From an optimization exercise on the open Yosys and OpenROAD flow, aimed at small area and a short achievable clock period; shortcuts taken in it are not production practice. At most, simulation tests tie the RTL to the original design; equivalence was not proved. Not every run is shown, and edits may drop behaviour that the tests do not exercise. Only the layout flow was run in runs 6 and 7; the RTL was not checked for function there. Power and IR drop assume default switching activity.

<file path="flow/design.v">
module DECODER_UNIT (
  input  wire [1:0] ALU_FUN,
  output wire       Arith_Enable,
  output wire       Logic_Enable,
  output wire       CMP_Enable,
  output wire       Shift_Enable
);
  assign Arith_Enable = ALU_FUN == 2'b00;
  assign Logic_Enable = ALU_FUN == 2'b01;
  assign CMP_Enable   = ALU_FUN == 2'b10;
  assign Shift_Enable = ALU_FUN == 2'b11;
endmodule
module ARITHMETIC_UNIT #(parameter K = 11) (
  input  wire [15:0]     A,
  input  wire [15:0]     B,
  input  wire [1:0]      ALU_FUN,
  input  wire            Arith_Enable,
  input  wire            Sub,
  input  wire [15:16-K]  QH,
  input  wire [K-1:0]    RH,
  output wire [15:0]     S,
  output wire            C16,
  output wire [31:0]     Arith_OUT,
  output wire            Carry_OUT
);
  ADDSUB U_addsub (.A(A), .B(B), .Sub(Sub), .S(S), .C16(C16));
  wire [31:0] p;
  MUL16 U_mul (.A(A), .B(B), .P(p));
  wire [15:0] q;
  assign q[15:16-K] = QH;
  DIV_TAIL #(.K(K)) U_div_tail (.A(A[15-K:0]), .B(B), .RH(RH), .Q(q[15-K:0]));
  wire [15:0] lo = ALU_FUN[1] ? (ALU_FUN[0] ? q : p[15:0]) : S;
  wire [15:0] hi = ALU_FUN[1] ? (ALU_FUN[0] ? 16'b0 : p[31:16])
                              : {16{ALU_FUN[0] & ~C16}};
  assign Arith_OUT = Arith_Enable ? {hi, lo} : 32'b0;
  assign Carry_OUT = Arith_Enable & (ALU_FUN == 2'b00) & C16;
endmodule
module ADDSUB (
  input  wire [15:0] A,
  input  wire [15:0] B,
  input  wire        Sub,
  output wire [15:0] S,
  output wire        C16
);
  wire [16:0] c;
  wire [15:0] bx = B ^ {16{Sub}};
  assign c[0] = Sub;
  genvar j;
  generate for (j = 0; j < 16; j = j + 1) begin : g
    assign S[j]   = A[j] ^ bx[j] ^ c[j];
    assign c[j+1] = (A[j] & bx[j]) | (c[j] & (A[j] ^ bx[j]));
  end endgenerate
  assign C16 = c[16];
endmodule
module DIV_STEP #(parameter W = 1) (
  input  wire [W-1:0] U,
  input  wire [W-1:0] BL,
  input  wire         BHZ,
  output wire         Q,
  output wire [W-1:0] UN
);
  wire [W:0]   c;
  wire [W-1:0] s;
  assign c[0] = 1'b0;
  genvar j;
  generate for (j = 0; j < W; j = j + 1) begin : g
    assign s[j]   = U[j] ^ BL[j] ^ c[j];
    assign c[j+1] = (U[j] & BL[j]) | (c[j] & (U[j] ^ BL[j]));
  end endgenerate
  assign Q  = BHZ & ~c[W];
  assign UN = Q ? s : U;
endmodule
module DIV_LAST (
  input  wire [15:0] U,
  input  wire [15:0] B,
  output wire        Q
);
  wire [16:0] c;
  assign c[0] = 1'b0;
  genvar j;
  generate for (j = 0; j < 16; j = j + 1) begin : g
    assign c[j+1] = (U[j] & B[j]) | (c[j] & (U[j] ^ B[j]));
  end endgenerate
  assign Q = ~c[16];
endmodule
module HIGH_OR (
  input  wire [15:0] B,
  output wire [15:1] NZ
);
  wire [15:0] p;        
  wire [3:0]  above;    
  genvar k;
  generate for (k = 0; k < 4; k = k + 1) begin : g
    assign p[4*k+3] = B[4*k+3];
    assign p[4*k+2] = B[4*k+3] | B[4*k+2];
    assign p[4*k+1] = p[4*k+2] | B[4*k+1];
    assign p[4*k]   = p[4*k+2] | (B[4*k+1] | B[4*k]);
  end endgenerate
  assign above[3] = 1'b0;
  assign above[2] = p[12];
  assign above[1] = p[12] | p[8];
  assign above[0] = p[12] | (p[8] | p[4]);
  genvar w;
  generate for (w = 1; w < 16; w = w + 1) begin : o
    assign NZ[w] = above[w/4] | p[w];
  end endgenerate
endmodule
module DIV_HEAD #(parameter K = 11) (
  input  wire [15:0]    A,
  input  wire [15:0]    B,
  output wire [15:16-K] Q,
  output wire [K-1:0]   R
);
  wire [15:1] nz;
  HIGH_OR U_nz (.B(B), .NZ(nz));
  genvar w;
  generate
    for (w = 1; w <= K; w = w + 1) begin : st
      wire [w-1:0] t;
      wire [w-1:0] r;
      if (w == 1) begin : f
        assign t = ~A[15];
      end else begin : n
        assign t = {st[w-1].r, ~A[16-w]};
      end
      DIV_STEP #(.W(w)) u (.U(t), .BL(B[w-1:0]), .BHZ(~nz[w]), .Q(Q[16-w]), .UN(r));
    end
  endgenerate
  assign R = st[K].r;
endmodule
module DIV_TAIL #(parameter K = 11) (
  input  wire [15-K:0] A,
  input  wire [15:0]   B,
  input  wire [K-1:0]  RH,
  output wire [15-K:0] Q
);
  wire [15:1] nz;
  HIGH_OR U_nz (.B(B), .NZ(nz));
  genvar w;
  generate
    for (w = K + 1; w <= 15; w = w + 1) begin : st
      wire [w-1:0] t;
      wire [w-1:0] r;
      if (w == K + 1) begin : f
        assign t = {RH, ~A[16-w]};
      end else begin : n
        assign t = {st[w-1].r, ~A[16-w]};
      end
      DIV_STEP #(.W(w)) u (.U(t), .BL(B[w-1:0]), .BHZ(~nz[w]), .Q(Q[16-w]), .UN(r));
    end
  endgenerate
  DIV_LAST u_last (.U({st[15].r, ~A[0]}), .B(B), .Q(Q[0]));
endmodule
module MUL16 (
  input  wire [15:0] A,
  input  wire [15:0] B,
  output wire [31:0] P
);
  wire x1_0;
  wire x2_0;
  wire ng_0;
  wire pp1;
  wire pp2;
  wire pp3;
  wire pp4;
  wire pp5;
  wire pp6;
  wire pp7;
  wire pp8;
  wire pp9;
  wire pp10;
  wire pp11;
  wire pp12;
  wire pp13;
  wire pp14;
  wire pp15;
  wire pp16;
  wire pp17;
  wire sn18;
  wire x1_1;
  wire x2_1;
  wire ng_1;
  wire pp19;
  wire pp20;
  wire pp21;
  wire pp22;
  wire pp23;
  wire pp24;
  wire pp25;
  wire pp26;
  wire pp27;
  wire pp28;
  wire pp29;
  wire pp30;
  wire pp31;
  wire pp32;
  wire pp33;
  wire pp34;
  wire pp35;
  wire sn36;
  wire x1_2;
  wire x2_2;
  wire ng_2;
  wire pp37;
  wire pp38;
  wire pp39;
  wire pp40;
  wire pp41;
  wire pp42;
  wire pp43;
  wire pp44;
  wire pp45;
  wire pp46;
  wire pp47;
  wire pp48;
  wire pp49;
  wire pp50;
  wire pp51;
  wire pp52;
  wire pp53;
  wire sn54;
  wire x1_3;
  wire x2_3;
  wire ng_3;
  wire pp55;
  wire pp56;
  wire pp57;
  wire pp58;
  wire pp59;
  wire pp60;
  wire pp61;
  wire pp62;
  wire pp63;
  wire pp64;
  wire pp65;
  wire pp66;
  wire pp67;
  wire pp68;
  wire pp69;
  wire pp70;
  wire pp71;
  wire sn72;
  wire x1_4;
  wire x2_4;
  wire ng_4;
  wire pp73;
  wire pp74;
  wire pp75;
  wire pp76;
  wire pp77;
  wire pp78;
  wire pp79;
  wire pp80;
  wire pp81;
  wire pp82;
  wire pp83;
  wire pp84;
  wire pp85;
  wire pp86;
  wire pp87;
  wire pp88;
  wire pp89;
  wire sn90;
  wire x1_5;
  wire x2_5;
  wire ng_5;
  wire pp91;
  wire pp92;
  wire pp93;
  wire pp94;
  wire pp95;
  wire pp96;
  wire pp97;
  wire pp98;
  wire pp99;
  wire pp100;
  wire pp101;
  wire pp102;
  wire pp103;
  wire pp104;
  wire pp105;
  wire pp106;
  wire pp107;
  wire sn108;
  wire x1_6;
  wire x2_6;
  wire ng_6;
  wire pp109;
  wire pp110;
  wire pp111;
  wire pp112;
  wire pp113;
  wire pp114;
  wire pp115;
  wire pp116;
  wire pp117;
  wire pp118;
  wire pp119;
  wire pp120;
  wire pp121;
  wire pp122;
  wire pp123;
  wire pp124;
  wire pp125;
  wire sn126;
  wire x1_7;
  wire x2_7;
  wire ng_7;
  wire pp127;
  wire pp128;
  wire pp129;
  wire pp130;
  wire pp131;
  wire pp132;
  wire pp133;
  wire pp134;
  wire pp135;
  wire pp136;
  wire pp137;
  wire pp138;
  wire pp139;
  wire pp140;
  wire pp141;
  wire pp142;
  wire pp143;
  wire sn144;
  wire pr145;
  wire pr146;
  wire pr147;
  wire pr148;
  wire pr149;
  wire pr150;
  wire pr151;
  wire pr152;
  wire pr153;
  wire pr154;
  wire pr155;
  wire pr156;
  wire pr157;
  wire pr158;
  wire pr159;
  wire pr160;
  wire s161;
  wire c162;
  wire s163;
  wire c164;
  wire s165;
  wire c166;
  wire s167;
  wire c168;
  wire s169;
  wire c170;
  wire s171;
  wire c172;
  wire s173;
  wire c174;
  wire s175;
  wire c176;
  wire s177;
  wire c178;
  wire s179;
  wire c180;
  wire s181;
  wire c182;
  wire s183;
  wire c184;
  wire s185;
  wire c186;
  wire s187;
  wire c188;
  wire s189;
  wire c190;
  wire s191;
  wire c192;
  wire s193;
  wire c194;
  wire s195;
  wire c196;
  wire s197;
  wire c198;
  wire s199;
  wire c200;
  wire s201;
  wire c202;
  wire s203;
  wire c204;
  wire s205;
  wire c206;
  wire s207;
  wire c208;
  wire s209;
  wire c210;
  wire s211;
  wire c212;
  wire s213;
  wire c214;
  wire s215;
  wire c216;
  wire s217;
  wire c218;
  wire s219;
  wire c220;
  wire s221;
  wire c222;
  wire s223;
  wire c224;
  wire s225;
  wire c226;
  wire s227;
  wire c228;
  wire s229;
  wire c230;
  wire s231;
  wire c232;
  wire s233;
  wire c234;
  wire s235;
  wire c236;
  wire s237;
  wire c238;
  wire s239;
  wire c240;
  wire s241;
  wire c242;
  wire s243;
  wire c244;
  wire s245;
  wire c246;
  wire s247;
  wire c248;
  wire s249;
  wire c250;
  wire s251;
  wire c252;
  wire s253;
  wire c254;
  wire s255;
  wire c256;
  wire s257;
  wire c258;
  wire s259;
  wire c260;
  wire s261;
  wire c262;
  wire s263;
  wire c264;
  wire s265;
  wire c266;
  wire s267;
  wire c268;
  wire s269;
  wire c270;
  wire s271;
  wire c272;
  wire s273;
  wire c274;
  wire s275;
  wire c276;
  wire s277;
  wire c278;
  wire s279;
  wire c280;
  wire s281;
  wire c282;
  wire s283;
  wire c284;
  wire s285;
  wire c286;
  wire s287;
  wire c288;
  wire s289;
  wire c290;
  wire s291;
  wire c292;
  wire s293;
  wire c294;
  wire s295;
  wire c296;
  wire s297;
  wire c298;
  wire s299;
  wire c300;
  wire s301;
  wire c302;
  wire s303;
  wire c304;
  wire s305;
  wire c306;
  wire s307;
  wire c308;
  wire s309;
  wire c310;
  wire s311;
  wire c312;
  wire s313;
  wire c314;
  wire s315;
  wire c316;
  wire s317;
  wire c318;
  wire s319;
  wire c320;
  wire s321;
  wire c322;
  wire s323;
  wire c324;
  wire s325;
  wire c326;
  wire s327;
  wire c328;
  wire s329;
  wire c330;
  wire s331;
  wire c332;
  wire s333;
  wire c334;
  wire s335;
  wire c336;
  wire s337;
  wire c338;
  wire s339;
  wire c340;
  wire s341;
  wire c342;
  wire s343;
  wire c344;
  wire s345;
  wire c346;
  wire s347;
  wire c348;
  wire s349;
  wire c350;
  wire s351;
  wire c352;
  wire s353;
  wire c354;
  wire s355;
  wire c356;
  wire s357;
  wire c358;
  wire s359;
  wire c360;
  wire s361;
  wire c362;
  wire s363;
  wire c364;
  wire s365;
  wire c366;
  wire s367;
  wire c368;
  wire s369;
  wire c370;
  wire s371;
  wire c372;
  wire s373;
  wire c374;
  wire s375;
  wire c376;
  wire s377;
  wire c378;
  wire s379;
  wire c380;
  wire s381;
  wire c382;
  wire s383;
  wire c384;
  wire s385;
  wire c386;
  wire s387;
  wire c388;
  wire s389;
  wire c390;
  wire s391;
  wire c392;
  wire s393;
  wire c394;
  wire s395;
  wire c396;
  wire s397;
  wire c398;
  wire s399;
  wire c400;
  wire s401;
  wire c402;
  wire s403;
  wire c404;
  wire s405;
  wire c406;
  wire s407;
  wire c408;
  wire s409;
  wire c410;
  wire s411;
  wire c412;
  wire s413;
  wire c414;
  wire s415;
  wire c416;
  wire s417;
  wire c418;
  wire s419;
  wire c420;
  wire s421;
  wire c422;
  wire s423;
  wire c424;
  wire s425;
  wire c426;
  wire s427;
  wire c428;
  wire f429;
  wire fc430;
  wire f431;
  wire fc432;
  wire f433;
  wire fc434;
  wire f435;
  wire fc436;
  wire f437;
  wire fc438;
  wire f439;
  wire fc440;
  wire f441;
  wire fc442;
  wire f443;
  wire fc444;
  wire f445;
  wire fc446;
  wire f447;
  wire fc448;
  wire f449;
  wire fc450;
  wire f451;
  wire fc452;
  wire f453;
  wire fc454;
  wire f455;
  wire fc456;
  wire f457;
  wire fc458;
  wire f459;
  wire fc460;
  wire f461;
  wire fc462;
  wire f463;
  wire fc464;
  wire f465;
  wire fc466;
  wire f467;
  wire fc468;
  wire f469;
  wire fc470;
  wire f471;
  wire fc472;
  wire f473;
  wire fc474;
  wire f475;
  wire fc476;
  wire f477;
  wire fc478;
  wire f479;
  wire fc480;
  wire f481;
  wire fc482;
  wire f483;
  wire fc484;
  wire f485;
  wire fc486;
  wire f487;
  wire fc488;
  wire f489;
  wire fc490;
  wire f491;
  wire fc492;
  assign x1_0 = B[0] ^ 1'b0;
  assign x2_0 = (B[1] & ~B[0] & ~1'b0) | (~B[1] & B[0] & 1'b0);
  assign ng_0 = B[1];
  assign pp1 = ((x1_0 & A[0])) ^ ng_0;
  assign pp2 = ((x1_0 & A[1]) | (x2_0 & A[0])) ^ ng_0;
  assign pp3 = ((x1_0 & A[2]) | (x2_0 & A[1])) ^ ng_0;
  assign pp4 = ((x1_0 & A[3]) | (x2_0 & A[2])) ^ ng_0;
  assign pp5 = ((x1_0 & A[4]) | (x2_0 & A[3])) ^ ng_0;
  assign pp6 = ((x1_0 & A[5]) | (x2_0 & A[4])) ^ ng_0;
  assign pp7 = ((x1_0 & A[6]) | (x2_0 & A[5])) ^ ng_0;
  assign pp8 = ((x1_0 & A[7]) | (x2_0 & A[6])) ^ ng_0;
  assign pp9 = ((x1_0 & A[8]) | (x2_0 & A[7])) ^ ng_0;
  assign pp10 = ((x1_0 & A[9]) | (x2_0 & A[8])) ^ ng_0;
  assign pp11 = ((x1_0 & A[10]) | (x2_0 & A[9])) ^ ng_0;
  assign pp12 = ((x1_0 & A[11]) | (x2_0 & A[10])) ^ ng_0;
  assign pp13 = ((x1_0 & A[12]) | (x2_0 & A[11])) ^ ng_0;
  assign pp14 = ((x1_0 & A[13]) | (x2_0 & A[12])) ^ ng_0;
  assign pp15 = ((x1_0 & A[14]) | (x2_0 & A[13])) ^ ng_0;
  assign pp16 = ((x1_0 & A[15]) | (x2_0 & A[14])) ^ ng_0;
  assign pp17 = ((x2_0 & A[15])) ^ ng_0;
  assign sn18 = ~ng_0;
  assign x1_1 = B[2] ^ B[1];
  assign x2_1 = (B[3] & ~B[2] & ~B[1]) | (~B[3] & B[2] & B[1]);
  assign ng_1 = B[3];
  assign pp19 = ((x1_1 & A[0])) ^ ng_1;
  assign pp20 = ((x1_1 & A[1]) | (x2_1 & A[0])) ^ ng_1;
  assign pp21 = ((x1_1 & A[2]) | (x2_1 & A[1])) ^ ng_1;
  assign pp22 = ((x1_1 & A[3]) | (x2_1 & A[2])) ^ ng_1;
  assign pp23 = ((x1_1 & A[4]) | (x2_1 & A[3])) ^ ng_1;
  assign pp24 = ((x1_1 & A[5]) | (x2_1 & A[4])) ^ ng_1;
  assign pp25 = ((x1_1 & A[6]) | (x2_1 & A[5])) ^ ng_1;
  assign pp26 = ((x1_1 & A[7]) | (x2_1 & A[6])) ^ ng_1;
  assign pp27 = ((x1_1 & A[8]) | (x2_1 & A[7])) ^ ng_1;
  assign pp28 = ((x1_1 & A[9]) | (x2_1 & A[8])) ^ ng_1;
  assign pp29 = ((x1_1 & A[10]) | (x2_1 & A[9])) ^ ng_1;
  assign pp30 = ((x1_1 & A[11]) | (x2_1 & A[10])) ^ ng_1;
  assign pp31 = ((x1_1 & A[12]) | (x2_1 & A[11])) ^ ng_1;
  assign pp32 = ((x1_1 & A[13]) | (x2_1 & A[12])) ^ ng_1;
  assign pp33 = ((x1_1 & A[14]) | (x2_1 & A[13])) ^ ng_1;
  assign pp34 = ((x1_1 & A[15]) | (x2_1 & A[14])) ^ ng_1;
  assign pp35 = ((x2_1 & A[15])) ^ ng_1;
  assign sn36 = ~ng_1;
  assign x1_2 = B[4] ^ B[3];
  assign x2_2 = (B[5] & ~B[4] & ~B[3]) | (~B[5] & B[4] & B[3]);
  assign ng_2 = B[5];
  assign pp37 = ((x1_2 & A[0])) ^ ng_2;
  assign pp38 = ((x1_2 & A[1]) | (x2_2 & A[0])) ^ ng_2;
  assign pp39 = ((x1_2 & A[2]) | (x2_2 & A[1])) ^ ng_2;
  assign pp40 = ((x1_2 & A[3]) | (x2_2 & A[2])) ^ ng_2;
  assign pp41 = ((x1_2 & A[4]) | (x2_2 & A[3])) ^ ng_2;
  assign pp42 = ((x1_2 & A[5]) | (x2_2 & A[4])) ^ ng_2;
  assign pp43 = ((x1_2 & A[6]) | (x2_2 & A[5])) ^ ng_2;
  assign pp44 = ((x1_2 & A[7]) | (x2_2 & A[6])) ^ ng_2;
  assign pp45 = ((x1_2 & A[8]) | (x2_2 & A[7])) ^ ng_2;
  assign pp46 = ((x1_2 & A[9]) | (x2_2 & A[8])) ^ ng_2;
  assign pp47 = ((x1_2 & A[10]) | (x2_2 & A[9])) ^ ng_2;
  assign pp48 = ((x1_2 & A[11]) | (x2_2 & A[10])) ^ ng_2;
  assign pp49 = ((x1_2 & A[12]) | (x2_2 & A[11])) ^ ng_2;
  assign pp50 = ((x1_2 & A[13]) | (x2_2 & A[12])) ^ ng_2;
  assign pp51 = ((x1_2 & A[14]) | (x2_2 & A[13])) ^ ng_2;
  assign pp52 = ((x1_2 & A[15]) | (x2_2 & A[14])) ^ ng_2;
  assign pp53 = ((x2_2 & A[15])) ^ ng_2;
  assign sn54 = ~ng_2;
  assign x1_3 = B[6] ^ B[5];
  assign x2_3 = (B[7] & ~B[6] & ~B[5]) | (~B[7] & B[6] & B[5]);
  assign ng_3 = B[7];
  assign pp55 = ((x1_3 & A[0])) ^ ng_3;
  assign pp56 = ((x1_3 & A[1]) | (x2_3 & A[0])) ^ ng_3;
  assign pp57 = ((x1_3 & A[2]) | (x2_3 & A[1])) ^ ng_3;
  assign pp58 = ((x1_3 & A[3]) | (x2_3 & A[2])) ^ ng_3;
  assign pp59 = ((x1_3 & A[4]) | (x2_3 & A[3])) ^ ng_3;
  assign pp60 = ((x1_3 & A[5]) | (x2_3 & A[4])) ^ ng_3;
  assign pp61 = ((x1_3 & A[6]) | (x2_3 & A[5])) ^ ng_3;
  assign pp62 = ((x1_3 & A[7]) | (x2_3 & A[6])) ^ ng_3;
  assign pp63 = ((x1_3 & A[8]) | (x2_3 & A[7])) ^ ng_3;
  assign pp64 = ((x1_3 & A[9]) | (x2_3 & A[8])) ^ ng_3;
  assign pp65 = ((x1_3 & A[10]) | (x2_3 & A[9])) ^ ng_3;
  assign pp66 = ((x1_3 & A[11]) | (x2_3 & A[10])) ^ ng_3;
  assign pp67 = ((x1_3 & A[12]) | (x2_3 & A[11])) ^ ng_3;
  assign pp68 = ((x1_3 & A[13]) | (x2_3 & A[12])) ^ ng_3;
  assign pp69 = ((x1_3 & A[14]) | (x2_3 & A[13])) ^ ng_3;
  assign pp70 = ((x1_3 & A[15]) | (x2_3 & A[14])) ^ ng_3;
  assign pp71 = ((x2_3 & A[15])) ^ ng_3;
  assign sn72 = ~ng_3;
  assign x1_4 = B[8] ^ B[7];
  assign x2_4 = (B[9] & ~B[8] & ~B[7]) | (~B[9] & B[8] & B[7]);
  assign ng_4 = B[9];
  assign pp73 = ((x1_4 & A[0])) ^ ng_4;
  assign pp74 = ((x1_4 & A[1]) | (x2_4 & A[0])) ^ ng_4;
  assign pp75 = ((x1_4 & A[2]) | (x2_4 & A[1])) ^ ng_4;
  assign pp76 = ((x1_4 & A[3]) | (x2_4 & A[2])) ^ ng_4;
  assign pp77 = ((x1_4 & A[4]) | (x2_4 & A[3])) ^ ng_4;
  assign pp78 = ((x1_4 & A[5]) | (x2_4 & A[4])) ^ ng_4;
  assign pp79 = ((x1_4 & A[6]) | (x2_4 & A[5])) ^ ng_4;
  assign pp80 = ((x1_4 & A[7]) | (x2_4 & A[6])) ^ ng_4;
  assign pp81 = ((x1_4 & A[8]) | (x2_4 & A[7])) ^ ng_4;
  assign pp82 = ((x1_4 & A[9]) | (x2_4 & A[8])) ^ ng_4;
  assign pp83 = ((x1_4 & A[10]) | (x2_4 & A[9])) ^ ng_4;
  assign pp84 = ((x1_4 & A[11]) | (x2_4 & A[10])) ^ ng_4;
  assign pp85 = ((x1_4 & A[12]) | (x2_4 & A[11])) ^ ng_4;
  assign pp86 = ((x1_4 & A[13]) | (x2_4 & A[12])) ^ ng_4;
  assign pp87 = ((x1_4 & A[14]) | (x2_4 & A[13])) ^ ng_4;
  assign pp88 = ((x1_4 & A[15]) | (x2_4 & A[14])) ^ ng_4;
  assign pp89 = ((x2_4 & A[15])) ^ ng_4;
  assign sn90 = ~ng_4;
  assign x1_5 = B[10] ^ B[9];
  assign x2_5 = (B[11] & ~B[10] & ~B[9]) | (~B[11] & B[10] & B[9]);
  assign ng_5 = B[11];
  assign pp91 = ((x1_5 & A[0])) ^ ng_5;
  assign pp92 = ((x1_5 & A[1]) | (x2_5 & A[0])) ^ ng_5;
  assign pp93 = ((x1_5 & A[2]) | (x2_5 & A[1])) ^ ng_5;
  assign pp94 = ((x1_5 & A[3]) | (x2_5 & A[2])) ^ ng_5;
  assign pp95 = ((x1_5 & A[4]) | (x2_5 & A[3])) ^ ng_5;
  assign pp96 = ((x1_5 & A[5]) | (x2_5 & A[4])) ^ ng_5;
  assign pp97 = ((x1_5 & A[6]) | (x2_5 & A[5])) ^ ng_5;
  assign pp98 = ((x1_5 & A[7]) | (x2_5 & A[6])) ^ ng_5;
  assign pp99 = ((x1_5 & A[8]) | (x2_5 & A[7])) ^ ng_5;
  assign pp100 = ((x1_5 & A[9]) | (x2_5 & A[8])) ^ ng_5;
  assign pp101 = ((x1_5 & A[10]) | (x2_5 & A[9])) ^ ng_5;
  assign pp102 = ((x1_5 & A[11]) | (x2_5 & A[10])) ^ ng_5;
  assign pp103 = ((x1_5 & A[12]) | (x2_5 & A[11])) ^ ng_5;
  assign pp104 = ((x1_5 & A[13]) | (x2_5 & A[12])) ^ ng_5;
  assign pp105 = ((x1_5 & A[14]) | (x2_5 & A[13])) ^ ng_5;
  assign pp106 = ((x1_5 & A[15]) | (x2_5 & A[14])) ^ ng_5;
  assign pp107 = ((x2_5 & A[15])) ^ ng_5;
  assign sn108 = ~ng_5;
  assign x1_6 = B[12] ^ B[11];
  assign x2_6 = (B[13] & ~B[12] & ~B[11]) | (~B[13] & B[12] & B[11]);
  assign ng_6 = B[13];
  assign pp109 = ((x1_6 & A[0])) ^ ng_6;
  assign pp110 = ((x1_6 & A[1]) | (x2_6 & A[0])) ^ ng_6;
  assign pp111 = ((x1_6 & A[2]) | (x2_6 & A[1])) ^ ng_6;
  assign pp112 = ((x1_6 & A[3]) | (x2_6 & A[2])) ^ ng_6;
  assign pp113 = ((x1_6 & A[4]) | (x2_6 & A[3])) ^ ng_6;
  assign pp114 = ((x1_6 & A[5]) | (x2_6 & A[4])) ^ ng_6;
  assign pp115 = ((x1_6 & A[6]) | (x2_6 & A[5])) ^ ng_6;
  assign pp116 = ((x1_6 & A[7]) | (x2_6 & A[6])) ^ ng_6;
  assign pp117 = ((x1_6 & A[8]) | (x2_6 & A[7])) ^ ng_6;
  assign pp118 = ((x1_6 & A[9]) | (x2_6 & A[8])) ^ ng_6;
  assign pp119 = ((x1_6 & A[10]) | (x2_6 & A[9])) ^ ng_6;
  assign pp120 = ((x1_6 & A[11]) | (x2_6 & A[10])) ^ ng_6;
  assign pp121 = ((x1_6 & A[12]) | (x2_6 & A[11])) ^ ng_6;
  assign pp122 = ((x1_6 & A[13]) | (x2_6 & A[12])) ^ ng_6;
  assign pp123 = ((x1_6 & A[14]) | (x2_6 & A[13])) ^ ng_6;
  assign pp124 = ((x1_6 & A[15]) | (x2_6 & A[14])) ^ ng_6;
  assign pp125 = ((x2_6 & A[15])) ^ ng_6;
  assign sn126 = ~ng_6;
  assign x1_7 = B[14] ^ B[13];
  assign x2_7 = (B[15] & ~B[14] & ~B[13]) | (~B[15] & B[14] & B[13]);
  assign ng_7 = B[15];
  assign pp127 = ((x1_7 & A[0])) ^ ng_7;
  assign pp128 = ((x1_7 & A[1]) | (x2_7 & A[0])) ^ ng_7;
  assign pp129 = ((x1_7 & A[2]) | (x2_7 & A[1])) ^ ng_7;
  assign pp130 = ((x1_7 & A[3]) | (x2_7 & A[2])) ^ ng_7;
  assign pp131 = ((x1_7 & A[4]) | (x2_7 & A[3])) ^ ng_7;
  assign pp132 = ((x1_7 & A[5]) | (x2_7 & A[4])) ^ ng_7;
  assign pp133 = ((x1_7 & A[6]) | (x2_7 & A[5])) ^ ng_7;
  assign pp134 = ((x1_7 & A[7]) | (x2_7 & A[6])) ^ ng_7;
  assign pp135 = ((x1_7 & A[8]) | (x2_7 & A[7])) ^ ng_7;
  assign pp136 = ((x1_7 & A[9]) | (x2_7 & A[8])) ^ ng_7;
  assign pp137 = ((x1_7 & A[10]) | (x2_7 & A[9])) ^ ng_7;
  assign pp138 = ((x1_7 & A[11]) | (x2_7 & A[10])) ^ ng_7;
  assign pp139 = ((x1_7 & A[12]) | (x2_7 & A[11])) ^ ng_7;
  assign pp140 = ((x1_7 & A[13]) | (x2_7 & A[12])) ^ ng_7;
  assign pp141 = ((x1_7 & A[14]) | (x2_7 & A[13])) ^ ng_7;
  assign pp142 = ((x1_7 & A[15]) | (x2_7 & A[14])) ^ ng_7;
  assign pp143 = ((x2_7 & A[15])) ^ ng_7;
  assign sn144 = ~ng_7;
  assign pr145 = B[15] & A[0];
  assign pr146 = B[15] & A[1];
  assign pr147 = B[15] & A[2];
  assign pr148 = B[15] & A[3];
  assign pr149 = B[15] & A[4];
  assign pr150 = B[15] & A[5];
  assign pr151 = B[15] & A[6];
  assign pr152 = B[15] & A[7];
  assign pr153 = B[15] & A[8];
  assign pr154 = B[15] & A[9];
  assign pr155 = B[15] & A[10];
  assign pr156 = B[15] & A[11];
  assign pr157 = B[15] & A[12];
  assign pr158 = B[15] & A[13];
  assign pr159 = B[15] & A[14];
  assign pr160 = B[15] & A[15];
  assign s161 = sn18 ^ pp34;
  assign c162 = sn18 & pp34;
  assign s163 = pp35 ^ pp51;
  assign c164 = pp35 & pp51;
  assign s165 = pp11 ^ pp27;
  assign c166 = pp11 & pp27;
  assign s167 = pp12 ^ pp28;
  assign c168 = pp12 & pp28;
  assign s169 = pp13 ^ pp29 ^ pp45;
  assign c170 = (pp13 & pp29) | (pp45 & (pp13 ^ pp29));
  assign s171 = pp61 ^ pp77;
  assign c172 = pp61 & pp77;
  assign s173 = pp14 ^ pp30 ^ pp46;
  assign c174 = (pp14 & pp30) | (pp46 & (pp14 ^ pp30));
  assign s175 = pp62 ^ pp78;
  assign c176 = pp62 & pp78;
  assign s177 = pp15 ^ pp31 ^ pp47;
  assign c178 = (pp15 & pp31) | (pp47 & (pp15 ^ pp31));
  assign s179 = pp63 ^ pp79 ^ pp95;
  assign c180 = (pp63 & pp79) | (pp95 & (pp63 ^ pp79));
  assign s181 = pp111 ^ pp127;
  assign c182 = pp111 & pp127;
  assign s183 = pp16 ^ pp32 ^ pp48;
  assign c184 = (pp16 & pp32) | (pp48 & (pp16 ^ pp32));
  assign s185 = pp64 ^ pp80 ^ pp96;
  assign c186 = (pp64 & pp80) | (pp96 & (pp64 ^ pp80));
  assign s187 = pp112 ^ pp128;
  assign c188 = pp112 & pp128;
  assign s189 = pp17 ^ pp33 ^ pp49;
  assign c190 = (pp17 & pp33) | (pp49 & (pp17 ^ pp33));
  assign s191 = pp65 ^ pp81 ^ pp97;
  assign c192 = (pp65 & pp81) | (pp97 & (pp65 ^ pp81));
  assign s193 = pp113 ^ pp129 ^ pr145;
  assign c194 = (pp113 & pp129) | (pr145 & (pp113 ^ pp129));
  assign s195 = s161 ^ pp50 ^ pp66;
  assign c196 = (s161 & pp50) | (pp66 & (s161 ^ pp50));
  assign s197 = pp82 ^ pp98 ^ pp114;
  assign c198 = (pp82 & pp98) | (pp114 & (pp82 ^ pp98));
  assign s199 = pp130 ^ pr146 ^ 1'b1;
  assign c200 = (pp130 & pr146) | (1'b1 & (pp130 ^ pr146));
  assign s201 = c162 ^ s163 ^ pp67;
  assign c202 = (c162 & s163) | (pp67 & (c162 ^ s163));
  assign s203 = pp83 ^ pp99 ^ pp115;
  assign c204 = (pp83 & pp99) | (pp115 & (pp83 ^ pp99));
  assign s205 = pp131 ^ pr147 ^ 1'b1;
  assign c206 = (pp131 & pr147) | (1'b1 & (pp131 ^ pr147));
  assign s207 = c164 ^ sn36 ^ pp52;
  assign c208 = (c164 & sn36) | (pp52 & (c164 ^ sn36));
  assign s209 = pp68 ^ pp84 ^ pp100;
  assign c210 = (pp68 & pp84) | (pp100 & (pp68 ^ pp84));
  assign s211 = pp116 ^ pp132 ^ pr148;
  assign c212 = (pp116 & pp132) | (pr148 & (pp116 ^ pp132));
  assign s213 = pp53 ^ pp69 ^ pp85;
  assign c214 = (pp53 & pp69) | (pp85 & (pp53 ^ pp69));
  assign s215 = pp101 ^ pp117 ^ pp133;
  assign c216 = (pp101 & pp117) | (pp133 & (pp101 ^ pp117));
  assign s217 = pr149 ^ 1'b1;
  assign c218 = pr149 & 1'b1;
  assign s219 = sn54 ^ pp70 ^ pp86;
  assign c220 = (sn54 & pp70) | (pp86 & (sn54 ^ pp70));
  assign s221 = pp102 ^ pp118 ^ pp134;
  assign c222 = (pp102 & pp118) | (pp134 & (pp102 ^ pp118));
  assign s223 = pp71 ^ pp87 ^ pp103;
  assign c224 = (pp71 & pp87) | (pp103 & (pp71 ^ pp87));
  assign s225 = pp119 ^ pp135;
  assign c226 = pp119 & pp135;
  assign s227 = sn72 ^ pp88 ^ pp104;
  assign c228 = (sn72 & pp88) | (pp104 & (sn72 ^ pp88));
  assign s229 = pp89 ^ pp105;
  assign c230 = pp89 & pp105;
  assign s231 = pp7 ^ pp23;
  assign c232 = pp7 & pp23;
  assign s233 = pp8 ^ pp24;
  assign c234 = pp8 & pp24;
  assign s235 = pp9 ^ pp25 ^ pp41;
  assign c236 = (pp9 & pp25) | (pp41 & (pp9 ^ pp25));
  assign s237 = pp57 ^ pp73;
  assign c238 = pp57 & pp73;
  assign s239 = pp10 ^ pp26 ^ pp42;
  assign c240 = (pp10 & pp26) | (pp42 & (pp10 ^ pp26));
  assign s241 = pp58 ^ pp74;
  assign c242 = pp58 & pp74;
  assign s243 = s165 ^ pp43 ^ pp59;
  assign c244 = (s165 & pp43) | (pp59 & (s165 ^ pp43));
  assign s245 = pp75 ^ pp91 ^ ng_5;
  assign c246 = (pp75 & pp91) | (ng_5 & (pp75 ^ pp91));
  assign s247 = c166 ^ s167 ^ pp44;
  assign c248 = (c166 & s167) | (pp44 & (c166 ^ s167));
  assign s249 = pp60 ^ pp76 ^ pp92;
  assign c250 = (pp60 & pp76) | (pp92 & (pp60 ^ pp76));
  assign s251 = c168 ^ s169 ^ s171;
  assign c252 = (c168 & s169) | (s171 & (c168 ^ s169));
  assign s253 = pp93 ^ pp109 ^ ng_6;
  assign c254 = (pp93 & pp109) | (ng_6 & (pp93 ^ pp109));
  assign s255 = c170 ^ c172 ^ s173;
  assign c256 = (c170 & c172) | (s173 & (c170 ^ c172));
  assign s257 = s175 ^ pp94 ^ pp110;
  assign c258 = (s175 & pp94) | (pp110 & (s175 ^ pp94));
  assign s259 = c174 ^ c176 ^ s177;
  assign c260 = (c174 & c176) | (s177 & (c174 ^ c176));
  assign s261 = s179 ^ s181 ^ ng_7;
  assign c262 = (s179 & s181) | (ng_7 & (s179 ^ s181));
  assign s263 = c178 ^ c180 ^ c182;
  assign c264 = (c178 & c180) | (c182 & (c178 ^ c180));
  assign s265 = s183 ^ s185 ^ s187;
  assign c266 = (s183 & s185) | (s187 & (s183 ^ s185));
  assign s267 = c184 ^ c186 ^ c188;
  assign c268 = (c184 & c186) | (c188 & (c184 ^ c186));
  assign s269 = s189 ^ s191 ^ s193;
  assign c270 = (s189 & s191) | (s193 & (s189 ^ s191));
  assign s271 = c190 ^ c192 ^ c194;
  assign c272 = (c190 & c192) | (c194 & (c190 ^ c192));
  assign s273 = s195 ^ s197 ^ s199;
  assign c274 = (s195 & s197) | (s199 & (s195 ^ s197));
  assign s275 = c196 ^ c198 ^ c200;
  assign c276 = (c196 & c198) | (c200 & (c196 ^ c198));
  assign s277 = s201 ^ s203 ^ s205;
  assign c278 = (s201 & s203) | (s205 & (s201 ^ s203));
  assign s279 = c202 ^ c204 ^ c206;
  assign c280 = (c202 & c204) | (c206 & (c202 ^ c204));
  assign s281 = s207 ^ s209 ^ s211;
  assign c282 = (s207 & s209) | (s211 & (s207 ^ s209));
  assign s283 = c208 ^ c210 ^ c212;
  assign c284 = (c208 & c210) | (c212 & (c208 ^ c210));
  assign s285 = s213 ^ s215 ^ s217;
  assign c286 = (s213 & s215) | (s217 & (s213 ^ s215));
  assign s287 = c214 ^ c216 ^ c218;
  assign c288 = (c214 & c216) | (c218 & (c214 ^ c216));
  assign s289 = s219 ^ s221 ^ pr150;
  assign c290 = (s219 & s221) | (pr150 & (s219 ^ s221));
  assign s291 = c220 ^ c222 ^ s223;
  assign c292 = (c220 & c222) | (s223 & (c220 ^ c222));
  assign s293 = s225 ^ pr151 ^ 1'b1;
  assign c294 = (s225 & pr151) | (1'b1 & (s225 ^ pr151));
  assign s295 = c224 ^ c226 ^ s227;
  assign c296 = (c224 & c226) | (s227 & (c224 ^ c226));
  assign s297 = pp120 ^ pp136 ^ pr152;
  assign c298 = (pp120 & pp136) | (pr152 & (pp120 ^ pp136));
  assign s299 = c228 ^ s229 ^ pp121;
  assign c300 = (c228 & s229) | (pp121 & (c228 ^ s229));
  assign s301 = pp137 ^ pr153 ^ 1'b1;
  assign c302 = (pp137 & pr153) | (1'b1 & (pp137 ^ pr153));
  assign s303 = c230 ^ sn90 ^ pp106;
  assign c304 = (c230 & sn90) | (pp106 & (c230 ^ sn90));
  assign s305 = pp122 ^ pp138 ^ pr154;
  assign c306 = (pp122 & pp138) | (pr154 & (pp122 ^ pp138));
  assign s307 = pp107 ^ pp123 ^ pp139;
  assign c308 = (pp107 & pp123) | (pp139 & (pp107 ^ pp123));
  assign s309 = pr155 ^ 1'b1;
  assign c310 = pr155 & 1'b1;
  assign s311 = sn108 ^ pp124 ^ pp140;
  assign c312 = (sn108 & pp124) | (pp140 & (sn108 ^ pp124));
  assign s313 = pp125 ^ pp141;
  assign c314 = pp125 & pp141;
  assign s315 = pp5 ^ pp21;
  assign c316 = pp5 & pp21;
  assign s317 = pp6 ^ pp22;
  assign c318 = pp6 & pp22;
  assign s319 = s231 ^ pp39 ^ pp55;
  assign c320 = (s231 & pp39) | (pp55 & (s231 ^ pp39));
  assign s321 = c232 ^ s233 ^ pp40;
  assign c322 = (c232 & s233) | (pp40 & (c232 ^ s233));
  assign s323 = c234 ^ s235 ^ s237;
  assign c324 = (c234 & s235) | (s237 & (c234 ^ s235));
  assign s325 = c236 ^ c238 ^ s239;
  assign c326 = (c236 & c238) | (s239 & (c236 ^ c238));
  assign s327 = c240 ^ c242 ^ s243;
  assign c328 = (c240 & c242) | (s243 & (c240 ^ c242));
  assign s329 = c244 ^ c246 ^ s247;
  assign c330 = (c244 & c246) | (s247 & (c244 ^ c246));
  assign s331 = c248 ^ c250 ^ s251;
  assign c332 = (c248 & c250) | (s251 & (c248 ^ c250));
  assign s333 = c252 ^ c254 ^ s255;
  assign c334 = (c252 & c254) | (s255 & (c252 ^ c254));
  assign s335 = c256 ^ c258 ^ s259;
  assign c336 = (c256 & c258) | (s259 & (c256 ^ c258));
  assign s337 = c260 ^ c262 ^ s263;
  assign c338 = (c260 & c262) | (s263 & (c260 ^ c262));
  assign s339 = c264 ^ c266 ^ s267;
  assign c340 = (c264 & c266) | (s267 & (c264 ^ c266));
  assign s341 = c268 ^ c270 ^ s271;
  assign c342 = (c268 & c270) | (s271 & (c268 ^ c270));
  assign s343 = c272 ^ c274 ^ s275;
  assign c344 = (c272 & c274) | (s275 & (c272 ^ c274));
  assign s345 = c276 ^ c278 ^ s279;
  assign c346 = (c276 & c278) | (s279 & (c276 ^ c278));
  assign s347 = c280 ^ c282 ^ s283;
  assign c348 = (c280 & c282) | (s283 & (c280 ^ c282));
  assign s349 = c284 ^ c286 ^ s287;
  assign c350 = (c284 & c286) | (s287 & (c284 ^ c286));
  assign s351 = c288 ^ c290 ^ s291;
  assign c352 = (c288 & c290) | (s291 & (c288 ^ c290));
  assign s353 = c292 ^ c294 ^ s295;
  assign c354 = (c292 & c294) | (s295 & (c292 ^ c294));
  assign s355 = c296 ^ c298 ^ s299;
  assign c356 = (c296 & c298) | (s299 & (c296 ^ c298));
  assign s357 = c300 ^ c302 ^ s303;
  assign c358 = (c300 & c302) | (s303 & (c300 ^ c302));
  assign s359 = c304 ^ c306 ^ s307;
  assign c360 = (c304 & c306) | (s307 & (c304 ^ c306));
  assign s361 = c308 ^ c310 ^ s311;
  assign c362 = (c308 & c310) | (s311 & (c308 ^ c310));
  assign s363 = c312 ^ s313 ^ pr157;
  assign c364 = (c312 & s313) | (pr157 & (c312 ^ s313));
  assign s365 = c314 ^ sn126 ^ pp142;
  assign c366 = (c314 & sn126) | (pp142 & (c314 ^ sn126));
  assign s367 = pp143 ^ pr159;
  assign c368 = pp143 & pr159;
  assign s369 = pp3 ^ pp19;
  assign c370 = pp3 & pp19;
  assign s371 = pp4 ^ pp20;
  assign c372 = pp4 & pp20;
  assign s373 = s315 ^ pp37 ^ ng_2;
  assign c374 = (s315 & pp37) | (ng_2 & (s315 ^ pp37));
  assign s375 = c316 ^ s317 ^ pp38;
  assign c376 = (c316 & s317) | (pp38 & (c316 ^ s317));
  assign s377 = c318 ^ s319 ^ ng_3;
  assign c378 = (c318 & s319) | (ng_3 & (c318 ^ s319));
  assign s379 = c320 ^ s321 ^ pp56;
  assign c380 = (c320 & s321) | (pp56 & (c320 ^ s321));
  assign s381 = c322 ^ s323 ^ ng_4;
  assign c382 = (c322 & s323) | (ng_4 & (c322 ^ s323));
  assign s383 = c324 ^ s325 ^ s241;
  assign c384 = (c324 & s325) | (s241 & (c324 ^ s325));
  assign s385 = c326 ^ s327 ^ s245;
  assign c386 = (c326 & s327) | (s245 & (c326 ^ s327));
  assign s387 = c328 ^ s329 ^ s249;
  assign c388 = (c328 & s329) | (s249 & (c328 ^ s329));
  assign s389 = c330 ^ s331 ^ s253;
  assign c390 = (c330 & s331) | (s253 & (c330 ^ s331));
  assign s391 = c332 ^ s333 ^ s257;
  assign c392 = (c332 & s333) | (s257 & (c332 ^ s333));
  assign s393 = c334 ^ s335 ^ s261;
  assign c394 = (c334 & s335) | (s261 & (c334 ^ s335));
  assign s395 = c336 ^ s337 ^ s265;
  assign c396 = (c336 & s337) | (s265 & (c336 ^ s337));
  assign s397 = c338 ^ s339 ^ s269;
  assign c398 = (c338 & s339) | (s269 & (c338 ^ s339));
  assign s399 = c340 ^ s341 ^ s273;
  assign c400 = (c340 & s341) | (s273 & (c340 ^ s341));
  assign s401 = c342 ^ s343 ^ s277;
  assign c402 = (c342 & s343) | (s277 & (c342 ^ s343));
  assign s403 = c344 ^ s345 ^ s281;
  assign c404 = (c344 & s345) | (s281 & (c344 ^ s345));
  assign s405 = c346 ^ s347 ^ s285;
  assign c406 = (c346 & s347) | (s285 & (c346 ^ s347));
  assign s407 = c348 ^ s349 ^ s289;
  assign c408 = (c348 & s349) | (s289 & (c348 ^ s349));
  assign s409 = c350 ^ s351 ^ s293;
  assign c410 = (c350 & s351) | (s293 & (c350 ^ s351));
  assign s411 = c352 ^ s353 ^ s297;
  assign c412 = (c352 & s353) | (s297 & (c352 ^ s353));
  assign s413 = c354 ^ s355 ^ s301;
  assign c414 = (c354 & s355) | (s301 & (c354 ^ s355));
  assign s415 = c356 ^ s357 ^ s305;
  assign c416 = (c356 & s357) | (s305 & (c356 ^ s357));
  assign s417 = c358 ^ s359 ^ s309;
  assign c418 = (c358 & s359) | (s309 & (c358 ^ s359));
  assign s419 = c360 ^ s361 ^ pr156;
  assign c420 = (c360 & s361) | (pr156 & (c360 ^ s361));
  assign s421 = c362 ^ s363 ^ 1'b1;
  assign c422 = (c362 & s363) | (1'b1 & (c362 ^ s363));
  assign s423 = c364 ^ s365 ^ pr158;
  assign c424 = (c364 & s365) | (pr158 & (c364 ^ s365));
  assign s425 = c366 ^ s367 ^ 1'b1;
  assign c426 = (c366 & s367) | (1'b1 & (c366 ^ s367));
  assign s427 = c368 ^ sn144 ^ pr160;
  assign c428 = (c368 & sn144) | (pr160 & (c368 ^ sn144));
  assign f429 = pp1 ^ ng_0;
  assign fc430 = pp1 & ng_0;
  assign f431 = pp2 ^ fc430;
  assign fc432 = pp2 & fc430;
  assign f433 = s369 ^ ng_1 ^ fc432;
  assign fc434 = (s369 & ng_1) | (fc432 & (s369 ^ ng_1));
  assign f435 = c370 ^ s371 ^ fc434;
  assign fc436 = (c370 & s371) | (fc434 & (c370 ^ s371));
  assign f437 = c372 ^ s373 ^ fc436;
  assign fc438 = (c372 & s373) | (fc436 & (c372 ^ s373));
  assign f439 = c374 ^ s375 ^ fc438;
  assign fc440 = (c374 & s375) | (fc438 & (c374 ^ s375));
  assign f441 = c376 ^ s377 ^ fc440;
  assign fc442 = (c376 & s377) | (fc440 & (c376 ^ s377));
  assign f443 = c378 ^ s379 ^ fc442;
  assign fc444 = (c378 & s379) | (fc442 & (c378 ^ s379));
  assign f445 = c380 ^ s381 ^ fc444;
  assign fc446 = (c380 & s381) | (fc444 & (c380 ^ s381));
  assign f447 = c382 ^ s383 ^ fc446;
  assign fc448 = (c382 & s383) | (fc446 & (c382 ^ s383));
  assign f449 = c384 ^ s385 ^ fc448;
  assign fc450 = (c384 & s385) | (fc448 & (c384 ^ s385));
  assign f451 = c386 ^ s387 ^ fc450;
  assign fc452 = (c386 & s387) | (fc450 & (c386 ^ s387));
  assign f453 = c388 ^ s389 ^ fc452;
  assign fc454 = (c388 & s389) | (fc452 & (c388 ^ s389));
  assign f455 = c390 ^ s391 ^ fc454;
  assign fc456 = (c390 & s391) | (fc454 & (c390 ^ s391));
  assign f457 = c392 ^ s393 ^ fc456;
  assign fc458 = (c392 & s393) | (fc456 & (c392 ^ s393));
  assign f459 = c394 ^ s395 ^ fc458;
  assign fc460 = (c394 & s395) | (fc458 & (c394 ^ s395));
  assign f461 = c396 ^ s397 ^ fc460;
  assign fc462 = (c396 & s397) | (fc460 & (c396 ^ s397));
  assign f463 = c398 ^ s399 ^ fc462;
  assign fc464 = (c398 & s399) | (fc462 & (c398 ^ s399));
  assign f465 = c400 ^ s401 ^ fc464;
  assign fc466 = (c400 & s401) | (fc464 & (c400 ^ s401));
  assign f467 = c402 ^ s403 ^ fc466;
  assign fc468 = (c402 & s403) | (fc466 & (c402 ^ s403));
  assign f469 = c404 ^ s405 ^ fc468;
  assign fc470 = (c404 & s405) | (fc468 & (c404 ^ s405));
  assign f471 = c406 ^ s407 ^ fc470;
  assign fc472 = (c406 & s407) | (fc470 & (c406 ^ s407));
  assign f473 = c408 ^ s409 ^ fc472;
  assign fc474 = (c408 & s409) | (fc472 & (c408 ^ s409));
  assign f475 = c410 ^ s411 ^ fc474;
  assign fc476 = (c410 & s411) | (fc474 & (c410 ^ s411));
  assign f477 = c412 ^ s413 ^ fc476;
  assign fc478 = (c412 & s413) | (fc476 & (c412 ^ s413));
  assign f479 = c414 ^ s415 ^ fc478;
  assign fc480 = (c414 & s415) | (fc478 & (c414 ^ s415));
  assign f481 = c416 ^ s417 ^ fc480;
  assign fc482 = (c416 & s417) | (fc480 & (c416 ^ s417));
  assign f483 = c418 ^ s419 ^ fc482;
  assign fc484 = (c418 & s419) | (fc482 & (c418 ^ s419));
  assign f485 = c420 ^ s421 ^ fc484;
  assign fc486 = (c420 & s421) | (fc484 & (c420 ^ s421));
  assign f487 = c422 ^ s423 ^ fc486;
  assign fc488 = (c422 & s423) | (fc486 & (c422 ^ s423));
  assign f489 = c424 ^ s425 ^ fc488;
  assign fc490 = (c424 & s425) | (fc488 & (c424 ^ s425));
  assign f491 = c426 ^ s427 ^ fc490;
  assign fc492 = (c426 & s427) | (fc490 & (c426 ^ s427));
  assign P[0] = f429;
  assign P[1] = f431;
  assign P[2] = f433;
  assign P[3] = f435;
  assign P[4] = f437;
  assign P[5] = f439;
  assign P[6] = f441;
  assign P[7] = f443;
  assign P[8] = f445;
  assign P[9] = f447;
  assign P[10] = f449;
  assign P[11] = f451;
  assign P[12] = f453;
  assign P[13] = f455;
  assign P[14] = f457;
  assign P[15] = f459;
  assign P[16] = f461;
  assign P[17] = f463;
  assign P[18] = f465;
  assign P[19] = f467;
  assign P[20] = f469;
  assign P[21] = f471;
  assign P[22] = f473;
  assign P[23] = f475;
  assign P[24] = f477;
  assign P[25] = f479;
  assign P[26] = f481;
  assign P[27] = f483;
  assign P[28] = f485;
  assign P[29] = f487;
  assign P[30] = f489;
  assign P[31] = f491;
endmodule
module LOGIC_UNIT (
  input  wire [15:0] a,
  input  wire [15:0] b,
  input  wire [1:0]  ALU_FUN,
  input  wire        Logic_Enable,
  output wire [15:0] Logic_OUT
);
  wire        k1 = Logic_Enable & ~ALU_FUN[1];
  wire        k0 = Logic_Enable & ALU_FUN[1];
  wire [15:0] m  = (a & b) | (a & {16{ALU_FUN[0]}}) | (b & {16{ALU_FUN[0]}});
  assign Logic_OUT = (m & {16{k1}}) | (~m & {16{k0}});
endmodule
module CMP_UNIT (
  input  wire [15:0] S,
  input  wire        C16,
  input  wire [1:0]  ALU_FUN,
  input  wire        CMP_Enable,
  output wire [1:0]  CMP_OUT
);
  wire eq = ~|S;
  wire lt = ~C16;
  wire gt = C16 & ~eq;
  assign CMP_OUT[0] = CMP_Enable & ((ALU_FUN == 2'b01 & eq) | (ALU_FUN == 2'b11 & lt));
  assign CMP_OUT[1] = CMP_Enable & ((ALU_FUN == 2'b10 & gt) | (ALU_FUN == 2'b11 & lt));
endmodule
module SHIFT_UNIT (
  input  wire [15:0] A,
  input  wire [15:0] B,
  input  wire [1:0]  ALU_FUN,
  input  wire        Shift_Enable,
  output wire [15:0] Shift_OUT
);
  wire [15:0] x = ALU_FUN[1] ? B : A;
  wire [15:0] r = ALU_FUN[0] ? {x[14:0], 1'b0} : {1'b0, x[15:1]};
  assign Shift_OUT = Shift_Enable ? r : 16'b0;
endmodule
module ALU_TOP (
  input  wire [15:0] A_TOP,
  input  wire [15:0] B_TOP,
  input  wire [3:0]  ALU_FUN_TOP,
  input  wire        CLK_TOP,
  input  wire        RST_TOP,
  output wire [31:0] Arith_OUT_TOP,
  output wire        Carry_OUT_TOP,
  output wire        Arith_Flag_TOP,
  output wire [15:0] Logic_OUT_TOP,
  output wire        Logic_Flag_TOP,
  output wire [1:0]  CMP_OUT_TOP,
  output wire        CMP_Flag_TOP,
  output wire [15:0] Shift_OUT_TOP,
  output wire        Shift_Flag_TOP
);
  localparam DK = 11;             
  reg [15:0] a_r, b_r;
  reg [3:0]  f_r;
  reg [15:16-DK] dq_r;            
  reg [DK-1:0]   dr_r;            
  wire [15:16-DK] dq_d;
  wire [DK-1:0]   dr_d;
  always @(posedge CLK_TOP or negedge RST_TOP)
    if (!RST_TOP)
      f_r <= 4'b1000;
    else
      f_r <= ALU_FUN_TOP;
  always @(posedge CLK_TOP) begin
    a_r  <= A_TOP;
    b_r  <= B_TOP;
    dq_r <= dq_d;
    dr_r <= dr_d;
  end
  DECODER_UNIT U_decoder_unit (
    .ALU_FUN(ALU_FUN_TOP[3:2]),
    .Arith_Enable(Arith_Flag_TOP),
    .Logic_Enable(Logic_Flag_TOP),
    .CMP_Enable(CMP_Flag_TOP),
    .Shift_Enable(Shift_Flag_TOP)
  );
  DIV_HEAD #(.K(DK)) U_div_head (
    .A(A_TOP), .B(B_TOP), .Q(dq_d), .R(dr_d)
  );
  wire        sub = f_r[0] | f_r[3];
  wire [15:0] s;
  wire        c16;
  ARITHMETIC_UNIT #(.K(DK)) U_arithmetic_unit (
    .A(a_r), .B(b_r), .ALU_FUN(f_r[1:0]), .Arith_Enable(f_r[3:2] == 2'b00),
    .Sub(sub), .QH(dq_r), .RH(dr_r),
    .S(s), .C16(c16),
    .Arith_OUT(Arith_OUT_TOP), .Carry_OUT(Carry_OUT_TOP)
  );
  LOGIC_UNIT U_logic_unit (
    .a(a_r), .b(b_r), .ALU_FUN(f_r[1:0]), .Logic_Enable(f_r[3:2] == 2'b01),
    .Logic_OUT(Logic_OUT_TOP)
  );
  CMP_UNIT U_cmp_unit (
    .S(s), .C16(c16), .ALU_FUN(f_r[1:0]), .CMP_Enable(f_r[3:2] == 2'b10),
    .CMP_OUT(CMP_OUT_TOP)
  );
  SHIFT_UNIT U_shifter_unit (
    .A(a_r), .B(b_r), .ALU_FUN(f_r[1:0]), .Shift_Enable(f_r[3:2] == 2'b11),
    .Shift_OUT(Shift_OUT_TOP)
  );
endmodule
</file>
<file path="flow/flow/run.sh">
#!/bin/bash
# The standard layout (standard.sh) with these changes:
# - the port buffers are sky130_fd_sc_hd__buf_1 cells;
# - Yosys's synth skips its generic "abc -fast" pass before full-adder
#   extraction (ABC still maps the design to cells afterwards);
# - ABC's area script (ABC_AREA = 1) is replaced by an area-recovering
#   mapping without ABC's buffering and sizing: strash; dch; amap; topo
#   (a copy of ORFS's scripts folder, with only abc_area.script changed);
# - CTS builds a clock tree of clkbuf_8 cells without dummy loads
#   (CTS_ARGS: -sink_clustering_enable -repair_clock_nets -buf_list sky130_fd_sc_hd__clkbuf_8 -dont_use_dummy_load);
set -euo pipefail
cp -r "$FLOW_HOME/scripts" orfs_scripts
printf 'strash\ndch\namap\ntopo\n' > orfs_scripts/abc_area.script
export SCRIPTS_DIR="$PWD/orfs_scripts"
export BUFFER_PORTS_ARGS="-buffer_cell sky130_fd_sc_hd__buf_1"
export SYNTH_ARGS="-noabc"
export SETUP_SLACK_MARGIN=82.8
export CTS_ARGS="-sink_clustering_enable -repair_clock_nets -buf_list sky130_fd_sc_hd__clkbuf_8 -dont_use_dummy_load"
bash standard.sh > standard.log 2>&1
</file>
<file path="flow/standard.sh">
#!/bin/bash
# synth_recipe.tcl (not shown) runs the flow's synth.tcl, then flattens the netlist and writes it again
# the make line also repeats each setting of config.mk as NAME=value (left out here)
make -C /OpenROAD-flow-scripts/flow DESIGN_CONFIG=/design/flow/config.mk WORK_HOME=/design/flow/orfs CLKGATE_MAP_FILE= SYNTH_SCRIPT=/design/flow/synth_recipe.tcl "${@:-finish}"
</file>
<file path="flow/config.mk">
export PLATFORM = sky130hd
export DESIGN_NAME = ALU_TOP
export DESIGN_NICKNAME = ALU_TOP
export VERILOG_FILES = /design/flow/design.v
export SDC_FILE = /design/flow/constraint.sdc
export NUM_CORES = 4
export LEC_CHECK = 0
export ABC_AREA = 1
export CAP_MARGIN = 20
export CORE_MARGIN = 2
export CORE_UTILIZATION = 60
export CTS_BUF_LIST = sky130_fd_sc_hd__clkbuf_8
export SLEW_MARGIN = 20
</file>
<file path="flow/constraint.sdc">
create_clock -name core_clock -period 140.0 [get_ports {CLK_TOP}]
set_input_delay 28.0000 -clock core_clock [delete_from_list [all_inputs] [get_ports {CLK_TOP}]]
set_output_delay 28.0000 -clock core_clock [all_outputs]
set_load 0.01 [all_outputs]
</file>
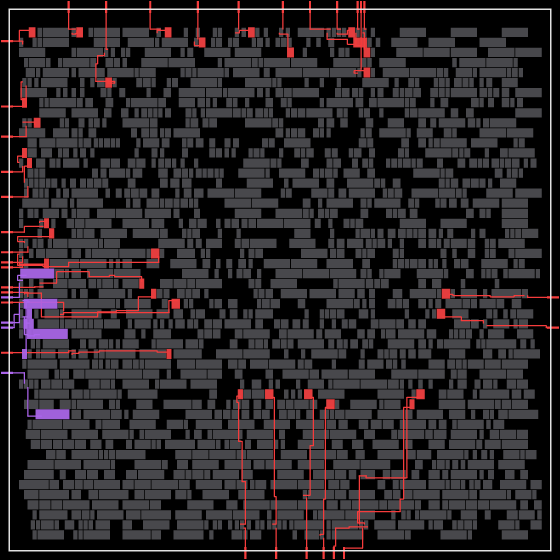
Fig. 1. Wires at chosen ports, followed through buffers (run 1).
Arith_OUT_TOP: drawn in red, bits 32, direction output, edge 13 west, 11 north, 6 south, 2 east, end cells 32, buffers 32, wire 850 um. ALU_FUN_TOP: drawn in purple, bits 4, direction input, edge west, end cells 9, buffers 4, wire 70.6 um.

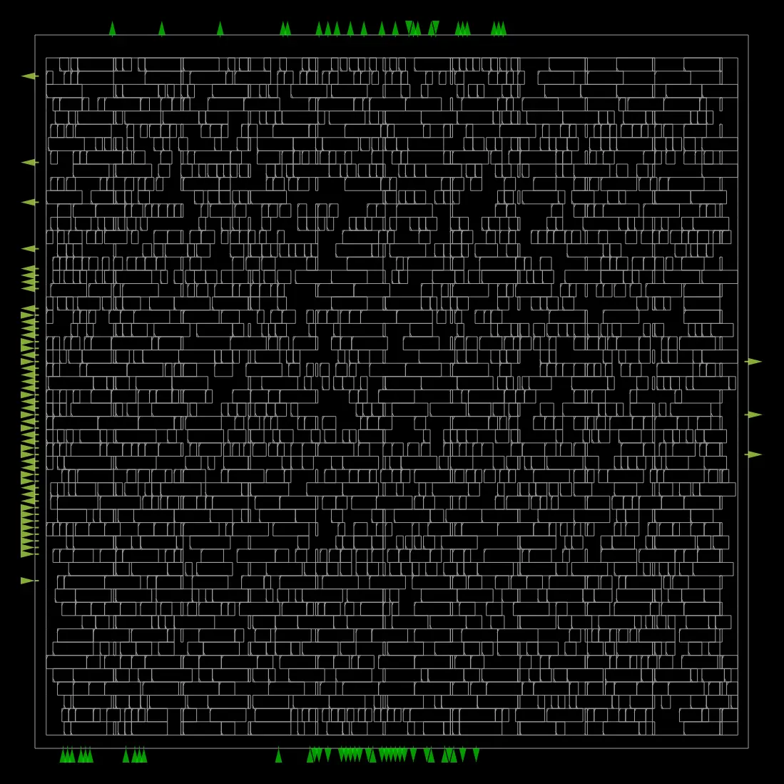
Fig. 2. Placement view (run 1).
Filler cells: 1624
fin cells: 1833
Tap Cells: 265
core box area: 19700 um2

==> results.py, run 1 <==
metrics = {
    "route": {
        "drc": 0,
        "wirelength_um": 40500,
        "route.vias.total": 11900,
        "postRouteAntennaNets": 0,
        "avgRoutedWirePerCell_um": 22.1,
        "first_iter_violations": 1367,
        "vias_per_cell": 6.50,
        "firstDrtPassIters": 6,
    },
    "sta": {
        "worstMarginPinSlew_ns": 0.998,
        "min_period_ns": 56.51,
        "slew_headroom": 0.334,
        "max_freq_ghz": 0.0177,
        "final_hold_viol_count": 0,
        "setup_tns_ns": 0,
        "drv_slew": 0,
        "setup_viol": 0,
        "rsz0062_at_grt": "no",
        "fin_crit_sh": 0.404,
    },
    "power_and_ir_drop": {
        "p_leak_nw": 5.02,
        "clock_power_share": 0.068,
        "peakVddDrop_mv": 0.00997,
        "power_clock_w": 0.0000122,
        "power_leader": "combinational cells",
        "p_comb_w": 0.000148,
        "combPwrFrac": 0.826,
        "p_sw_frac": 0.506,
        "p_seq_frac": 0.106,
    },
    "clocking": {
        "cts_buffer_depth": 2,
        "ctsRootBufferMaster": "clkbuf_8",
        "clock_sinks": 58,
        "postCtsSetupBuffers": 19,
        "cts_resized": 11,
        "hold_buffers": 0,
        "cts_tree": "done",
        "numCtsBuffers": 9,
        "clk_pin_slew_ns": 0.07,
        "htreeDepth": 3,
    },
    "cells_and_area": {
        "multi_input_area_um2": 10700,
        "multi_input_cells": 1187,
        "final_cell_mix": "fa_1, o22ai_1, nor2_1, nand2_1, clkinv_1",
        "inv_count": 129,
        "multi_input_area_share": 0.772,
        "nNonClkBuffers": 185,
        "layout-drive-gt1-share": 0.106,
        "buf_share": 0.0725,
        "nets": 1926,
        "nClkBuffers": 9,
        "dominant_cells": "multi-input combinational cells",
        "clkCellAreaFrac": 0.00890,
        "synthToLayoutAreaGrowth_pct": 14.8,
        "final_common_cell": "fa_1",
        "postLayoutCellArea_um2": 13900,
        "design.seq.count": 58,
        "diodes": 0,
    },
    "placed_design": {
        "dpl.hpwl_um": 28800,
        "port_buffers": 108,
        "gp_congestion": 0.942,
        "dp_cells": 1784,
        "placed_area_um2": 13300,
    },
    "logic_synthesis": {
        "synth_ff_type": "dfxtp_1",
        "synth_simple_gate_area_frac": 0.112,
        "syn_area_um2": 12100,
        "synth_top_family_by_area": "adder cells",
        "synth_xor_area_frac": 0.000723,
        "synth-compound-area-share": 0.263,
        "synth_top_cell_by_area": "fa_1",
        "synth.avg_cell_area_um2": 8.82,
        "async_reset_ff_frac": 0.0690,
        "synth_top_area_frac": 0.421,
        "synth-seq-area-share": 0.0976,
        "syn_nets": 1730,
        "muxShareOfSynthArea": 0,
        "synthAdderAreaFrac": 0.486,
        "synth.distinct_cells": 28,
        "synthCells": 1374,
        "synth-seq-cells": 58,
        "synth_common_cells": "fa_1, o22ai_1, nor2_1",
        "synth-edff-count": 0,
        "synth_warnings": 1,
        "synth_area_leaders": "fa_1, o22ai_1, dfxtp_1",
        "synthMostInstantiatedCell": "fa_1",
    },
    "floorplanning": {
        "die_x_um": 146,
        "initial_utilization": 0.617,
        "row_count": 51,
        "io_pins": 109,
        "dieArea_um2": 21400,
        "dieHeight_um": 146,
    },
    "critical_path": {
        "crit_arrival_ns": 28.51,
        "critical_path_class": "primary input to output port",
        "endpoint_kind": "output port",
        "crit_fanout": 4,
        "crit_start": "ALU_FUN_TOP[2]",
        "cp-start-kind": "primary input",
        "worstPathRequired_ns": 112.00,
    },
    "worst_hold_path": {
        "hp-class": "primary input to async pin",
    },
    "grt": {
        "antenna_found_initial": 0,
        "grt_pass1_wl_um": 63800,
        "grt_max_degree": 47,
        "grt_pass1_vias": 11500,
        "grt.overflow.total": 0,
        "grtUsageTotal": 0.383,
    },
    "run": {
        "maxCapViolations": 0,
    },
    "run_status": {
        "status": "complete, no violations",
    },
}
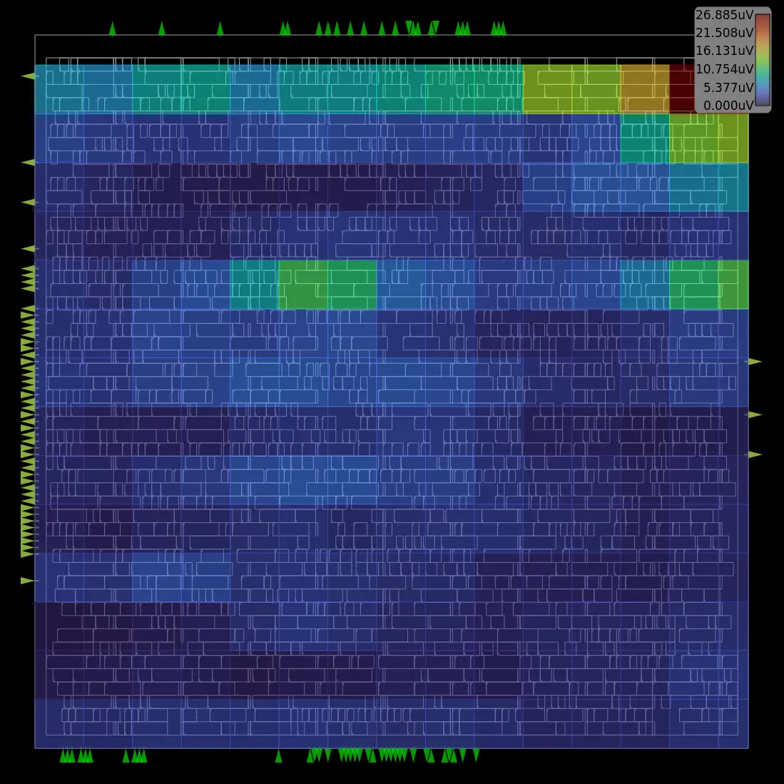
Fig. 3. IR drop map (run 1).
Final Power: 0.000180 W
pwr dens: 12.9 nW/um2
NetSw: 0.0000909 W
P_int: 0.0000888 W

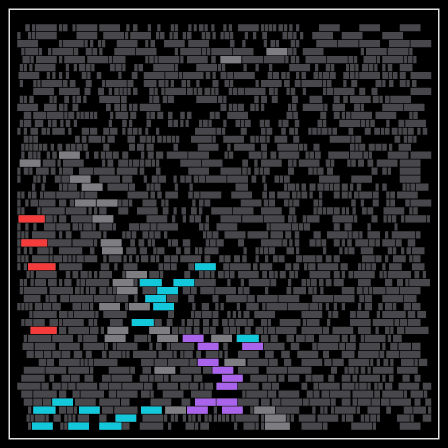
Fig. 4. Sequential cells grouped by signal name (run 1).
Other sequential cells in the stronger grey, the rest of the logic in the fainter grey.
f_r: drawn in red, sequential cells 4, where west. b_r: drawn in cyan, sequential cells 16. dr_r: drawn in purple, sequential cells 11, where south.
Another 27 sequential cells are not coloured.
sequential share of cell area: 0.0857
Seq group: 0.0000191 W
register area: 1190 um2
Final Core Density: 0.708

==> run 1: state kept, by name, indices dropped and copies added (netlist names) <==
signal and flops:
dr_r 11, a_r 16, f_r 4, b_r 16, dq_r 11
==> run 1: path summary, 6_finish.rpt <==
check / endpoint / slack (ns)
min in group core_clock: a_r[4] / 27.72
max in group asynchronous: f_r[3] / 112.26
hold / removal: f_r[1] / 27.47
setup / recovery: Shift_Flag_TOP / 83.49
==> run 1: routing by layer <==
layer / global-route usage / wire length, um / vias to the layer above
met2: 0.561 / 17600 / 793
met4: 0.144 / 1960 / 0
li1: - / - / 5353
met3: 0.0888 / 4730 / 119
met1: 0.559 / 16200 / 5646
met5: 0 / 0 / -
==> run 1: stage by stage <==
stage | setup slack, ns | utilization | hold WS (ns) | power (W)
CTS | 82.80 | 0.693 | 27.48 | 0.000177
global route | 82.68 | 0.708 | 27.49 | 0.000200
detailed placement | 81.23 | 0.677 | 27.85 | 0.000163
finish | 83.49 | 0.708 | 27.47 | 0.000180
floorplan | 82.83 | - | 27.70 | 0.000117
global placement | 81.89 | 0.677 | 27.84 | 0.000161
==> run 1: worst max-delay path, stage by stage <==
cell,delay [ns]
buf_1,0.14
clkinv_1,0.10
nor2_1,0.10
buf_1,0.16
==> run 2: changes to the inputs <==
--- a/flow/config.mk
+++ b/flow/config.mk
@@ -11,3 +11,3 @@
 export CORE_UTILIZATION = 60
-export CTS_BUF_LIST = sky130_fd_sc_hd__clkbuf_8
+export GPL_TIMING_DRIVEN = 0
 export SLEW_MARGIN = 20
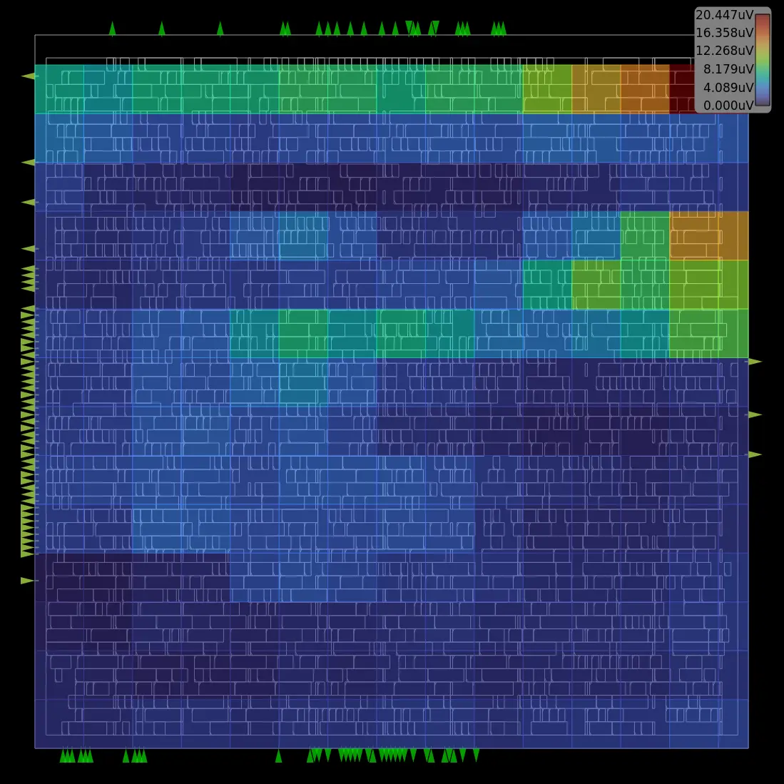
Fig. 5. IR drop map (run 2).
P_int: 0.0000887 W
NetSw: 0.0000917 W
Final Power: 0.000180 W

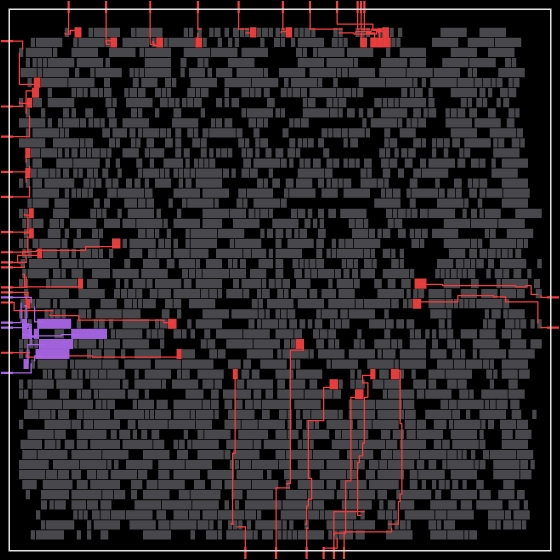
Fig. 6. Wires at chosen ports, followed through buffers (run 2).
ALU_FUN_TOP: drawn in purple, bits 4, direction input, edge west, end cells 9, buffers 4, wire 82.3 um. Arith_OUT_TOP: drawn in red, bits 32, direction output, edge 13 west, 11 north, 6 south, 2 east, end cells 32, buffers 32, wire 836 um.

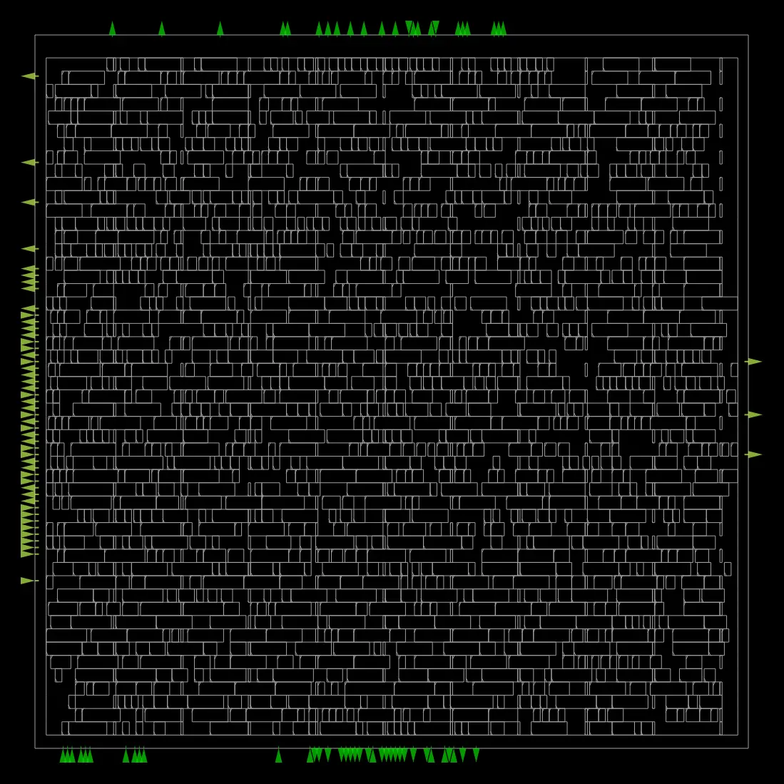
Fig. 7. Placement view (run 2).
sequential share of cell area: 0.0861
Seq Cell Count: 58
Final Core Density: 0.709
fin cells: 1806

==> results.py, run 2 <==
metrics = {
    "run_status": {
        "status": "complete, no violations",
    },
    "grt": {
        "grt_pass1_vias": 11400,
        "grtUsageTotal": 0.375,
        "grt_pass1_wl_um": 62800,
        "antenna_found_initial": 0,
        "grt_max_degree": 41,
        "grt.overflow.total": 0,
    },
    "logic_synthesis": {
        "synth-seq-area-share": 0.0976,
        "synth_warnings": 1,
        "synth_area_leaders": "fa_1, o22ai_1, dfxtp_1",
        "synth_top_area_frac": 0.421,
        "synth_common_cells": "fa_1, o22ai_1, nor2_1",
        "syn_area_um2": 12100,
        "async_reset_ff_frac": 0.0690,
        "synth_ff_type": "dfxtp_1",
        "synthMostInstantiatedCell": "fa_1",
        "synth-edff-count": 0,
        "synthCells": 1374,
        "syn_nets": 1730,
        "synth.avg_cell_area_um2": 8.82,
        "synth.distinct_cells": 28,
        "synth-seq-cells": 58,
        "synth_top_cell_by_area": "fa_1",
    },
    "power_and_ir_drop": {
        "powerDensity_nw_per_um2": 12.9,
        "power_leader": "combinational cells",
        "clock_power_share": 0.067,
        "power_clock_w": 0.0000121,
        "p_sw_frac": 0.508,
        "p_leak_nw": 4.96,
        "peakVddDrop_mv": 0.0150,
        "seq_cell_power_w": 0.0000200,
        "combPwrFrac": 0.822,
        "p_comb_w": 0.000148,
        "p_seq_frac": 0.111,
    },
    "floorplanning": {
        "initial_utilization": 0.617,
        "row_count": 51,
        "io_pins": 109,
        "dieArea_um2": 21400,
        "die_x_um": 146,
        "core_um2": 19700,
        "dieHeight_um": 146,
    },
    "route": {
        "first_iter_violations": 1222,
        "drc": 0,
        "postRouteAntennaNets": 0,
        "firstDrtPassIters": 6,
        "wirelength_um": 39200,
        "avgRoutedWirePerCell_um": 21.7,
        "vias_per_cell": 6.49,
        "route.vias.total": 11700,
    },
    "cells_and_area": {
        "final_common_cell": "fa_1",
        "layout-drive-gt1-share": 0.104,
        "synthToLayoutAreaGrowth_pct": 15.0,
        "postLayoutCellArea_um2": 13900,
        "final_cell_mix": "fa_1, o22ai_1, nor2_1, nand2_1, a21oi_1",
        "diodes": 0,
        "nets": 1899,
        "reg.largest.list": "a_r: 16 flops, b_r: 16 flops",
    },
    "sta": {
        "rsz0062_at_grt": "no",
        "hold_ws_ns": 27.48,
        "max_freq_ghz": 0.0177,
        "setup_viol": 0,
        "setup_tns_ns": 0,
        "min_period_ns": 56.52,
        "drv_slew": 0,
        "fin_ws_ns": 83.48,
        "fin_crit_sh": 0.404,
        "final_hold_viol_count": 0,
        "worstMarginPinSlew_ns": 1.10,
        "slew_headroom": 0.268,
    },
    "placed_design": {
        "gp_congestion": 0.998,
        "port_buffers": 108,
        "dpl_worst_slack_ns": 80.21,
        "placed_area_um2": 13400,
        "dpl.hpwl_um": 29900,
        "dp_cells": 1765,
    },
    "critical_path": {
        "worstPathRequired_ns": 112.00,
        "crit_start": "ALU_FUN_TOP[2]",
        "critical_path_class": "primary input to output port",
        "crit_arrival_ns": 28.52,
        "cp-start-kind": "primary input",
        "endpoint_kind": "output port",
        "crit_end": "Logic_Flag_TOP",
        "crit_fanout": 4,
    },
    "clocking": {
        "htreeDepth": 3,
        "numCtsBuffers": 9,
        "ctsRootBufferMaster": "clkbuf_8",
        "clock_sinks": 58,
        "clk_pin_slew_ns": 0.05,
        "hold_buffers": 0,
        "cts_tree": "done",
        "cts_resized": 17,
        "cts_buffer_depth": 2,
        "postCtsSetupBuffers": 19,
    },
    "worst_hold_path": {
        "hp-class": "primary input to async pin",
    },
    "run": {
        "maxCapViolations": 0,
    },
}
-- run 2: changes by cell type in the layout (fill, tap and decap cells not counted), moves of 4 or more --
cell,previous run,this run
buf_4,68,29
a31oi_1,14,8
a31oi_2,0,6
buf_12,1,6
dfxtp_1,48,44
nor2_4,6,10
o21ai_1,8,4
o21ai_2,3,7
-- run 2: metal layers --
| metal | GRT usage | up-vias | share of wire |
|---|---|---|---|
| li1 | - | 5307 | - |
| met1 | 0.543 | 5598 | 0.41 |
| met2 | 0.558 | 725 | 0.44 |
| met3 | 0.0909 | 96 | 0.11 |
| met4 | 0.128 | 0 | 0.035 |
| met5 | 0 | - | 0 |
-- run 2: layout make-up --
class	instances	area [um2]
multi-input combinational	1190	10900
tap	265	332
timing repair buffer	155	908
clock buffer	9	124
inverter	129	514
sequential	58	1200
fill	1618	5720
-- run 2: logic make-up after synthesis --
logic type	share of synthesized area
compound gates	0.263
xor+xnor	0.000723
fa+ha+maj	0.486
buf+inv	0.0400
flops	0.0976
simple gates	0.112
-- run 2: critical path, stage by stage --
cell and delay [ns]:
buf_1 0.15, clkinv_1 0.10, nor2_1 0.11, buf_1 0.16
==> run 3: changes to the inputs <==
--- a/flow/flow/run.sh
+++ b/flow/flow/run.sh
@@ -6,3 +6,3 @@
 # - ABC's area script (ABC_AREA = 1) is replaced by an area-recovering
-#   mapping without ABC's buffering and sizing: strash; dch; amap; topo
+#   mapping without ABC's buffering and sizing: strash; dch; map -a; strash; dch; map -a; topo
 #   (a copy of ORFS's scripts folder, with only abc_area.script changed);
@@ -12,3 +12,3 @@
 cp -r "$FLOW_HOME/scripts" orfs_scripts
-printf 'strash\ndch\namap\ntopo\n' > orfs_scripts/abc_area.script
+printf 'strash\ndch\nmap -a\nstrash\ndch\nmap -a\ntopo\n' > orfs_scripts/abc_area.script
 export SCRIPTS_DIR="$PWD/orfs_scripts"
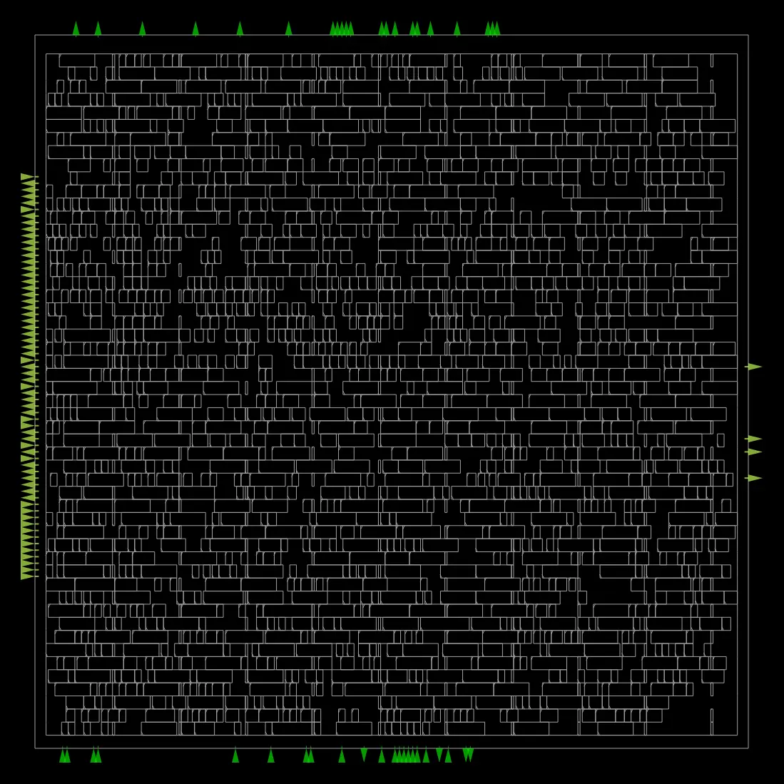
Fig. 8. Placement view (run 3).
sequential share of cell area: 0.0858
fin cells: 1813
Filler cells: 1732

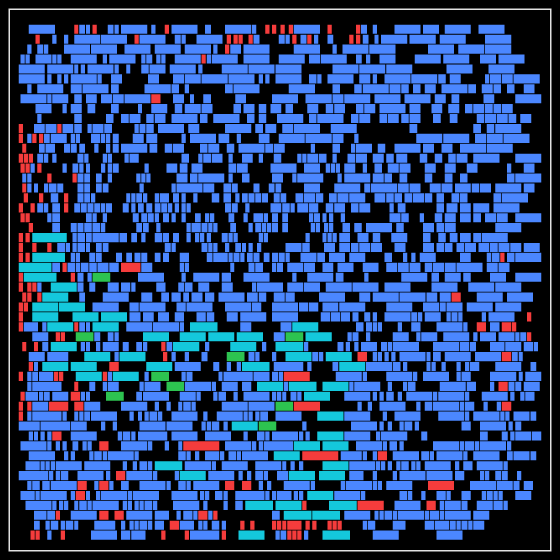
Fig. 9. Cell classes on the final placement (run 3).
sequential cells: drawn in cyan, cells 58, share of their area 8.8%. remaining buffers and delay cells: drawn in red, cells 142, share of their area 5.7%. remaining logic cells: drawn in blue, cells 1334, share of their area 85%. clock-net drivers: drawn in green, cells 9, share of their area 0.91%.
row count: 52
fin area: 13900 um2
core box area: 20300 um2
Final Core Density: 0.686

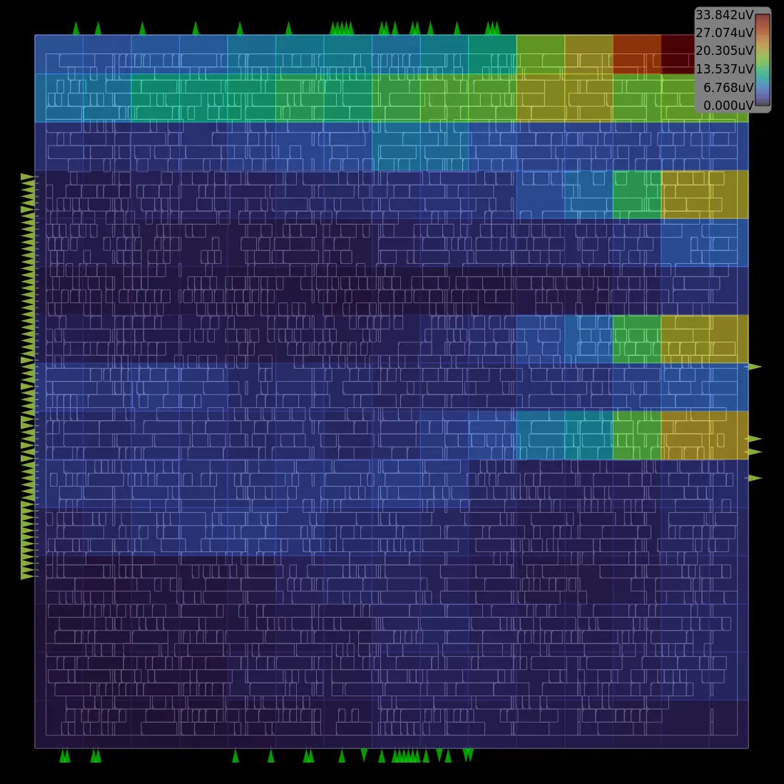
Fig. 10. IR drop map (run 3).
NetSw: 0.000116 W
P_int: 0.000102 W

==> results.py, run 3 <==
metrics = {
    "run_status": {
        "status": "complete, no violations",
    },
    "critical_path": {
        "crit_fanout": 4,
        "critical_path_class": "primary input to output port",
        "endpoint_kind": "output port",
        "cp_common_cell": "buf_1",
        "slowest_delay_ns": 0.18,
        "worst_path_max_delay_cell": "buf_1",
        "critPathBufInv": 3,
        "crit_arrival_ns": 28.57,
        "cp_num_cells": 4,
        "worstPathRequired_ns": 112.00,
        "cpLargestDelayFamily": "buffers and inverters",
    },
    "grt": {
        "gr-usage-met2": 0.539,
        "antenna_found_initial": 0,
        "grt_use_met1": 0.483,
        "grt.overflow.total": 0,
        "grt_pass1_wl_um": 58800,
        "grtUsageTotal": 0.343,
        "grt_max_degree": 36,
        "grt_pass1_vias": 11000,
    },
    "route": {
        "top_layer": "met4",
        "vias_per_cell": 6.03,
        "first_iter_violations": 957,
        "met3_length_um": 3530,
        "wl_met1_um": 14700,
        "firstDrtPassIters": 5,
        "avgRoutedWirePerCell_um": 19.7,
        "routed-wl-met2_um": 16700,
    },
    "clocking": {
        "numCtsBuffers": 9,
        "htreeDepth": 3,
        "postCtsSetupBuffers": 10,
        "ctsRootBufferMaster": "clkbuf_8",
        "hold_buffers": 0,
        "clk_pin_slew_ns": 0.06,
        "cts_buffer_depth": 2,
        "cts_tree": "done",
        "clock_sinks": 58,
    },
    "sta": {
        "worstMarginPinSlew_ns": 1.07,
        "setup_tns_ns": 0,
        "setup_viol": 0,
        "drv_slew": 0,
        "fin_crit_sh": 0.404,
        "slew_headroom": 0.282,
        "min_period_ns": 56.57,
        "max_freq_ghz": 0.0177,
    },
    "cells_and_area": {
        "seq_area_um2": 1190,
        "multi_input_area_um2": 11000,
        "inv_count": 124,
        "dominant_cells": "multi-input combinational cells",
        "clkCellAreaFrac": 0.00890,
        "final_cell_mix": "nand2_1, fa_1, o22ai_1, xor2_1, clkinv_1",
        "multi_input_cells": 1210,
        "nets": 1901,
        "buf_share": 0.0553,
        "synthToLayoutAreaGrowth_pct": 11.7,
        "layout-drive-gt1-share": 0.0687,
        "final_common_cell": "nand2_1",
        "reg.largest.list": "a_r: 16 flops, b_r: 16 flops",
    },
    "logic_synthesis": {
        "synth_ff_type": "dfxtp_1",
        "syn_area_um2": 12500,
        "synthCells": 1391,
        "synth-seq-cells": 58,
        "synthMostInstantiatedCell": "nand2_1",
        "synth-edff-count": 0,
        "syn_nets": 1747,
        "synth-seq-area-share": 0.0949,
        "synth.avg_cell_area_um2": 8.96,
        "synth_top_cell_by_area": "fa_1",
        "async_reset_ff_frac": 0.0690,
        "synth_area_leaders": "fa_1, xor2_1, dfxtp_1",
    },
    "floorplanning": {
        "initial_utilization": 0.614,
        "dieArea_um2": 21900,
        "dieHeight_um": 148,
        "die_x_um": 148,
    },
    "power_and_ir_drop": {
        "p_sw_frac": 0.532,
        "p_leak_nw": 5.45,
        "powerDensity_nw_per_um2": 15.7,
    },
    "placed_design": {
        "dpl.hpwl_um": 27800,
        "dp_cells": 1778,
        "dpl_worst_slack_ns": 79.64,
        "port_buffers": 108,
        "gp_congestion": 0.942,
    },
}
## run 3: changes by cell type after synthesis, sizes merged, moves of 17 or more
cell   before  now
a22oi       0   17
nand2     128  264
a21oi     118   48
o21ai     118   93
xor2        1  129
o22a       45    0
o22ai     197  130
a31oi      14   39
nor2      171   87
## run 3: path summary, 6_finish.rpt
path	from	end	slack, ns
min	RST_TOP	f_r[0]	27.48
max	ALU_FUN_TOP[2]	Shift_Flag_TOP	83.43
max in group asynchronous	RST_TOP	f_r[3]	112.28
min in group core_clock	A_TOP[1]	a_r[1]	27.77
## run 3: power groups by stage
stage / combinational, W / sequential [W] / clock (W)
finish: 0.000187 / 0.0000198 / 0.0000115
global route: 0.000211 / 0.0000200 / 0.0000122
CTS: 0.000186 / 0.0000198 / 0.0000117
detailed placement: 0.000182 / 0.0000201 / 0
global placement: 0.000178 / 0.0000209 / 0
floorplan: 0.000118 / 0.0000196 / 0
## run 3: kinds of logic after synthesis
family / Yosys count / synth area share
buffers and inverters: 124 / 0.0374
AOI/OAI and AO/OA: 356 / 0.169
xor gates and xnor gates: 145 / 0.102
DFF: 58 / 0.0949
adders and majority gates: 318 / 0.473
muxes: 2 / 0.00181
and+or+nand+nor: 388 / 0.121
==> run 4: changes to the inputs <==
--- a/flow/config.mk
+++ b/flow/config.mk
@@ -11,3 +11,3 @@
 export CORE_UTILIZATION = 60
-export GPL_TIMING_DRIVEN = 0
+export CTS_BUF_LIST = sky130_fd_sc_hd__clkbuf_8
 export SLEW_MARGIN = 20
==> results.py, run 4 <==
metrics = {
    "cells_and_area": {
        "multi_input_area_um2": 11000,
        "final_cell_mix": "nand2_1, fa_1, o22ai_1, xor2_1, clkinv_1",
        "layout-drive-gt1-share": 0.0649,
        "stdcell_count": 1826,
        "nets": 1914,
        "postLayoutCellArea_um2": 13900,
        "synthToLayoutAreaGrowth_pct": 11.3,
        "fillers": 1734,
        "reg.largest.list": "a_r: 16 flops, b_r: 16 flops",
        "diodes": 0,
        "final_common_cell": "nand2_1",
    },
    "floorplanning": {
        "io_pins": 109,
        "initial_utilization": 0.614,
        "die_x_um": 148,
        "dieArea_um2": 21900,
        "core_um2": 20300,
        "dieHeight_um": 148,
        "row_count": 52,
    },
    "logic_synthesis": {
        "async_reset_ff_frac": 0.0690,
        "synth_top_cell_by_area": "fa_1",
        "muxShareOfSynthArea": 0.00181,
        "syn_nets": 1747,
        "synth.distinct_cells": 28,
        "synth-edff-count": 0,
        "synth-seq-area-share": 0.0949,
        "synth.avg_cell_area_um2": 8.96,
        "synthCells": 1391,
        "synth_ff_type": "dfxtp_1",
        "synth_xor_area_frac": 0.102,
        "synth_common_cells": "nand2_1, fa_1, o22ai_1",
        "synth_top_area_frac": 0.410,
        "synth-compound-area-share": 0.169,
        "synth-seq-cells": 58,
        "synthMostInstantiatedCell": "nand2_1",
        "synth_simple_gate_area_frac": 0.121,
        "synth_top_family_by_area": "adder cells",
        "synth_warnings": 1,
        "synthAdderAreaFrac": 0.473,
        "synth_area_leaders": "fa_1, xor2_1, dfxtp_1",
        "syn_area_um2": 12500,
    },
    "route": {
        "met3_length_um": 3310,
        "avgRoutedWirePerCell_um": 19.4,
        "postRouteAntennaNets": 0,
        "drc": 0,
        "wl_met1_um": 15100,
        "wirelength_um": 35400,
        "routed-wl-met2_um": 16200,
        "firstDrtPassIters": 5,
        "first_iter_violations": 781,
        "vias_per_cell": 6.03,
        "route.vias.total": 11000,
        "top_layer": "met4",
    },
    "critical_path": {
        "endpoint_kind": "output port",
        "worstPathRequired_ns": 112.00,
        "cp-start-kind": "primary input",
        "crit_fanout": 4,
        "crit_arrival_ns": 28.55,
        "critical_path_class": "primary input to output port",
    },
    "clocking": {
        "cts_tree": "done",
        "ctsRootBufferMaster": "clkbuf_8",
        "numCtsBuffers": 9,
        "cts_buffer_depth": 2,
        "htreeDepth": 3,
        "clk_pin_slew_ns": 0.06,
        "clock_sinks": 58,
        "hold_buffers": 0,
    },
    "grt": {
        "antenna_found_initial": 0,
        "grt_pass1_wl_um": 57300,
        "grtUsageTotal": 0.333,
        "grt_pass1_vias": 10700,
        "grt_use_met1": 0.491,
        "grt-busiest-layer": "met2",
        "grt.overflow.total": 0,
        "gr-usage-met3": 0.0690,
        "grt_max_degree": 36,
        "gr-usage-met2": 0.516,
    },
    "sta": {
        "max_freq_ghz": 0.0177,
        "fin_ws_ns": 83.45,
        "fin_crit_sh": 0.404,
        "setup_viol": 0,
        "hold_ws_ns": 27.47,
        "worstMarginPinSlew_ns": 1.06,
        "setup_tns_ns": 0,
        "min_period_ns": 56.55,
        "final_hold_viol_count": 0,
        "slew_headroom": 0.294,
        "drv_slew": 0,
        "rsz0062_at_grt": "no",
    },
    "power_and_ir_drop": {
        "p_leak_nw": 5.47,
        "peakVddDrop_mv": 0.0181,
    },
    "placed_design": {
        "dpl_worst_slack_ns": 80.35,
        "port_buffers": 108,
        "dp_cells": 1800,
        "gp_congestion": 0.953,
        "placed_area_um2": 13500,
        "dpl.hpwl_um": 27400,
    },
    "run_status": {
        "status": "complete, no violations",
    },
    "run": {
        "maxCapViolations": 0,
    },
    "worst_hold_path": {
        "hp-class": "primary input to async pin",
    },
}
==> run 4: cell counts after synthesis <==
No cell type changed its count.
==> run 4: path summary, 6_finish.rpt <==
path,cells past startpoint,startpoint,endpoint
max,4,ALU_FUN_TOP[2],Shift_Flag_TOP
min,1,RST_TOP,f_r[0]
max in group asynchronous,1,RST_TOP,f_r[3]
min in group core_clock,1,A_TOP[0],a_r[0]
==> run 4: layout make-up <==
type	instances	share of cell area
repair inverters	1	0.000361
repair buffers	154	0.0552
flip-flops and latches	58	0.0855
inverters	124	0.0352
multi-input cells	1210	0.790
well taps	270	0.0244
clock buffers	9	0.00894
==> run 4: repair_timing <==
item	in CTS	in global routing
setup endpoints to repair	13	13
gates resized for setup	19	41
pin swaps	5	7
setup buffers	6	9
gates cloned	0	2
==> run 4: critical path: stages <==
cell and delay, ns:
buf_1 0.17, clkinv_1 0.11, nor2_1 0.11, buf_1 0.16
==> run 4: where the power goes <==
part           internal, W  leakage (nW)  switching, W  total (W)
registers        0.0000173         0.497    0.00000143  0.0000188
logic            0.0000787          4.91      0.000108   0.000186
clock network   0.00000571        0.0647    0.00000609  0.0000118
total             0.000102          5.47      0.000115   0.000217
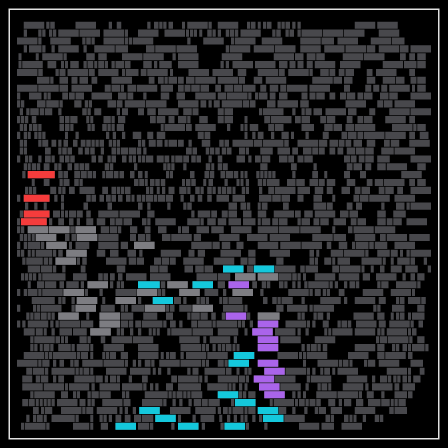
Fig. 11. Sequential cells grouped by signal name (run 4).
Other sequential cells in the stronger grey, the rest of the logic in the fainter grey.
Seq group: 0.0000188 W
sequential share of cell area: 0.0855
register area: 1180 um2
Final Core Density: 0.683

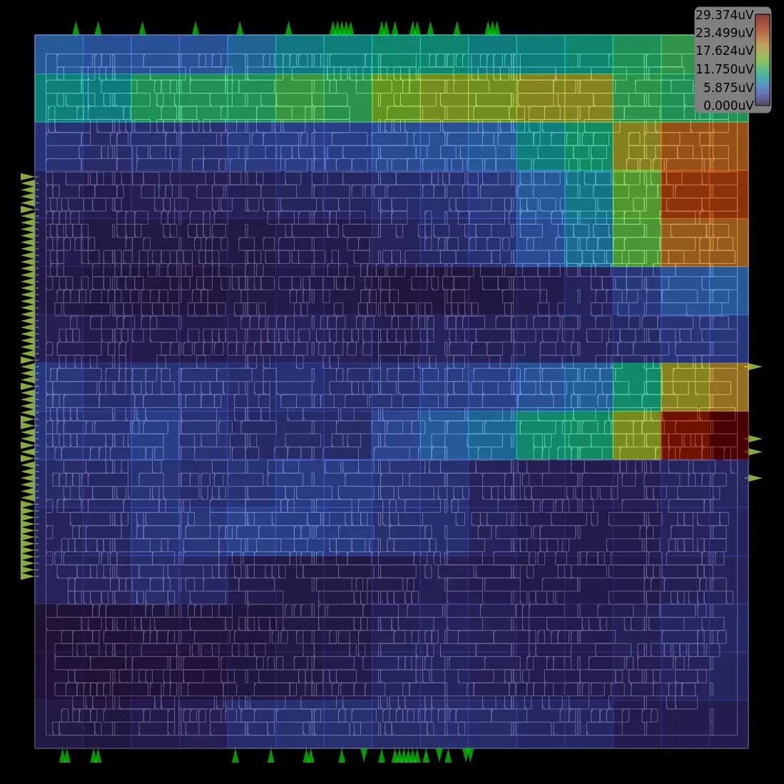
Fig. 12. IR drop map (run 4).
NetSw: 0.000115 W
pwr dens: 15.7 nW/um2
Final Power: 0.000217 W
P_int: 0.000102 W

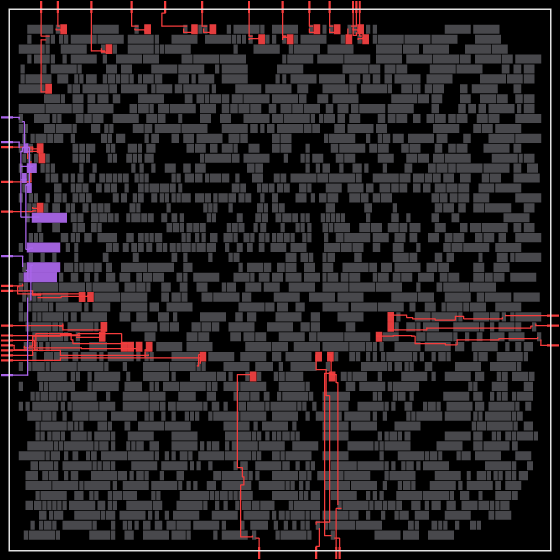
Fig. 13. Wires at chosen ports, followed through buffers (run 4).
ALU_FUN_TOP: drawn in purple, bits 4, direction input, edge west, end cells 9, buffers 4, wire 122 um. Arith_OUT_TOP: drawn in red, bits 32, direction output, edge 13 north, 12 west, 4 south, 3 east, end cells 32, buffers 32, wire 875 um.

Fig. 14: run 4, close-up of the layout
Region (64, 94) to (84, 114) um. Cells in grey, sequential cells in the stronger grey; small squares are vias.
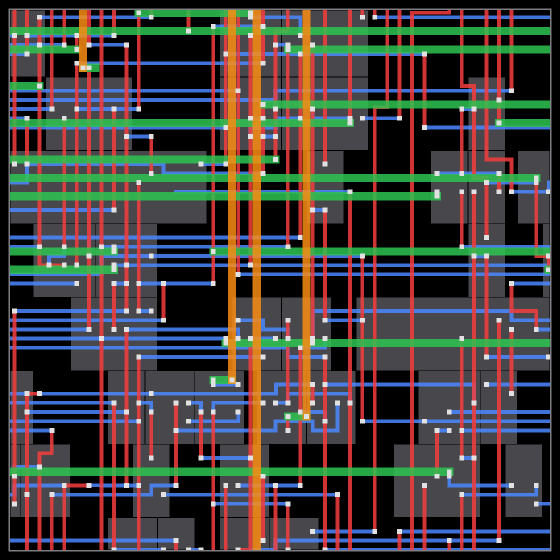

==> run 5: changes to the inputs <==
--- a/flow/flow/run.sh
+++ b/flow/flow/run.sh
@@ -6,3 +6,3 @@
 # - ABC's area script (ABC_AREA = 1) is replaced by an area-recovering
-#   mapping without ABC's buffering and sizing: strash; dch; map -a; strash; dch; map -a; topo
+#   mapping without ABC's buffering and sizing: strash; &get -n; &deepsyn -T 30; &put; dch; amap; topo
 #   (a copy of ORFS's scripts folder, with only abc_area.script changed);
@@ -12,3 +12,3 @@
 cp -r "$FLOW_HOME/scripts" orfs_scripts
-printf 'strash\ndch\nmap -a\nstrash\ndch\nmap -a\ntopo\n' > orfs_scripts/abc_area.script
+printf 'strash\n&get -n\n&deepsyn -T 30\n&put\ndch\namap\ntopo\n' > orfs_scripts/abc_area.script
 export SCRIPTS_DIR="$PWD/orfs_scripts"
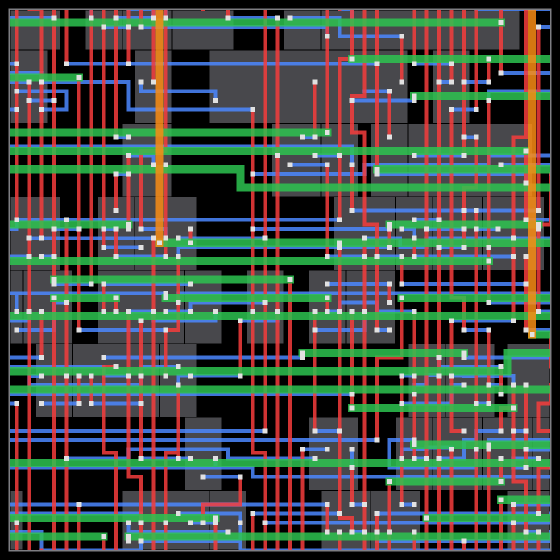
Fig. 15. Close-up of the layout (run 5).
Region (63, 93) to (83, 113) um. Cells in grey, sequential cells in the stronger grey; small squares are vias.
M3: drawn in green. M4: drawn in orange. M1: drawn in blue. M2: drawn in red.
Most frequent: o21ai_0 (11), nor2_1 (10), o22ai_1 (7). Sequential cells in the window: 0. 44 logic cells have their middle in the window.

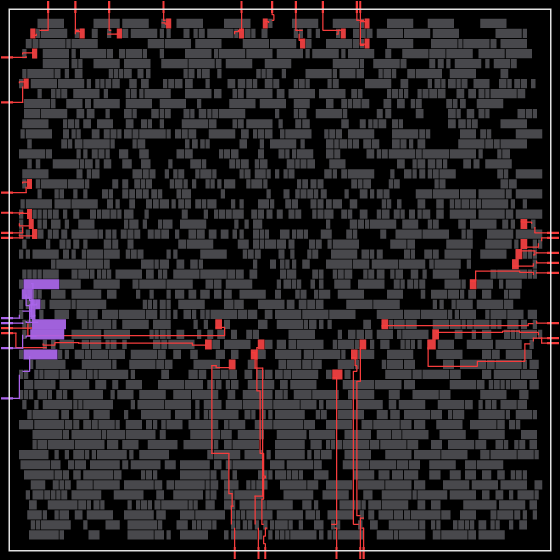
Fig. 16. Wires at chosen ports, followed through buffers (run 5).
Arith_OUT_TOP: drawn in red, bits 32, direction output, edge 10 north, 8 west, 8 east, 6 south, end cells 32, buffers 32, wire 773 um. ALU_FUN_TOP: drawn in purple, bits 4, direction input, edge west, end cells 9, buffers 4, wire 61.0 um.

==> results.py, run 5 <==
metrics = {
    "run_status": {
        "status": "complete, no violations",
    },
    "sta": {
        "hold_ws_ns": 27.48,
        "fin_ws_ns": 83.47,
        "drv_slew": 0,
        "setup_tns_ns": 0,
        "worstMarginPinSlew_ns": 1.03,
        "max_freq_ghz": 0.0177,
        "min_period_ns": 56.53,
        "fin_crit_sh": 0.404,
        "final_hold_viol_count": 0,
        "slew_headroom": 0.307,
        "rsz0062_at_grt": "no",
        "setup_viol": 0,
    },
    "route": {
        "wirelength_um": 39900,
        "firstDrtPassIters": 7,
        "route.vias.total": 11800,
        "vias_per_cell": 6.41,
        "drc": 0,
        "first_iter_violations": 1525,
        "postRouteAntennaNets": 0,
        "avgRoutedWirePerCell_um": 21.6,
    },
    "logic_synthesis": {
        "synth-seq-area-share": 0.0971,
        "synthMostInstantiatedCell": "fa_1",
        "synth_area_leaders": "fa_1, o22ai_1, dfxtp_1",
        "syn_nets": 1757,
        "synthAdderAreaFrac": 0.484,
        "synth_top_family_by_area": "adder cells",
        "async_reset_ff_frac": 0.0690,
        "synth_common_cells": "fa_1, nor2_1, o22ai_1",
        "synth.avg_cell_area_um2": 8.69,
        "synth_top_cell_by_area": "fa_1",
        "synth_simple_gate_area_frac": 0.116,
        "synthCells": 1401,
        "muxShareOfSynthArea": 0,
        "synth-seq-cells": 58,
        "synth_top_area_frac": 0.419,
        "synth-edff-count": 0,
        "synth-compound-area-share": 0.258,
        "syn_area_um2": 12200,
        "synth.distinct_cells": 28,
        "synth_ff_type": "dfxtp_1",
        "synth_xor_area_frac": 0,
        "synth_warnings": 1,
    },
    "critical_path": {
        "crit_fanout": 4,
        "worstPathRequired_ns": 112.00,
        "crit_end": "Logic_Flag_TOP",
        "crit_start": "ALU_FUN_TOP[2]",
        "endpoint_kind": "output port",
        "critical_path_class": "primary input to output port",
        "crit_arrival_ns": 28.53,
        "cp-start-kind": "primary input",
    },
    "power_and_ir_drop": {
        "p_leak_nw": 4.93,
        "powerDensity_nw_per_um2": 12.5,
        "peakVddDrop_mv": 0.0174,
        "power_w": 0.000174,
        "internal_power_w": 0.0000870,
        "p_seq_frac": 0.108,
        "clock_power_share": 0.068,
        "p_sw_frac": 0.500,
        "combPwrFrac": 0.824,
        "power_switching_w": 0.0000869,
    },
    "cells_and_area": {
        "postLayoutCellArea_um2": 13900,
        "finalCoreUtilization": 0.692,
        "final_common_cell": "nor2_1",
        "seq_area_um2": 1190,
        "final_cell_mix": "nor2_1, fa_1, o22ai_1, clkinv_1, o21ai_0",
        "dominant_cells": "multi-input combinational cells",
        "diodes": 0,
        "buf_share": 0.0631,
        "inv_count": 147,
        "layout-drive-gt1-share": 0.110,
        "multi_input_cells": 1196,
        "synthToLayoutAreaGrowth_pct": 14.3,
        "nets": 1933,
        "nClkBuffers": 9,
        "multi_input_area_share": 0.777,
        "clkCellAreaFrac": 0.00890,
        "reg.largest.list": "a_r: 16 flops, b_r: 16 flops",
        "design.seq.count": 58,
        "multi_input_area_um2": 10800,
        "nNonClkBuffers": 165,
        "seq_share": 0.0853,
    },
    "clocking": {
        "htreeDepth": 3,
        "clock_sinks": 58,
        "clk_pin_slew_ns": 0.07,
        "cts_buffer_depth": 2,
        "numCtsBuffers": 9,
        "cts_tree": "done",
        "ctsRootBufferMaster": "clkbuf_8",
    },
    "floorplanning": {
        "core_um2": 20100,
        "row_count": 52,
        "dieHeight_um": 146,
        "die_x_um": 146,
        "initial_utilization": 0.606,
        "io_pins": 109,
        "dieArea_um2": 21400,
    },
    "grt": {
        "grt_max_degree": 44,
        "grtUsageTotal": 0.375,
        "grt.overflow.total": 0,
        "antenna_found_initial": 0,
        "grt_pass1_wl_um": 62800,
        "grt_pass1_vias": 11300,
    },
    "run": {
        "maxCapViolations": 0,
    },
    "placed_design": {
        "placed_area_um2": 13400,
        "dp_cells": 1809,
        "gp_congestion": 0.985,
        "port_buffers": 108,
        "dpl.hpwl_um": 30100,
        "dpl_worst_slack_ns": 80.84,
    },
    "worst_hold_path": {
        "hp-class": "primary input to async pin",
    },
}
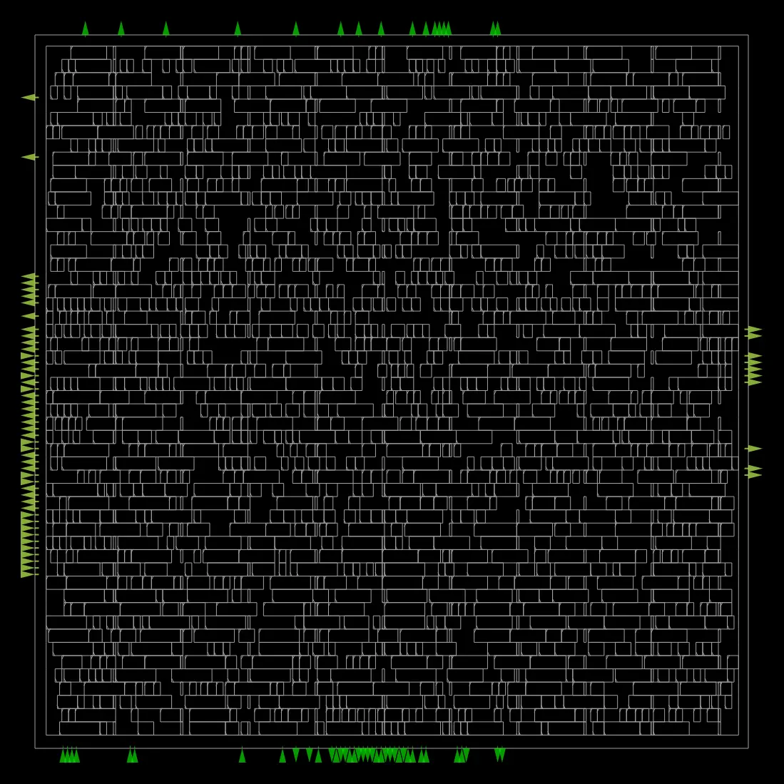
Fig. 17. Placement view (run 5).
Filler cells: 1700
fin cells: 1845
Tap Cells: 270

run 5: what timing repair did:
action                     CTS  global route
hold buffers                 0             0
resized for setup            8            47
hold endpoints to repair     0             0
buffers inserted            14            10
setup endpoints to repair   13            13
cloned                       0             2
pin swaps                   11             7
run 5: power by group through the flow:
stage / clock network [W] / logic (W) / registers [W]
2_1_floorplan: 0 / 0.0000973 / 0.0000197
3_3_place_gp: 0 / 0.000135 / 0.0000192
3_5_place_dp: 0 / 0.000140 / 0.0000192
4_1_cts: 0.0000119 / 0.000142 / 0.0000188
5_1_grt: 0.0000125 / 0.000162 / 0.0000189
6_report: 0.0000118 / 0.000143 / 0.0000189
run 5: cell families after synthesis:
| family | Yosys count |
|---|---|
| and+or+nand+nor | 351 |
| buffers and inverters | 147 |
| AOI/OAI and AO/OA | 527 |
| DFF | 58 |
| adders and majority gates | 318 |
run 5: worst max-delay path: stages:
cell and delay (ns):
buf_1 0.14, clkinv_1 0.10, nor2_1 0.12, buf_1 0.17
run 5: layer usage:
layer  vias up  global-route usage  routed length (um)
li1       5372                   -                   -
met1      5673               0.555               16200
met2       684               0.571               17900
met3        91              0.0822                4700
met4         0              0.0922                1150
met5         -                   0                   0
==> run 6: changes to the inputs <==
--- a/flow/design.v
+++ b/flow/design.v
@@ -54,4 +54,4 @@
 endmodule
-module DIV_STEP #(parameter W = 1) (
-  input  wire [W-1:0] U,
+module DIV_STEP #(parameter W = 1, parameter INV = 1) (
+  input  wire [W-1:0] X,
   input  wire [W-1:0] BL,
@@ -59,3 +59,3 @@
   output wire         Q,
-  output wire [W-1:0] UN
+  output wire [W-1:0] XN
 );
@@ -63,10 +63,11 @@
   wire [W-1:0] s;
-  assign c[0] = 1'b0;
+  wire [W-1:0] y = INV ? BL : ~BL;
+  assign c[0] = INV ? 1'b0 : 1'b1;
   genvar j;
   generate for (j = 0; j < W; j = j + 1) begin : g
-    assign s[j]   = U[j] ^ BL[j] ^ c[j];
-    assign c[j+1] = (U[j] & BL[j]) | (c[j] & (U[j] ^ BL[j]));
+    assign s[j]   = X[j] ^ y[j] ^ c[j];
+    assign c[j+1] = (X[j] & y[j]) | (c[j] & (X[j] ^ y[j]));
   end endgenerate
-  assign Q  = BHZ & ~c[W];
-  assign UN = Q ? s : U;
+  assign Q  = BHZ & (INV ? ~c[W] : c[W]);
+  assign XN = ~(Q ? s : X);
 endmodule
@@ -121,7 +122,9 @@
       if (w == 1) begin : f
-        assign t = ~A[15];
-      end else begin : n
+        assign t = A[15];
+      end else if (w % 2 == 0) begin : n
         assign t = {st[w-1].r, ~A[16-w]};
+      end else begin : p
+        assign t = {st[w-1].r, A[16-w]};
       end
-      DIV_STEP #(.W(w)) u (.U(t), .BL(B[w-1:0]), .BHZ(~nz[w]), .Q(Q[16-w]), .UN(r));
+      DIV_STEP #(.W(w), .INV(1 - w % 2)) u (.X(t), .BL(B[w-1:0]), .BHZ(~nz[w]), .Q(Q[16-w]), .XN(r));
     end
@@ -144,7 +147,13 @@
       if (w == K + 1) begin : f
-        assign t = {RH, ~A[16-w]};
-      end else begin : n
+        if (w % 2 == 0) begin : n
+          assign t = {RH, ~A[16-w]};
+        end else begin : p
+          assign t = {RH, A[16-w]};
+        end
+      end else if (w % 2 == 0) begin : n
         assign t = {st[w-1].r, ~A[16-w]};
+      end else begin : p
+        assign t = {st[w-1].r, A[16-w]};
       end
-      DIV_STEP #(.W(w)) u (.U(t), .BL(B[w-1:0]), .BHZ(~nz[w]), .Q(Q[16-w]), .UN(r));
+      DIV_STEP #(.W(w), .INV(1 - w % 2)) u (.X(t), .BL(B[w-1:0]), .BHZ(~nz[w]), .Q(Q[16-w]), .XN(r));
     end
--- a/flow/flow/run.sh
+++ b/flow/flow/run.sh
@@ -6,3 +6,3 @@
 # - ABC's area script (ABC_AREA = 1) is replaced by an area-recovering
-#   mapping without ABC's buffering and sizing: strash; &get -n; &deepsyn -T 30; &put; dch; amap; topo
+#   mapping without ABC's buffering and sizing: strash; dch; amap; topo
 #   (a copy of ORFS's scripts folder, with only abc_area.script changed);
@@ -12,3 +12,3 @@
 cp -r "$FLOW_HOME/scripts" orfs_scripts
-printf 'strash\n&get -n\n&deepsyn -T 30\n&put\ndch\namap\ntopo\n' > orfs_scripts/abc_area.script
+printf 'strash\ndch\namap\ntopo\n' > orfs_scripts/abc_area.script
 export SCRIPTS_DIR="$PWD/orfs_scripts"
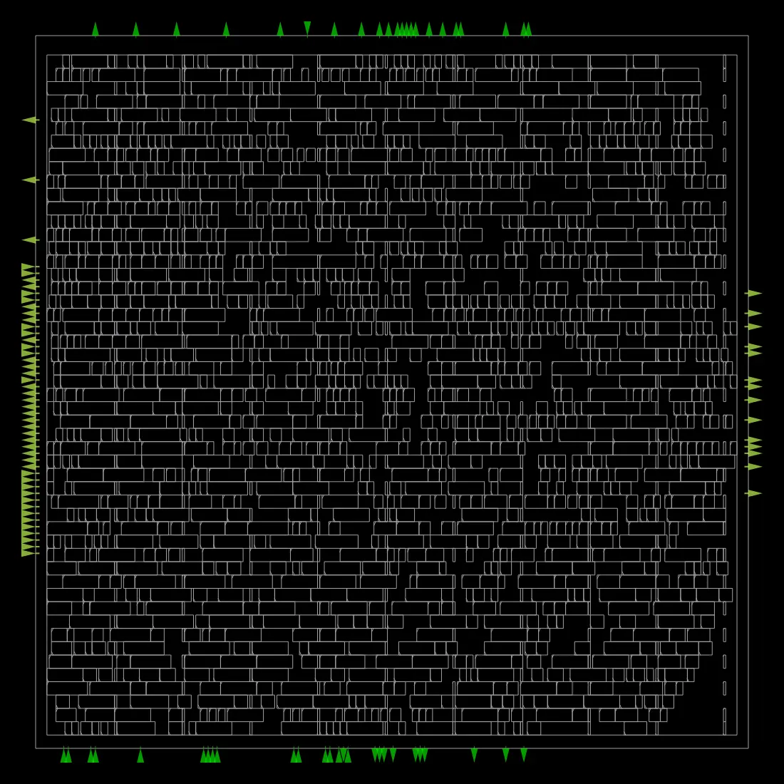
Fig. 18. Placement view (run 6).
core box area: 19500 um2
Filler cells: 1555
sequential share of cell area: 0.0856
Tap Cells: 265
Final Core Density: 0.712

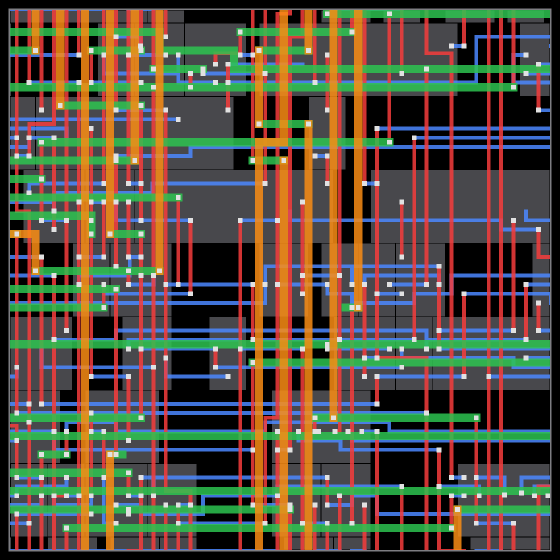
Fig. 19. Close-up of the layout (run 6).
Region (63, 92) to (83, 112) um. Cells in grey, sequential cells in the stronger grey; small squares are vias.

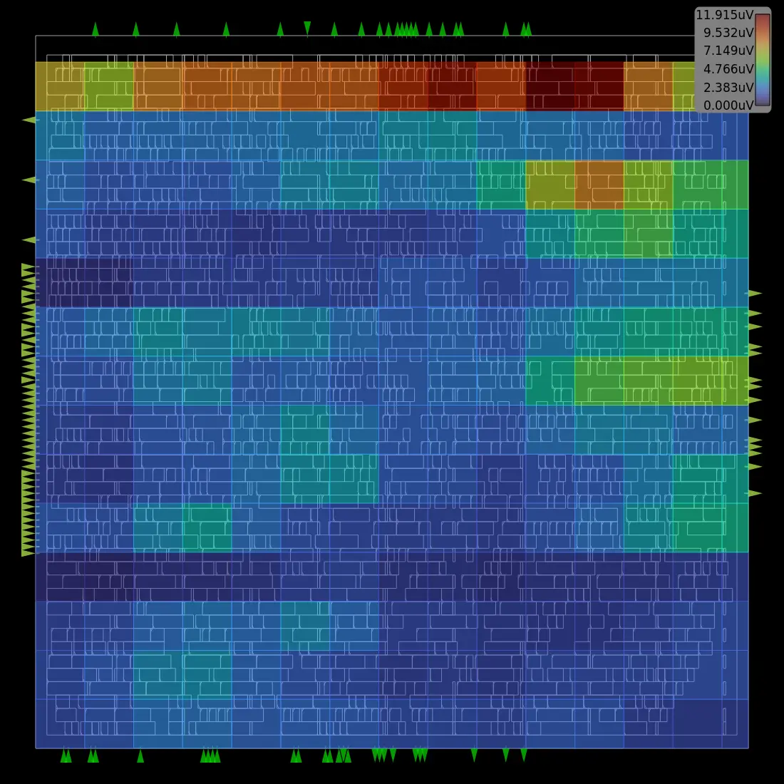
Fig. 20. IR drop map (run 6).
Final Power: 0.000170 W
NetSw: 0.0000850 W

==> results.py, run 6 <==
metrics = {
    "run_status": {
        "status": "complete, no violations",
    },
    "cells_and_area": {
        "layout-drive-gt1-share": 0.118,
        "multi_input_area_share": 0.768,
        "buf_share": 0.0793,
        "nNonClkBuffers": 198,
        "multi_input_cells": 1153,
        "clkCellAreaFrac": 0.00891,
        "postLayoutCellArea_um2": 13900,
        "diodes": 0,
        "synthToLayoutAreaGrowth_pct": 15.9,
        "multi_input_area_um2": 10700,
        "seq_area_um2": 1190,
        "nClkBuffers": 9,
        "nets": 1902,
        "design.seq.count": 58,
        "reg.largest.list": "a_r: 16 flops, b_r: 16 flops",
        "final_cell_mix": "o22ai_1, fa_1, nor2_1, a21oi_1, clkinv_1",
        "dominant_cells": "multi-input combinational cells",
        "stdcell_count": 1807,
        "final_common_cell": "o22ai_1",
    },
    "logic_synthesis": {
        "synthMostInstantiatedCell": "fa_1",
        "synth_ff_type": "dfxtp_1",
        "synth_xor_area_frac": 0,
        "synth_top_family_by_area": "adder cells",
        "syn_nets": 1692,
        "synth-edff-count": 0,
        "synth_area_leaders": "fa_1, o22ai_1, dfxtp_1",
        "synth.avg_cell_area_um2": 8.99,
        "muxShareOfSynthArea": 0,
        "synthCells": 1334,
        "synth_warnings": 1,
        "async_reset_ff_frac": 0.0690,
        "syn_area_um2": 12000,
        "synth_simple_gate_area_frac": 0.103,
        "synth-seq-area-share": 0.0986,
        "synth-seq-cells": 58,
        "synthAdderAreaFrac": 0.493,
        "synth_common_cells": "fa_1, o22ai_1, nor2_1",
        "synth_top_area_frac": 0.426,
        "synth-compound-area-share": 0.266,
        "synth.distinct_cells": 29,
        "synth_top_cell_by_area": "fa_1",
    },
    "grt": {
        "grt_pass1_wl_um": 66100,
        "grt.overflow.total": 0,
        "grt_pass1_vias": 11800,
        "antenna_found_initial": 0,
        "grt_max_degree": 46,
        "grtUsageTotal": 0.402,
    },
    "sta": {
        "setup_viol": 0,
        "rsz0062_at_grt": "no",
        "setup_tns_ns": 0,
        "fin_ws_ns": 83.42,
        "max_freq_ghz": 0.0177,
        "fin_crit_sh": 0.404,
        "hold_ws_ns": 27.52,
        "final_hold_viol_count": 0,
        "min_period_ns": 56.58,
        "drv_slew": 0,
        "worstMarginPinSlew_ns": 1.06,
    },
    "critical_path": {
        "crit_arrival_ns": 28.58,
        "endpoint_kind": "output port",
        "cp-start-kind": "primary input",
        "critical_path_class": "primary input to output port",
        "crit_fanout": 4,
        "worstPathRequired_ns": 112.00,
    },
    "route": {
        "vias_per_cell": 6.73,
        "first_iter_violations": 1514,
        "wirelength_um": 42500,
        "postRouteAntennaNets": 0,
        "firstDrtPassIters": 8,
        "drc": 0,
        "route.vias.total": 12200,
    },
    "clocking": {
        "postCtsSetupBuffers": 55,
        "cts_buffer_depth": 2,
        "clock_sinks": 58,
        "hold_buffers": 0,
        "clk_pin_slew_ns": 0.06,
        "ctsRootBufferMaster": "clkbuf_8",
        "htreeDepth": 3,
        "cts_resized": 21,
        "cts_tree": "done",
        "numCtsBuffers": 9,
    },
    "placed_design": {
        "dpl_worst_slack_ns": 80.83,
        "dp_cells": 1736,
        "gp_congestion": 0.971,
        "placed_area_um2": 13100,
        "dpl.hpwl_um": 29800,
    },
    "power_and_ir_drop": {
        "combPwrFrac": 0.820,
        "p_sw_frac": 0.500,
        "p_leak_nw": 5.10,
        "p_seq_frac": 0.111,
        "peakVddDrop_mv": 0.0116,
        "clock_power_share": 0.068,
        "internal_power_w": 0.0000852,
        "powerDensity_nw_per_um2": 12.2,
    },
    "floorplanning": {
        "io_pins": 109,
        "row_count": 51,
        "dieArea_um2": 21100,
        "dieHeight_um": 145,
        "initial_utilization": 0.614,
    },
    "worst_hold_path": {
        "hp-class": "primary input to async pin",
    },
    "run": {
        "maxCapViolations": 0,
    },
}
-- run 6: cell count changes in the layout (fill, tap and decap cells not counted), sizes merged, moves of 12 or more --
| cell | delta |
|---|---|
| nor2 | -36 |
| o21ai | -44 |
| a222oi | +12 |
| clkinv | -22 |
| o22ai | +35 |
| buf | +33 |
| o22a | -22 |
| a22o | +18 |
-- run 6: layer usage --
metal  track usage  share of wire
met1         0.569           0.37
met2         0.588           0.43
met3         0.122           0.15
met4         0.154          0.047
met5             0              0
-- run 6: power by group through the flow --
stage,Clock [W],Combinational [W],Sequential [W]
floorplan,0,0.0000973,0.0000196
global placement,0,0.000134,0.0000192
detailed placement,0,0.000137,0.0000192
CTS,0.0000115,0.000139,0.0000189
global route,0.0000120,0.000160,0.0000190
finish,0.0000116,0.000140,0.0000190
-- run 6: path summary, 6_finish.rpt --
| path | start | end |
|---|---|---|
| worst max-delay path | ALU_FUN_TOP[3] | Shift_Flag_TOP |
| worst min-delay path | RST_TOP | f_r[2] |
| max in group asynchronous | RST_TOP | f_r[3] |
| min in group core_clock | A_TOP[0] | a_r[0] |
-- run 6: critical path, stage by stage --
cell and delay [ns]:
buf_1 0.18, clkinv_1 0.13, nor2_1 0.12, buf_1 0.15
==> run 7: changes to the inputs <==
--- a/flow/flow/run.sh
+++ b/flow/flow/run.sh
@@ -8,4 +8,4 @@
 #   (a copy of ORFS's scripts folder, with only abc_area.script changed);
-# - CTS builds a clock tree of clkbuf_8 cells without dummy loads
-#   (CTS_ARGS: -sink_clustering_enable -repair_clock_nets -buf_list sky130_fd_sc_hd__clkbuf_8 -dont_use_dummy_load);
+# - CTS builds a clock tree of clkbuf_4 cells, at most 5 registers per leaf buffer, without dummy loads
+#   (CTS_ARGS: -sink_clustering_enable -repair_clock_nets -buf_list sky130_fd_sc_hd__clkbuf_4 -sink_clustering_size 5 -sink_clustering_max_diameter 40 -dont_use_dummy_load);
 set -euo pipefail
@@ -17,3 +17,3 @@
 export SETUP_SLACK_MARGIN=82.8
-export CTS_ARGS="-sink_clustering_enable -repair_clock_nets -buf_list sky130_fd_sc_hd__clkbuf_8 -dont_use_dummy_load"
+export CTS_ARGS="-sink_clustering_enable -repair_clock_nets -buf_list sky130_fd_sc_hd__clkbuf_4 -sink_clustering_size 5 -sink_clustering_max_diameter 40 -dont_use_dummy_load"
 bash standard.sh > standard.log 2>&1
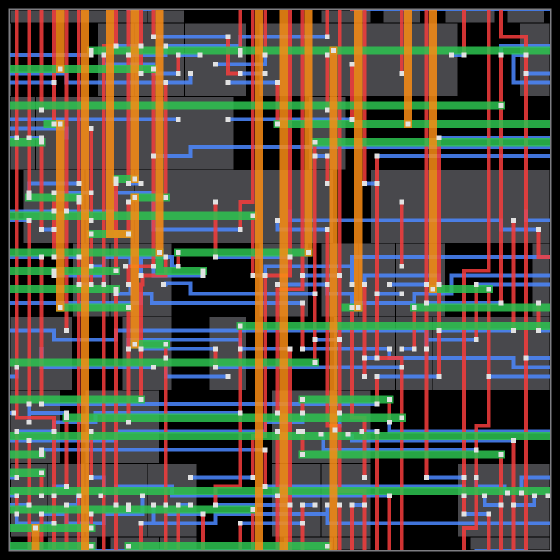
Fig. 21. Close-up of the layout (run 7).
Region (63, 92) to (83, 112) um. Cells in grey, sequential cells in the stronger grey; small squares are vias.
M1: drawn in blue. M2: drawn in red. M4: drawn in orange. M3: drawn in green.
Most frequent: o22ai_1 (6). 33 logic cells have their middle in the window. Sequential cells in the window: 0.

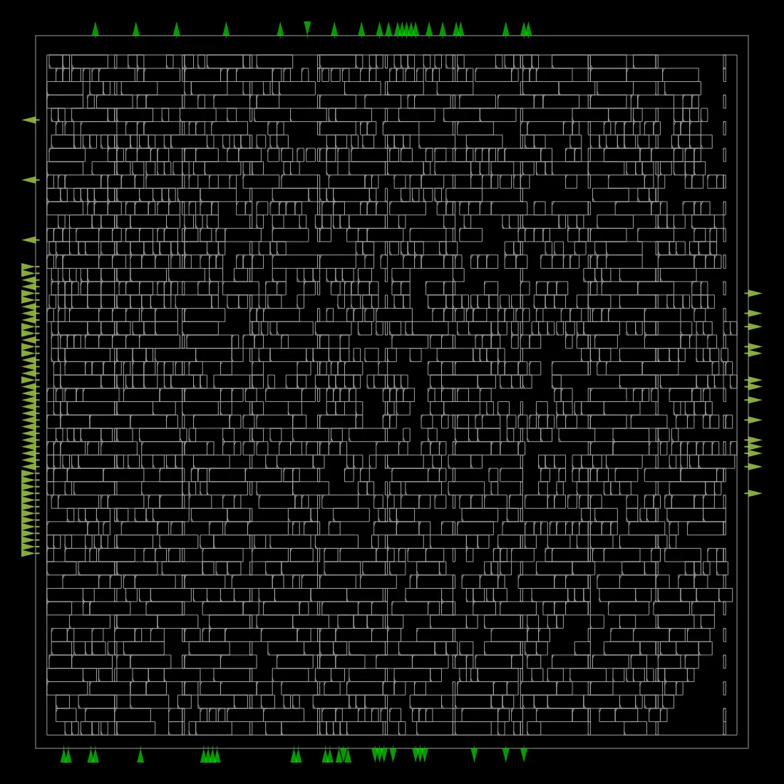
Fig. 22. Placement view (run 7).
fin cells: 1813
sequential share of cell area: 0.0858
Filler cells: 1565
row count: 51

==> results.py, run 7 <==
metrics = {
    "grt": {
        "grtUsageTotal": 0.397,
        "grt.overflow.total": 0,
        "grt_pass1_wl_um": 65100,
        "gr-usage-met2": 0.577,
        "grt_use_met1": 0.561,
        "grt_pass1_vias": 11700,
        "grt-busiest-layer": "met2",
        "antenna_found_initial": 0,
        "grt_max_degree": 46,
        "gr-usage-met3": 0.126,
    },
    "run": {
        "maxCapViolations": 0,
    },
    "floorplanning": {
        "die_x_um": 145,
        "initial_utilization": 0.614,
        "dieHeight_um": 145,
        "core_um2": 19500,
        "dieArea_um2": 21100,
        "io_pins": 109,
    },
    "logic_synthesis": {
        "synth_top_family_by_area": "adder cells",
        "synth_warnings": 1,
        "synth-compound-area-share": 0.266,
        "synth_top_cell_by_area": "fa_1",
        "muxShareOfSynthArea": 0,
        "synthCells": 1334,
        "synth-seq-cells": 58,
        "synth_area_leaders": "fa_1, o22ai_1, dfxtp_1",
        "synth-seq-area-share": 0.0986,
        "synth-edff-count": 0,
        "synth_top_area_frac": 0.426,
        "synth.avg_cell_area_um2": 8.99,
        "synthAdderAreaFrac": 0.493,
        "synth_xor_area_frac": 0,
        "synth_common_cells": "fa_1, o22ai_1, nor2_1",
        "syn_area_um2": 12000,
        "async_reset_ff_frac": 0.0690,
        "synthMostInstantiatedCell": "fa_1",
        "synth.distinct_cells": 29,
        "syn_nets": 1692,
        "synth_ff_type": "dfxtp_1",
        "synth_simple_gate_area_frac": 0.103,
    },
    "sta": {
        "min_period_ns": 56.56,
        "max_freq_ghz": 0.0177,
        "drv_slew": 0,
        "rsz0062_at_grt": "no",
        "hold_ws_ns": 27.45,
        "setup_tns_ns": 0,
        "final_hold_viol_count": 0,
        "slew_headroom": 0.290,
        "setup_viol": 0,
        "fin_ws_ns": 83.44,
        "fin_crit_sh": 0.404,
        "worstMarginPinSlew_ns": 1.06,
    },
    "route": {
        "firstDrtPassIters": 7,
        "top_layer": "met4",
        "routed-wl-met2_um": 18300,
        "avgRoutedWirePerCell_um": 23.2,
        "route.vias.total": 12200,
        "wirelength_um": 42000,
        "vias_per_cell": 6.73,
        "met3_length_um": 6000,
        "drc": 0,
        "wl_met1_um": 15900,
        "postRouteAntennaNets": 0,
        "first_iter_violations": 1466,
    },
    "clocking": {
        "numCtsBuffers": 9,
        "clk_pin_slew_ns": 0.09,
        "hold_buffers": 0,
        "cts_resized": 18,
        "htreeDepth": 3,
        "clock_sinks": 58,
        "cts_tree": "done",
        "ctsRootBufferMaster": "clkbuf_4",
        "postCtsSetupBuffers": 54,
        "cts_buffer_depth": 2,
    },
    "power_and_ir_drop": {
        "p_leak_nw": 5.10,
        "power_switching_w": 0.0000847,
        "power_w": 0.000167,
        "power_clock_w": 0.00000841,
        "internal_power_w": 0.0000825,
        "combPwrFrac": 0.837,
        "peakVddDrop_mv": 0.0107,
        "p_seq_frac": 0.113,
        "p_sw_frac": 0.507,
        "p_comb_w": 0.000140,
        "seq_cell_power_w": 0.0000189,
        "powerDensity_nw_per_um2": 12.1,
        "clock_power_share": 0.050,
        "power_leader": "combinational cells",
    },
    "critical_path": {
        "crit_fanout": 4,
        "worstPathRequired_ns": 112.00,
        "crit_arrival_ns": 28.56,
        "cp-start-kind": "primary input",
        "critical_path_class": "primary input to output port",
        "endpoint_kind": "output port",
    },
    "cells_and_area": {
        "nets": 1908,
        "final_cell_mix": "o22ai_1, fa_1, nor2_1, a21oi_1, clkinv_1",
        "final_common_cell": "o22ai_1",
        "postLayoutCellArea_um2": 13900,
        "layout-drive-gt1-share": 0.122,
        "synthToLayoutAreaGrowth_pct": 15.7,
        "reg.largest.list": "a_r: 16 flops, b_r: 16 flops",
        "diodes": 0,
        "finalCoreUtilization": 0.710,
    },
    "worst_hold_path": {
        "hp-class": "primary input to async pin",
    },
    "placed_design": {
        "dp_cells": 1736,
        "dpl_worst_slack_ns": 80.83,
        "port_buffers": 108,
        "gp_congestion": 0.971,
        "placed_area_um2": 13100,
        "dpl.hpwl_um": 29800,
    },
    "run_status": {
        "status": "complete, no violations",
    },
}
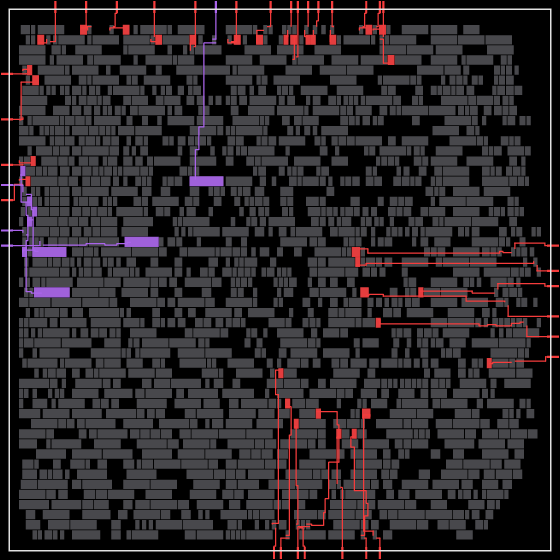
Fig. 23. Wires at chosen ports, followed through buffers (run 7).
ALU_FUN_TOP: drawn in purple, bits 4, direction input, edge 3 west, 1 north, end cells 9, buffers 4, wire 157 um. Arith_OUT_TOP: drawn in red, bits 32, direction output, edge 15 north, 7 south, 6 east, 4 west, end cells 32, buffers 32, wire 751 um.

-- run 7: cell count changes in the layout (fill, tap and decap cells not counted), moves of 2 or more --
cell / change
clkbuf_8: -9
nor2b_4: -2
clkbuf_4: +9
buf_4: +6
nor2b_2: +2
-- run 7: area by class of cell --
type / instances / area (um2) / area share
Timing Repair Buffer: 204 / 1140 / 0.0821
Multi-Input combinational cell: 1153 / 10700 / 0.768
Inverter: 123 / 478 / 0.0345
Clock buffer: 9 / 67.6 / 0.00487
Timing Repair inverter: 1 / 6.26 / 0.000451
Tap cell: 265 / 332 / 0.0239
Sequential cell: 58 / 1190 / 0.0858
-- run 7: logic make-up after synthesis --
| family | Yosys count |
|---|---|
| flops | 58 |
| buf+inv | 123 |
| compound gates | 527 |
| fa+ha+maj | 320 |
| simple gates | 306 |
-- run 7: final timing paths --
path / to / cells after the start / start
worst max-delay path: Shift_Flag_TOP / 4 / ALU_FUN_TOP[3]
worst min-delay path: f_r[2] / 1 / RST_TOP
max in group asynchronous: f_r[3] / 1 / RST_TOP
min in group core_clock: a_r[0] / 1 / A_TOP[0]
-- run 7: worst max-delay path, cell delays in order --
cell	delay, ns
buf_1	0.17
clkinv_1	0.12
nor2_1	0.11
buf_1	0.15
Fig. 24: run 7, cell classes on the final placement
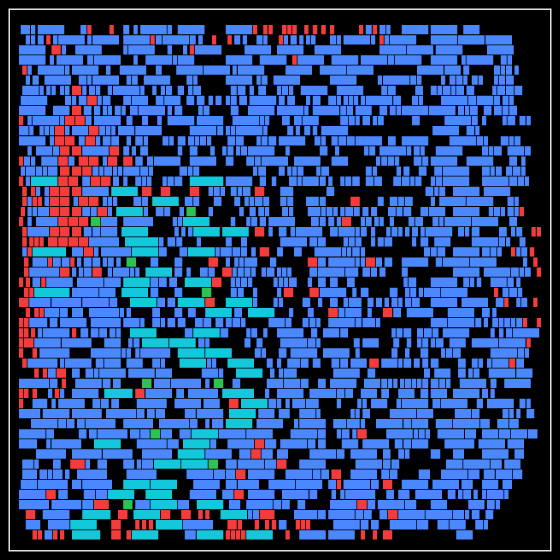

==> run 8: changes to the inputs <==
--- a/flow/design.v
+++ b/flow/design.v
@@ -74,3 +74,3 @@
 module DIV_LAST (
-  input  wire [15:0] U,
+  input  wire [15:0] T,
   input  wire [15:0] B,
@@ -79,8 +79,8 @@
   wire [16:0] c;
-  assign c[0] = 1'b0;
+  assign c[0] = 1'b1;
   genvar j;
   generate for (j = 0; j < 16; j = j + 1) begin : g
-    assign c[j+1] = (U[j] & B[j]) | (c[j] & (U[j] ^ B[j]));
+    assign c[j+1] = (T[j] & ~B[j]) | (c[j] & (T[j] ^ ~B[j]));
   end endgenerate
-  assign Q = ~c[16];
+  assign Q = c[16];
 endmodule
@@ -122,4 +122,4 @@
       if (w == 1) begin : f
-        assign t = A[15];
-      end else if (w % 2 == 0) begin : n
+        assign t = ~A[15];
+      end else if (w % 2) begin : n
         assign t = {st[w-1].r, ~A[16-w]};
@@ -128,3 +128,3 @@
       end
-      DIV_STEP #(.W(w), .INV(1 - w % 2)) u (.X(t), .BL(B[w-1:0]), .BHZ(~nz[w]), .Q(Q[16-w]), .XN(r));
+      DIV_STEP #(.W(w), .INV(w % 2)) u (.X(t), .BL(B[w-1:0]), .BHZ(~nz[w]), .Q(Q[16-w]), .XN(r));
     end
@@ -147,3 +147,3 @@
       if (w == K + 1) begin : f
-        if (w % 2 == 0) begin : n
+        if (w % 2) begin : n
           assign t = {RH, ~A[16-w]};
@@ -152,3 +152,3 @@
         end
-      end else if (w % 2 == 0) begin : n
+      end else if (w % 2) begin : n
         assign t = {st[w-1].r, ~A[16-w]};
@@ -157,6 +157,6 @@
       end
-      DIV_STEP #(.W(w), .INV(1 - w % 2)) u (.X(t), .BL(B[w-1:0]), .BHZ(~nz[w]), .Q(Q[16-w]), .XN(r));
+      DIV_STEP #(.W(w), .INV(w % 2)) u (.X(t), .BL(B[w-1:0]), .BHZ(~nz[w]), .Q(Q[16-w]), .XN(r));
     end
   endgenerate
-  DIV_LAST u_last (.U({st[15].r, ~A[0]}), .B(B), .Q(Q[0]));
+  DIV_LAST u_last (.T({st[15].r, A[0]}), .B(B), .Q(Q[0]));
 endmodule
==> flow/flow/run.sh (replaced) <==
#!/bin/bash
# The standard layout (standard.sh) with these changes:
# - the port buffers are sky130_fd_sc_hd__buf_1 cells;
# - Yosys's synth skips its generic "abc -fast" pass before full-adder
#   extraction (ABC still maps the design to cells afterwards);
# - ABC's area script (ABC_AREA = 1) is replaced by an area-recovering
#   mapping without ABC's buffering and sizing: strash; dch; map -a; strash; dch; map -a; topo
#   (a copy of ORFS's scripts folder, with only abc_area.script changed);
# - CTS builds a clock tree of clkbuf_8 cells without dummy loads
#   (CTS_ARGS: -sink_clustering_enable -repair_clock_nets -buf_list sky130_fd_sc_hd__clkbuf_8 -dont_use_dummy_load);
set -euo pipefail
cp -r "$FLOW_HOME/scripts" orfs_scripts
printf 'strash\ndch\nmap -a\nstrash\ndch\nmap -a\ntopo\n' > orfs_scripts/abc_area.script
export SCRIPTS_DIR="$PWD/orfs_scripts"
export BUFFER_PORTS_ARGS="-buffer_cell sky130_fd_sc_hd__buf_1"
export SYNTH_ARGS="-noabc"
export SETUP_SLACK_MARGIN=82.8
export CTS_ARGS="-sink_clustering_enable -repair_clock_nets -buf_list sky130_fd_sc_hd__clkbuf_8 -dont_use_dummy_load"
bash standard.sh > standard.log 2>&1
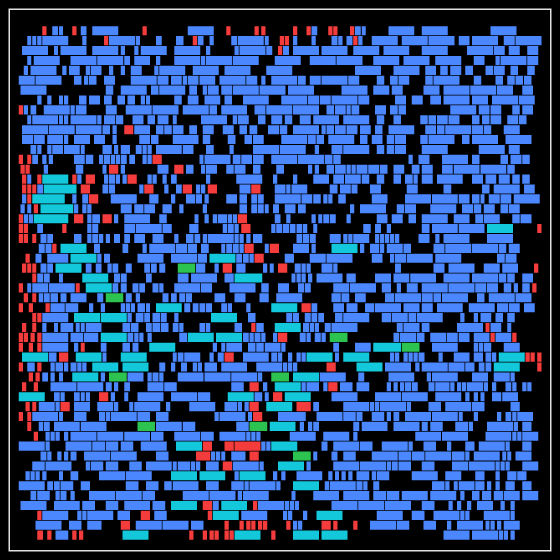
Fig. 25. Cell classes on the final placement (run 8).
sequential cells: drawn in cyan, cells 58, share of their area 8.8%. remaining logic cells: drawn in blue, cells 1273, share of their area 85%. remaining buffers and delay cells: drawn in red, cells 152, share of their area 5.6%. clock-net drivers: drawn in green, cells 9, share of their area 0.92%.
core box area: 20400 um2
fin area: 13900 um2
Final Core Density: 0.681
sequential share of cell area: 0.0855
row count: 52

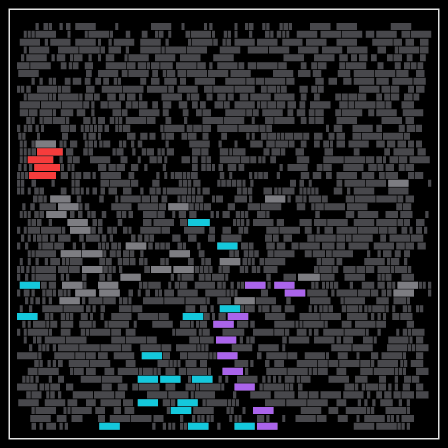
Fig. 26. Sequential cells grouped by signal name (run 8).
Other sequential cells in the stronger grey, the rest of the logic in the fainter grey.
Seq group: 0.0000187 W

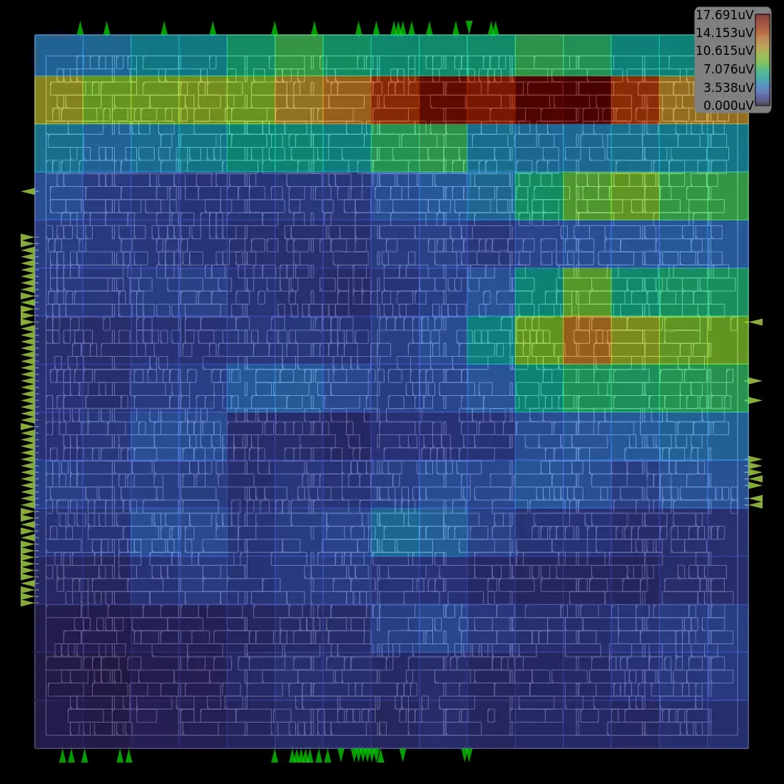
Fig. 27. IR drop map (run 8).
pwr dens: 15.4 nW/um2
Final Power: 0.000214 W
P_int: 0.000102 W
NetSw: 0.000112 W

==> results.py, run 8 <==
metrics = {
    "run_status": {
        "status": "complete, no violations",
    },
    "placed_design": {
        "dpl_worst_slack_ns": 81.60,
        "dp_cells": 1742,
        "dpl.hpwl_um": 30600,
        "gp_congestion": 0.934,
        "port_buffers": 108,
    },
    "grt": {
        "grt_pass1_vias": 11200,
        "grt_use_met1": 0.537,
        "grt_pass1_wl_um": 62900,
        "antenna_found_initial": 0,
        "gr-usage-met2": 0.582,
        "grt.overflow.total": 0,
        "gr-usage-met3": 0.0847,
        "grtUsageTotal": 0.374,
        "grt-busiest-layer": "met2",
        "grt_max_degree": 37,
    },
    "logic_synthesis": {
        "synth_top_cell_by_area": "fa_1",
        "async_reset_ff_frac": 0.0690,
        "synth_ff_type": "dfxtp_1",
        "synthMostInstantiatedCell": "fa_1",
        "syn_area_um2": 12500,
        "synth_warnings": 1,
        "synth-compound-area-share": 0.145,
        "synth_top_area_frac": 0.407,
        "syn_nets": 1691,
        "synth.distinct_cells": 24,
        "synth_xor_area_frac": 0.102,
        "synth_top_family_by_area": "adder cells",
        "synth-seq-cells": 58,
        "synth_simple_gate_area_frac": 0.0928,
        "synth-edff-count": 0,
        "synth_area_leaders": "fa_1, xor2_1, dfxtp_1",
        "synth.avg_cell_area_um2": 9.41,
        "synthCells": 1331,
        "synthAdderAreaFrac": 0.474,
        "muxShareOfSynthArea": 0.0503,
        "synth-seq-area-share": 0.0944,
        "synth_common_cells": "fa_1, nand2_1, clkinv_1",
    },
    "sta": {
        "setup_tns_ns": 0,
        "fin_crit_sh": 0.404,
        "worstMarginPinSlew_ns": 0.838,
        "slew_headroom": 0.441,
        "final_hold_viol_count": 0,
        "max_freq_ghz": 0.0177,
        "fin_ws_ns": 83.48,
        "min_period_ns": 56.52,
        "setup_viol": 0,
        "rsz0062_at_grt": "no",
        "hold_ws_ns": 27.44,
        "drv_slew": 0,
    },
    "cells_and_area": {
        "final_cell_mix": "fa_1, nand2_1, clkinv_1, o22ai_1, xor2_1",
        "synthToLayoutAreaGrowth_pct": 10.6,
        "reg.largest.list": "a_r: 16 flops, b_r: 16 flops",
        "stdcell_count": 1762,
        "layout-drive-gt1-share": 0.0556,
        "diodes": 0,
        "nets": 1854,
        "final_common_cell": "fa_1",
    },
    "floorplanning": {
        "dieHeight_um": 149,
        "initial_utilization": 0.615,
        "dieArea_um2": 22100,
        "io_pins": 109,
        "die_x_um": 149,
    },
    "critical_path": {
        "critical_path_class": "primary input to output port",
        "path_cells": "buf_1 -> clkinv_1 -> nor2_1 -> buf_1",
        "worst_path_max_delay_cell": "buf_1",
        "cp-start-kind": "primary input",
        "cpLargestDelayFamily": "buffers and inverters",
        "endpoint_kind": "output port",
        "crit_arrival_ns": 28.52,
        "slowest_delay_ns": 0.16,
        "crit_start": "ALU_FUN_TOP[3]",
        "cp_num_cells": 4,
        "crit_fanout": 4,
        "cp_common_cell": "buf_1",
        "critPathBufInv": 3,
        "crit_end": "Shift_Flag_TOP",
        "worstPathRequired_ns": 112.00,
    },
    "clocking": {
        "numCtsBuffers": 9,
        "clock_sinks": 58,
        "cts_tree": "done",
        "htreeDepth": 3,
        "ctsRootBufferMaster": "clkbuf_8",
        "clk_pin_slew_ns": 0.08,
        "cts_resized": 8,
        "cts_buffer_depth": 2,
        "hold_buffers": 0,
        "postCtsSetupBuffers": 1,
    },
    "worst_hold_path": {
        "hp-class": "primary input to async pin",
    },
    "power_and_ir_drop": {
        "combPwrFrac": 0.856,
        "p_sw_frac": 0.524,
        "p_seq_frac": 0.087,
        "clock_power_share": 0.057,
        "p_leak_nw": 5.37,
        "peakVddDrop_mv": 0.0180,
    },
    "route": {
        "vias_per_cell": 6.27,
        "route.vias.total": 11000,
        "drc": 0,
        "postRouteAntennaNets": 0,
        "first_iter_violations": 821,
        "wl_met1_um": 16300,
        "firstDrtPassIters": 5,
        "wirelength_um": 39700,
        "avgRoutedWirePerCell_um": 22.5,
        "met3_length_um": 4200,
        "routed-wl-met2_um": 18200,
        "top_layer": "met4",
    },
    "run": {
        "maxCapViolations": 0,
    },
}
-- run 8: cell count changes after synthesis, moves of 63 or more --
| cell | delta |
|---|---|
| xor2_1 | +127 |
| nor2_1 | -109 |
| o22ai_1 | -108 |
| nand2_1 | +106 |
| a21oi_1 | -68 |
| mux2i_1 | +63 |
-- run 8: cell type report --
type | count | area (um2)
Sequential cell | 58 | 1180
Inverter | 139 | 536
Timing Repair Buffer | 152 | 757
Clock buffer | 9 | 124
Multi-Input combinational cell | 1134 | 10900
Tap cell | 270 | 338
Fill cell | 1768 | 6500
-- run 8: power groups by stage --
| stage | clock [W] | sequential (W) | combinational [W] |
|---|---|---|---|
| after CTS | 0.0000122 | 0.0000186 | 0.000183 |
| after detailed placement | 0 | 0.0000190 | 0.000179 |
| after global placement | 0 | 0.0000190 | 0.000177 |
| after global routing | 0.0000129 | 0.0000187 | 0.000209 |
| final | 0.0000122 | 0.0000187 | 0.000183 |
| after floorplan | 0 | 0.0000194 | 0.000120 |
-- run 8: metrics by stage --
stage	total power (W)	instance area, um2
global route	0.000240	13900
finish	0.000214	13900
CTS	0.000213	13700
global placement	0.000196	13500
floorplan	0.000139	12500
detailed placement	0.000198	13500
Fig. 28: run 8, wires at chosen ports, followed through buffers
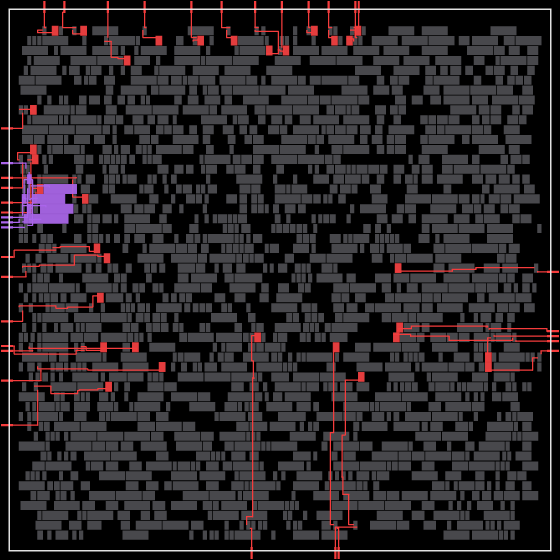

==> run 9: changes to the inputs <==
--- a/flow/flow/run.sh
+++ b/flow/flow/run.sh
@@ -6,3 +6,3 @@
 # - ABC's area script (ABC_AREA = 1) is replaced by an area-recovering
-#   mapping without ABC's buffering and sizing: strash; dch; map -a; strash; dch; map -a; topo
+#   mapping without ABC's buffering and sizing: strash; dch; amap; topo
 #   (a copy of ORFS's scripts folder, with only abc_area.script changed);
@@ -12,3 +12,3 @@
 cp -r "$FLOW_HOME/scripts" orfs_scripts
-printf 'strash\ndch\nmap -a\nstrash\ndch\nmap -a\ntopo\n' > orfs_scripts/abc_area.script
+printf 'strash\ndch\namap\ntopo\n' > orfs_scripts/abc_area.script
 export SCRIPTS_DIR="$PWD/orfs_scripts"
@@ -16,3 +16,3 @@
 export SYNTH_ARGS="-noabc"
-export SETUP_SLACK_MARGIN=82.8
+export SETUP_SLACK_MARGIN=82.3
 export CTS_ARGS="-sink_clustering_enable -repair_clock_nets -buf_list sky130_fd_sc_hd__clkbuf_8 -dont_use_dummy_load"
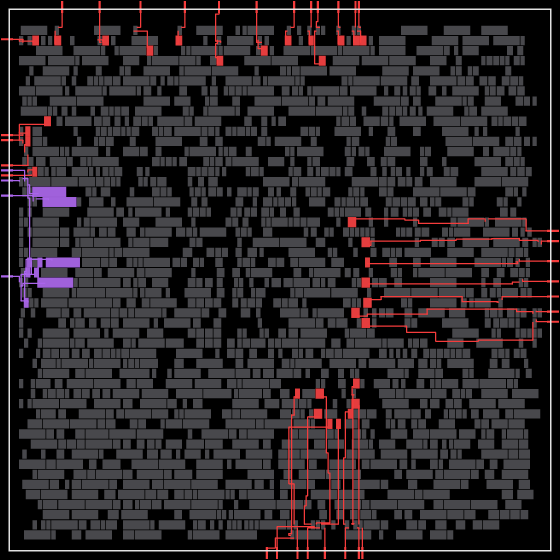
Fig. 29. Wires at chosen ports, followed through buffers (run 9).
Arith_OUT_TOP: drawn in red, bits 32, direction output, edge 12 north, 8 south, 7 east, 5 west, end cells 32, buffers 32, wire 897 um. ALU_FUN_TOP: drawn in purple, bits 4, direction input, edge west, end cells 9, buffers 4, wire 95.0 um.
# port buffers: 108
io pins: 109

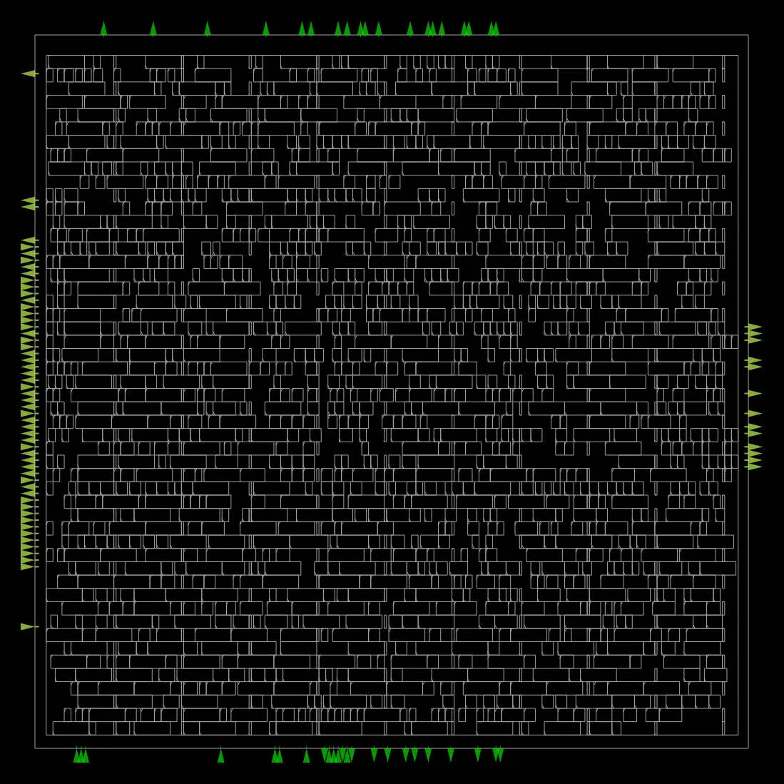
Fig. 30. Placement view (run 9).
Final Core Density: 0.694
core box area: 19600 um2
fin cells: 1802

==> results.py, run 9 <==
metrics = {
    "power_and_ir_drop": {
        "p_sw_frac": 0.499,
        "seq_cell_power_w": 0.0000190,
        "peakVddDrop_mv": 0.0112,
        "p_seq_frac": 0.112,
        "power_w": 0.000169,
        "combPwrFrac": 0.821,
        "powerDensity_nw_per_um2": 12.5,
        "p_comb_w": 0.000139,
        "internal_power_w": 0.0000847,
        "power_switching_w": 0.0000845,
        "power_clock_w": 0.0000114,
        "p_leak_nw": 4.97,
        "clock_power_share": 0.067,
        "power_leader": "combinational cells",
    },
    "sta": {
        "setup_tns_ns": 0,
        "fin_crit_sh": 0.405,
        "worstMarginPinSlew_ns": 1.10,
        "fin_ws_ns": 83.26,
        "hold_ws_ns": 27.50,
        "min_period_ns": 56.74,
        "slew_headroom": 0.265,
        "rsz0062_at_grt": "no",
        "setup_viol": 0,
        "drv_slew": 0,
        "max_freq_ghz": 0.0176,
        "final_hold_viol_count": 0,
    },
    "grt": {
        "antenna_found_initial": 0,
        "grtUsageTotal": 0.387,
        "grt_pass1_wl_um": 64100,
        "grt_max_degree": 44,
        "grt_use_met1": 0.547,
        "grt_pass1_vias": 11600,
        "grt-busiest-layer": "met2",
        "gr-usage-met2": 0.581,
        "gr-usage-met3": 0.100,
        "grt.overflow.total": 0,
    },
    "cells_and_area": {
        "nClkBuffers": 9,
        "dominant_cells": "multi-input combinational cells",
        "seq_share": 0.0873,
        "buf_share": 0.0649,
        "design.seq.count": 58,
        "nNonClkBuffers": 169,
        "multi_input_area_share": 0.776,
        "diodes": 0,
        "postLayoutCellArea_um2": 13600,
        "final_cell_mix": "o22ai_1, fa_1, nor2_1, clkinv_1, a21oi_1",
        "multi_input_area_um2": 10500,
        "synthToLayoutAreaGrowth_pct": 13.0,
        "fillers": 1641,
        "multi_input_cells": 1166,
        "nets": 1899,
        "final_common_cell": "o22ai_1",
        "seq_area_um2": 1190,
        "inv_count": 135,
        "clkCellAreaFrac": 0.00912,
        "reg.largest.list": "a_r: 16 flops, b_r: 16 flops",
        "layout-drive-gt1-share": 0.0703,
    },
    "critical_path": {
        "worstPathRequired_ns": 140.21,
        "critPathBufInv": 6,
        "critical_path_class": "primary input to flop",
        "cpLargestDelayFamily": "adder cells",
        "crit_arrival_ns": 56.95,
        "worst_path_max_delay_cell": "fa_1",
        "cp_num_cells": 94,
        "crit_fanout": 12,
        "endpoint_kind": "flop",
        "cp_common_cell": "fa_1",
        "crit_start": "B_TOP[13]",
        "slowest_delay_ns": 0.47,
        "cp-start-kind": "primary input",
        "crit_end": "dr_r[5]",
    },
    "logic_synthesis": {
        "synth-edff-count": 0,
        "async_reset_ff_frac": 0.0690,
        "syn_area_um2": 12000,
        "syn_nets": 1719,
        "synth_top_cell_by_area": "fa_1",
        "synth_ff_type": "dfxtp_1",
        "synth_warnings": 1,
        "synth.distinct_cells": 28,
        "synth_area_leaders": "fa_1, o22ai_1, dfxtp_1",
        "synth.avg_cell_area_um2": 8.85,
        "synth-seq-area-share": 0.0983,
        "synthMostInstantiatedCell": "o22ai_1",
        "synth_top_area_frac": 0.424,
        "synthCells": 1359,
        "synth-seq-cells": 58,
        "synth_common_cells": "o22ai_1, fa_1, nor2_1",
    },
    "route": {
        "vias_per_cell": 6.75,
        "firstDrtPassIters": 6,
        "drc": 0,
        "route.vias.total": 12200,
        "wl_met1_um": 15600,
        "wirelength_um": 41400,
        "postRouteAntennaNets": 0,
        "routed-wl-met2_um": 18400,
        "met3_length_um": 5670,
        "top_layer": "met4",
        "first_iter_violations": 1265,
        "avgRoutedWirePerCell_um": 23.0,
    },
    "floorplanning": {
        "dieArea_um2": 21200,
        "initial_utilization": 0.614,
        "tap_cells": 265,
        "row_count": 51,
        "dieHeight_um": 146,
        "die_x_um": 146,
    },
    "placed_design": {
        "gp_congestion": 0.988,
        "dpl.hpwl_um": 30200,
        "dpl_worst_slack_ns": 79.56,
        "placed_area_um2": 13000,
        "dp_cells": 1759,
    },
    "clocking": {
        "cts_buffer_depth": 2,
        "numCtsBuffers": 9,
        "postCtsSetupBuffers": 1,
        "cts_resized": 23,
        "ctsRootBufferMaster": "clkbuf_8",
        "htreeDepth": 3,
        "hold_buffers": 0,
        "cts_tree": "done",
        "clock_sinks": 58,
        "clk_pin_slew_ns": 0.06,
    },
    "run": {
        "maxCapViolations": 0,
    },
    "worst_hold_path": {
        "hp-class": "primary input to async pin",
    },
    "run_status": {
        "status": "complete, no violations",
    },
}
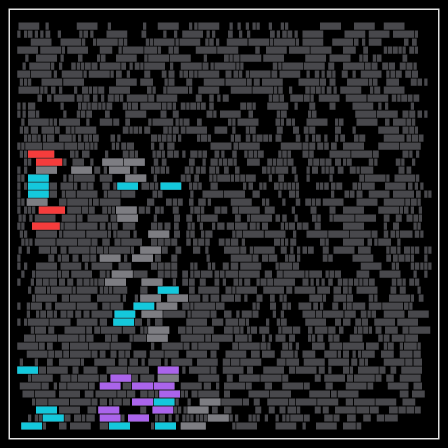
Fig. 31. Sequential cells grouped by signal name (run 9).
Other sequential cells in the stronger grey, the rest of the logic in the fainter grey.
dr_r: drawn in purple, sequential cells 11. f_r: drawn in red, sequential cells 4, where west. b_r: drawn in cyan, sequential cells 16.

==> run 9: changes by cell type after synthesis, sizes merged, moves of 8 or more <==
cell,previous run,this run
a21oi,57,120
a22o,0,20
a22oi,17,0
a31oi,4,16
mux2i,63,0
nand2,190,109
nand3,23,7
nor2,66,169
nor2b,0,8
o21a,15,3
o21ai,79,89
o22ai,130,262
xnor2,19,0
xor2,127,0
==> run 9: logic make-up after synthesis <==
family	after synthesis	synth area share
flip-flops	58	0.0983
AND/OR/NAND/NOR	317	0.105
adder cells (fa/ha/maj)	322	0.494
buffers and inverters	135	0.0421
AO/OA/AOI/OAI	527	0.260
==> run 9: worst min path at each step <==
| stage | start | end | cells past startpoint |
|---|---|---|---|
| 2_1_floorplan | RST_TOP | f_r[0] | 0 |
| 3_3_place_gp | RST_TOP | f_r[0] | 1 |
| 3_5_place_dp | RST_TOP | f_r[2] | 1 |
| 4_1_cts | RST_TOP | f_r[0] | 1 |
| 5_1_grt | RST_TOP | f_r[1] | 1 |
| 6_report | RST_TOP | f_r[0] | 1 |
==> run 10: changes to the inputs <==
--- a/flow/flow/run.sh
+++ b/flow/flow/run.sh
@@ -16,3 +16,3 @@
 export SYNTH_ARGS="-noabc"
-export SETUP_SLACK_MARGIN=82.3
+export SETUP_SLACK_MARGIN=81.5
 export CTS_ARGS="-sink_clustering_enable -repair_clock_nets -buf_list sky130_fd_sc_hd__clkbuf_8 -dont_use_dummy_load"
==> results.py, run 10 <==
metrics = {
    "logic_synthesis": {
        "synth_warnings": 1,
        "muxShareOfSynthArea": 0,
        "synth_simple_gate_area_frac": 0.105,
        "synthCells": 1359,
        "synth_top_area_frac": 0.424,
        "synth-seq-area-share": 0.0983,
        "synthMostInstantiatedCell": "o22ai_1",
        "synth-seq-cells": 58,
        "synth_top_family_by_area": "adder cells",
        "synth_ff_type": "dfxtp_1",
        "synth.avg_cell_area_um2": 8.85,
        "synthAdderAreaFrac": 0.494,
        "synth-compound-area-share": 0.260,
        "synth.distinct_cells": 28,
        "synth-edff-count": 0,
        "synth_xor_area_frac": 0,
        "syn_area_um2": 12000,
        "syn_nets": 1719,
        "synth_top_cell_by_area": "fa_1",
        "synth_area_leaders": "fa_1, o22ai_1, dfxtp_1",
        "synth_common_cells": "o22ai_1, fa_1, nor2_1",
        "async_reset_ff_frac": 0.0690,
    },
    "route": {
        "avgRoutedWirePerCell_um": 22.8,
        "wirelength_um": 40800,
        "drc": 0,
        "vias_per_cell": 6.70,
        "postRouteAntennaNets": 0,
        "route.vias.total": 12000,
        "firstDrtPassIters": 6,
        "first_iter_violations": 1312,
    },
    "clocking": {
        "cts_buffer_depth": 2,
        "cts_tree": "done",
        "clk_pin_slew_ns": 0.08,
        "hold_buffers": 0,
        "htreeDepth": 3,
        "numCtsBuffers": 9,
        "clock_sinks": 58,
        "ctsRootBufferMaster": "clkbuf_8",
    },
    "power_and_ir_drop": {
        "power_clock_w": 0.0000114,
        "power_leader": "combinational cells",
        "seq_cell_power_w": 0.0000189,
        "p_comb_w": 0.000138,
        "p_seq_frac": 0.112,
        "clock_power_share": 0.068,
        "p_sw_frac": 0.498,
        "combPwrFrac": 0.820,
        "peakVddDrop_mv": 0.0112,
        "power_switching_w": 0.0000840,
        "p_leak_nw": 4.87,
        "power_w": 0.000169,
        "internal_power_w": 0.0000845,
        "powerDensity_nw_per_um2": 12.6,
    },
    "critical_path": {
        "worstPathRequired_ns": 140.23,
        "endpoint_kind": "flop",
        "crit_start": "B_TOP[13]",
        "slowest_delay_ns": 0.45,
        "worst_path_max_delay_cell": "or3_4",
        "crit_end": "dr_r[8]",
        "crit_fanout": 12,
        "cp_num_cells": 94,
        "cp_common_cell": "fa_1",
        "critical_path_class": "primary input to flop",
        "cpLargestDelayFamily": "adder cells",
        "critPathBufInv": 6,
        "cp-start-kind": "primary input",
        "crit_arrival_ns": 57.50,
    },
    "sta": {
        "fin_crit_sh": 0.409,
        "rsz0062_at_grt": "no",
        "final_hold_viol_count": 0,
        "hold_ws_ns": 27.50,
        "setup_tns_ns": 0,
        "min_period_ns": 57.27,
        "drv_slew": 0,
        "slew_headroom": 0.272,
        "worstMarginPinSlew_ns": 1.09,
        "max_freq_ghz": 0.0175,
        "setup_viol": 0,
    },
    "worst_hold_path": {
        "hp-class": "primary input to async pin",
    },
    "cells_and_area": {
        "synthToLayoutAreaGrowth_pct": 11.5,
        "nets": 1883,
        "diodes": 0,
        "reg.largest.list": "a_r: 16 flops, b_r: 16 flops",
        "final_cell_mix": "o22ai_1, fa_1, nor2_1, clkinv_1, a21oi_1",
        "final_common_cell": "o22ai_1",
        "layout-drive-gt1-share": 0.0565,
    },
    "run_status": {
        "status": "complete, no violations",
    },
    "placed_design": {
        "port_buffers": 108,
        "dpl.hpwl_um": 30200,
        "gp_congestion": 0.988,
    },
    "grt": {
        "grt.overflow.total": 0,
        "antenna_found_initial": 0,
        "grt_max_degree": 44,
        "grtUsageTotal": 0.386,
        "grt_pass1_vias": 11600,
        "grt_pass1_wl_um": 64000,
    },
    "run": {
        "maxCapViolations": 0,
    },
    "floorplanning": {
        "die_x_um": 146,
        "initial_utilization": 0.614,
        "core_um2": 19600,
        "dieArea_um2": 21200,
        "io_pins": 109,
        "dieHeight_um": 146,
    },
}
-- run 10: cell counts after synthesis --
Identical to the previous run, type by type.
-- run 10: final cells by class --
class	instances	area [um2]	share of cell area
well taps	265	332	0.0247
inverters	135	522	0.0389
flip-flops and latches	58	1180	0.0882
clock buffers	9	124	0.00923
multi-input cells	1166	10500	0.782
repair buffers	153	763	0.0569
-- run 10: stage by stage --
step / cell area, um2 / instances / utilization / setup WS, ns
after floorplan: 12000 / 1359 / - / 82.48
final: 13400 / 1786 / 0.685 / 82.73
after CTS: 13200 / 1768 / 0.673 / 81.51
after detailed placement: 13000 / 1759 / 0.664 / 79.56
after global placement: 13000 / 1759 / 0.664 / 80.40
after global routing: 13400 / 1786 / 0.685 / 81.37
-- run 10: layer usage --
| metal | global-route usage | vias to the layer above | wire length, um |
|---|---|---|---|
| met1 | 0.546 | 5675 | 15600 |
| li1 | - | 5269 | - |
| met2 | 0.579 | 882 | 18000 |
| met3 | 0.0997 | 139 | 5410 |
| met5 | 0 | - | 0 |
| met4 | 0.142 | 0 | 1750 |
-- run 10: what timing repair did --
action	in CTS	in global routing
endpoints found under the hold margin	0	0
pin swaps	0	5
resized for setup	11	24
endpoints found under the setup margin	13	13
setup buffers	0	17
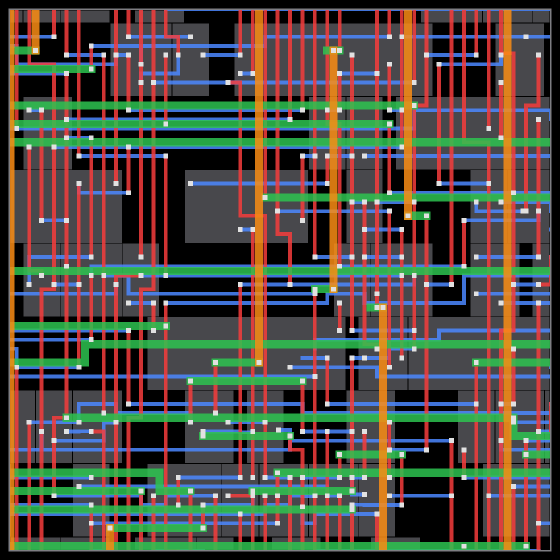
Fig. 32. Close-up of the layout (run 10).
Region (63, 92) to (83, 112) um. Cells in grey, sequential cells in the stronger grey; small squares are vias.
M3: drawn in green. M4: drawn in orange. M1: drawn in blue. M2: drawn in red.
36 logic cells have their middle in the window. Sequential cells in the window: 0. Most frequent: clkinv_1 (6), o21ai_0 (6).

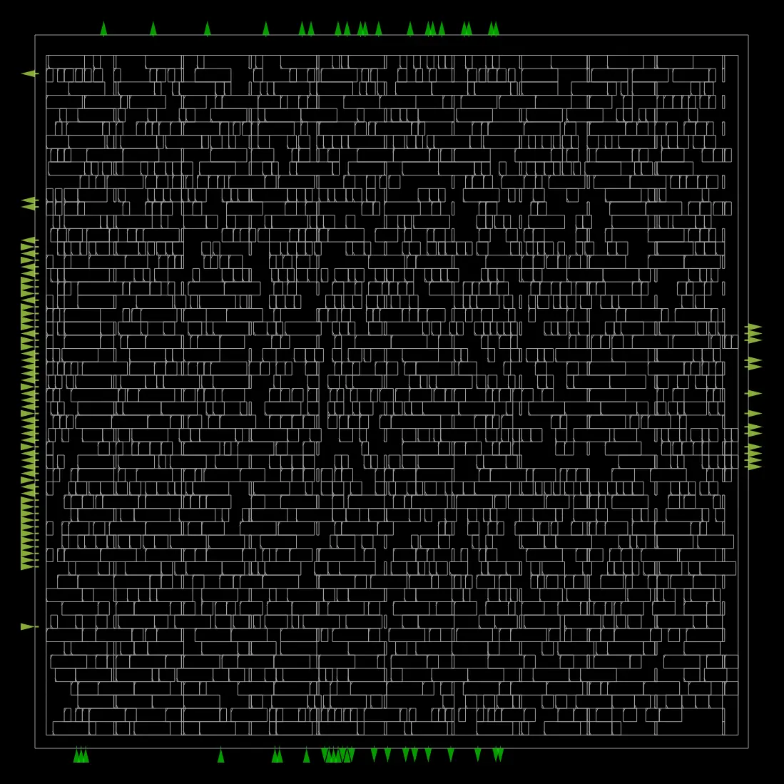
Fig. 33. Placement view (run 10).
fin cells: 1786
Filler cells: 1665
sequential share of cell area: 0.0882
row count: 51
Final Core Density: 0.685

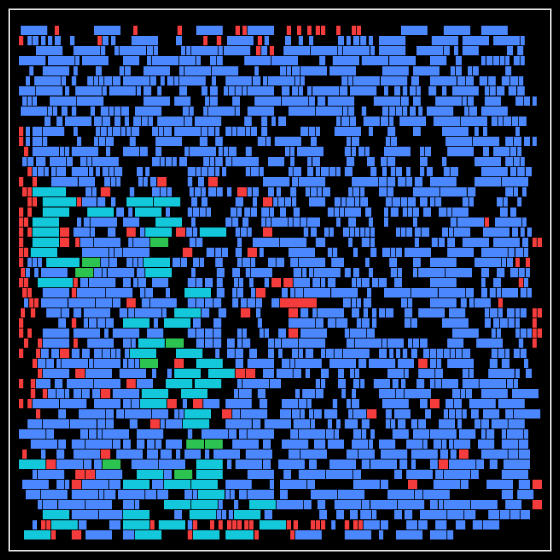
Fig. 34. Cell classes on the final placement (run 10).
remaining logic cells: drawn in blue, cells 1301, share of their area 84%. clock-net drivers: drawn in green, cells 9, share of their area 0.95%. remaining buffers and delay cells: drawn in red, cells 153, share of their area 5.8%. sequential cells: drawn in cyan, cells 58, share of their area 9.0%.

==> run 11: changes to the inputs <==
--- a/flow/flow/run.sh
+++ b/flow/flow/run.sh
@@ -16,3 +16,3 @@
 export SYNTH_ARGS="-noabc"
-export SETUP_SLACK_MARGIN=81.5
+export SETUP_SLACK_MARGIN=82.8
 export CTS_ARGS="-sink_clustering_enable -repair_clock_nets -buf_list sky130_fd_sc_hd__clkbuf_8 -dont_use_dummy_load"
--- a/flow/config.mk
+++ b/flow/config.mk
@@ -10,4 +10,3 @@
 export CORE_MARGIN = 2
-export CORE_UTILIZATION = 60
-export CTS_BUF_LIST = sky130_fd_sc_hd__clkbuf_8
+export CORE_UTILIZATION = 72
 export SLEW_MARGIN = 20
==> results.py, run 11 <==
metrics = {
    "run_status": {
        "status": "complete, no violations",
    },
    "placed_design": {
        "gp_congestion": 1.02,
        "dp_cells": 1716,
        "dpl.hpwl_um": 30200,
        "port_buffers": 108,
    },
    "clocking": {
        "hold_buffers": 0,
        "htreeDepth": 3,
        "numCtsBuffers": 9,
        "clk_pin_slew_ns": 0.05,
        "clock_sinks": 58,
        "cts_buffer_depth": 2,
        "cts_tree": "done",
    },
    "floorplanning": {
        "io_pins": 109,
        "core_um2": 16500,
        "die_x_um": 133,
        "dieArea_um2": 17800,
        "initial_utilization": 0.731,
    },
    "sta": {
        "min_period_ns": 56.63,
        "fin_crit_sh": 0.405,
        "slew_headroom": 0.247,
        "fin_ws_ns": 83.37,
        "worstMarginPinSlew_ns": 1.12,
        "hold_ws_ns": 27.48,
        "max_freq_ghz": 0.0177,
        "setup_tns_ns": 0,
    },
    "critical_path": {
        "cp_num_cells": 4,
        "critPathBufInv": 3,
        "path_cells": "buf_1 -> clkinv_1 -> nor2_1 -> buf_1",
        "crit_start": "ALU_FUN_TOP[3]",
        "cp-start-kind": "primary input",
        "worst_path_max_delay_cell": "buf_1",
        "cpLargestDelayFamily": "buffers and inverters",
        "critical_path_class": "primary input to output port",
        "cp_common_cell": "buf_1",
    },
    "route": {
        "postRouteAntennaNets": 0,
        "avgRoutedWirePerCell_um": 24.3,
        "vias_per_cell": 7.25,
        "drc": 0,
        "wirelength_um": 42900,
    },
    "logic_synthesis": {
        "synth-compound-area-share": 0.260,
        "synth_common_cells": "o22ai_1, fa_1, nor2_1",
        "syn_area_um2": 12000,
        "synth_warnings": 1,
        "synth-seq-cells": 58,
        "synth_top_area_frac": 0.424,
        "synth_area_leaders": "fa_1, o22ai_1, dfxtp_1",
        "synth_ff_type": "dfxtp_1",
        "synth_top_family_by_area": "adder cells",
        "synth.avg_cell_area_um2": 8.85,
        "synthMostInstantiatedCell": "o22ai_1",
        "synth_xor_area_frac": 0,
        "muxShareOfSynthArea": 0,
        "synth_top_cell_by_area": "fa_1",
        "syn_nets": 1719,
        "synth-edff-count": 0,
    },
    "cells_and_area": {
        "diodes": 0,
        "final_cell_mix": "o22ai_1, fa_1, nor2_1, clkinv_1, a21oi_1",
        "final_common_cell": "o22ai_1",
        "synthToLayoutAreaGrowth_pct": 13.4,
        "multi_input_area_um2": 10600,
        "reg.largest.list": "a_r: 16 flops, b_r: 16 flops",
        "seq_area_um2": 1190,
        "stdcell_count": 1764,
        "layout-drive-gt1-share": 0.0842,
    },
    "grt": {
        "antenna_found_initial": 0,
        "grt_pass1_wl_um": 64900,
        "grt.overflow.total": 0,
    },
    "worst_hold_path": {
        "hp-class": "primary input to async pin",
    },
    "power_and_ir_drop": {
        "power_w": 0.000176,
        "peakVddDrop_mv": 0.0130,
    },
}
## run 11: cell counts after synthesis
Identical to the previous run, type by type.
## run 11: layout make-up
| type | count | share of cell area |
|---|---|---|
| Multi-Input combinational cell | 1167 | 0.776 |
| Clock buffer | 9 | 0.00908 |
| Sequential cell | 58 | 0.0869 |
| Inverter | 135 | 0.0394 |
| Timing Repair Buffer | 175 | 0.0687 |
| Tap cell | 220 | 0.0202 |
## run 11: metrics by stage
stage                      util  cell area, um2
after floorplan               -           12000
after global placement    0.787           13000
after detailed placement  0.787           13000
after CTS                 0.804           13200
after global routing      0.829           13600
final                     0.829           13600
## run 11: per-layer routing
layer / up-vias / GRT usage / routed length, um
li1: 5307 / - / -
met3: 323 / 0.136 / 6930
met2: 1230 / 0.709 / 18400
met4: 0 / 0.228 / 3120
met5: - / 0 / 0
met1: 5926 / 0.640 / 14500
## run 11: power breakdown
group	internal, W	total [W]	switching, W
Combinational	0.0000640	0.000145	0.0000814
Clock	0.00000570	0.0000115	0.00000585
Sequential	0.0000173	0.0000189	0.00000161
Total	0.0000870	0.000176	0.0000889
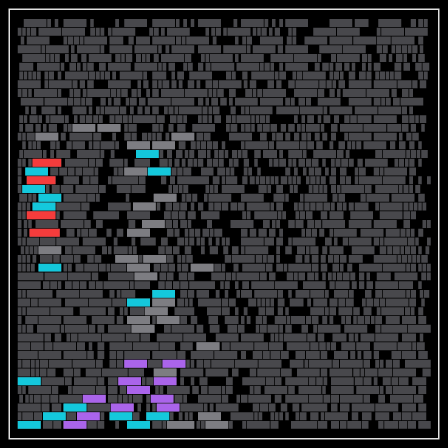
Fig. 35. Sequential cells grouped by signal name (run 11).
Other sequential cells in the stronger grey, the rest of the logic in the fainter grey.
b_r: drawn in cyan, sequential cells 16. dr_r: drawn in purple, sequential cells 11. f_r: drawn in red, sequential cells 4, where west.

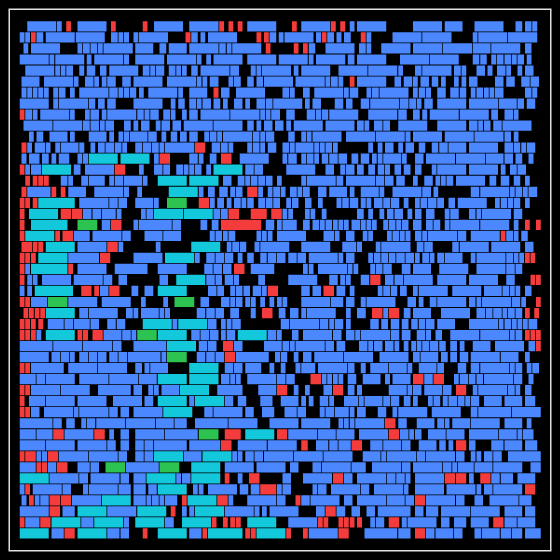
Fig. 36. Cell classes on the final placement (run 11).
fin area: 13600 um2
Final Core Density: 0.829
row count: 47
sequential share of cell area: 0.0869

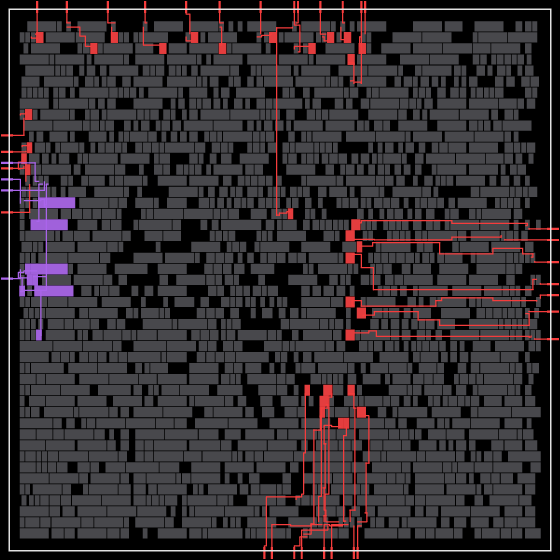
Fig. 37. Wires at chosen ports, followed through buffers (run 11).

==> run 12: changes to the inputs <==
--- a/flow/config.mk
+++ b/flow/config.mk
@@ -10,3 +10,3 @@
 export CORE_MARGIN = 2
-export CORE_UTILIZATION = 72
+export CORE_UTILIZATION = 50
 export SLEW_MARGIN = 20
==> results.py, run 12 <==
metrics = {
    "placed_design": {
        "port_buffers": 108,
        "dpl_worst_slack_ns": 79.98,
        "dpl.hpwl_um": 32200,
        "gp_congestion": 0.925,
        "placed_area_um2": 13100,
        "dp_cells": 1819,
    },
    "floorplanning": {
        "dieArea_um2": 25300,
        "die_x_um": 159,
        "dieHeight_um": 159,
        "io_pins": 109,
        "row_count": 56,
        "initial_utilization": 0.511,
    },
    "critical_path": {
        "cp-start-kind": "primary input",
        "worstPathRequired_ns": 112.00,
        "worst_path_max_delay_cell": "buf_1",
        "cp_num_cells": 4,
        "path_cells": "buf_1 -> clkinv_1 -> nor2_1 -> buf_1",
        "crit_start": "ALU_FUN_TOP[3]",
        "slowest_delay_ns": 0.15,
        "crit_fanout": 4,
        "cp_common_cell": "buf_1",
        "crit_end": "CMP_Flag_TOP",
        "endpoint_kind": "output port",
        "critPathBufInv": 3,
        "crit_arrival_ns": 28.51,
        "cpLargestDelayFamily": "buffers and inverters",
        "critical_path_class": "primary input to output port",
    },
    "grt": {
        "grt-busiest-layer": "met2",
        "gr-usage-met3": 0.0630,
        "grt_use_met1": 0.506,
        "antenna_found_initial": 0,
        "grt.overflow.total": 0,
        "grt_pass1_wl_um": 67700,
        "grtUsageTotal": 0.344,
        "grt_pass1_vias": 11700,
        "gr-usage-met2": 0.521,
        "grt_max_degree": 44,
    },
    "clocking": {
        "cts_tree": "done",
        "cts_buffer_depth": 2,
        "clock_sinks": 58,
        "ctsRootBufferMaster": "clkbuf_8",
        "numCtsBuffers": 9,
        "htreeDepth": 3,
        "clk_pin_slew_ns": 0.05,
    },
    "sta": {
        "fin_ws_ns": 83.49,
        "fin_crit_sh": 0.404,
        "final_hold_viol_count": 0,
        "setup_tns_ns": 0,
        "slew_headroom": 0.287,
        "min_period_ns": 56.51,
        "hold_ws_ns": 27.50,
        "drv_slew": 0,
        "max_freq_ghz": 0.0177,
        "rsz0062_at_grt": "no",
        "setup_viol": 0,
        "worstMarginPinSlew_ns": 1.07,
    },
    "route": {
        "avgRoutedWirePerCell_um": 23.1,
        "drc": 0,
        "route.vias.total": 11800,
        "vias_per_cell": 6.35,
        "first_iter_violations": 1123,
        "wirelength_um": 43000,
        "postRouteAntennaNets": 0,
        "firstDrtPassIters": 6,
    },
    "cells_and_area": {
        "final_common_cell": "o22ai_1",
        "reg.largest.list": "a_r: 16 flops, b_r: 16 flops",
        "multi_input_area_um2": 10600,
        "postLayoutCellArea_um2": 13800,
        "nets": 1906,
        "stdcell_count": 1863,
        "diodes": 0,
        "layout-drive-gt1-share": 0.0848,
        "synthToLayoutAreaGrowth_pct": 14.5,
        "final_cell_mix": "o22ai_1, fa_1, nor2_1, clkinv_1, a21oi_1",
    },
    "logic_synthesis": {
        "synthMostInstantiatedCell": "o22ai_1",
        "synth_common_cells": "o22ai_1, fa_1, nor2_1",
        "synth-edff-count": 0,
        "synth.avg_cell_area_um2": 8.85,
        "async_reset_ff_frac": 0.0690,
        "syn_area_um2": 12000,
        "synth.distinct_cells": 28,
        "synth_warnings": 1,
        "synthCells": 1359,
        "synth_top_area_frac": 0.424,
        "synth-seq-cells": 58,
        "synth_area_leaders": "fa_1, o22ai_1, dfxtp_1",
        "synth_ff_type": "dfxtp_1",
        "synth_top_cell_by_area": "fa_1",
        "synth-seq-area-share": 0.0983,
        "syn_nets": 1719,
    },
    "power_and_ir_drop": {
        "p_leak_nw": 5.00,
        "power_w": 0.000170,
        "peakVddDrop_mv": 0.0117,
        "powerDensity_nw_per_um2": 12.3,
    },
    "run": {
        "maxCapViolations": 0,
    },
    "run_status": {
        "status": "complete, no violations",
    },
    "worst_hold_path": {
        "hp-class": "primary input to async pin",
    },
}
[run 12: kinds of logic after synthesis]
| family | Yosys count | synth area share |
|---|---|---|
| buf+inv | 135 | 0.0421 |
| fa+ha+maj | 322 | 0.494 |
| flops | 58 | 0.0983 |
| compound gates | 527 | 0.260 |
| simple gates | 317 | 0.105 |
[run 12: power by group]
group / internal, W / switching, W
combinational: 0.0000621 / 0.0000777
clock: 0.00000568 / 0.00000555
sequential: 0.0000173 / 0.00000161
[run 12: cell type report]
type,count,share of cell area
clock buffers,9,0.00899
inverters,135,0.0394
multi-input cells,1167,0.769
flip-flops and latches,58,0.0861
well taps,319,0.0290
repair buffers,175,0.0675
[run 12: timing repair]
action,4_1_cts,5_1_grt
pin swaps,4,11
buffers inserted,4,28
cloned,0,3
hold buffers,0,0
resized for setup,33,42
setup endpoints to repair,13,13
[run 12: per-layer routing]
metal / wire, um / vias up
met3: 4210 / 111
met5: 0 / -
met2: 19100 / 660
li1: - / 5312
met4: 1260 / 0
met1: 18400 / 5746
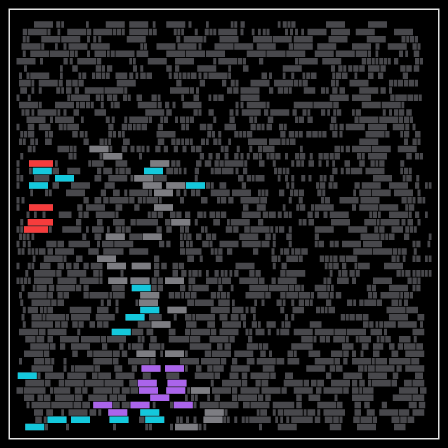
Fig. 38. Sequential cells grouped by signal name (run 12).
Other sequential cells in the stronger grey, the rest of the logic in the fainter grey.
Seq group: 0.0000189 W
register area: 1190 um2
sequential share of cell area: 0.0861

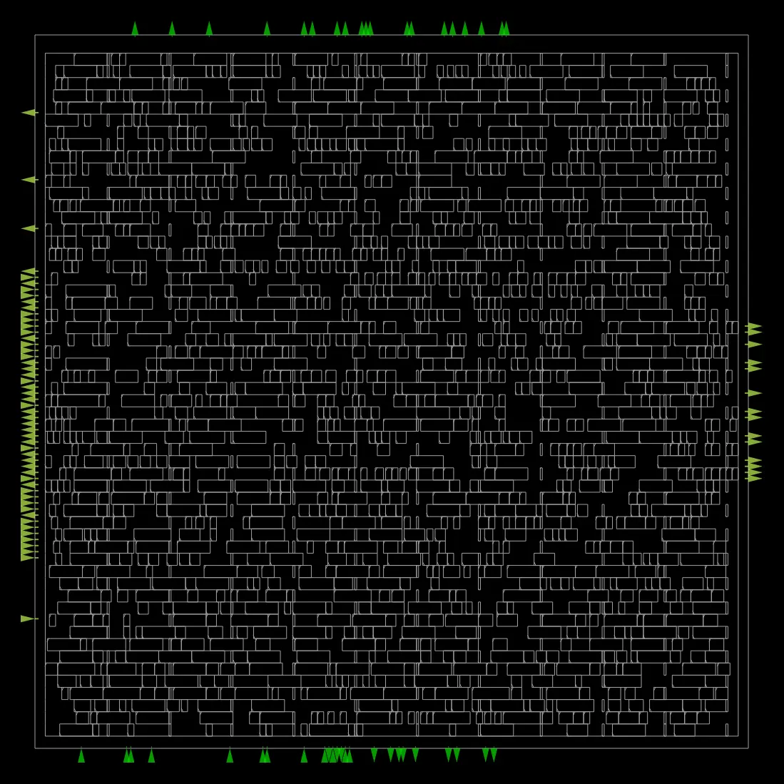
Fig. 39. Placement view (run 12).
Final Core Density: 0.585
Tap Cells: 319
core box area: 23500 um2
Filler cells: 2229

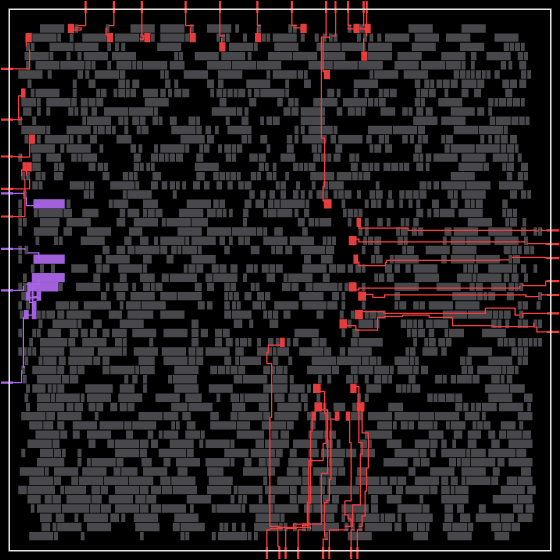
Fig. 40. Wires at chosen ports, followed through buffers (run 12).

==> run 13: changes to the inputs <==
--- a/flow/config.mk
+++ b/flow/config.mk
@@ -10,3 +10,4 @@
 export CORE_MARGIN = 2
-export CORE_UTILIZATION = 50
+export CORE_UTILIZATION = 60
+export GPL_ROUTABILITY_DRIVEN = 0
 export SLEW_MARGIN = 20
==> results.py, run 13 <==
metrics = {
    "logic_synthesis": {
        "synth_top_area_frac": 0.424,
        "synthMostInstantiatedCell": "o22ai_1",
        "synth-edff-count": 0,
        "synth.distinct_cells": 28,
        "synthCells": 1359,
        "async_reset_ff_frac": 0.0690,
        "syn_nets": 1719,
        "synth-seq-cells": 58,
        "synth_warnings": 1,
        "synth.avg_cell_area_um2": 8.85,
    },
    "power_and_ir_drop": {
        "combPwrFrac": 0.821,
        "p_leak_nw": 4.95,
        "powerDensity_nw_per_um2": 12.4,
        "p_sw_frac": 0.498,
        "power_w": 0.000169,
        "internal_power_w": 0.0000848,
    },
    "critical_path": {
        "crit_start": "ALU_FUN_TOP[2]",
        "crit_end": "Logic_Flag_TOP",
        "worstPathRequired_ns": 112.00,
        "cp_num_cells": 4,
        "slowest_delay_ns": 0.16,
        "cp-start-kind": "primary input",
        "path_cells": "buf_1 -> clkinv_1 -> nor2_1 -> buf_1",
        "crit_fanout": 4,
        "endpoint_kind": "output port",
        "critical_path_class": "primary input to output port",
    },
    "route": {
        "wirelength_um": 41100,
        "met3_length_um": 5460,
        "first_iter_violations": 1370,
        "route.vias.total": 12000,
        "wl_met1_um": 15700,
        "firstDrtPassIters": 9,
        "routed-wl-met2_um": 17900,
        "postRouteAntennaNets": 0,
    },
    "cells_and_area": {
        "nets": 1894,
        "reg.largest.list": "a_r: 16 flops, b_r: 16 flops",
        "layout-drive-gt1-share": 0.0770,
        "finalCoreUtilization": 0.695,
        "postLayoutCellArea_um2": 13600,
        "stdcell_count": 1798,
        "synthToLayoutAreaGrowth_pct": 13.2,
    },
    "grt": {
        "grt.overflow.total": 0,
        "antenna_found_initial": 0,
        "grt_pass1_vias": 11800,
        "grt_max_degree": 44,
    },
    "floorplanning": {
        "dieArea_um2": 21200,
        "io_pins": 109,
        "initial_utilization": 0.614,
    },
    "sta": {
        "rsz0062_at_grt": "no",
        "final_hold_viol_count": 0,
        "hold_ws_ns": 27.48,
        "slew_headroom": 0.269,
    },
    "clocking": {
        "cts_buffer_depth": 2,
        "clk_pin_slew_ns": 0.06,
        "hold_buffers": 0,
        "numCtsBuffers": 9,
    },
    "placed_design": {
        "dpl.hpwl_um": 30400,
        "placed_area_um2": 13000,
    },
    "run_status": {
        "status": "complete, no violations",
    },
    "worst_hold_path": {
        "hp-class": "primary input to async pin",
    },
}
run 13: cell counts after synthesis:
No cell type changed its count.
run 13: logic make-up after synthesis:
family | share of synthesized area
buffers and inverters | 0.0421
AO/OA/AOI/OAI | 0.260
adder cells (fa/ha/maj) | 0.494
AND/OR/NAND/NOR | 0.105
flip-flops | 0.0983
run 13: how the worst min path moves through the flow:
stage	slack [ns]	to	depth (start not counted)	from
6_report	27.48	f_r[0]	1	RST_TOP
5_1_grt	27.48	f_r[0]	1	RST_TOP
4_1_cts	27.48	f_r[0]	1	RST_TOP
3_5_place_dp	27.83	f_r[0]	1	RST_TOP
3_3_place_gp	27.83	f_r[0]	1	RST_TOP
2_1_floorplan	27.70	f_r[0]	0	RST_TOP
run 13: cell type report:
cell class / count / area (um2) / area share
multi-input cells: 1167 / 10600 / 0.778
flip-flops and latches: 58 / 1190 / 0.0871
repair buffers: 163 / 855 / 0.0627
inverters: 135 / 532 / 0.0390
well taps: 265 / 332 / 0.0243
clock buffers: 9 / 124 / 0.00909
diodes: 1 / 2.50 / 0.000184
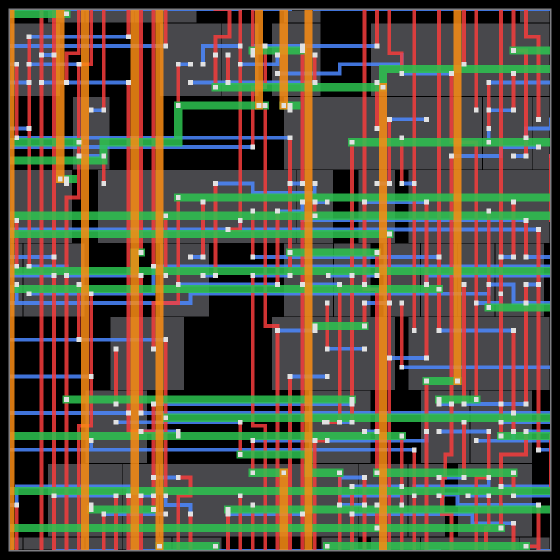
Fig. 41. Close-up of the layout (run 13).
Region (63, 92) to (83, 112) um. Cells in grey, sequential cells in the stronger grey; small squares are vias.

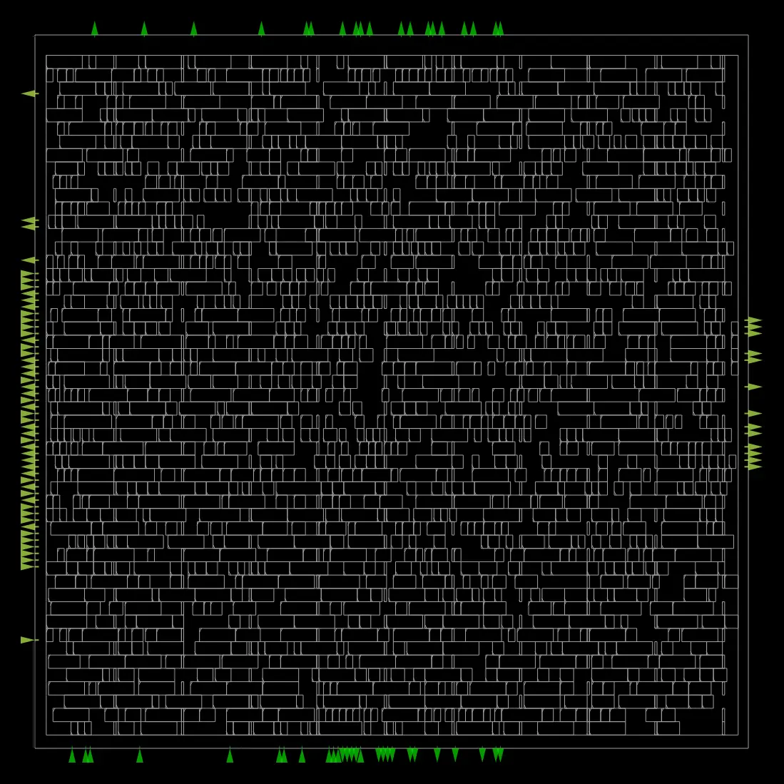
Fig. 42. Placement view (run 13).
sequential share of cell area: 0.0871
core box area: 19600 um2
Filler cells: 1636
row count: 51
Tap Cells: 265

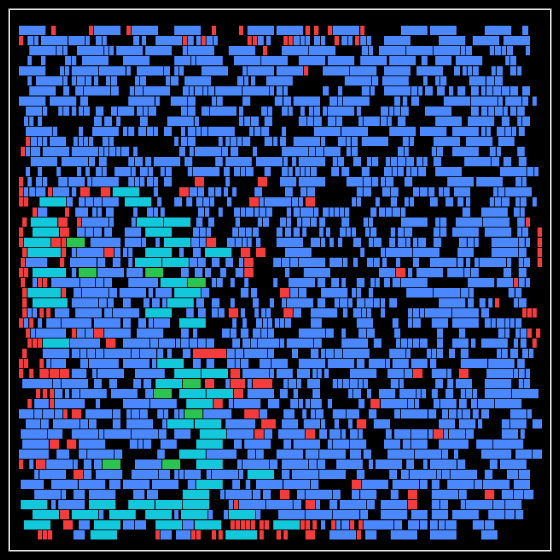
Fig. 43. Cell classes on the final placement (run 13).
sequential cells: drawn in cyan, cells 58, share of their area 8.9%. clock-net drivers: drawn in green, cells 9, share of their area 0.93%. remaining logic cells: drawn in blue, cells 1302, share of their area 84%. remaining buffers and delay cells: drawn in red, cells 163, share of their area 6.4%.

Fig. 44: run 13, wires at chosen ports, followed through buffers
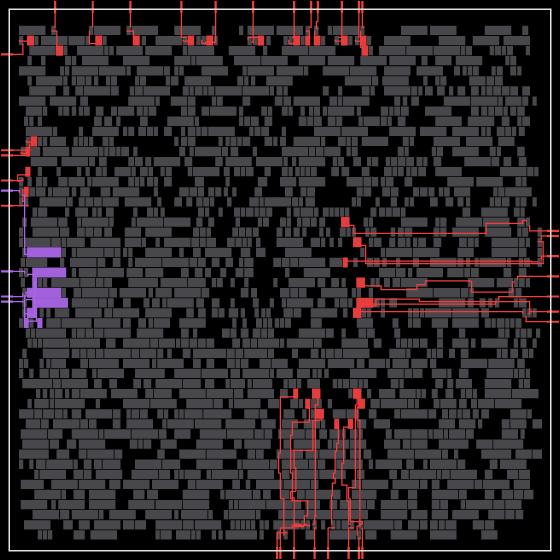

==> run 14: changes to the inputs <==
--- a/flow/config.mk
+++ b/flow/config.mk
@@ -11,3 +11,3 @@
 export CORE_UTILIZATION = 60
-export GPL_ROUTABILITY_DRIVEN = 0
+export CTS_BUF_LIST = sky130_fd_sc_hd__clkbuf_8
 export SLEW_MARGIN = 20
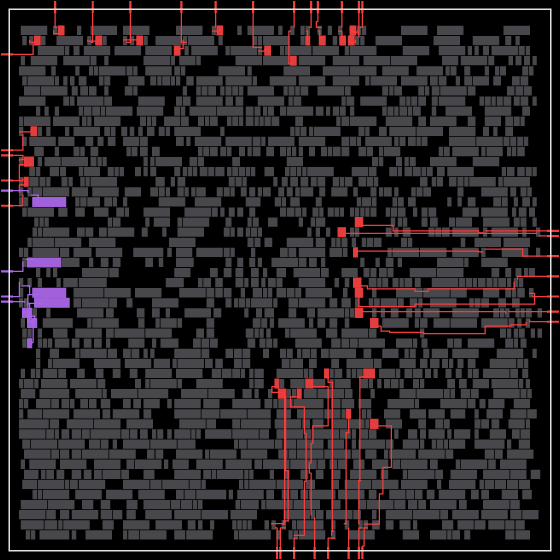
Fig. 45. Wires at chosen ports, followed through buffers (run 14).
Arith_OUT_TOP: drawn in red, bits 32, direction output, edge 12 north, 8 south, 7 east, 5 west, end cells 32, buffers 32, wire 926 um. ALU_FUN_TOP: drawn in purple, bits 4, direction input, edge west, end cells 9, buffers 4, wire 62.1 um.

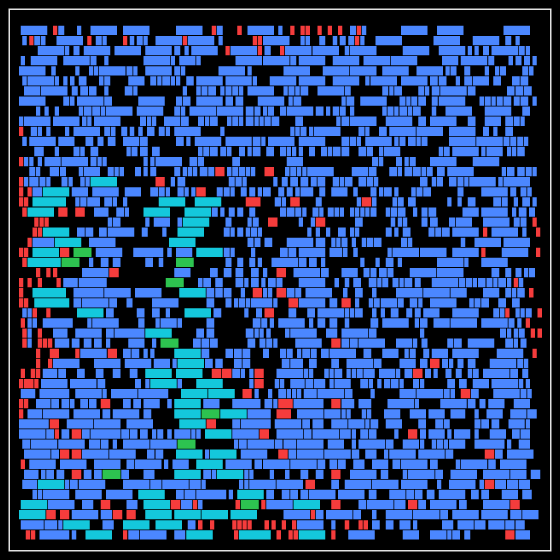
Fig. 46. Cell classes on the final placement (run 14).
fin area: 13600 um2
sequential share of cell area: 0.0871
Final Core Density: 0.695

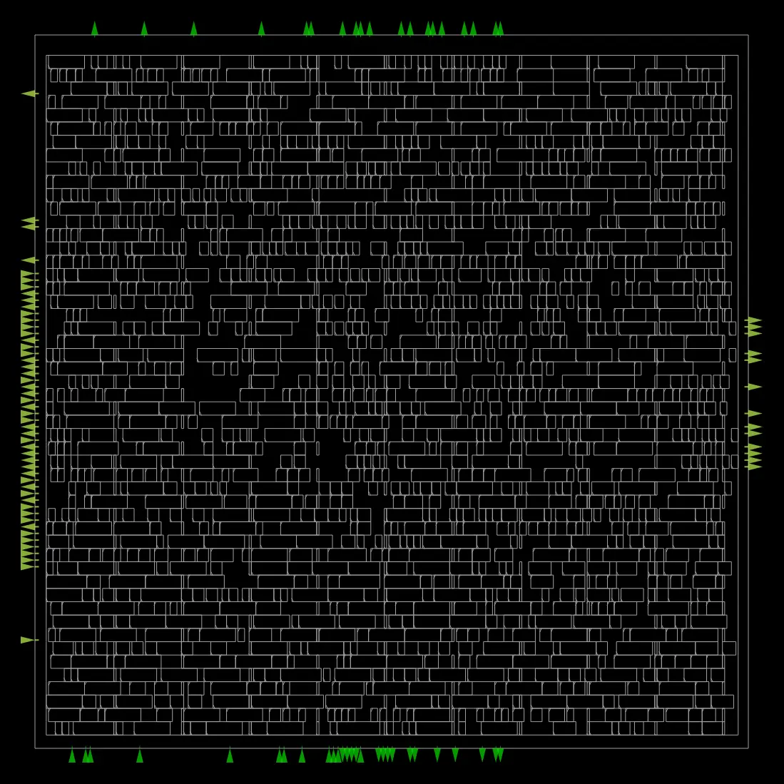
Fig. 47. Placement view (run 14).
Filler cells: 1671
fin cells: 1801

==> results.py, run 14 <==
metrics = {
    "critical_path": {
        "crit_fanout": 4,
        "crit_start": "ALU_FUN_TOP[3]",
        "critical_path_class": "primary input to output port",
        "crit_arrival_ns": 28.51,
        "cp-start-kind": "primary input",
        "endpoint_kind": "output port",
        "worstPathRequired_ns": 112.00,
        "crit_end": "CMP_Flag_TOP",
    },
    "cells_and_area": {
        "final_cell_mix": "o22ai_1, fa_1, nor2_1, clkinv_1, a21oi_1",
        "layout-drive-gt1-share": 0.0775,
        "final_common_cell": "o22ai_1",
        "reg.largest.list": "a_r: 16 flops, b_r: 16 flops",
        "nets": 1898,
        "diodes": 0,
        "synthToLayoutAreaGrowth_pct": 13.3,
    },
    "placed_design": {
        "gp_congestion": 0.948,
        "placed_area_um2": 13000,
        "port_buffers": 108,
        "dpl.hpwl_um": 30800,
        "dpl_worst_slack_ns": 80.14,
        "dp_cells": 1761,
    },
    "route": {
        "wl_met1_um": 16000,
        "route.vias.total": 12100,
        "drc": 0,
        "wirelength_um": 41400,
        "firstDrtPassIters": 6,
        "vias_per_cell": 6.71,
        "avgRoutedWirePerCell_um": 23.0,
        "first_iter_violations": 1203,
        "postRouteAntennaNets": 0,
        "routed-wl-met2_um": 17800,
        "top_layer": "met4",
        "met3_length_um": 5410,
    },
    "sta": {
        "fin_ws_ns": 83.49,
        "setup_tns_ns": 0,
        "rsz0062_at_grt": "no",
        "drv_slew": 0,
        "min_period_ns": 56.51,
        "fin_crit_sh": 0.404,
        "slew_headroom": 0.238,
        "hold_ws_ns": 27.50,
        "worstMarginPinSlew_ns": 1.14,
        "max_freq_ghz": 0.0177,
        "setup_viol": 0,
        "final_hold_viol_count": 0,
    },
    "floorplanning": {
        "dieHeight_um": 146,
        "core_um2": 19600,
        "dieArea_um2": 21200,
        "row_count": 51,
        "die_x_um": 146,
        "initial_utilization": 0.614,
        "io_pins": 109,
    },
    "power_and_ir_drop": {
        "p_sw_frac": 0.501,
        "clock_power_share": 0.066,
        "p_leak_nw": 4.95,
        "power_switching_w": 0.0000866,
        "p_comb_w": 0.000142,
        "peakVddDrop_mv": 0.0113,
        "power_clock_w": 0.0000114,
        "internal_power_w": 0.0000862,
        "powerDensity_nw_per_um2": 12.7,
        "seq_cell_power_w": 0.0000190,
        "combPwrFrac": 0.824,
        "p_seq_frac": 0.110,
        "power_leader": "combinational cells",
        "power_w": 0.000173,
    },
    "logic_synthesis": {
        "synth_warnings": 1,
        "synth_top_cell_by_area": "fa_1",
        "synth.distinct_cells": 28,
        "syn_area_um2": 12000,
        "syn_nets": 1719,
        "async_reset_ff_frac": 0.0690,
        "synth_common_cells": "o22ai_1, fa_1, nor2_1",
        "synthMostInstantiatedCell": "o22ai_1",
        "synth_top_area_frac": 0.424,
        "synth-edff-count": 0,
        "synth_area_leaders": "fa_1, o22ai_1, dfxtp_1",
        "synth_ff_type": "dfxtp_1",
        "synth-seq-cells": 58,
        "synth.avg_cell_area_um2": 8.85,
        "synth-seq-area-share": 0.0983,
        "synthCells": 1359,
    },
    "clocking": {
        "clk_pin_slew_ns": 0.05,
        "cts_tree": "done",
        "htreeDepth": 3,
        "cts_buffer_depth": 2,
        "clock_sinks": 58,
        "numCtsBuffers": 9,
        "ctsRootBufferMaster": "clkbuf_8",
    },
    "worst_hold_path": {
        "hp-class": "primary input to async pin",
    },
    "grt": {
        "grt_pass1_vias": 11800,
        "grt_pass1_wl_um": 64500,
        "gr-usage-met3": 0.101,
        "grt_max_degree": 44,
        "grt-busiest-layer": "met2",
        "grt.overflow.total": 0,
        "grt_use_met1": 0.555,
        "antenna_found_initial": 0,
        "grtUsageTotal": 0.391,
        "gr-usage-met2": 0.571,
    },
    "run": {
        "maxCapViolations": 0,
    },
    "run_status": {
        "status": "complete, no violations",
    },
}
==> run 14: cell counts after synthesis <==
No cell type changed its count.
==> run 14: logic make-up (layout without fill, tap and decap cells) <==
logic type | after synthesis | after routing | share of synthesized area
buf+inv | 135 | 310 | 0.0421
flops | 58 | 58 | 0.0983
fa+ha+maj | 322 | 322 | 0.494
simple gates | 317 | 319 | 0.105
compound gates | 527 | 527 | 0.260
==> run 14: cell type report <==
| cell class | instances | area (um2) |
|---|---|---|
| clock buffer | 9 | 124 |
| timing repair buffer | 166 | 852 |
| multi-input combinational | 1168 | 10600 |
| fill | 1671 | 5970 |
| tap | 265 | 332 |
| inverter | 135 | 538 |
| sequential | 58 | 1190 |
==> run 14: critical path, cell delays in order <==
cell and delay [ns]:
buf_1 0.15, clkinv_1 0.11, nor2_1 0.11, buf_1 0.15
==> run 14: what timing repair did <==
| action | in CTS | in global routing |
|---|---|---|
| pin swaps | 4 | 9 |
| hold buffers | 0 | 0 |
| setup buffers | 4 | 24 |
| gates resized for setup | 32 | 37 |
| setup endpoints to repair | 13 | 13 |
| gates cloned | 0 | 3 |
==> run 15: changes to the inputs <==
--- a/flow/flow/run.sh
+++ b/flow/flow/run.sh
@@ -16,3 +16,3 @@
 export SYNTH_ARGS="-noabc"
-export SETUP_SLACK_MARGIN=82.8
+export SETUP_SLACK_MARGIN=83.3
 export CTS_ARGS="-sink_clustering_enable -repair_clock_nets -buf_list sky130_fd_sc_hd__clkbuf_8 -dont_use_dummy_load"
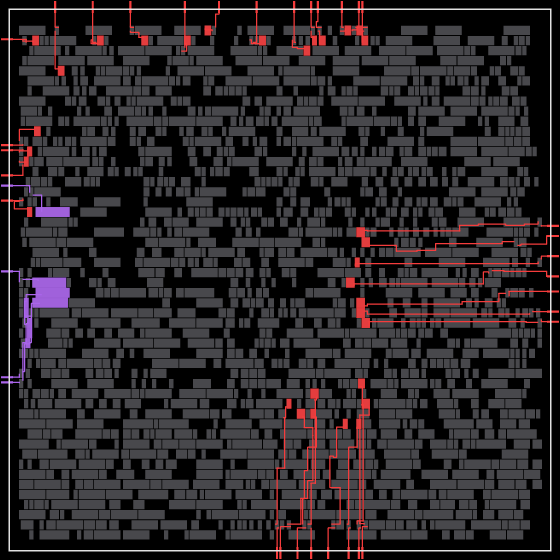
Fig. 48. Wires at chosen ports, followed through buffers (run 15).
ALU_FUN_TOP: drawn in purple, bits 4, direction input, edge west, end cells 9, buffers 4, wire 83.1 um. Arith_OUT_TOP: drawn in red, bits 32, direction output, edge 12 north, 8 south, 7 east, 5 west, end cells 32, buffers 32, wire 878 um.

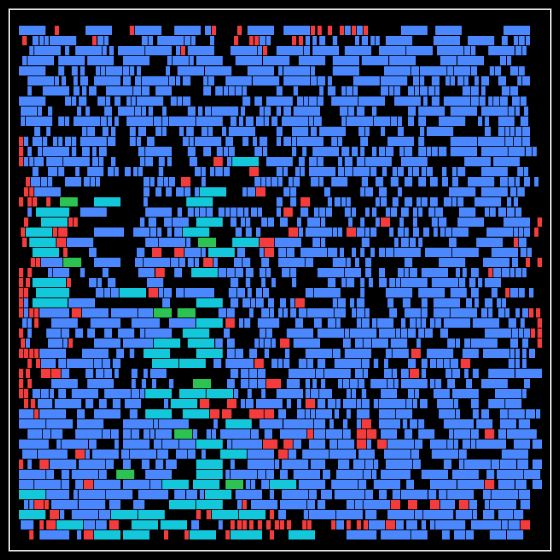
Fig. 49. Cell classes on the final placement (run 15).
sequential cells: drawn in cyan, cells 58, share of their area 8.9%. remaining buffers and delay cells: drawn in red, cells 169, share of their area 6.6%. clock-net drivers: drawn in green, cells 9, share of their area 0.93%. remaining logic cells: drawn in blue, cells 1302, share of their area 84%.
sequential share of cell area: 0.0868
Final Core Density: 0.698
fin area: 13700 um2

==> results.py, run 15 <==
metrics = {
    "floorplanning": {
        "row_count": 51,
        "io_pins": 109,
        "tap_cells": 265,
        "core_um2": 19600,
        "die_x_um": 146,
        "initial_utilization": 0.614,
        "dieArea_um2": 21200,
        "dieHeight_um": 146,
    },
    "critical_path": {
        "cp-start-kind": "primary input",
        "crit_arrival_ns": 28.52,
        "worstPathRequired_ns": 112.00,
        "crit_start": "ALU_FUN_TOP[3]",
        "critical_path_class": "primary input to output port",
        "crit_fanout": 4,
        "crit_end": "Shift_Flag_TOP",
        "endpoint_kind": "output port",
    },
    "logic_synthesis": {
        "syn_nets": 1719,
        "synth_common_cells": "o22ai_1, fa_1, nor2_1",
        "syn_area_um2": 12000,
        "synth.avg_cell_area_um2": 8.85,
        "synthCells": 1359,
        "synth-seq-area-share": 0.0983,
        "synth_area_leaders": "fa_1, o22ai_1, dfxtp_1",
        "async_reset_ff_frac": 0.0690,
        "synth_ff_type": "dfxtp_1",
        "synth-edff-count": 0,
        "synth_warnings": 1,
        "synth_top_area_frac": 0.424,
        "synth_top_cell_by_area": "fa_1",
        "synth-seq-cells": 58,
        "synth.distinct_cells": 28,
        "synthMostInstantiatedCell": "o22ai_1",
    },
    "clocking": {
        "ctsRootBufferMaster": "clkbuf_8",
        "htreeDepth": 3,
        "clock_sinks": 58,
        "cts_tree": "done",
        "hold_buffers": 0,
        "clk_pin_slew_ns": 0.05,
        "postCtsSetupBuffers": 7,
        "numCtsBuffers": 9,
        "cts_buffer_depth": 2,
        "cts_resized": 37,
    },
    "cells_and_area": {
        "design.seq.count": 58,
        "synthToLayoutAreaGrowth_pct": 13.6,
        "clkCellAreaFrac": 0.00906,
        "multi_input_area_um2": 10600,
        "dominant_cells": "multi-input combinational cells",
        "fillers": 1683,
        "multi_input_cells": 1167,
        "final_cell_mix": "o22ai_1, fa_1, nor2_1, clkinv_1, a21oi_1",
        "reg.largest.list": "a_r: 16 flops, b_r: 16 flops",
        "diodes": 0,
        "inv_count": 135,
        "nClkBuffers": 9,
        "nets": 1900,
        "buf_share": 0.0641,
        "layout-drive-gt1-share": 0.0858,
        "nNonClkBuffers": 169,
        "seq_area_um2": 1190,
        "multi_input_area_share": 0.776,
        "final_common_cell": "o22ai_1",
    },
    "grt": {
        "grtUsageTotal": 0.387,
        "grt.overflow.total": 0,
        "grt_max_degree": 44,
        "antenna_found_initial": 0,
        "grt_pass1_vias": 11500,
        "grt_pass1_wl_um": 64200,
    },
    "run_status": {
        "status": "complete, no violations",
    },
    "placed_design": {
        "dpl_worst_slack_ns": 80.92,
        "dpl.hpwl_um": 30200,
        "gp_congestion": 0.926,
        "port_buffers": 108,
    },
    "power_and_ir_drop": {
        "seq_cell_power_w": 0.0000189,
        "power_leader": "combinational cells",
        "p_comb_w": 0.000139,
        "p_leak_nw": 4.96,
        "combPwrFrac": 0.822,
        "clock_power_share": 0.067,
        "powerDensity_nw_per_um2": 12.4,
        "peakVddDrop_mv": 0.0132,
        "p_sw_frac": 0.498,
        "p_seq_frac": 0.112,
        "power_clock_w": 0.0000113,
    },
    "sta": {
        "drv_slew": 0,
        "fin_crit_sh": 0.404,
        "setup_tns_ns": 0,
        "final_hold_viol_count": 0,
        "min_period_ns": 56.52,
        "rsz0062_at_grt": "yes",
        "slew_headroom": 0.222,
        "max_freq_ghz": 0.0177,
        "fin_ws_ns": 83.48,
        "setup_viol": 0,
        "worstMarginPinSlew_ns": 1.16,
    },
    "route": {
        "first_iter_violations": 1331,
        "firstDrtPassIters": 7,
        "vias_per_cell": 6.66,
        "postRouteAntennaNets": 0,
        "avgRoutedWirePerCell_um": 22.7,
        "wirelength_um": 40900,
        "route.vias.total": 12000,
        "drc": 0,
    },
    "run": {
        "maxCapViolations": 0,
    },
    "worst_hold_path": {
        "hp-class": "primary input to async pin",
    },
}
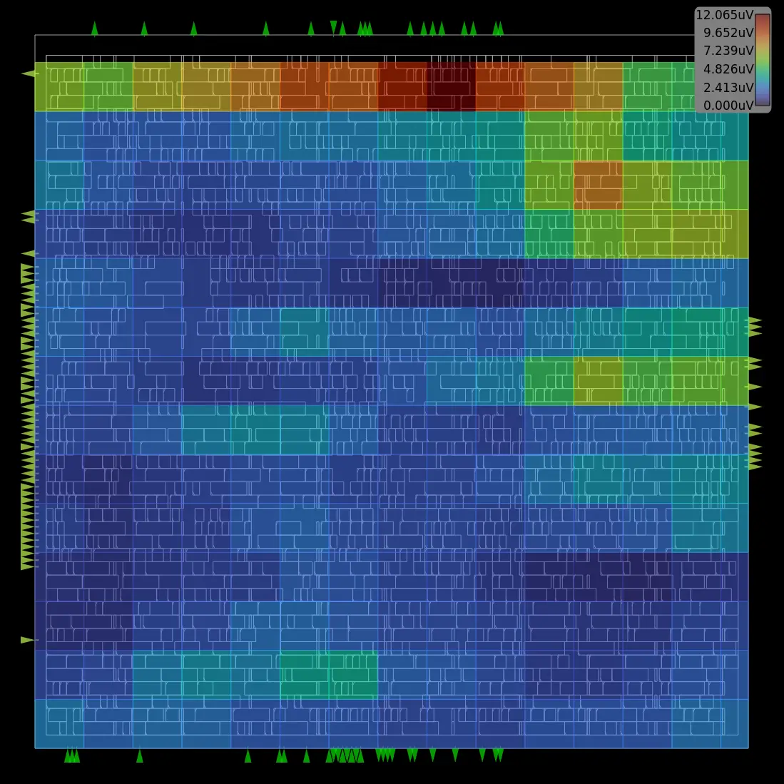
Fig. 50. IR drop map (run 15).
NetSw: 0.0000844 W
Final Power: 0.000169 W
P_int: 0.0000849 W

-- run 15: cells by family (layout without fill, tap and decap cells) --
group	count (synthesis)	after routing	share of synthesized area
compound gates	527	527	0.260
fa+ha+maj	322	322	0.494
simple gates	317	318	0.105
buf+inv	135	313	0.0421
flops	58	58	0.0983
-- run 15: how the worst min path moves through the flow --
stage	startpoint	slack, ns	end
final	RST_TOP	27.50	f_r[0]
after detailed placement	RST_TOP	27.84	f_r[1]
after global routing	RST_TOP	27.50	f_r[0]
after CTS	RST_TOP	27.49	f_r[0]
after floorplan	RST_TOP	27.70	f_r[0]
after global placement	RST_TOP	27.84	f_r[1]
-- run 15: through the flow --
step                hold WS (ns)  area (um2)  cells
CTS                        27.49       13400   1775
detailed placement         27.84       13000   1759
global placement           27.84       13000   1759
global route               27.50       13700   1803
floorplan                  27.70       12100   1359
finish                     27.50       13700   1803
-- run 15: per-layer routing --
layer  track usage  part of all wire  vias up
met1         0.566              0.39     5655
met5             0                 0        -
met3        0.0843              0.13      161
li1              -                 -     5307
met2         0.572              0.43      877
met4         0.145             0.046        0
-- run 15: critical path, stage by stage --
cell,delay [ns]
buf_1,0.16
clkinv_1,0.11
nor2_1,0.11
buf_1,0.15
==> run 16: changes to the inputs <==
--- a/flow/flow/run.sh
+++ b/flow/flow/run.sh
@@ -10,2 +10,4 @@
 #   (CTS_ARGS: -sink_clustering_enable -repair_clock_nets -buf_list sky130_fd_sc_hd__clkbuf_8 -dont_use_dummy_load);
+# - buf_4 and larger plain buffers are added to the platform's don't-use
+#   cells, so the repair steps buffer with smaller cells;
 set -euo pipefail
@@ -16,3 +18,4 @@
 export SYNTH_ARGS="-noabc"
-export SETUP_SLACK_MARGIN=83.3
+export SETUP_SLACK_MARGIN=82.8
+export DONT_USE_CELLS="sky130_fd_sc_hd__buf_4 sky130_fd_sc_hd__buf_6 sky130_fd_sc_hd__buf_8 sky130_fd_sc_hd__buf_12 sky130_fd_sc_hd__buf_16"
 export CTS_ARGS="-sink_clustering_enable -repair_clock_nets -buf_list sky130_fd_sc_hd__clkbuf_8 -dont_use_dummy_load"
==> results.py, run 16 <==
metrics = {
    "run_status": {
        "status": "complete, no violations",
    },
    "cells_and_area": {
        "seq_share": 0.0871,
        "synthToLayoutAreaGrowth_pct": 13.3,
        "clkCellAreaFrac": 0.00909,
        "reg.largest.list": "a_r: 16 flops, b_r: 16 flops",
        "final_cell_mix": "o22ai_1, fa_1, nor2_1, clkinv_1, a21oi_1",
        "inv_count": 135,
        "design.seq.count": 58,
        "nets": 1898,
        "multi_input_cells": 1168,
        "multi_input_area_share": 0.777,
        "dominant_cells": "multi-input combinational cells",
        "layout-drive-gt1-share": 0.0775,
        "seq_area_um2": 1190,
    },
    "logic_synthesis": {
        "muxShareOfSynthArea": 0,
        "synth_xor_area_frac": 0,
        "synth-edff-count": 0,
        "synth.distinct_cells": 28,
        "synthCells": 1359,
        "synthMostInstantiatedCell": "o22ai_1",
        "synth-seq-cells": 58,
        "synth_ff_type": "dfxtp_1",
        "async_reset_ff_frac": 0.0690,
        "syn_nets": 1719,
        "syn_area_um2": 12000,
        "synth_top_area_frac": 0.424,
        "synthAdderAreaFrac": 0.494,
        "synth_top_cell_by_area": "fa_1",
        "synth_area_leaders": "fa_1, o22ai_1, dfxtp_1",
        "synth_common_cells": "o22ai_1, fa_1, nor2_1",
    },
    "grt": {
        "gr-usage-met3": 0.101,
        "grtUsageTotal": 0.391,
        "grt-busiest-layer": "met2",
        "grt_use_met1": 0.555,
    },
    "critical_path": {
        "crit_end": "CMP_Flag_TOP",
        "cp-start-kind": "primary input",
        "crit_start": "ALU_FUN_TOP[3]",
        "crit_fanout": 4,
        "endpoint_kind": "output port",
    },
    "clocking": {
        "clk_pin_slew_ns": 0.05,
        "cts_buffer_depth": 2,
        "numCtsBuffers": 9,
        "cts_tree": "done",
        "ctsRootBufferMaster": "clkbuf_8",
    },
    "floorplanning": {
        "dieArea_um2": 21200,
        "die_x_um": 146,
        "row_count": 51,
        "dieHeight_um": 146,
        "io_pins": 109,
    },
    "placed_design": {
        "port_buffers": 108,
        "dpl.hpwl_um": 30800,
    },
    "sta": {
        "final_hold_viol_count": 0,
        "max_freq_ghz": 0.0177,
        "drv_slew": 0,
        "worstMarginPinSlew_ns": 1.14,
        "fin_crit_sh": 0.404,
        "slew_headroom": 0.238,
    },
    "worst_hold_path": {
        "hp-class": "primary input to async pin",
    },
    "route": {
        "postRouteAntennaNets": 0,
        "drc": 0,
        "route.vias.total": 12100,
        "first_iter_violations": 1203,
        "vias_per_cell": 6.71,
        "wirelength_um": 41400,
        "firstDrtPassIters": 6,
    },
    "run": {
        "maxCapViolations": 0,
    },
}
[run 16: cell counts after synthesis]
Identical to the previous run, type by type.
[run 16: worst max-delay path: stages]
cell	delay, ns
buf_1	0.15
clkinv_1	0.11
nor2_1	0.11
buf_1	0.15
[run 16: per-stage QoR]
stage | total power, W | setup slack, ns | instance area [um2] | util | std cells
CTS | 0.000172 | 82.82 | 13300 | 0.679 | 1774
global placement | 0.000152 | 80.96 | 13000 | 0.665 | 1761
global route | 0.000194 | 82.72 | 13600 | 0.695 | 1801
detailed placement | 0.000158 | 80.14 | 13000 | 0.665 | 1761
floorplan | 0.000116 | 82.87 | 12000 | - | 1359
finish | 0.000173 | 83.49 | 13600 | 0.695 | 1801
[run 16: what timing repair did]
action                     CTS  global route
cloned                       0             3
gates resized for setup     32            37
buffers inserted             4            24
setup endpoints to repair   13            13
pin swaps                    4             9
[run 16: power breakdown]
group | total (W) | switching [W] | internal (W)
logic | 0.000142 | 0.0000792 | 0.0000632
registers | 0.0000190 | 0.00000165 | 0.0000173
clock network | 0.0000114 | 0.00000572 | 0.00000570
[run 16: layer usage]
metal  share of wire  vias up
li1                -     5315
met1            0.39     5713
met4           0.052        0
met2            0.43      887
met5               0        -
met3            0.13      176
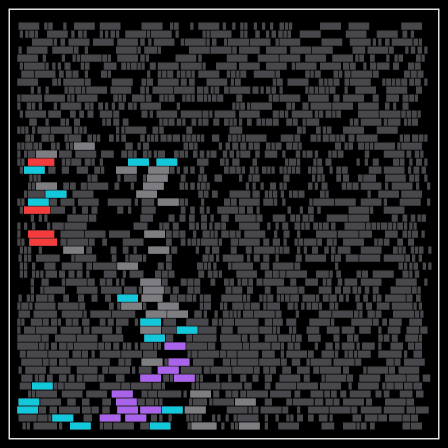
Fig. 51. Sequential cells grouped by signal name (run 16).
Other sequential cells in the stronger grey, the rest of the logic in the fainter grey.
f_r: drawn in red, sequential cells 4, where west. b_r: drawn in cyan, sequential cells 16. dr_r: drawn in purple, sequential cells 11.

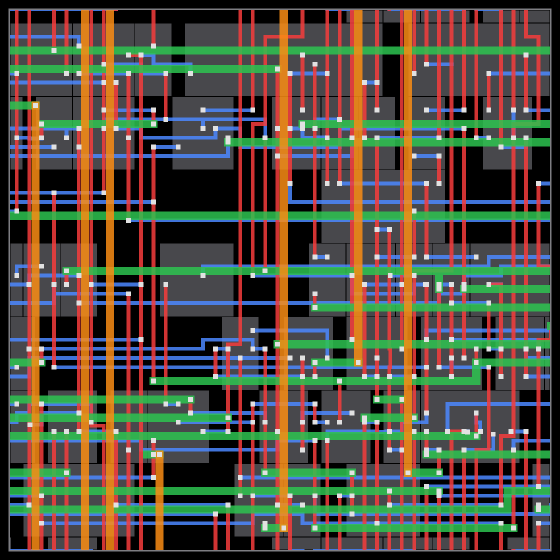
Fig. 52. Close-up of the layout (run 16).
Region (63, 92) to (83, 112) um. Cells in grey, sequential cells in the stronger grey; small squares are vias.

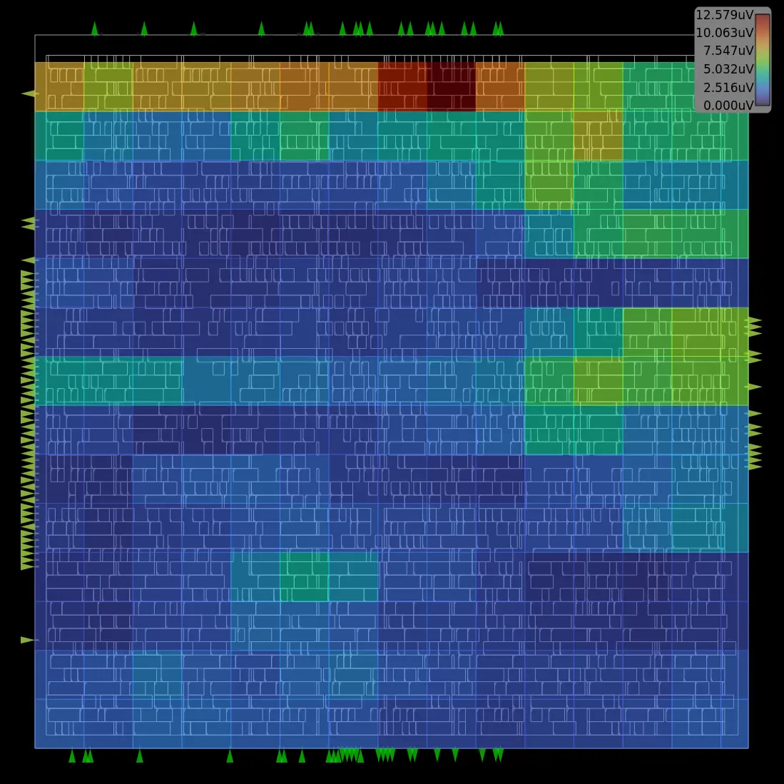
Fig. 53. IR drop map (run 16).
pwr dens: 12.7 nW/um2
P_int: 0.0000862 W
NetSw: 0.0000866 W
Final Power: 0.000173 W

[what the ideal ports hide]
No port has a modelled driver above. Below, the same layouts with a new extraction and two added sets of constraints.
Step 1: set_driving_cell puts a clkbuf_16 on CLK_TOP and a buf_2 on each other input, an assumption about the parent block.
Step 2 moves the port delays by t, midway between the first and last clock arrival at a register: inputs arrive t later, outputs are due t later. That takes back most of the time a late clock gives input paths.
a / b / c = ideal ports / drivers / drivers and shift; a / b = the first two.
| run | t, ns | slack for setup (ns) | hold slack, ns | slew at the worst register clock pin (ns) | cell pins on the clock port's net |
|---|---|---|---|---|---|
| run 1 | 0.391 | 83.488 / 83.464 / 83.464 | 27.468 / 27.451 / 27.843 | 0.09 / 0.09 | 1 |
| run 2 | 0.380 | 83.479 / 83.453 / 83.453 | 27.479 / 27.466 / 27.846 | 0.08 / 0.08 | 1 |
| run 3 | 0.356 | 83.427 / 83.405 / 83.405 | 27.484 / 27.479 / 27.835 | 0.08 / 0.08 | 1 |
| run 4 | 0.357 | 83.449 / 83.429 / 83.429 | 27.475 / 27.469 / 27.826 | 0.08 / 0.08 | 1 |
| run 5 | 0.355 | 83.470 / 83.448 / 83.448 | 27.481 / 27.477 / 27.832 | 0.08 / 0.08 | 1 |
| run 6 | 0.364 | 83.419 / 83.397 / 83.344 | 27.524 / 27.523 / 27.887 | 0.06 / 0.06 | 1 |
| run 7 | 0.430 | 83.442 / 83.420 / 83.262 | 27.454 / 27.454 / 27.885 | 0.09 / 0.09 | 1 |
| run 8 | 0.382 | 83.478 / 83.456 / 83.456 | 27.443 / 27.433 / 27.815 | 0.08 / 0.08 | 1 |
| run 9 | 0.351 | 83.258 / 83.265 / 82.914 | 27.503 / 27.498 / 27.848 | 0.08 / 0.08 | 1 |
| run 10 | 0.350 | 82.732 / 82.739 / 82.389 | 27.502 / 27.496 / 27.846 | 0.08 / 0.08 | 1 |
| run 11 | 0.367 | 83.366 / 83.340 / 83.289 | 27.483 / 27.480 / 27.847 | 0.08 / 0.08 | 1 |
| run 12 | 0.360 | 83.492 / 83.470 / 83.470 | 27.499 / 27.492 / 27.852 | 0.08 / 0.08 | 1 |
| run 13 | 0.349 | 83.466 / 83.444 / 83.444 | 27.482 / 27.481 / 27.830 | 0.08 / 0.08 | 1 |
| run 14 | 0.360 | 83.487 / 83.465 / 83.465 | 27.499 / 27.490 / 27.851 | 0.07 / 0.07 | 1 |
| run 15 | 0.365 | 83.476 / 83.455 / 83.455 | 27.499 / 27.488 / 27.853 | 0.08 / 0.08 | 1 |
| run 16 | 0.360 | 83.487 / 83.465 / 83.465 | 27.499 / 27.490 / 27.851 | 0.07 / 0.07 | 1 |
After both steps setup and hold are still met in every run listed. For run 9, which loses most, drivers alone change the setup slack by +0.007 ns; drivers and shift together by -0.344 ns.
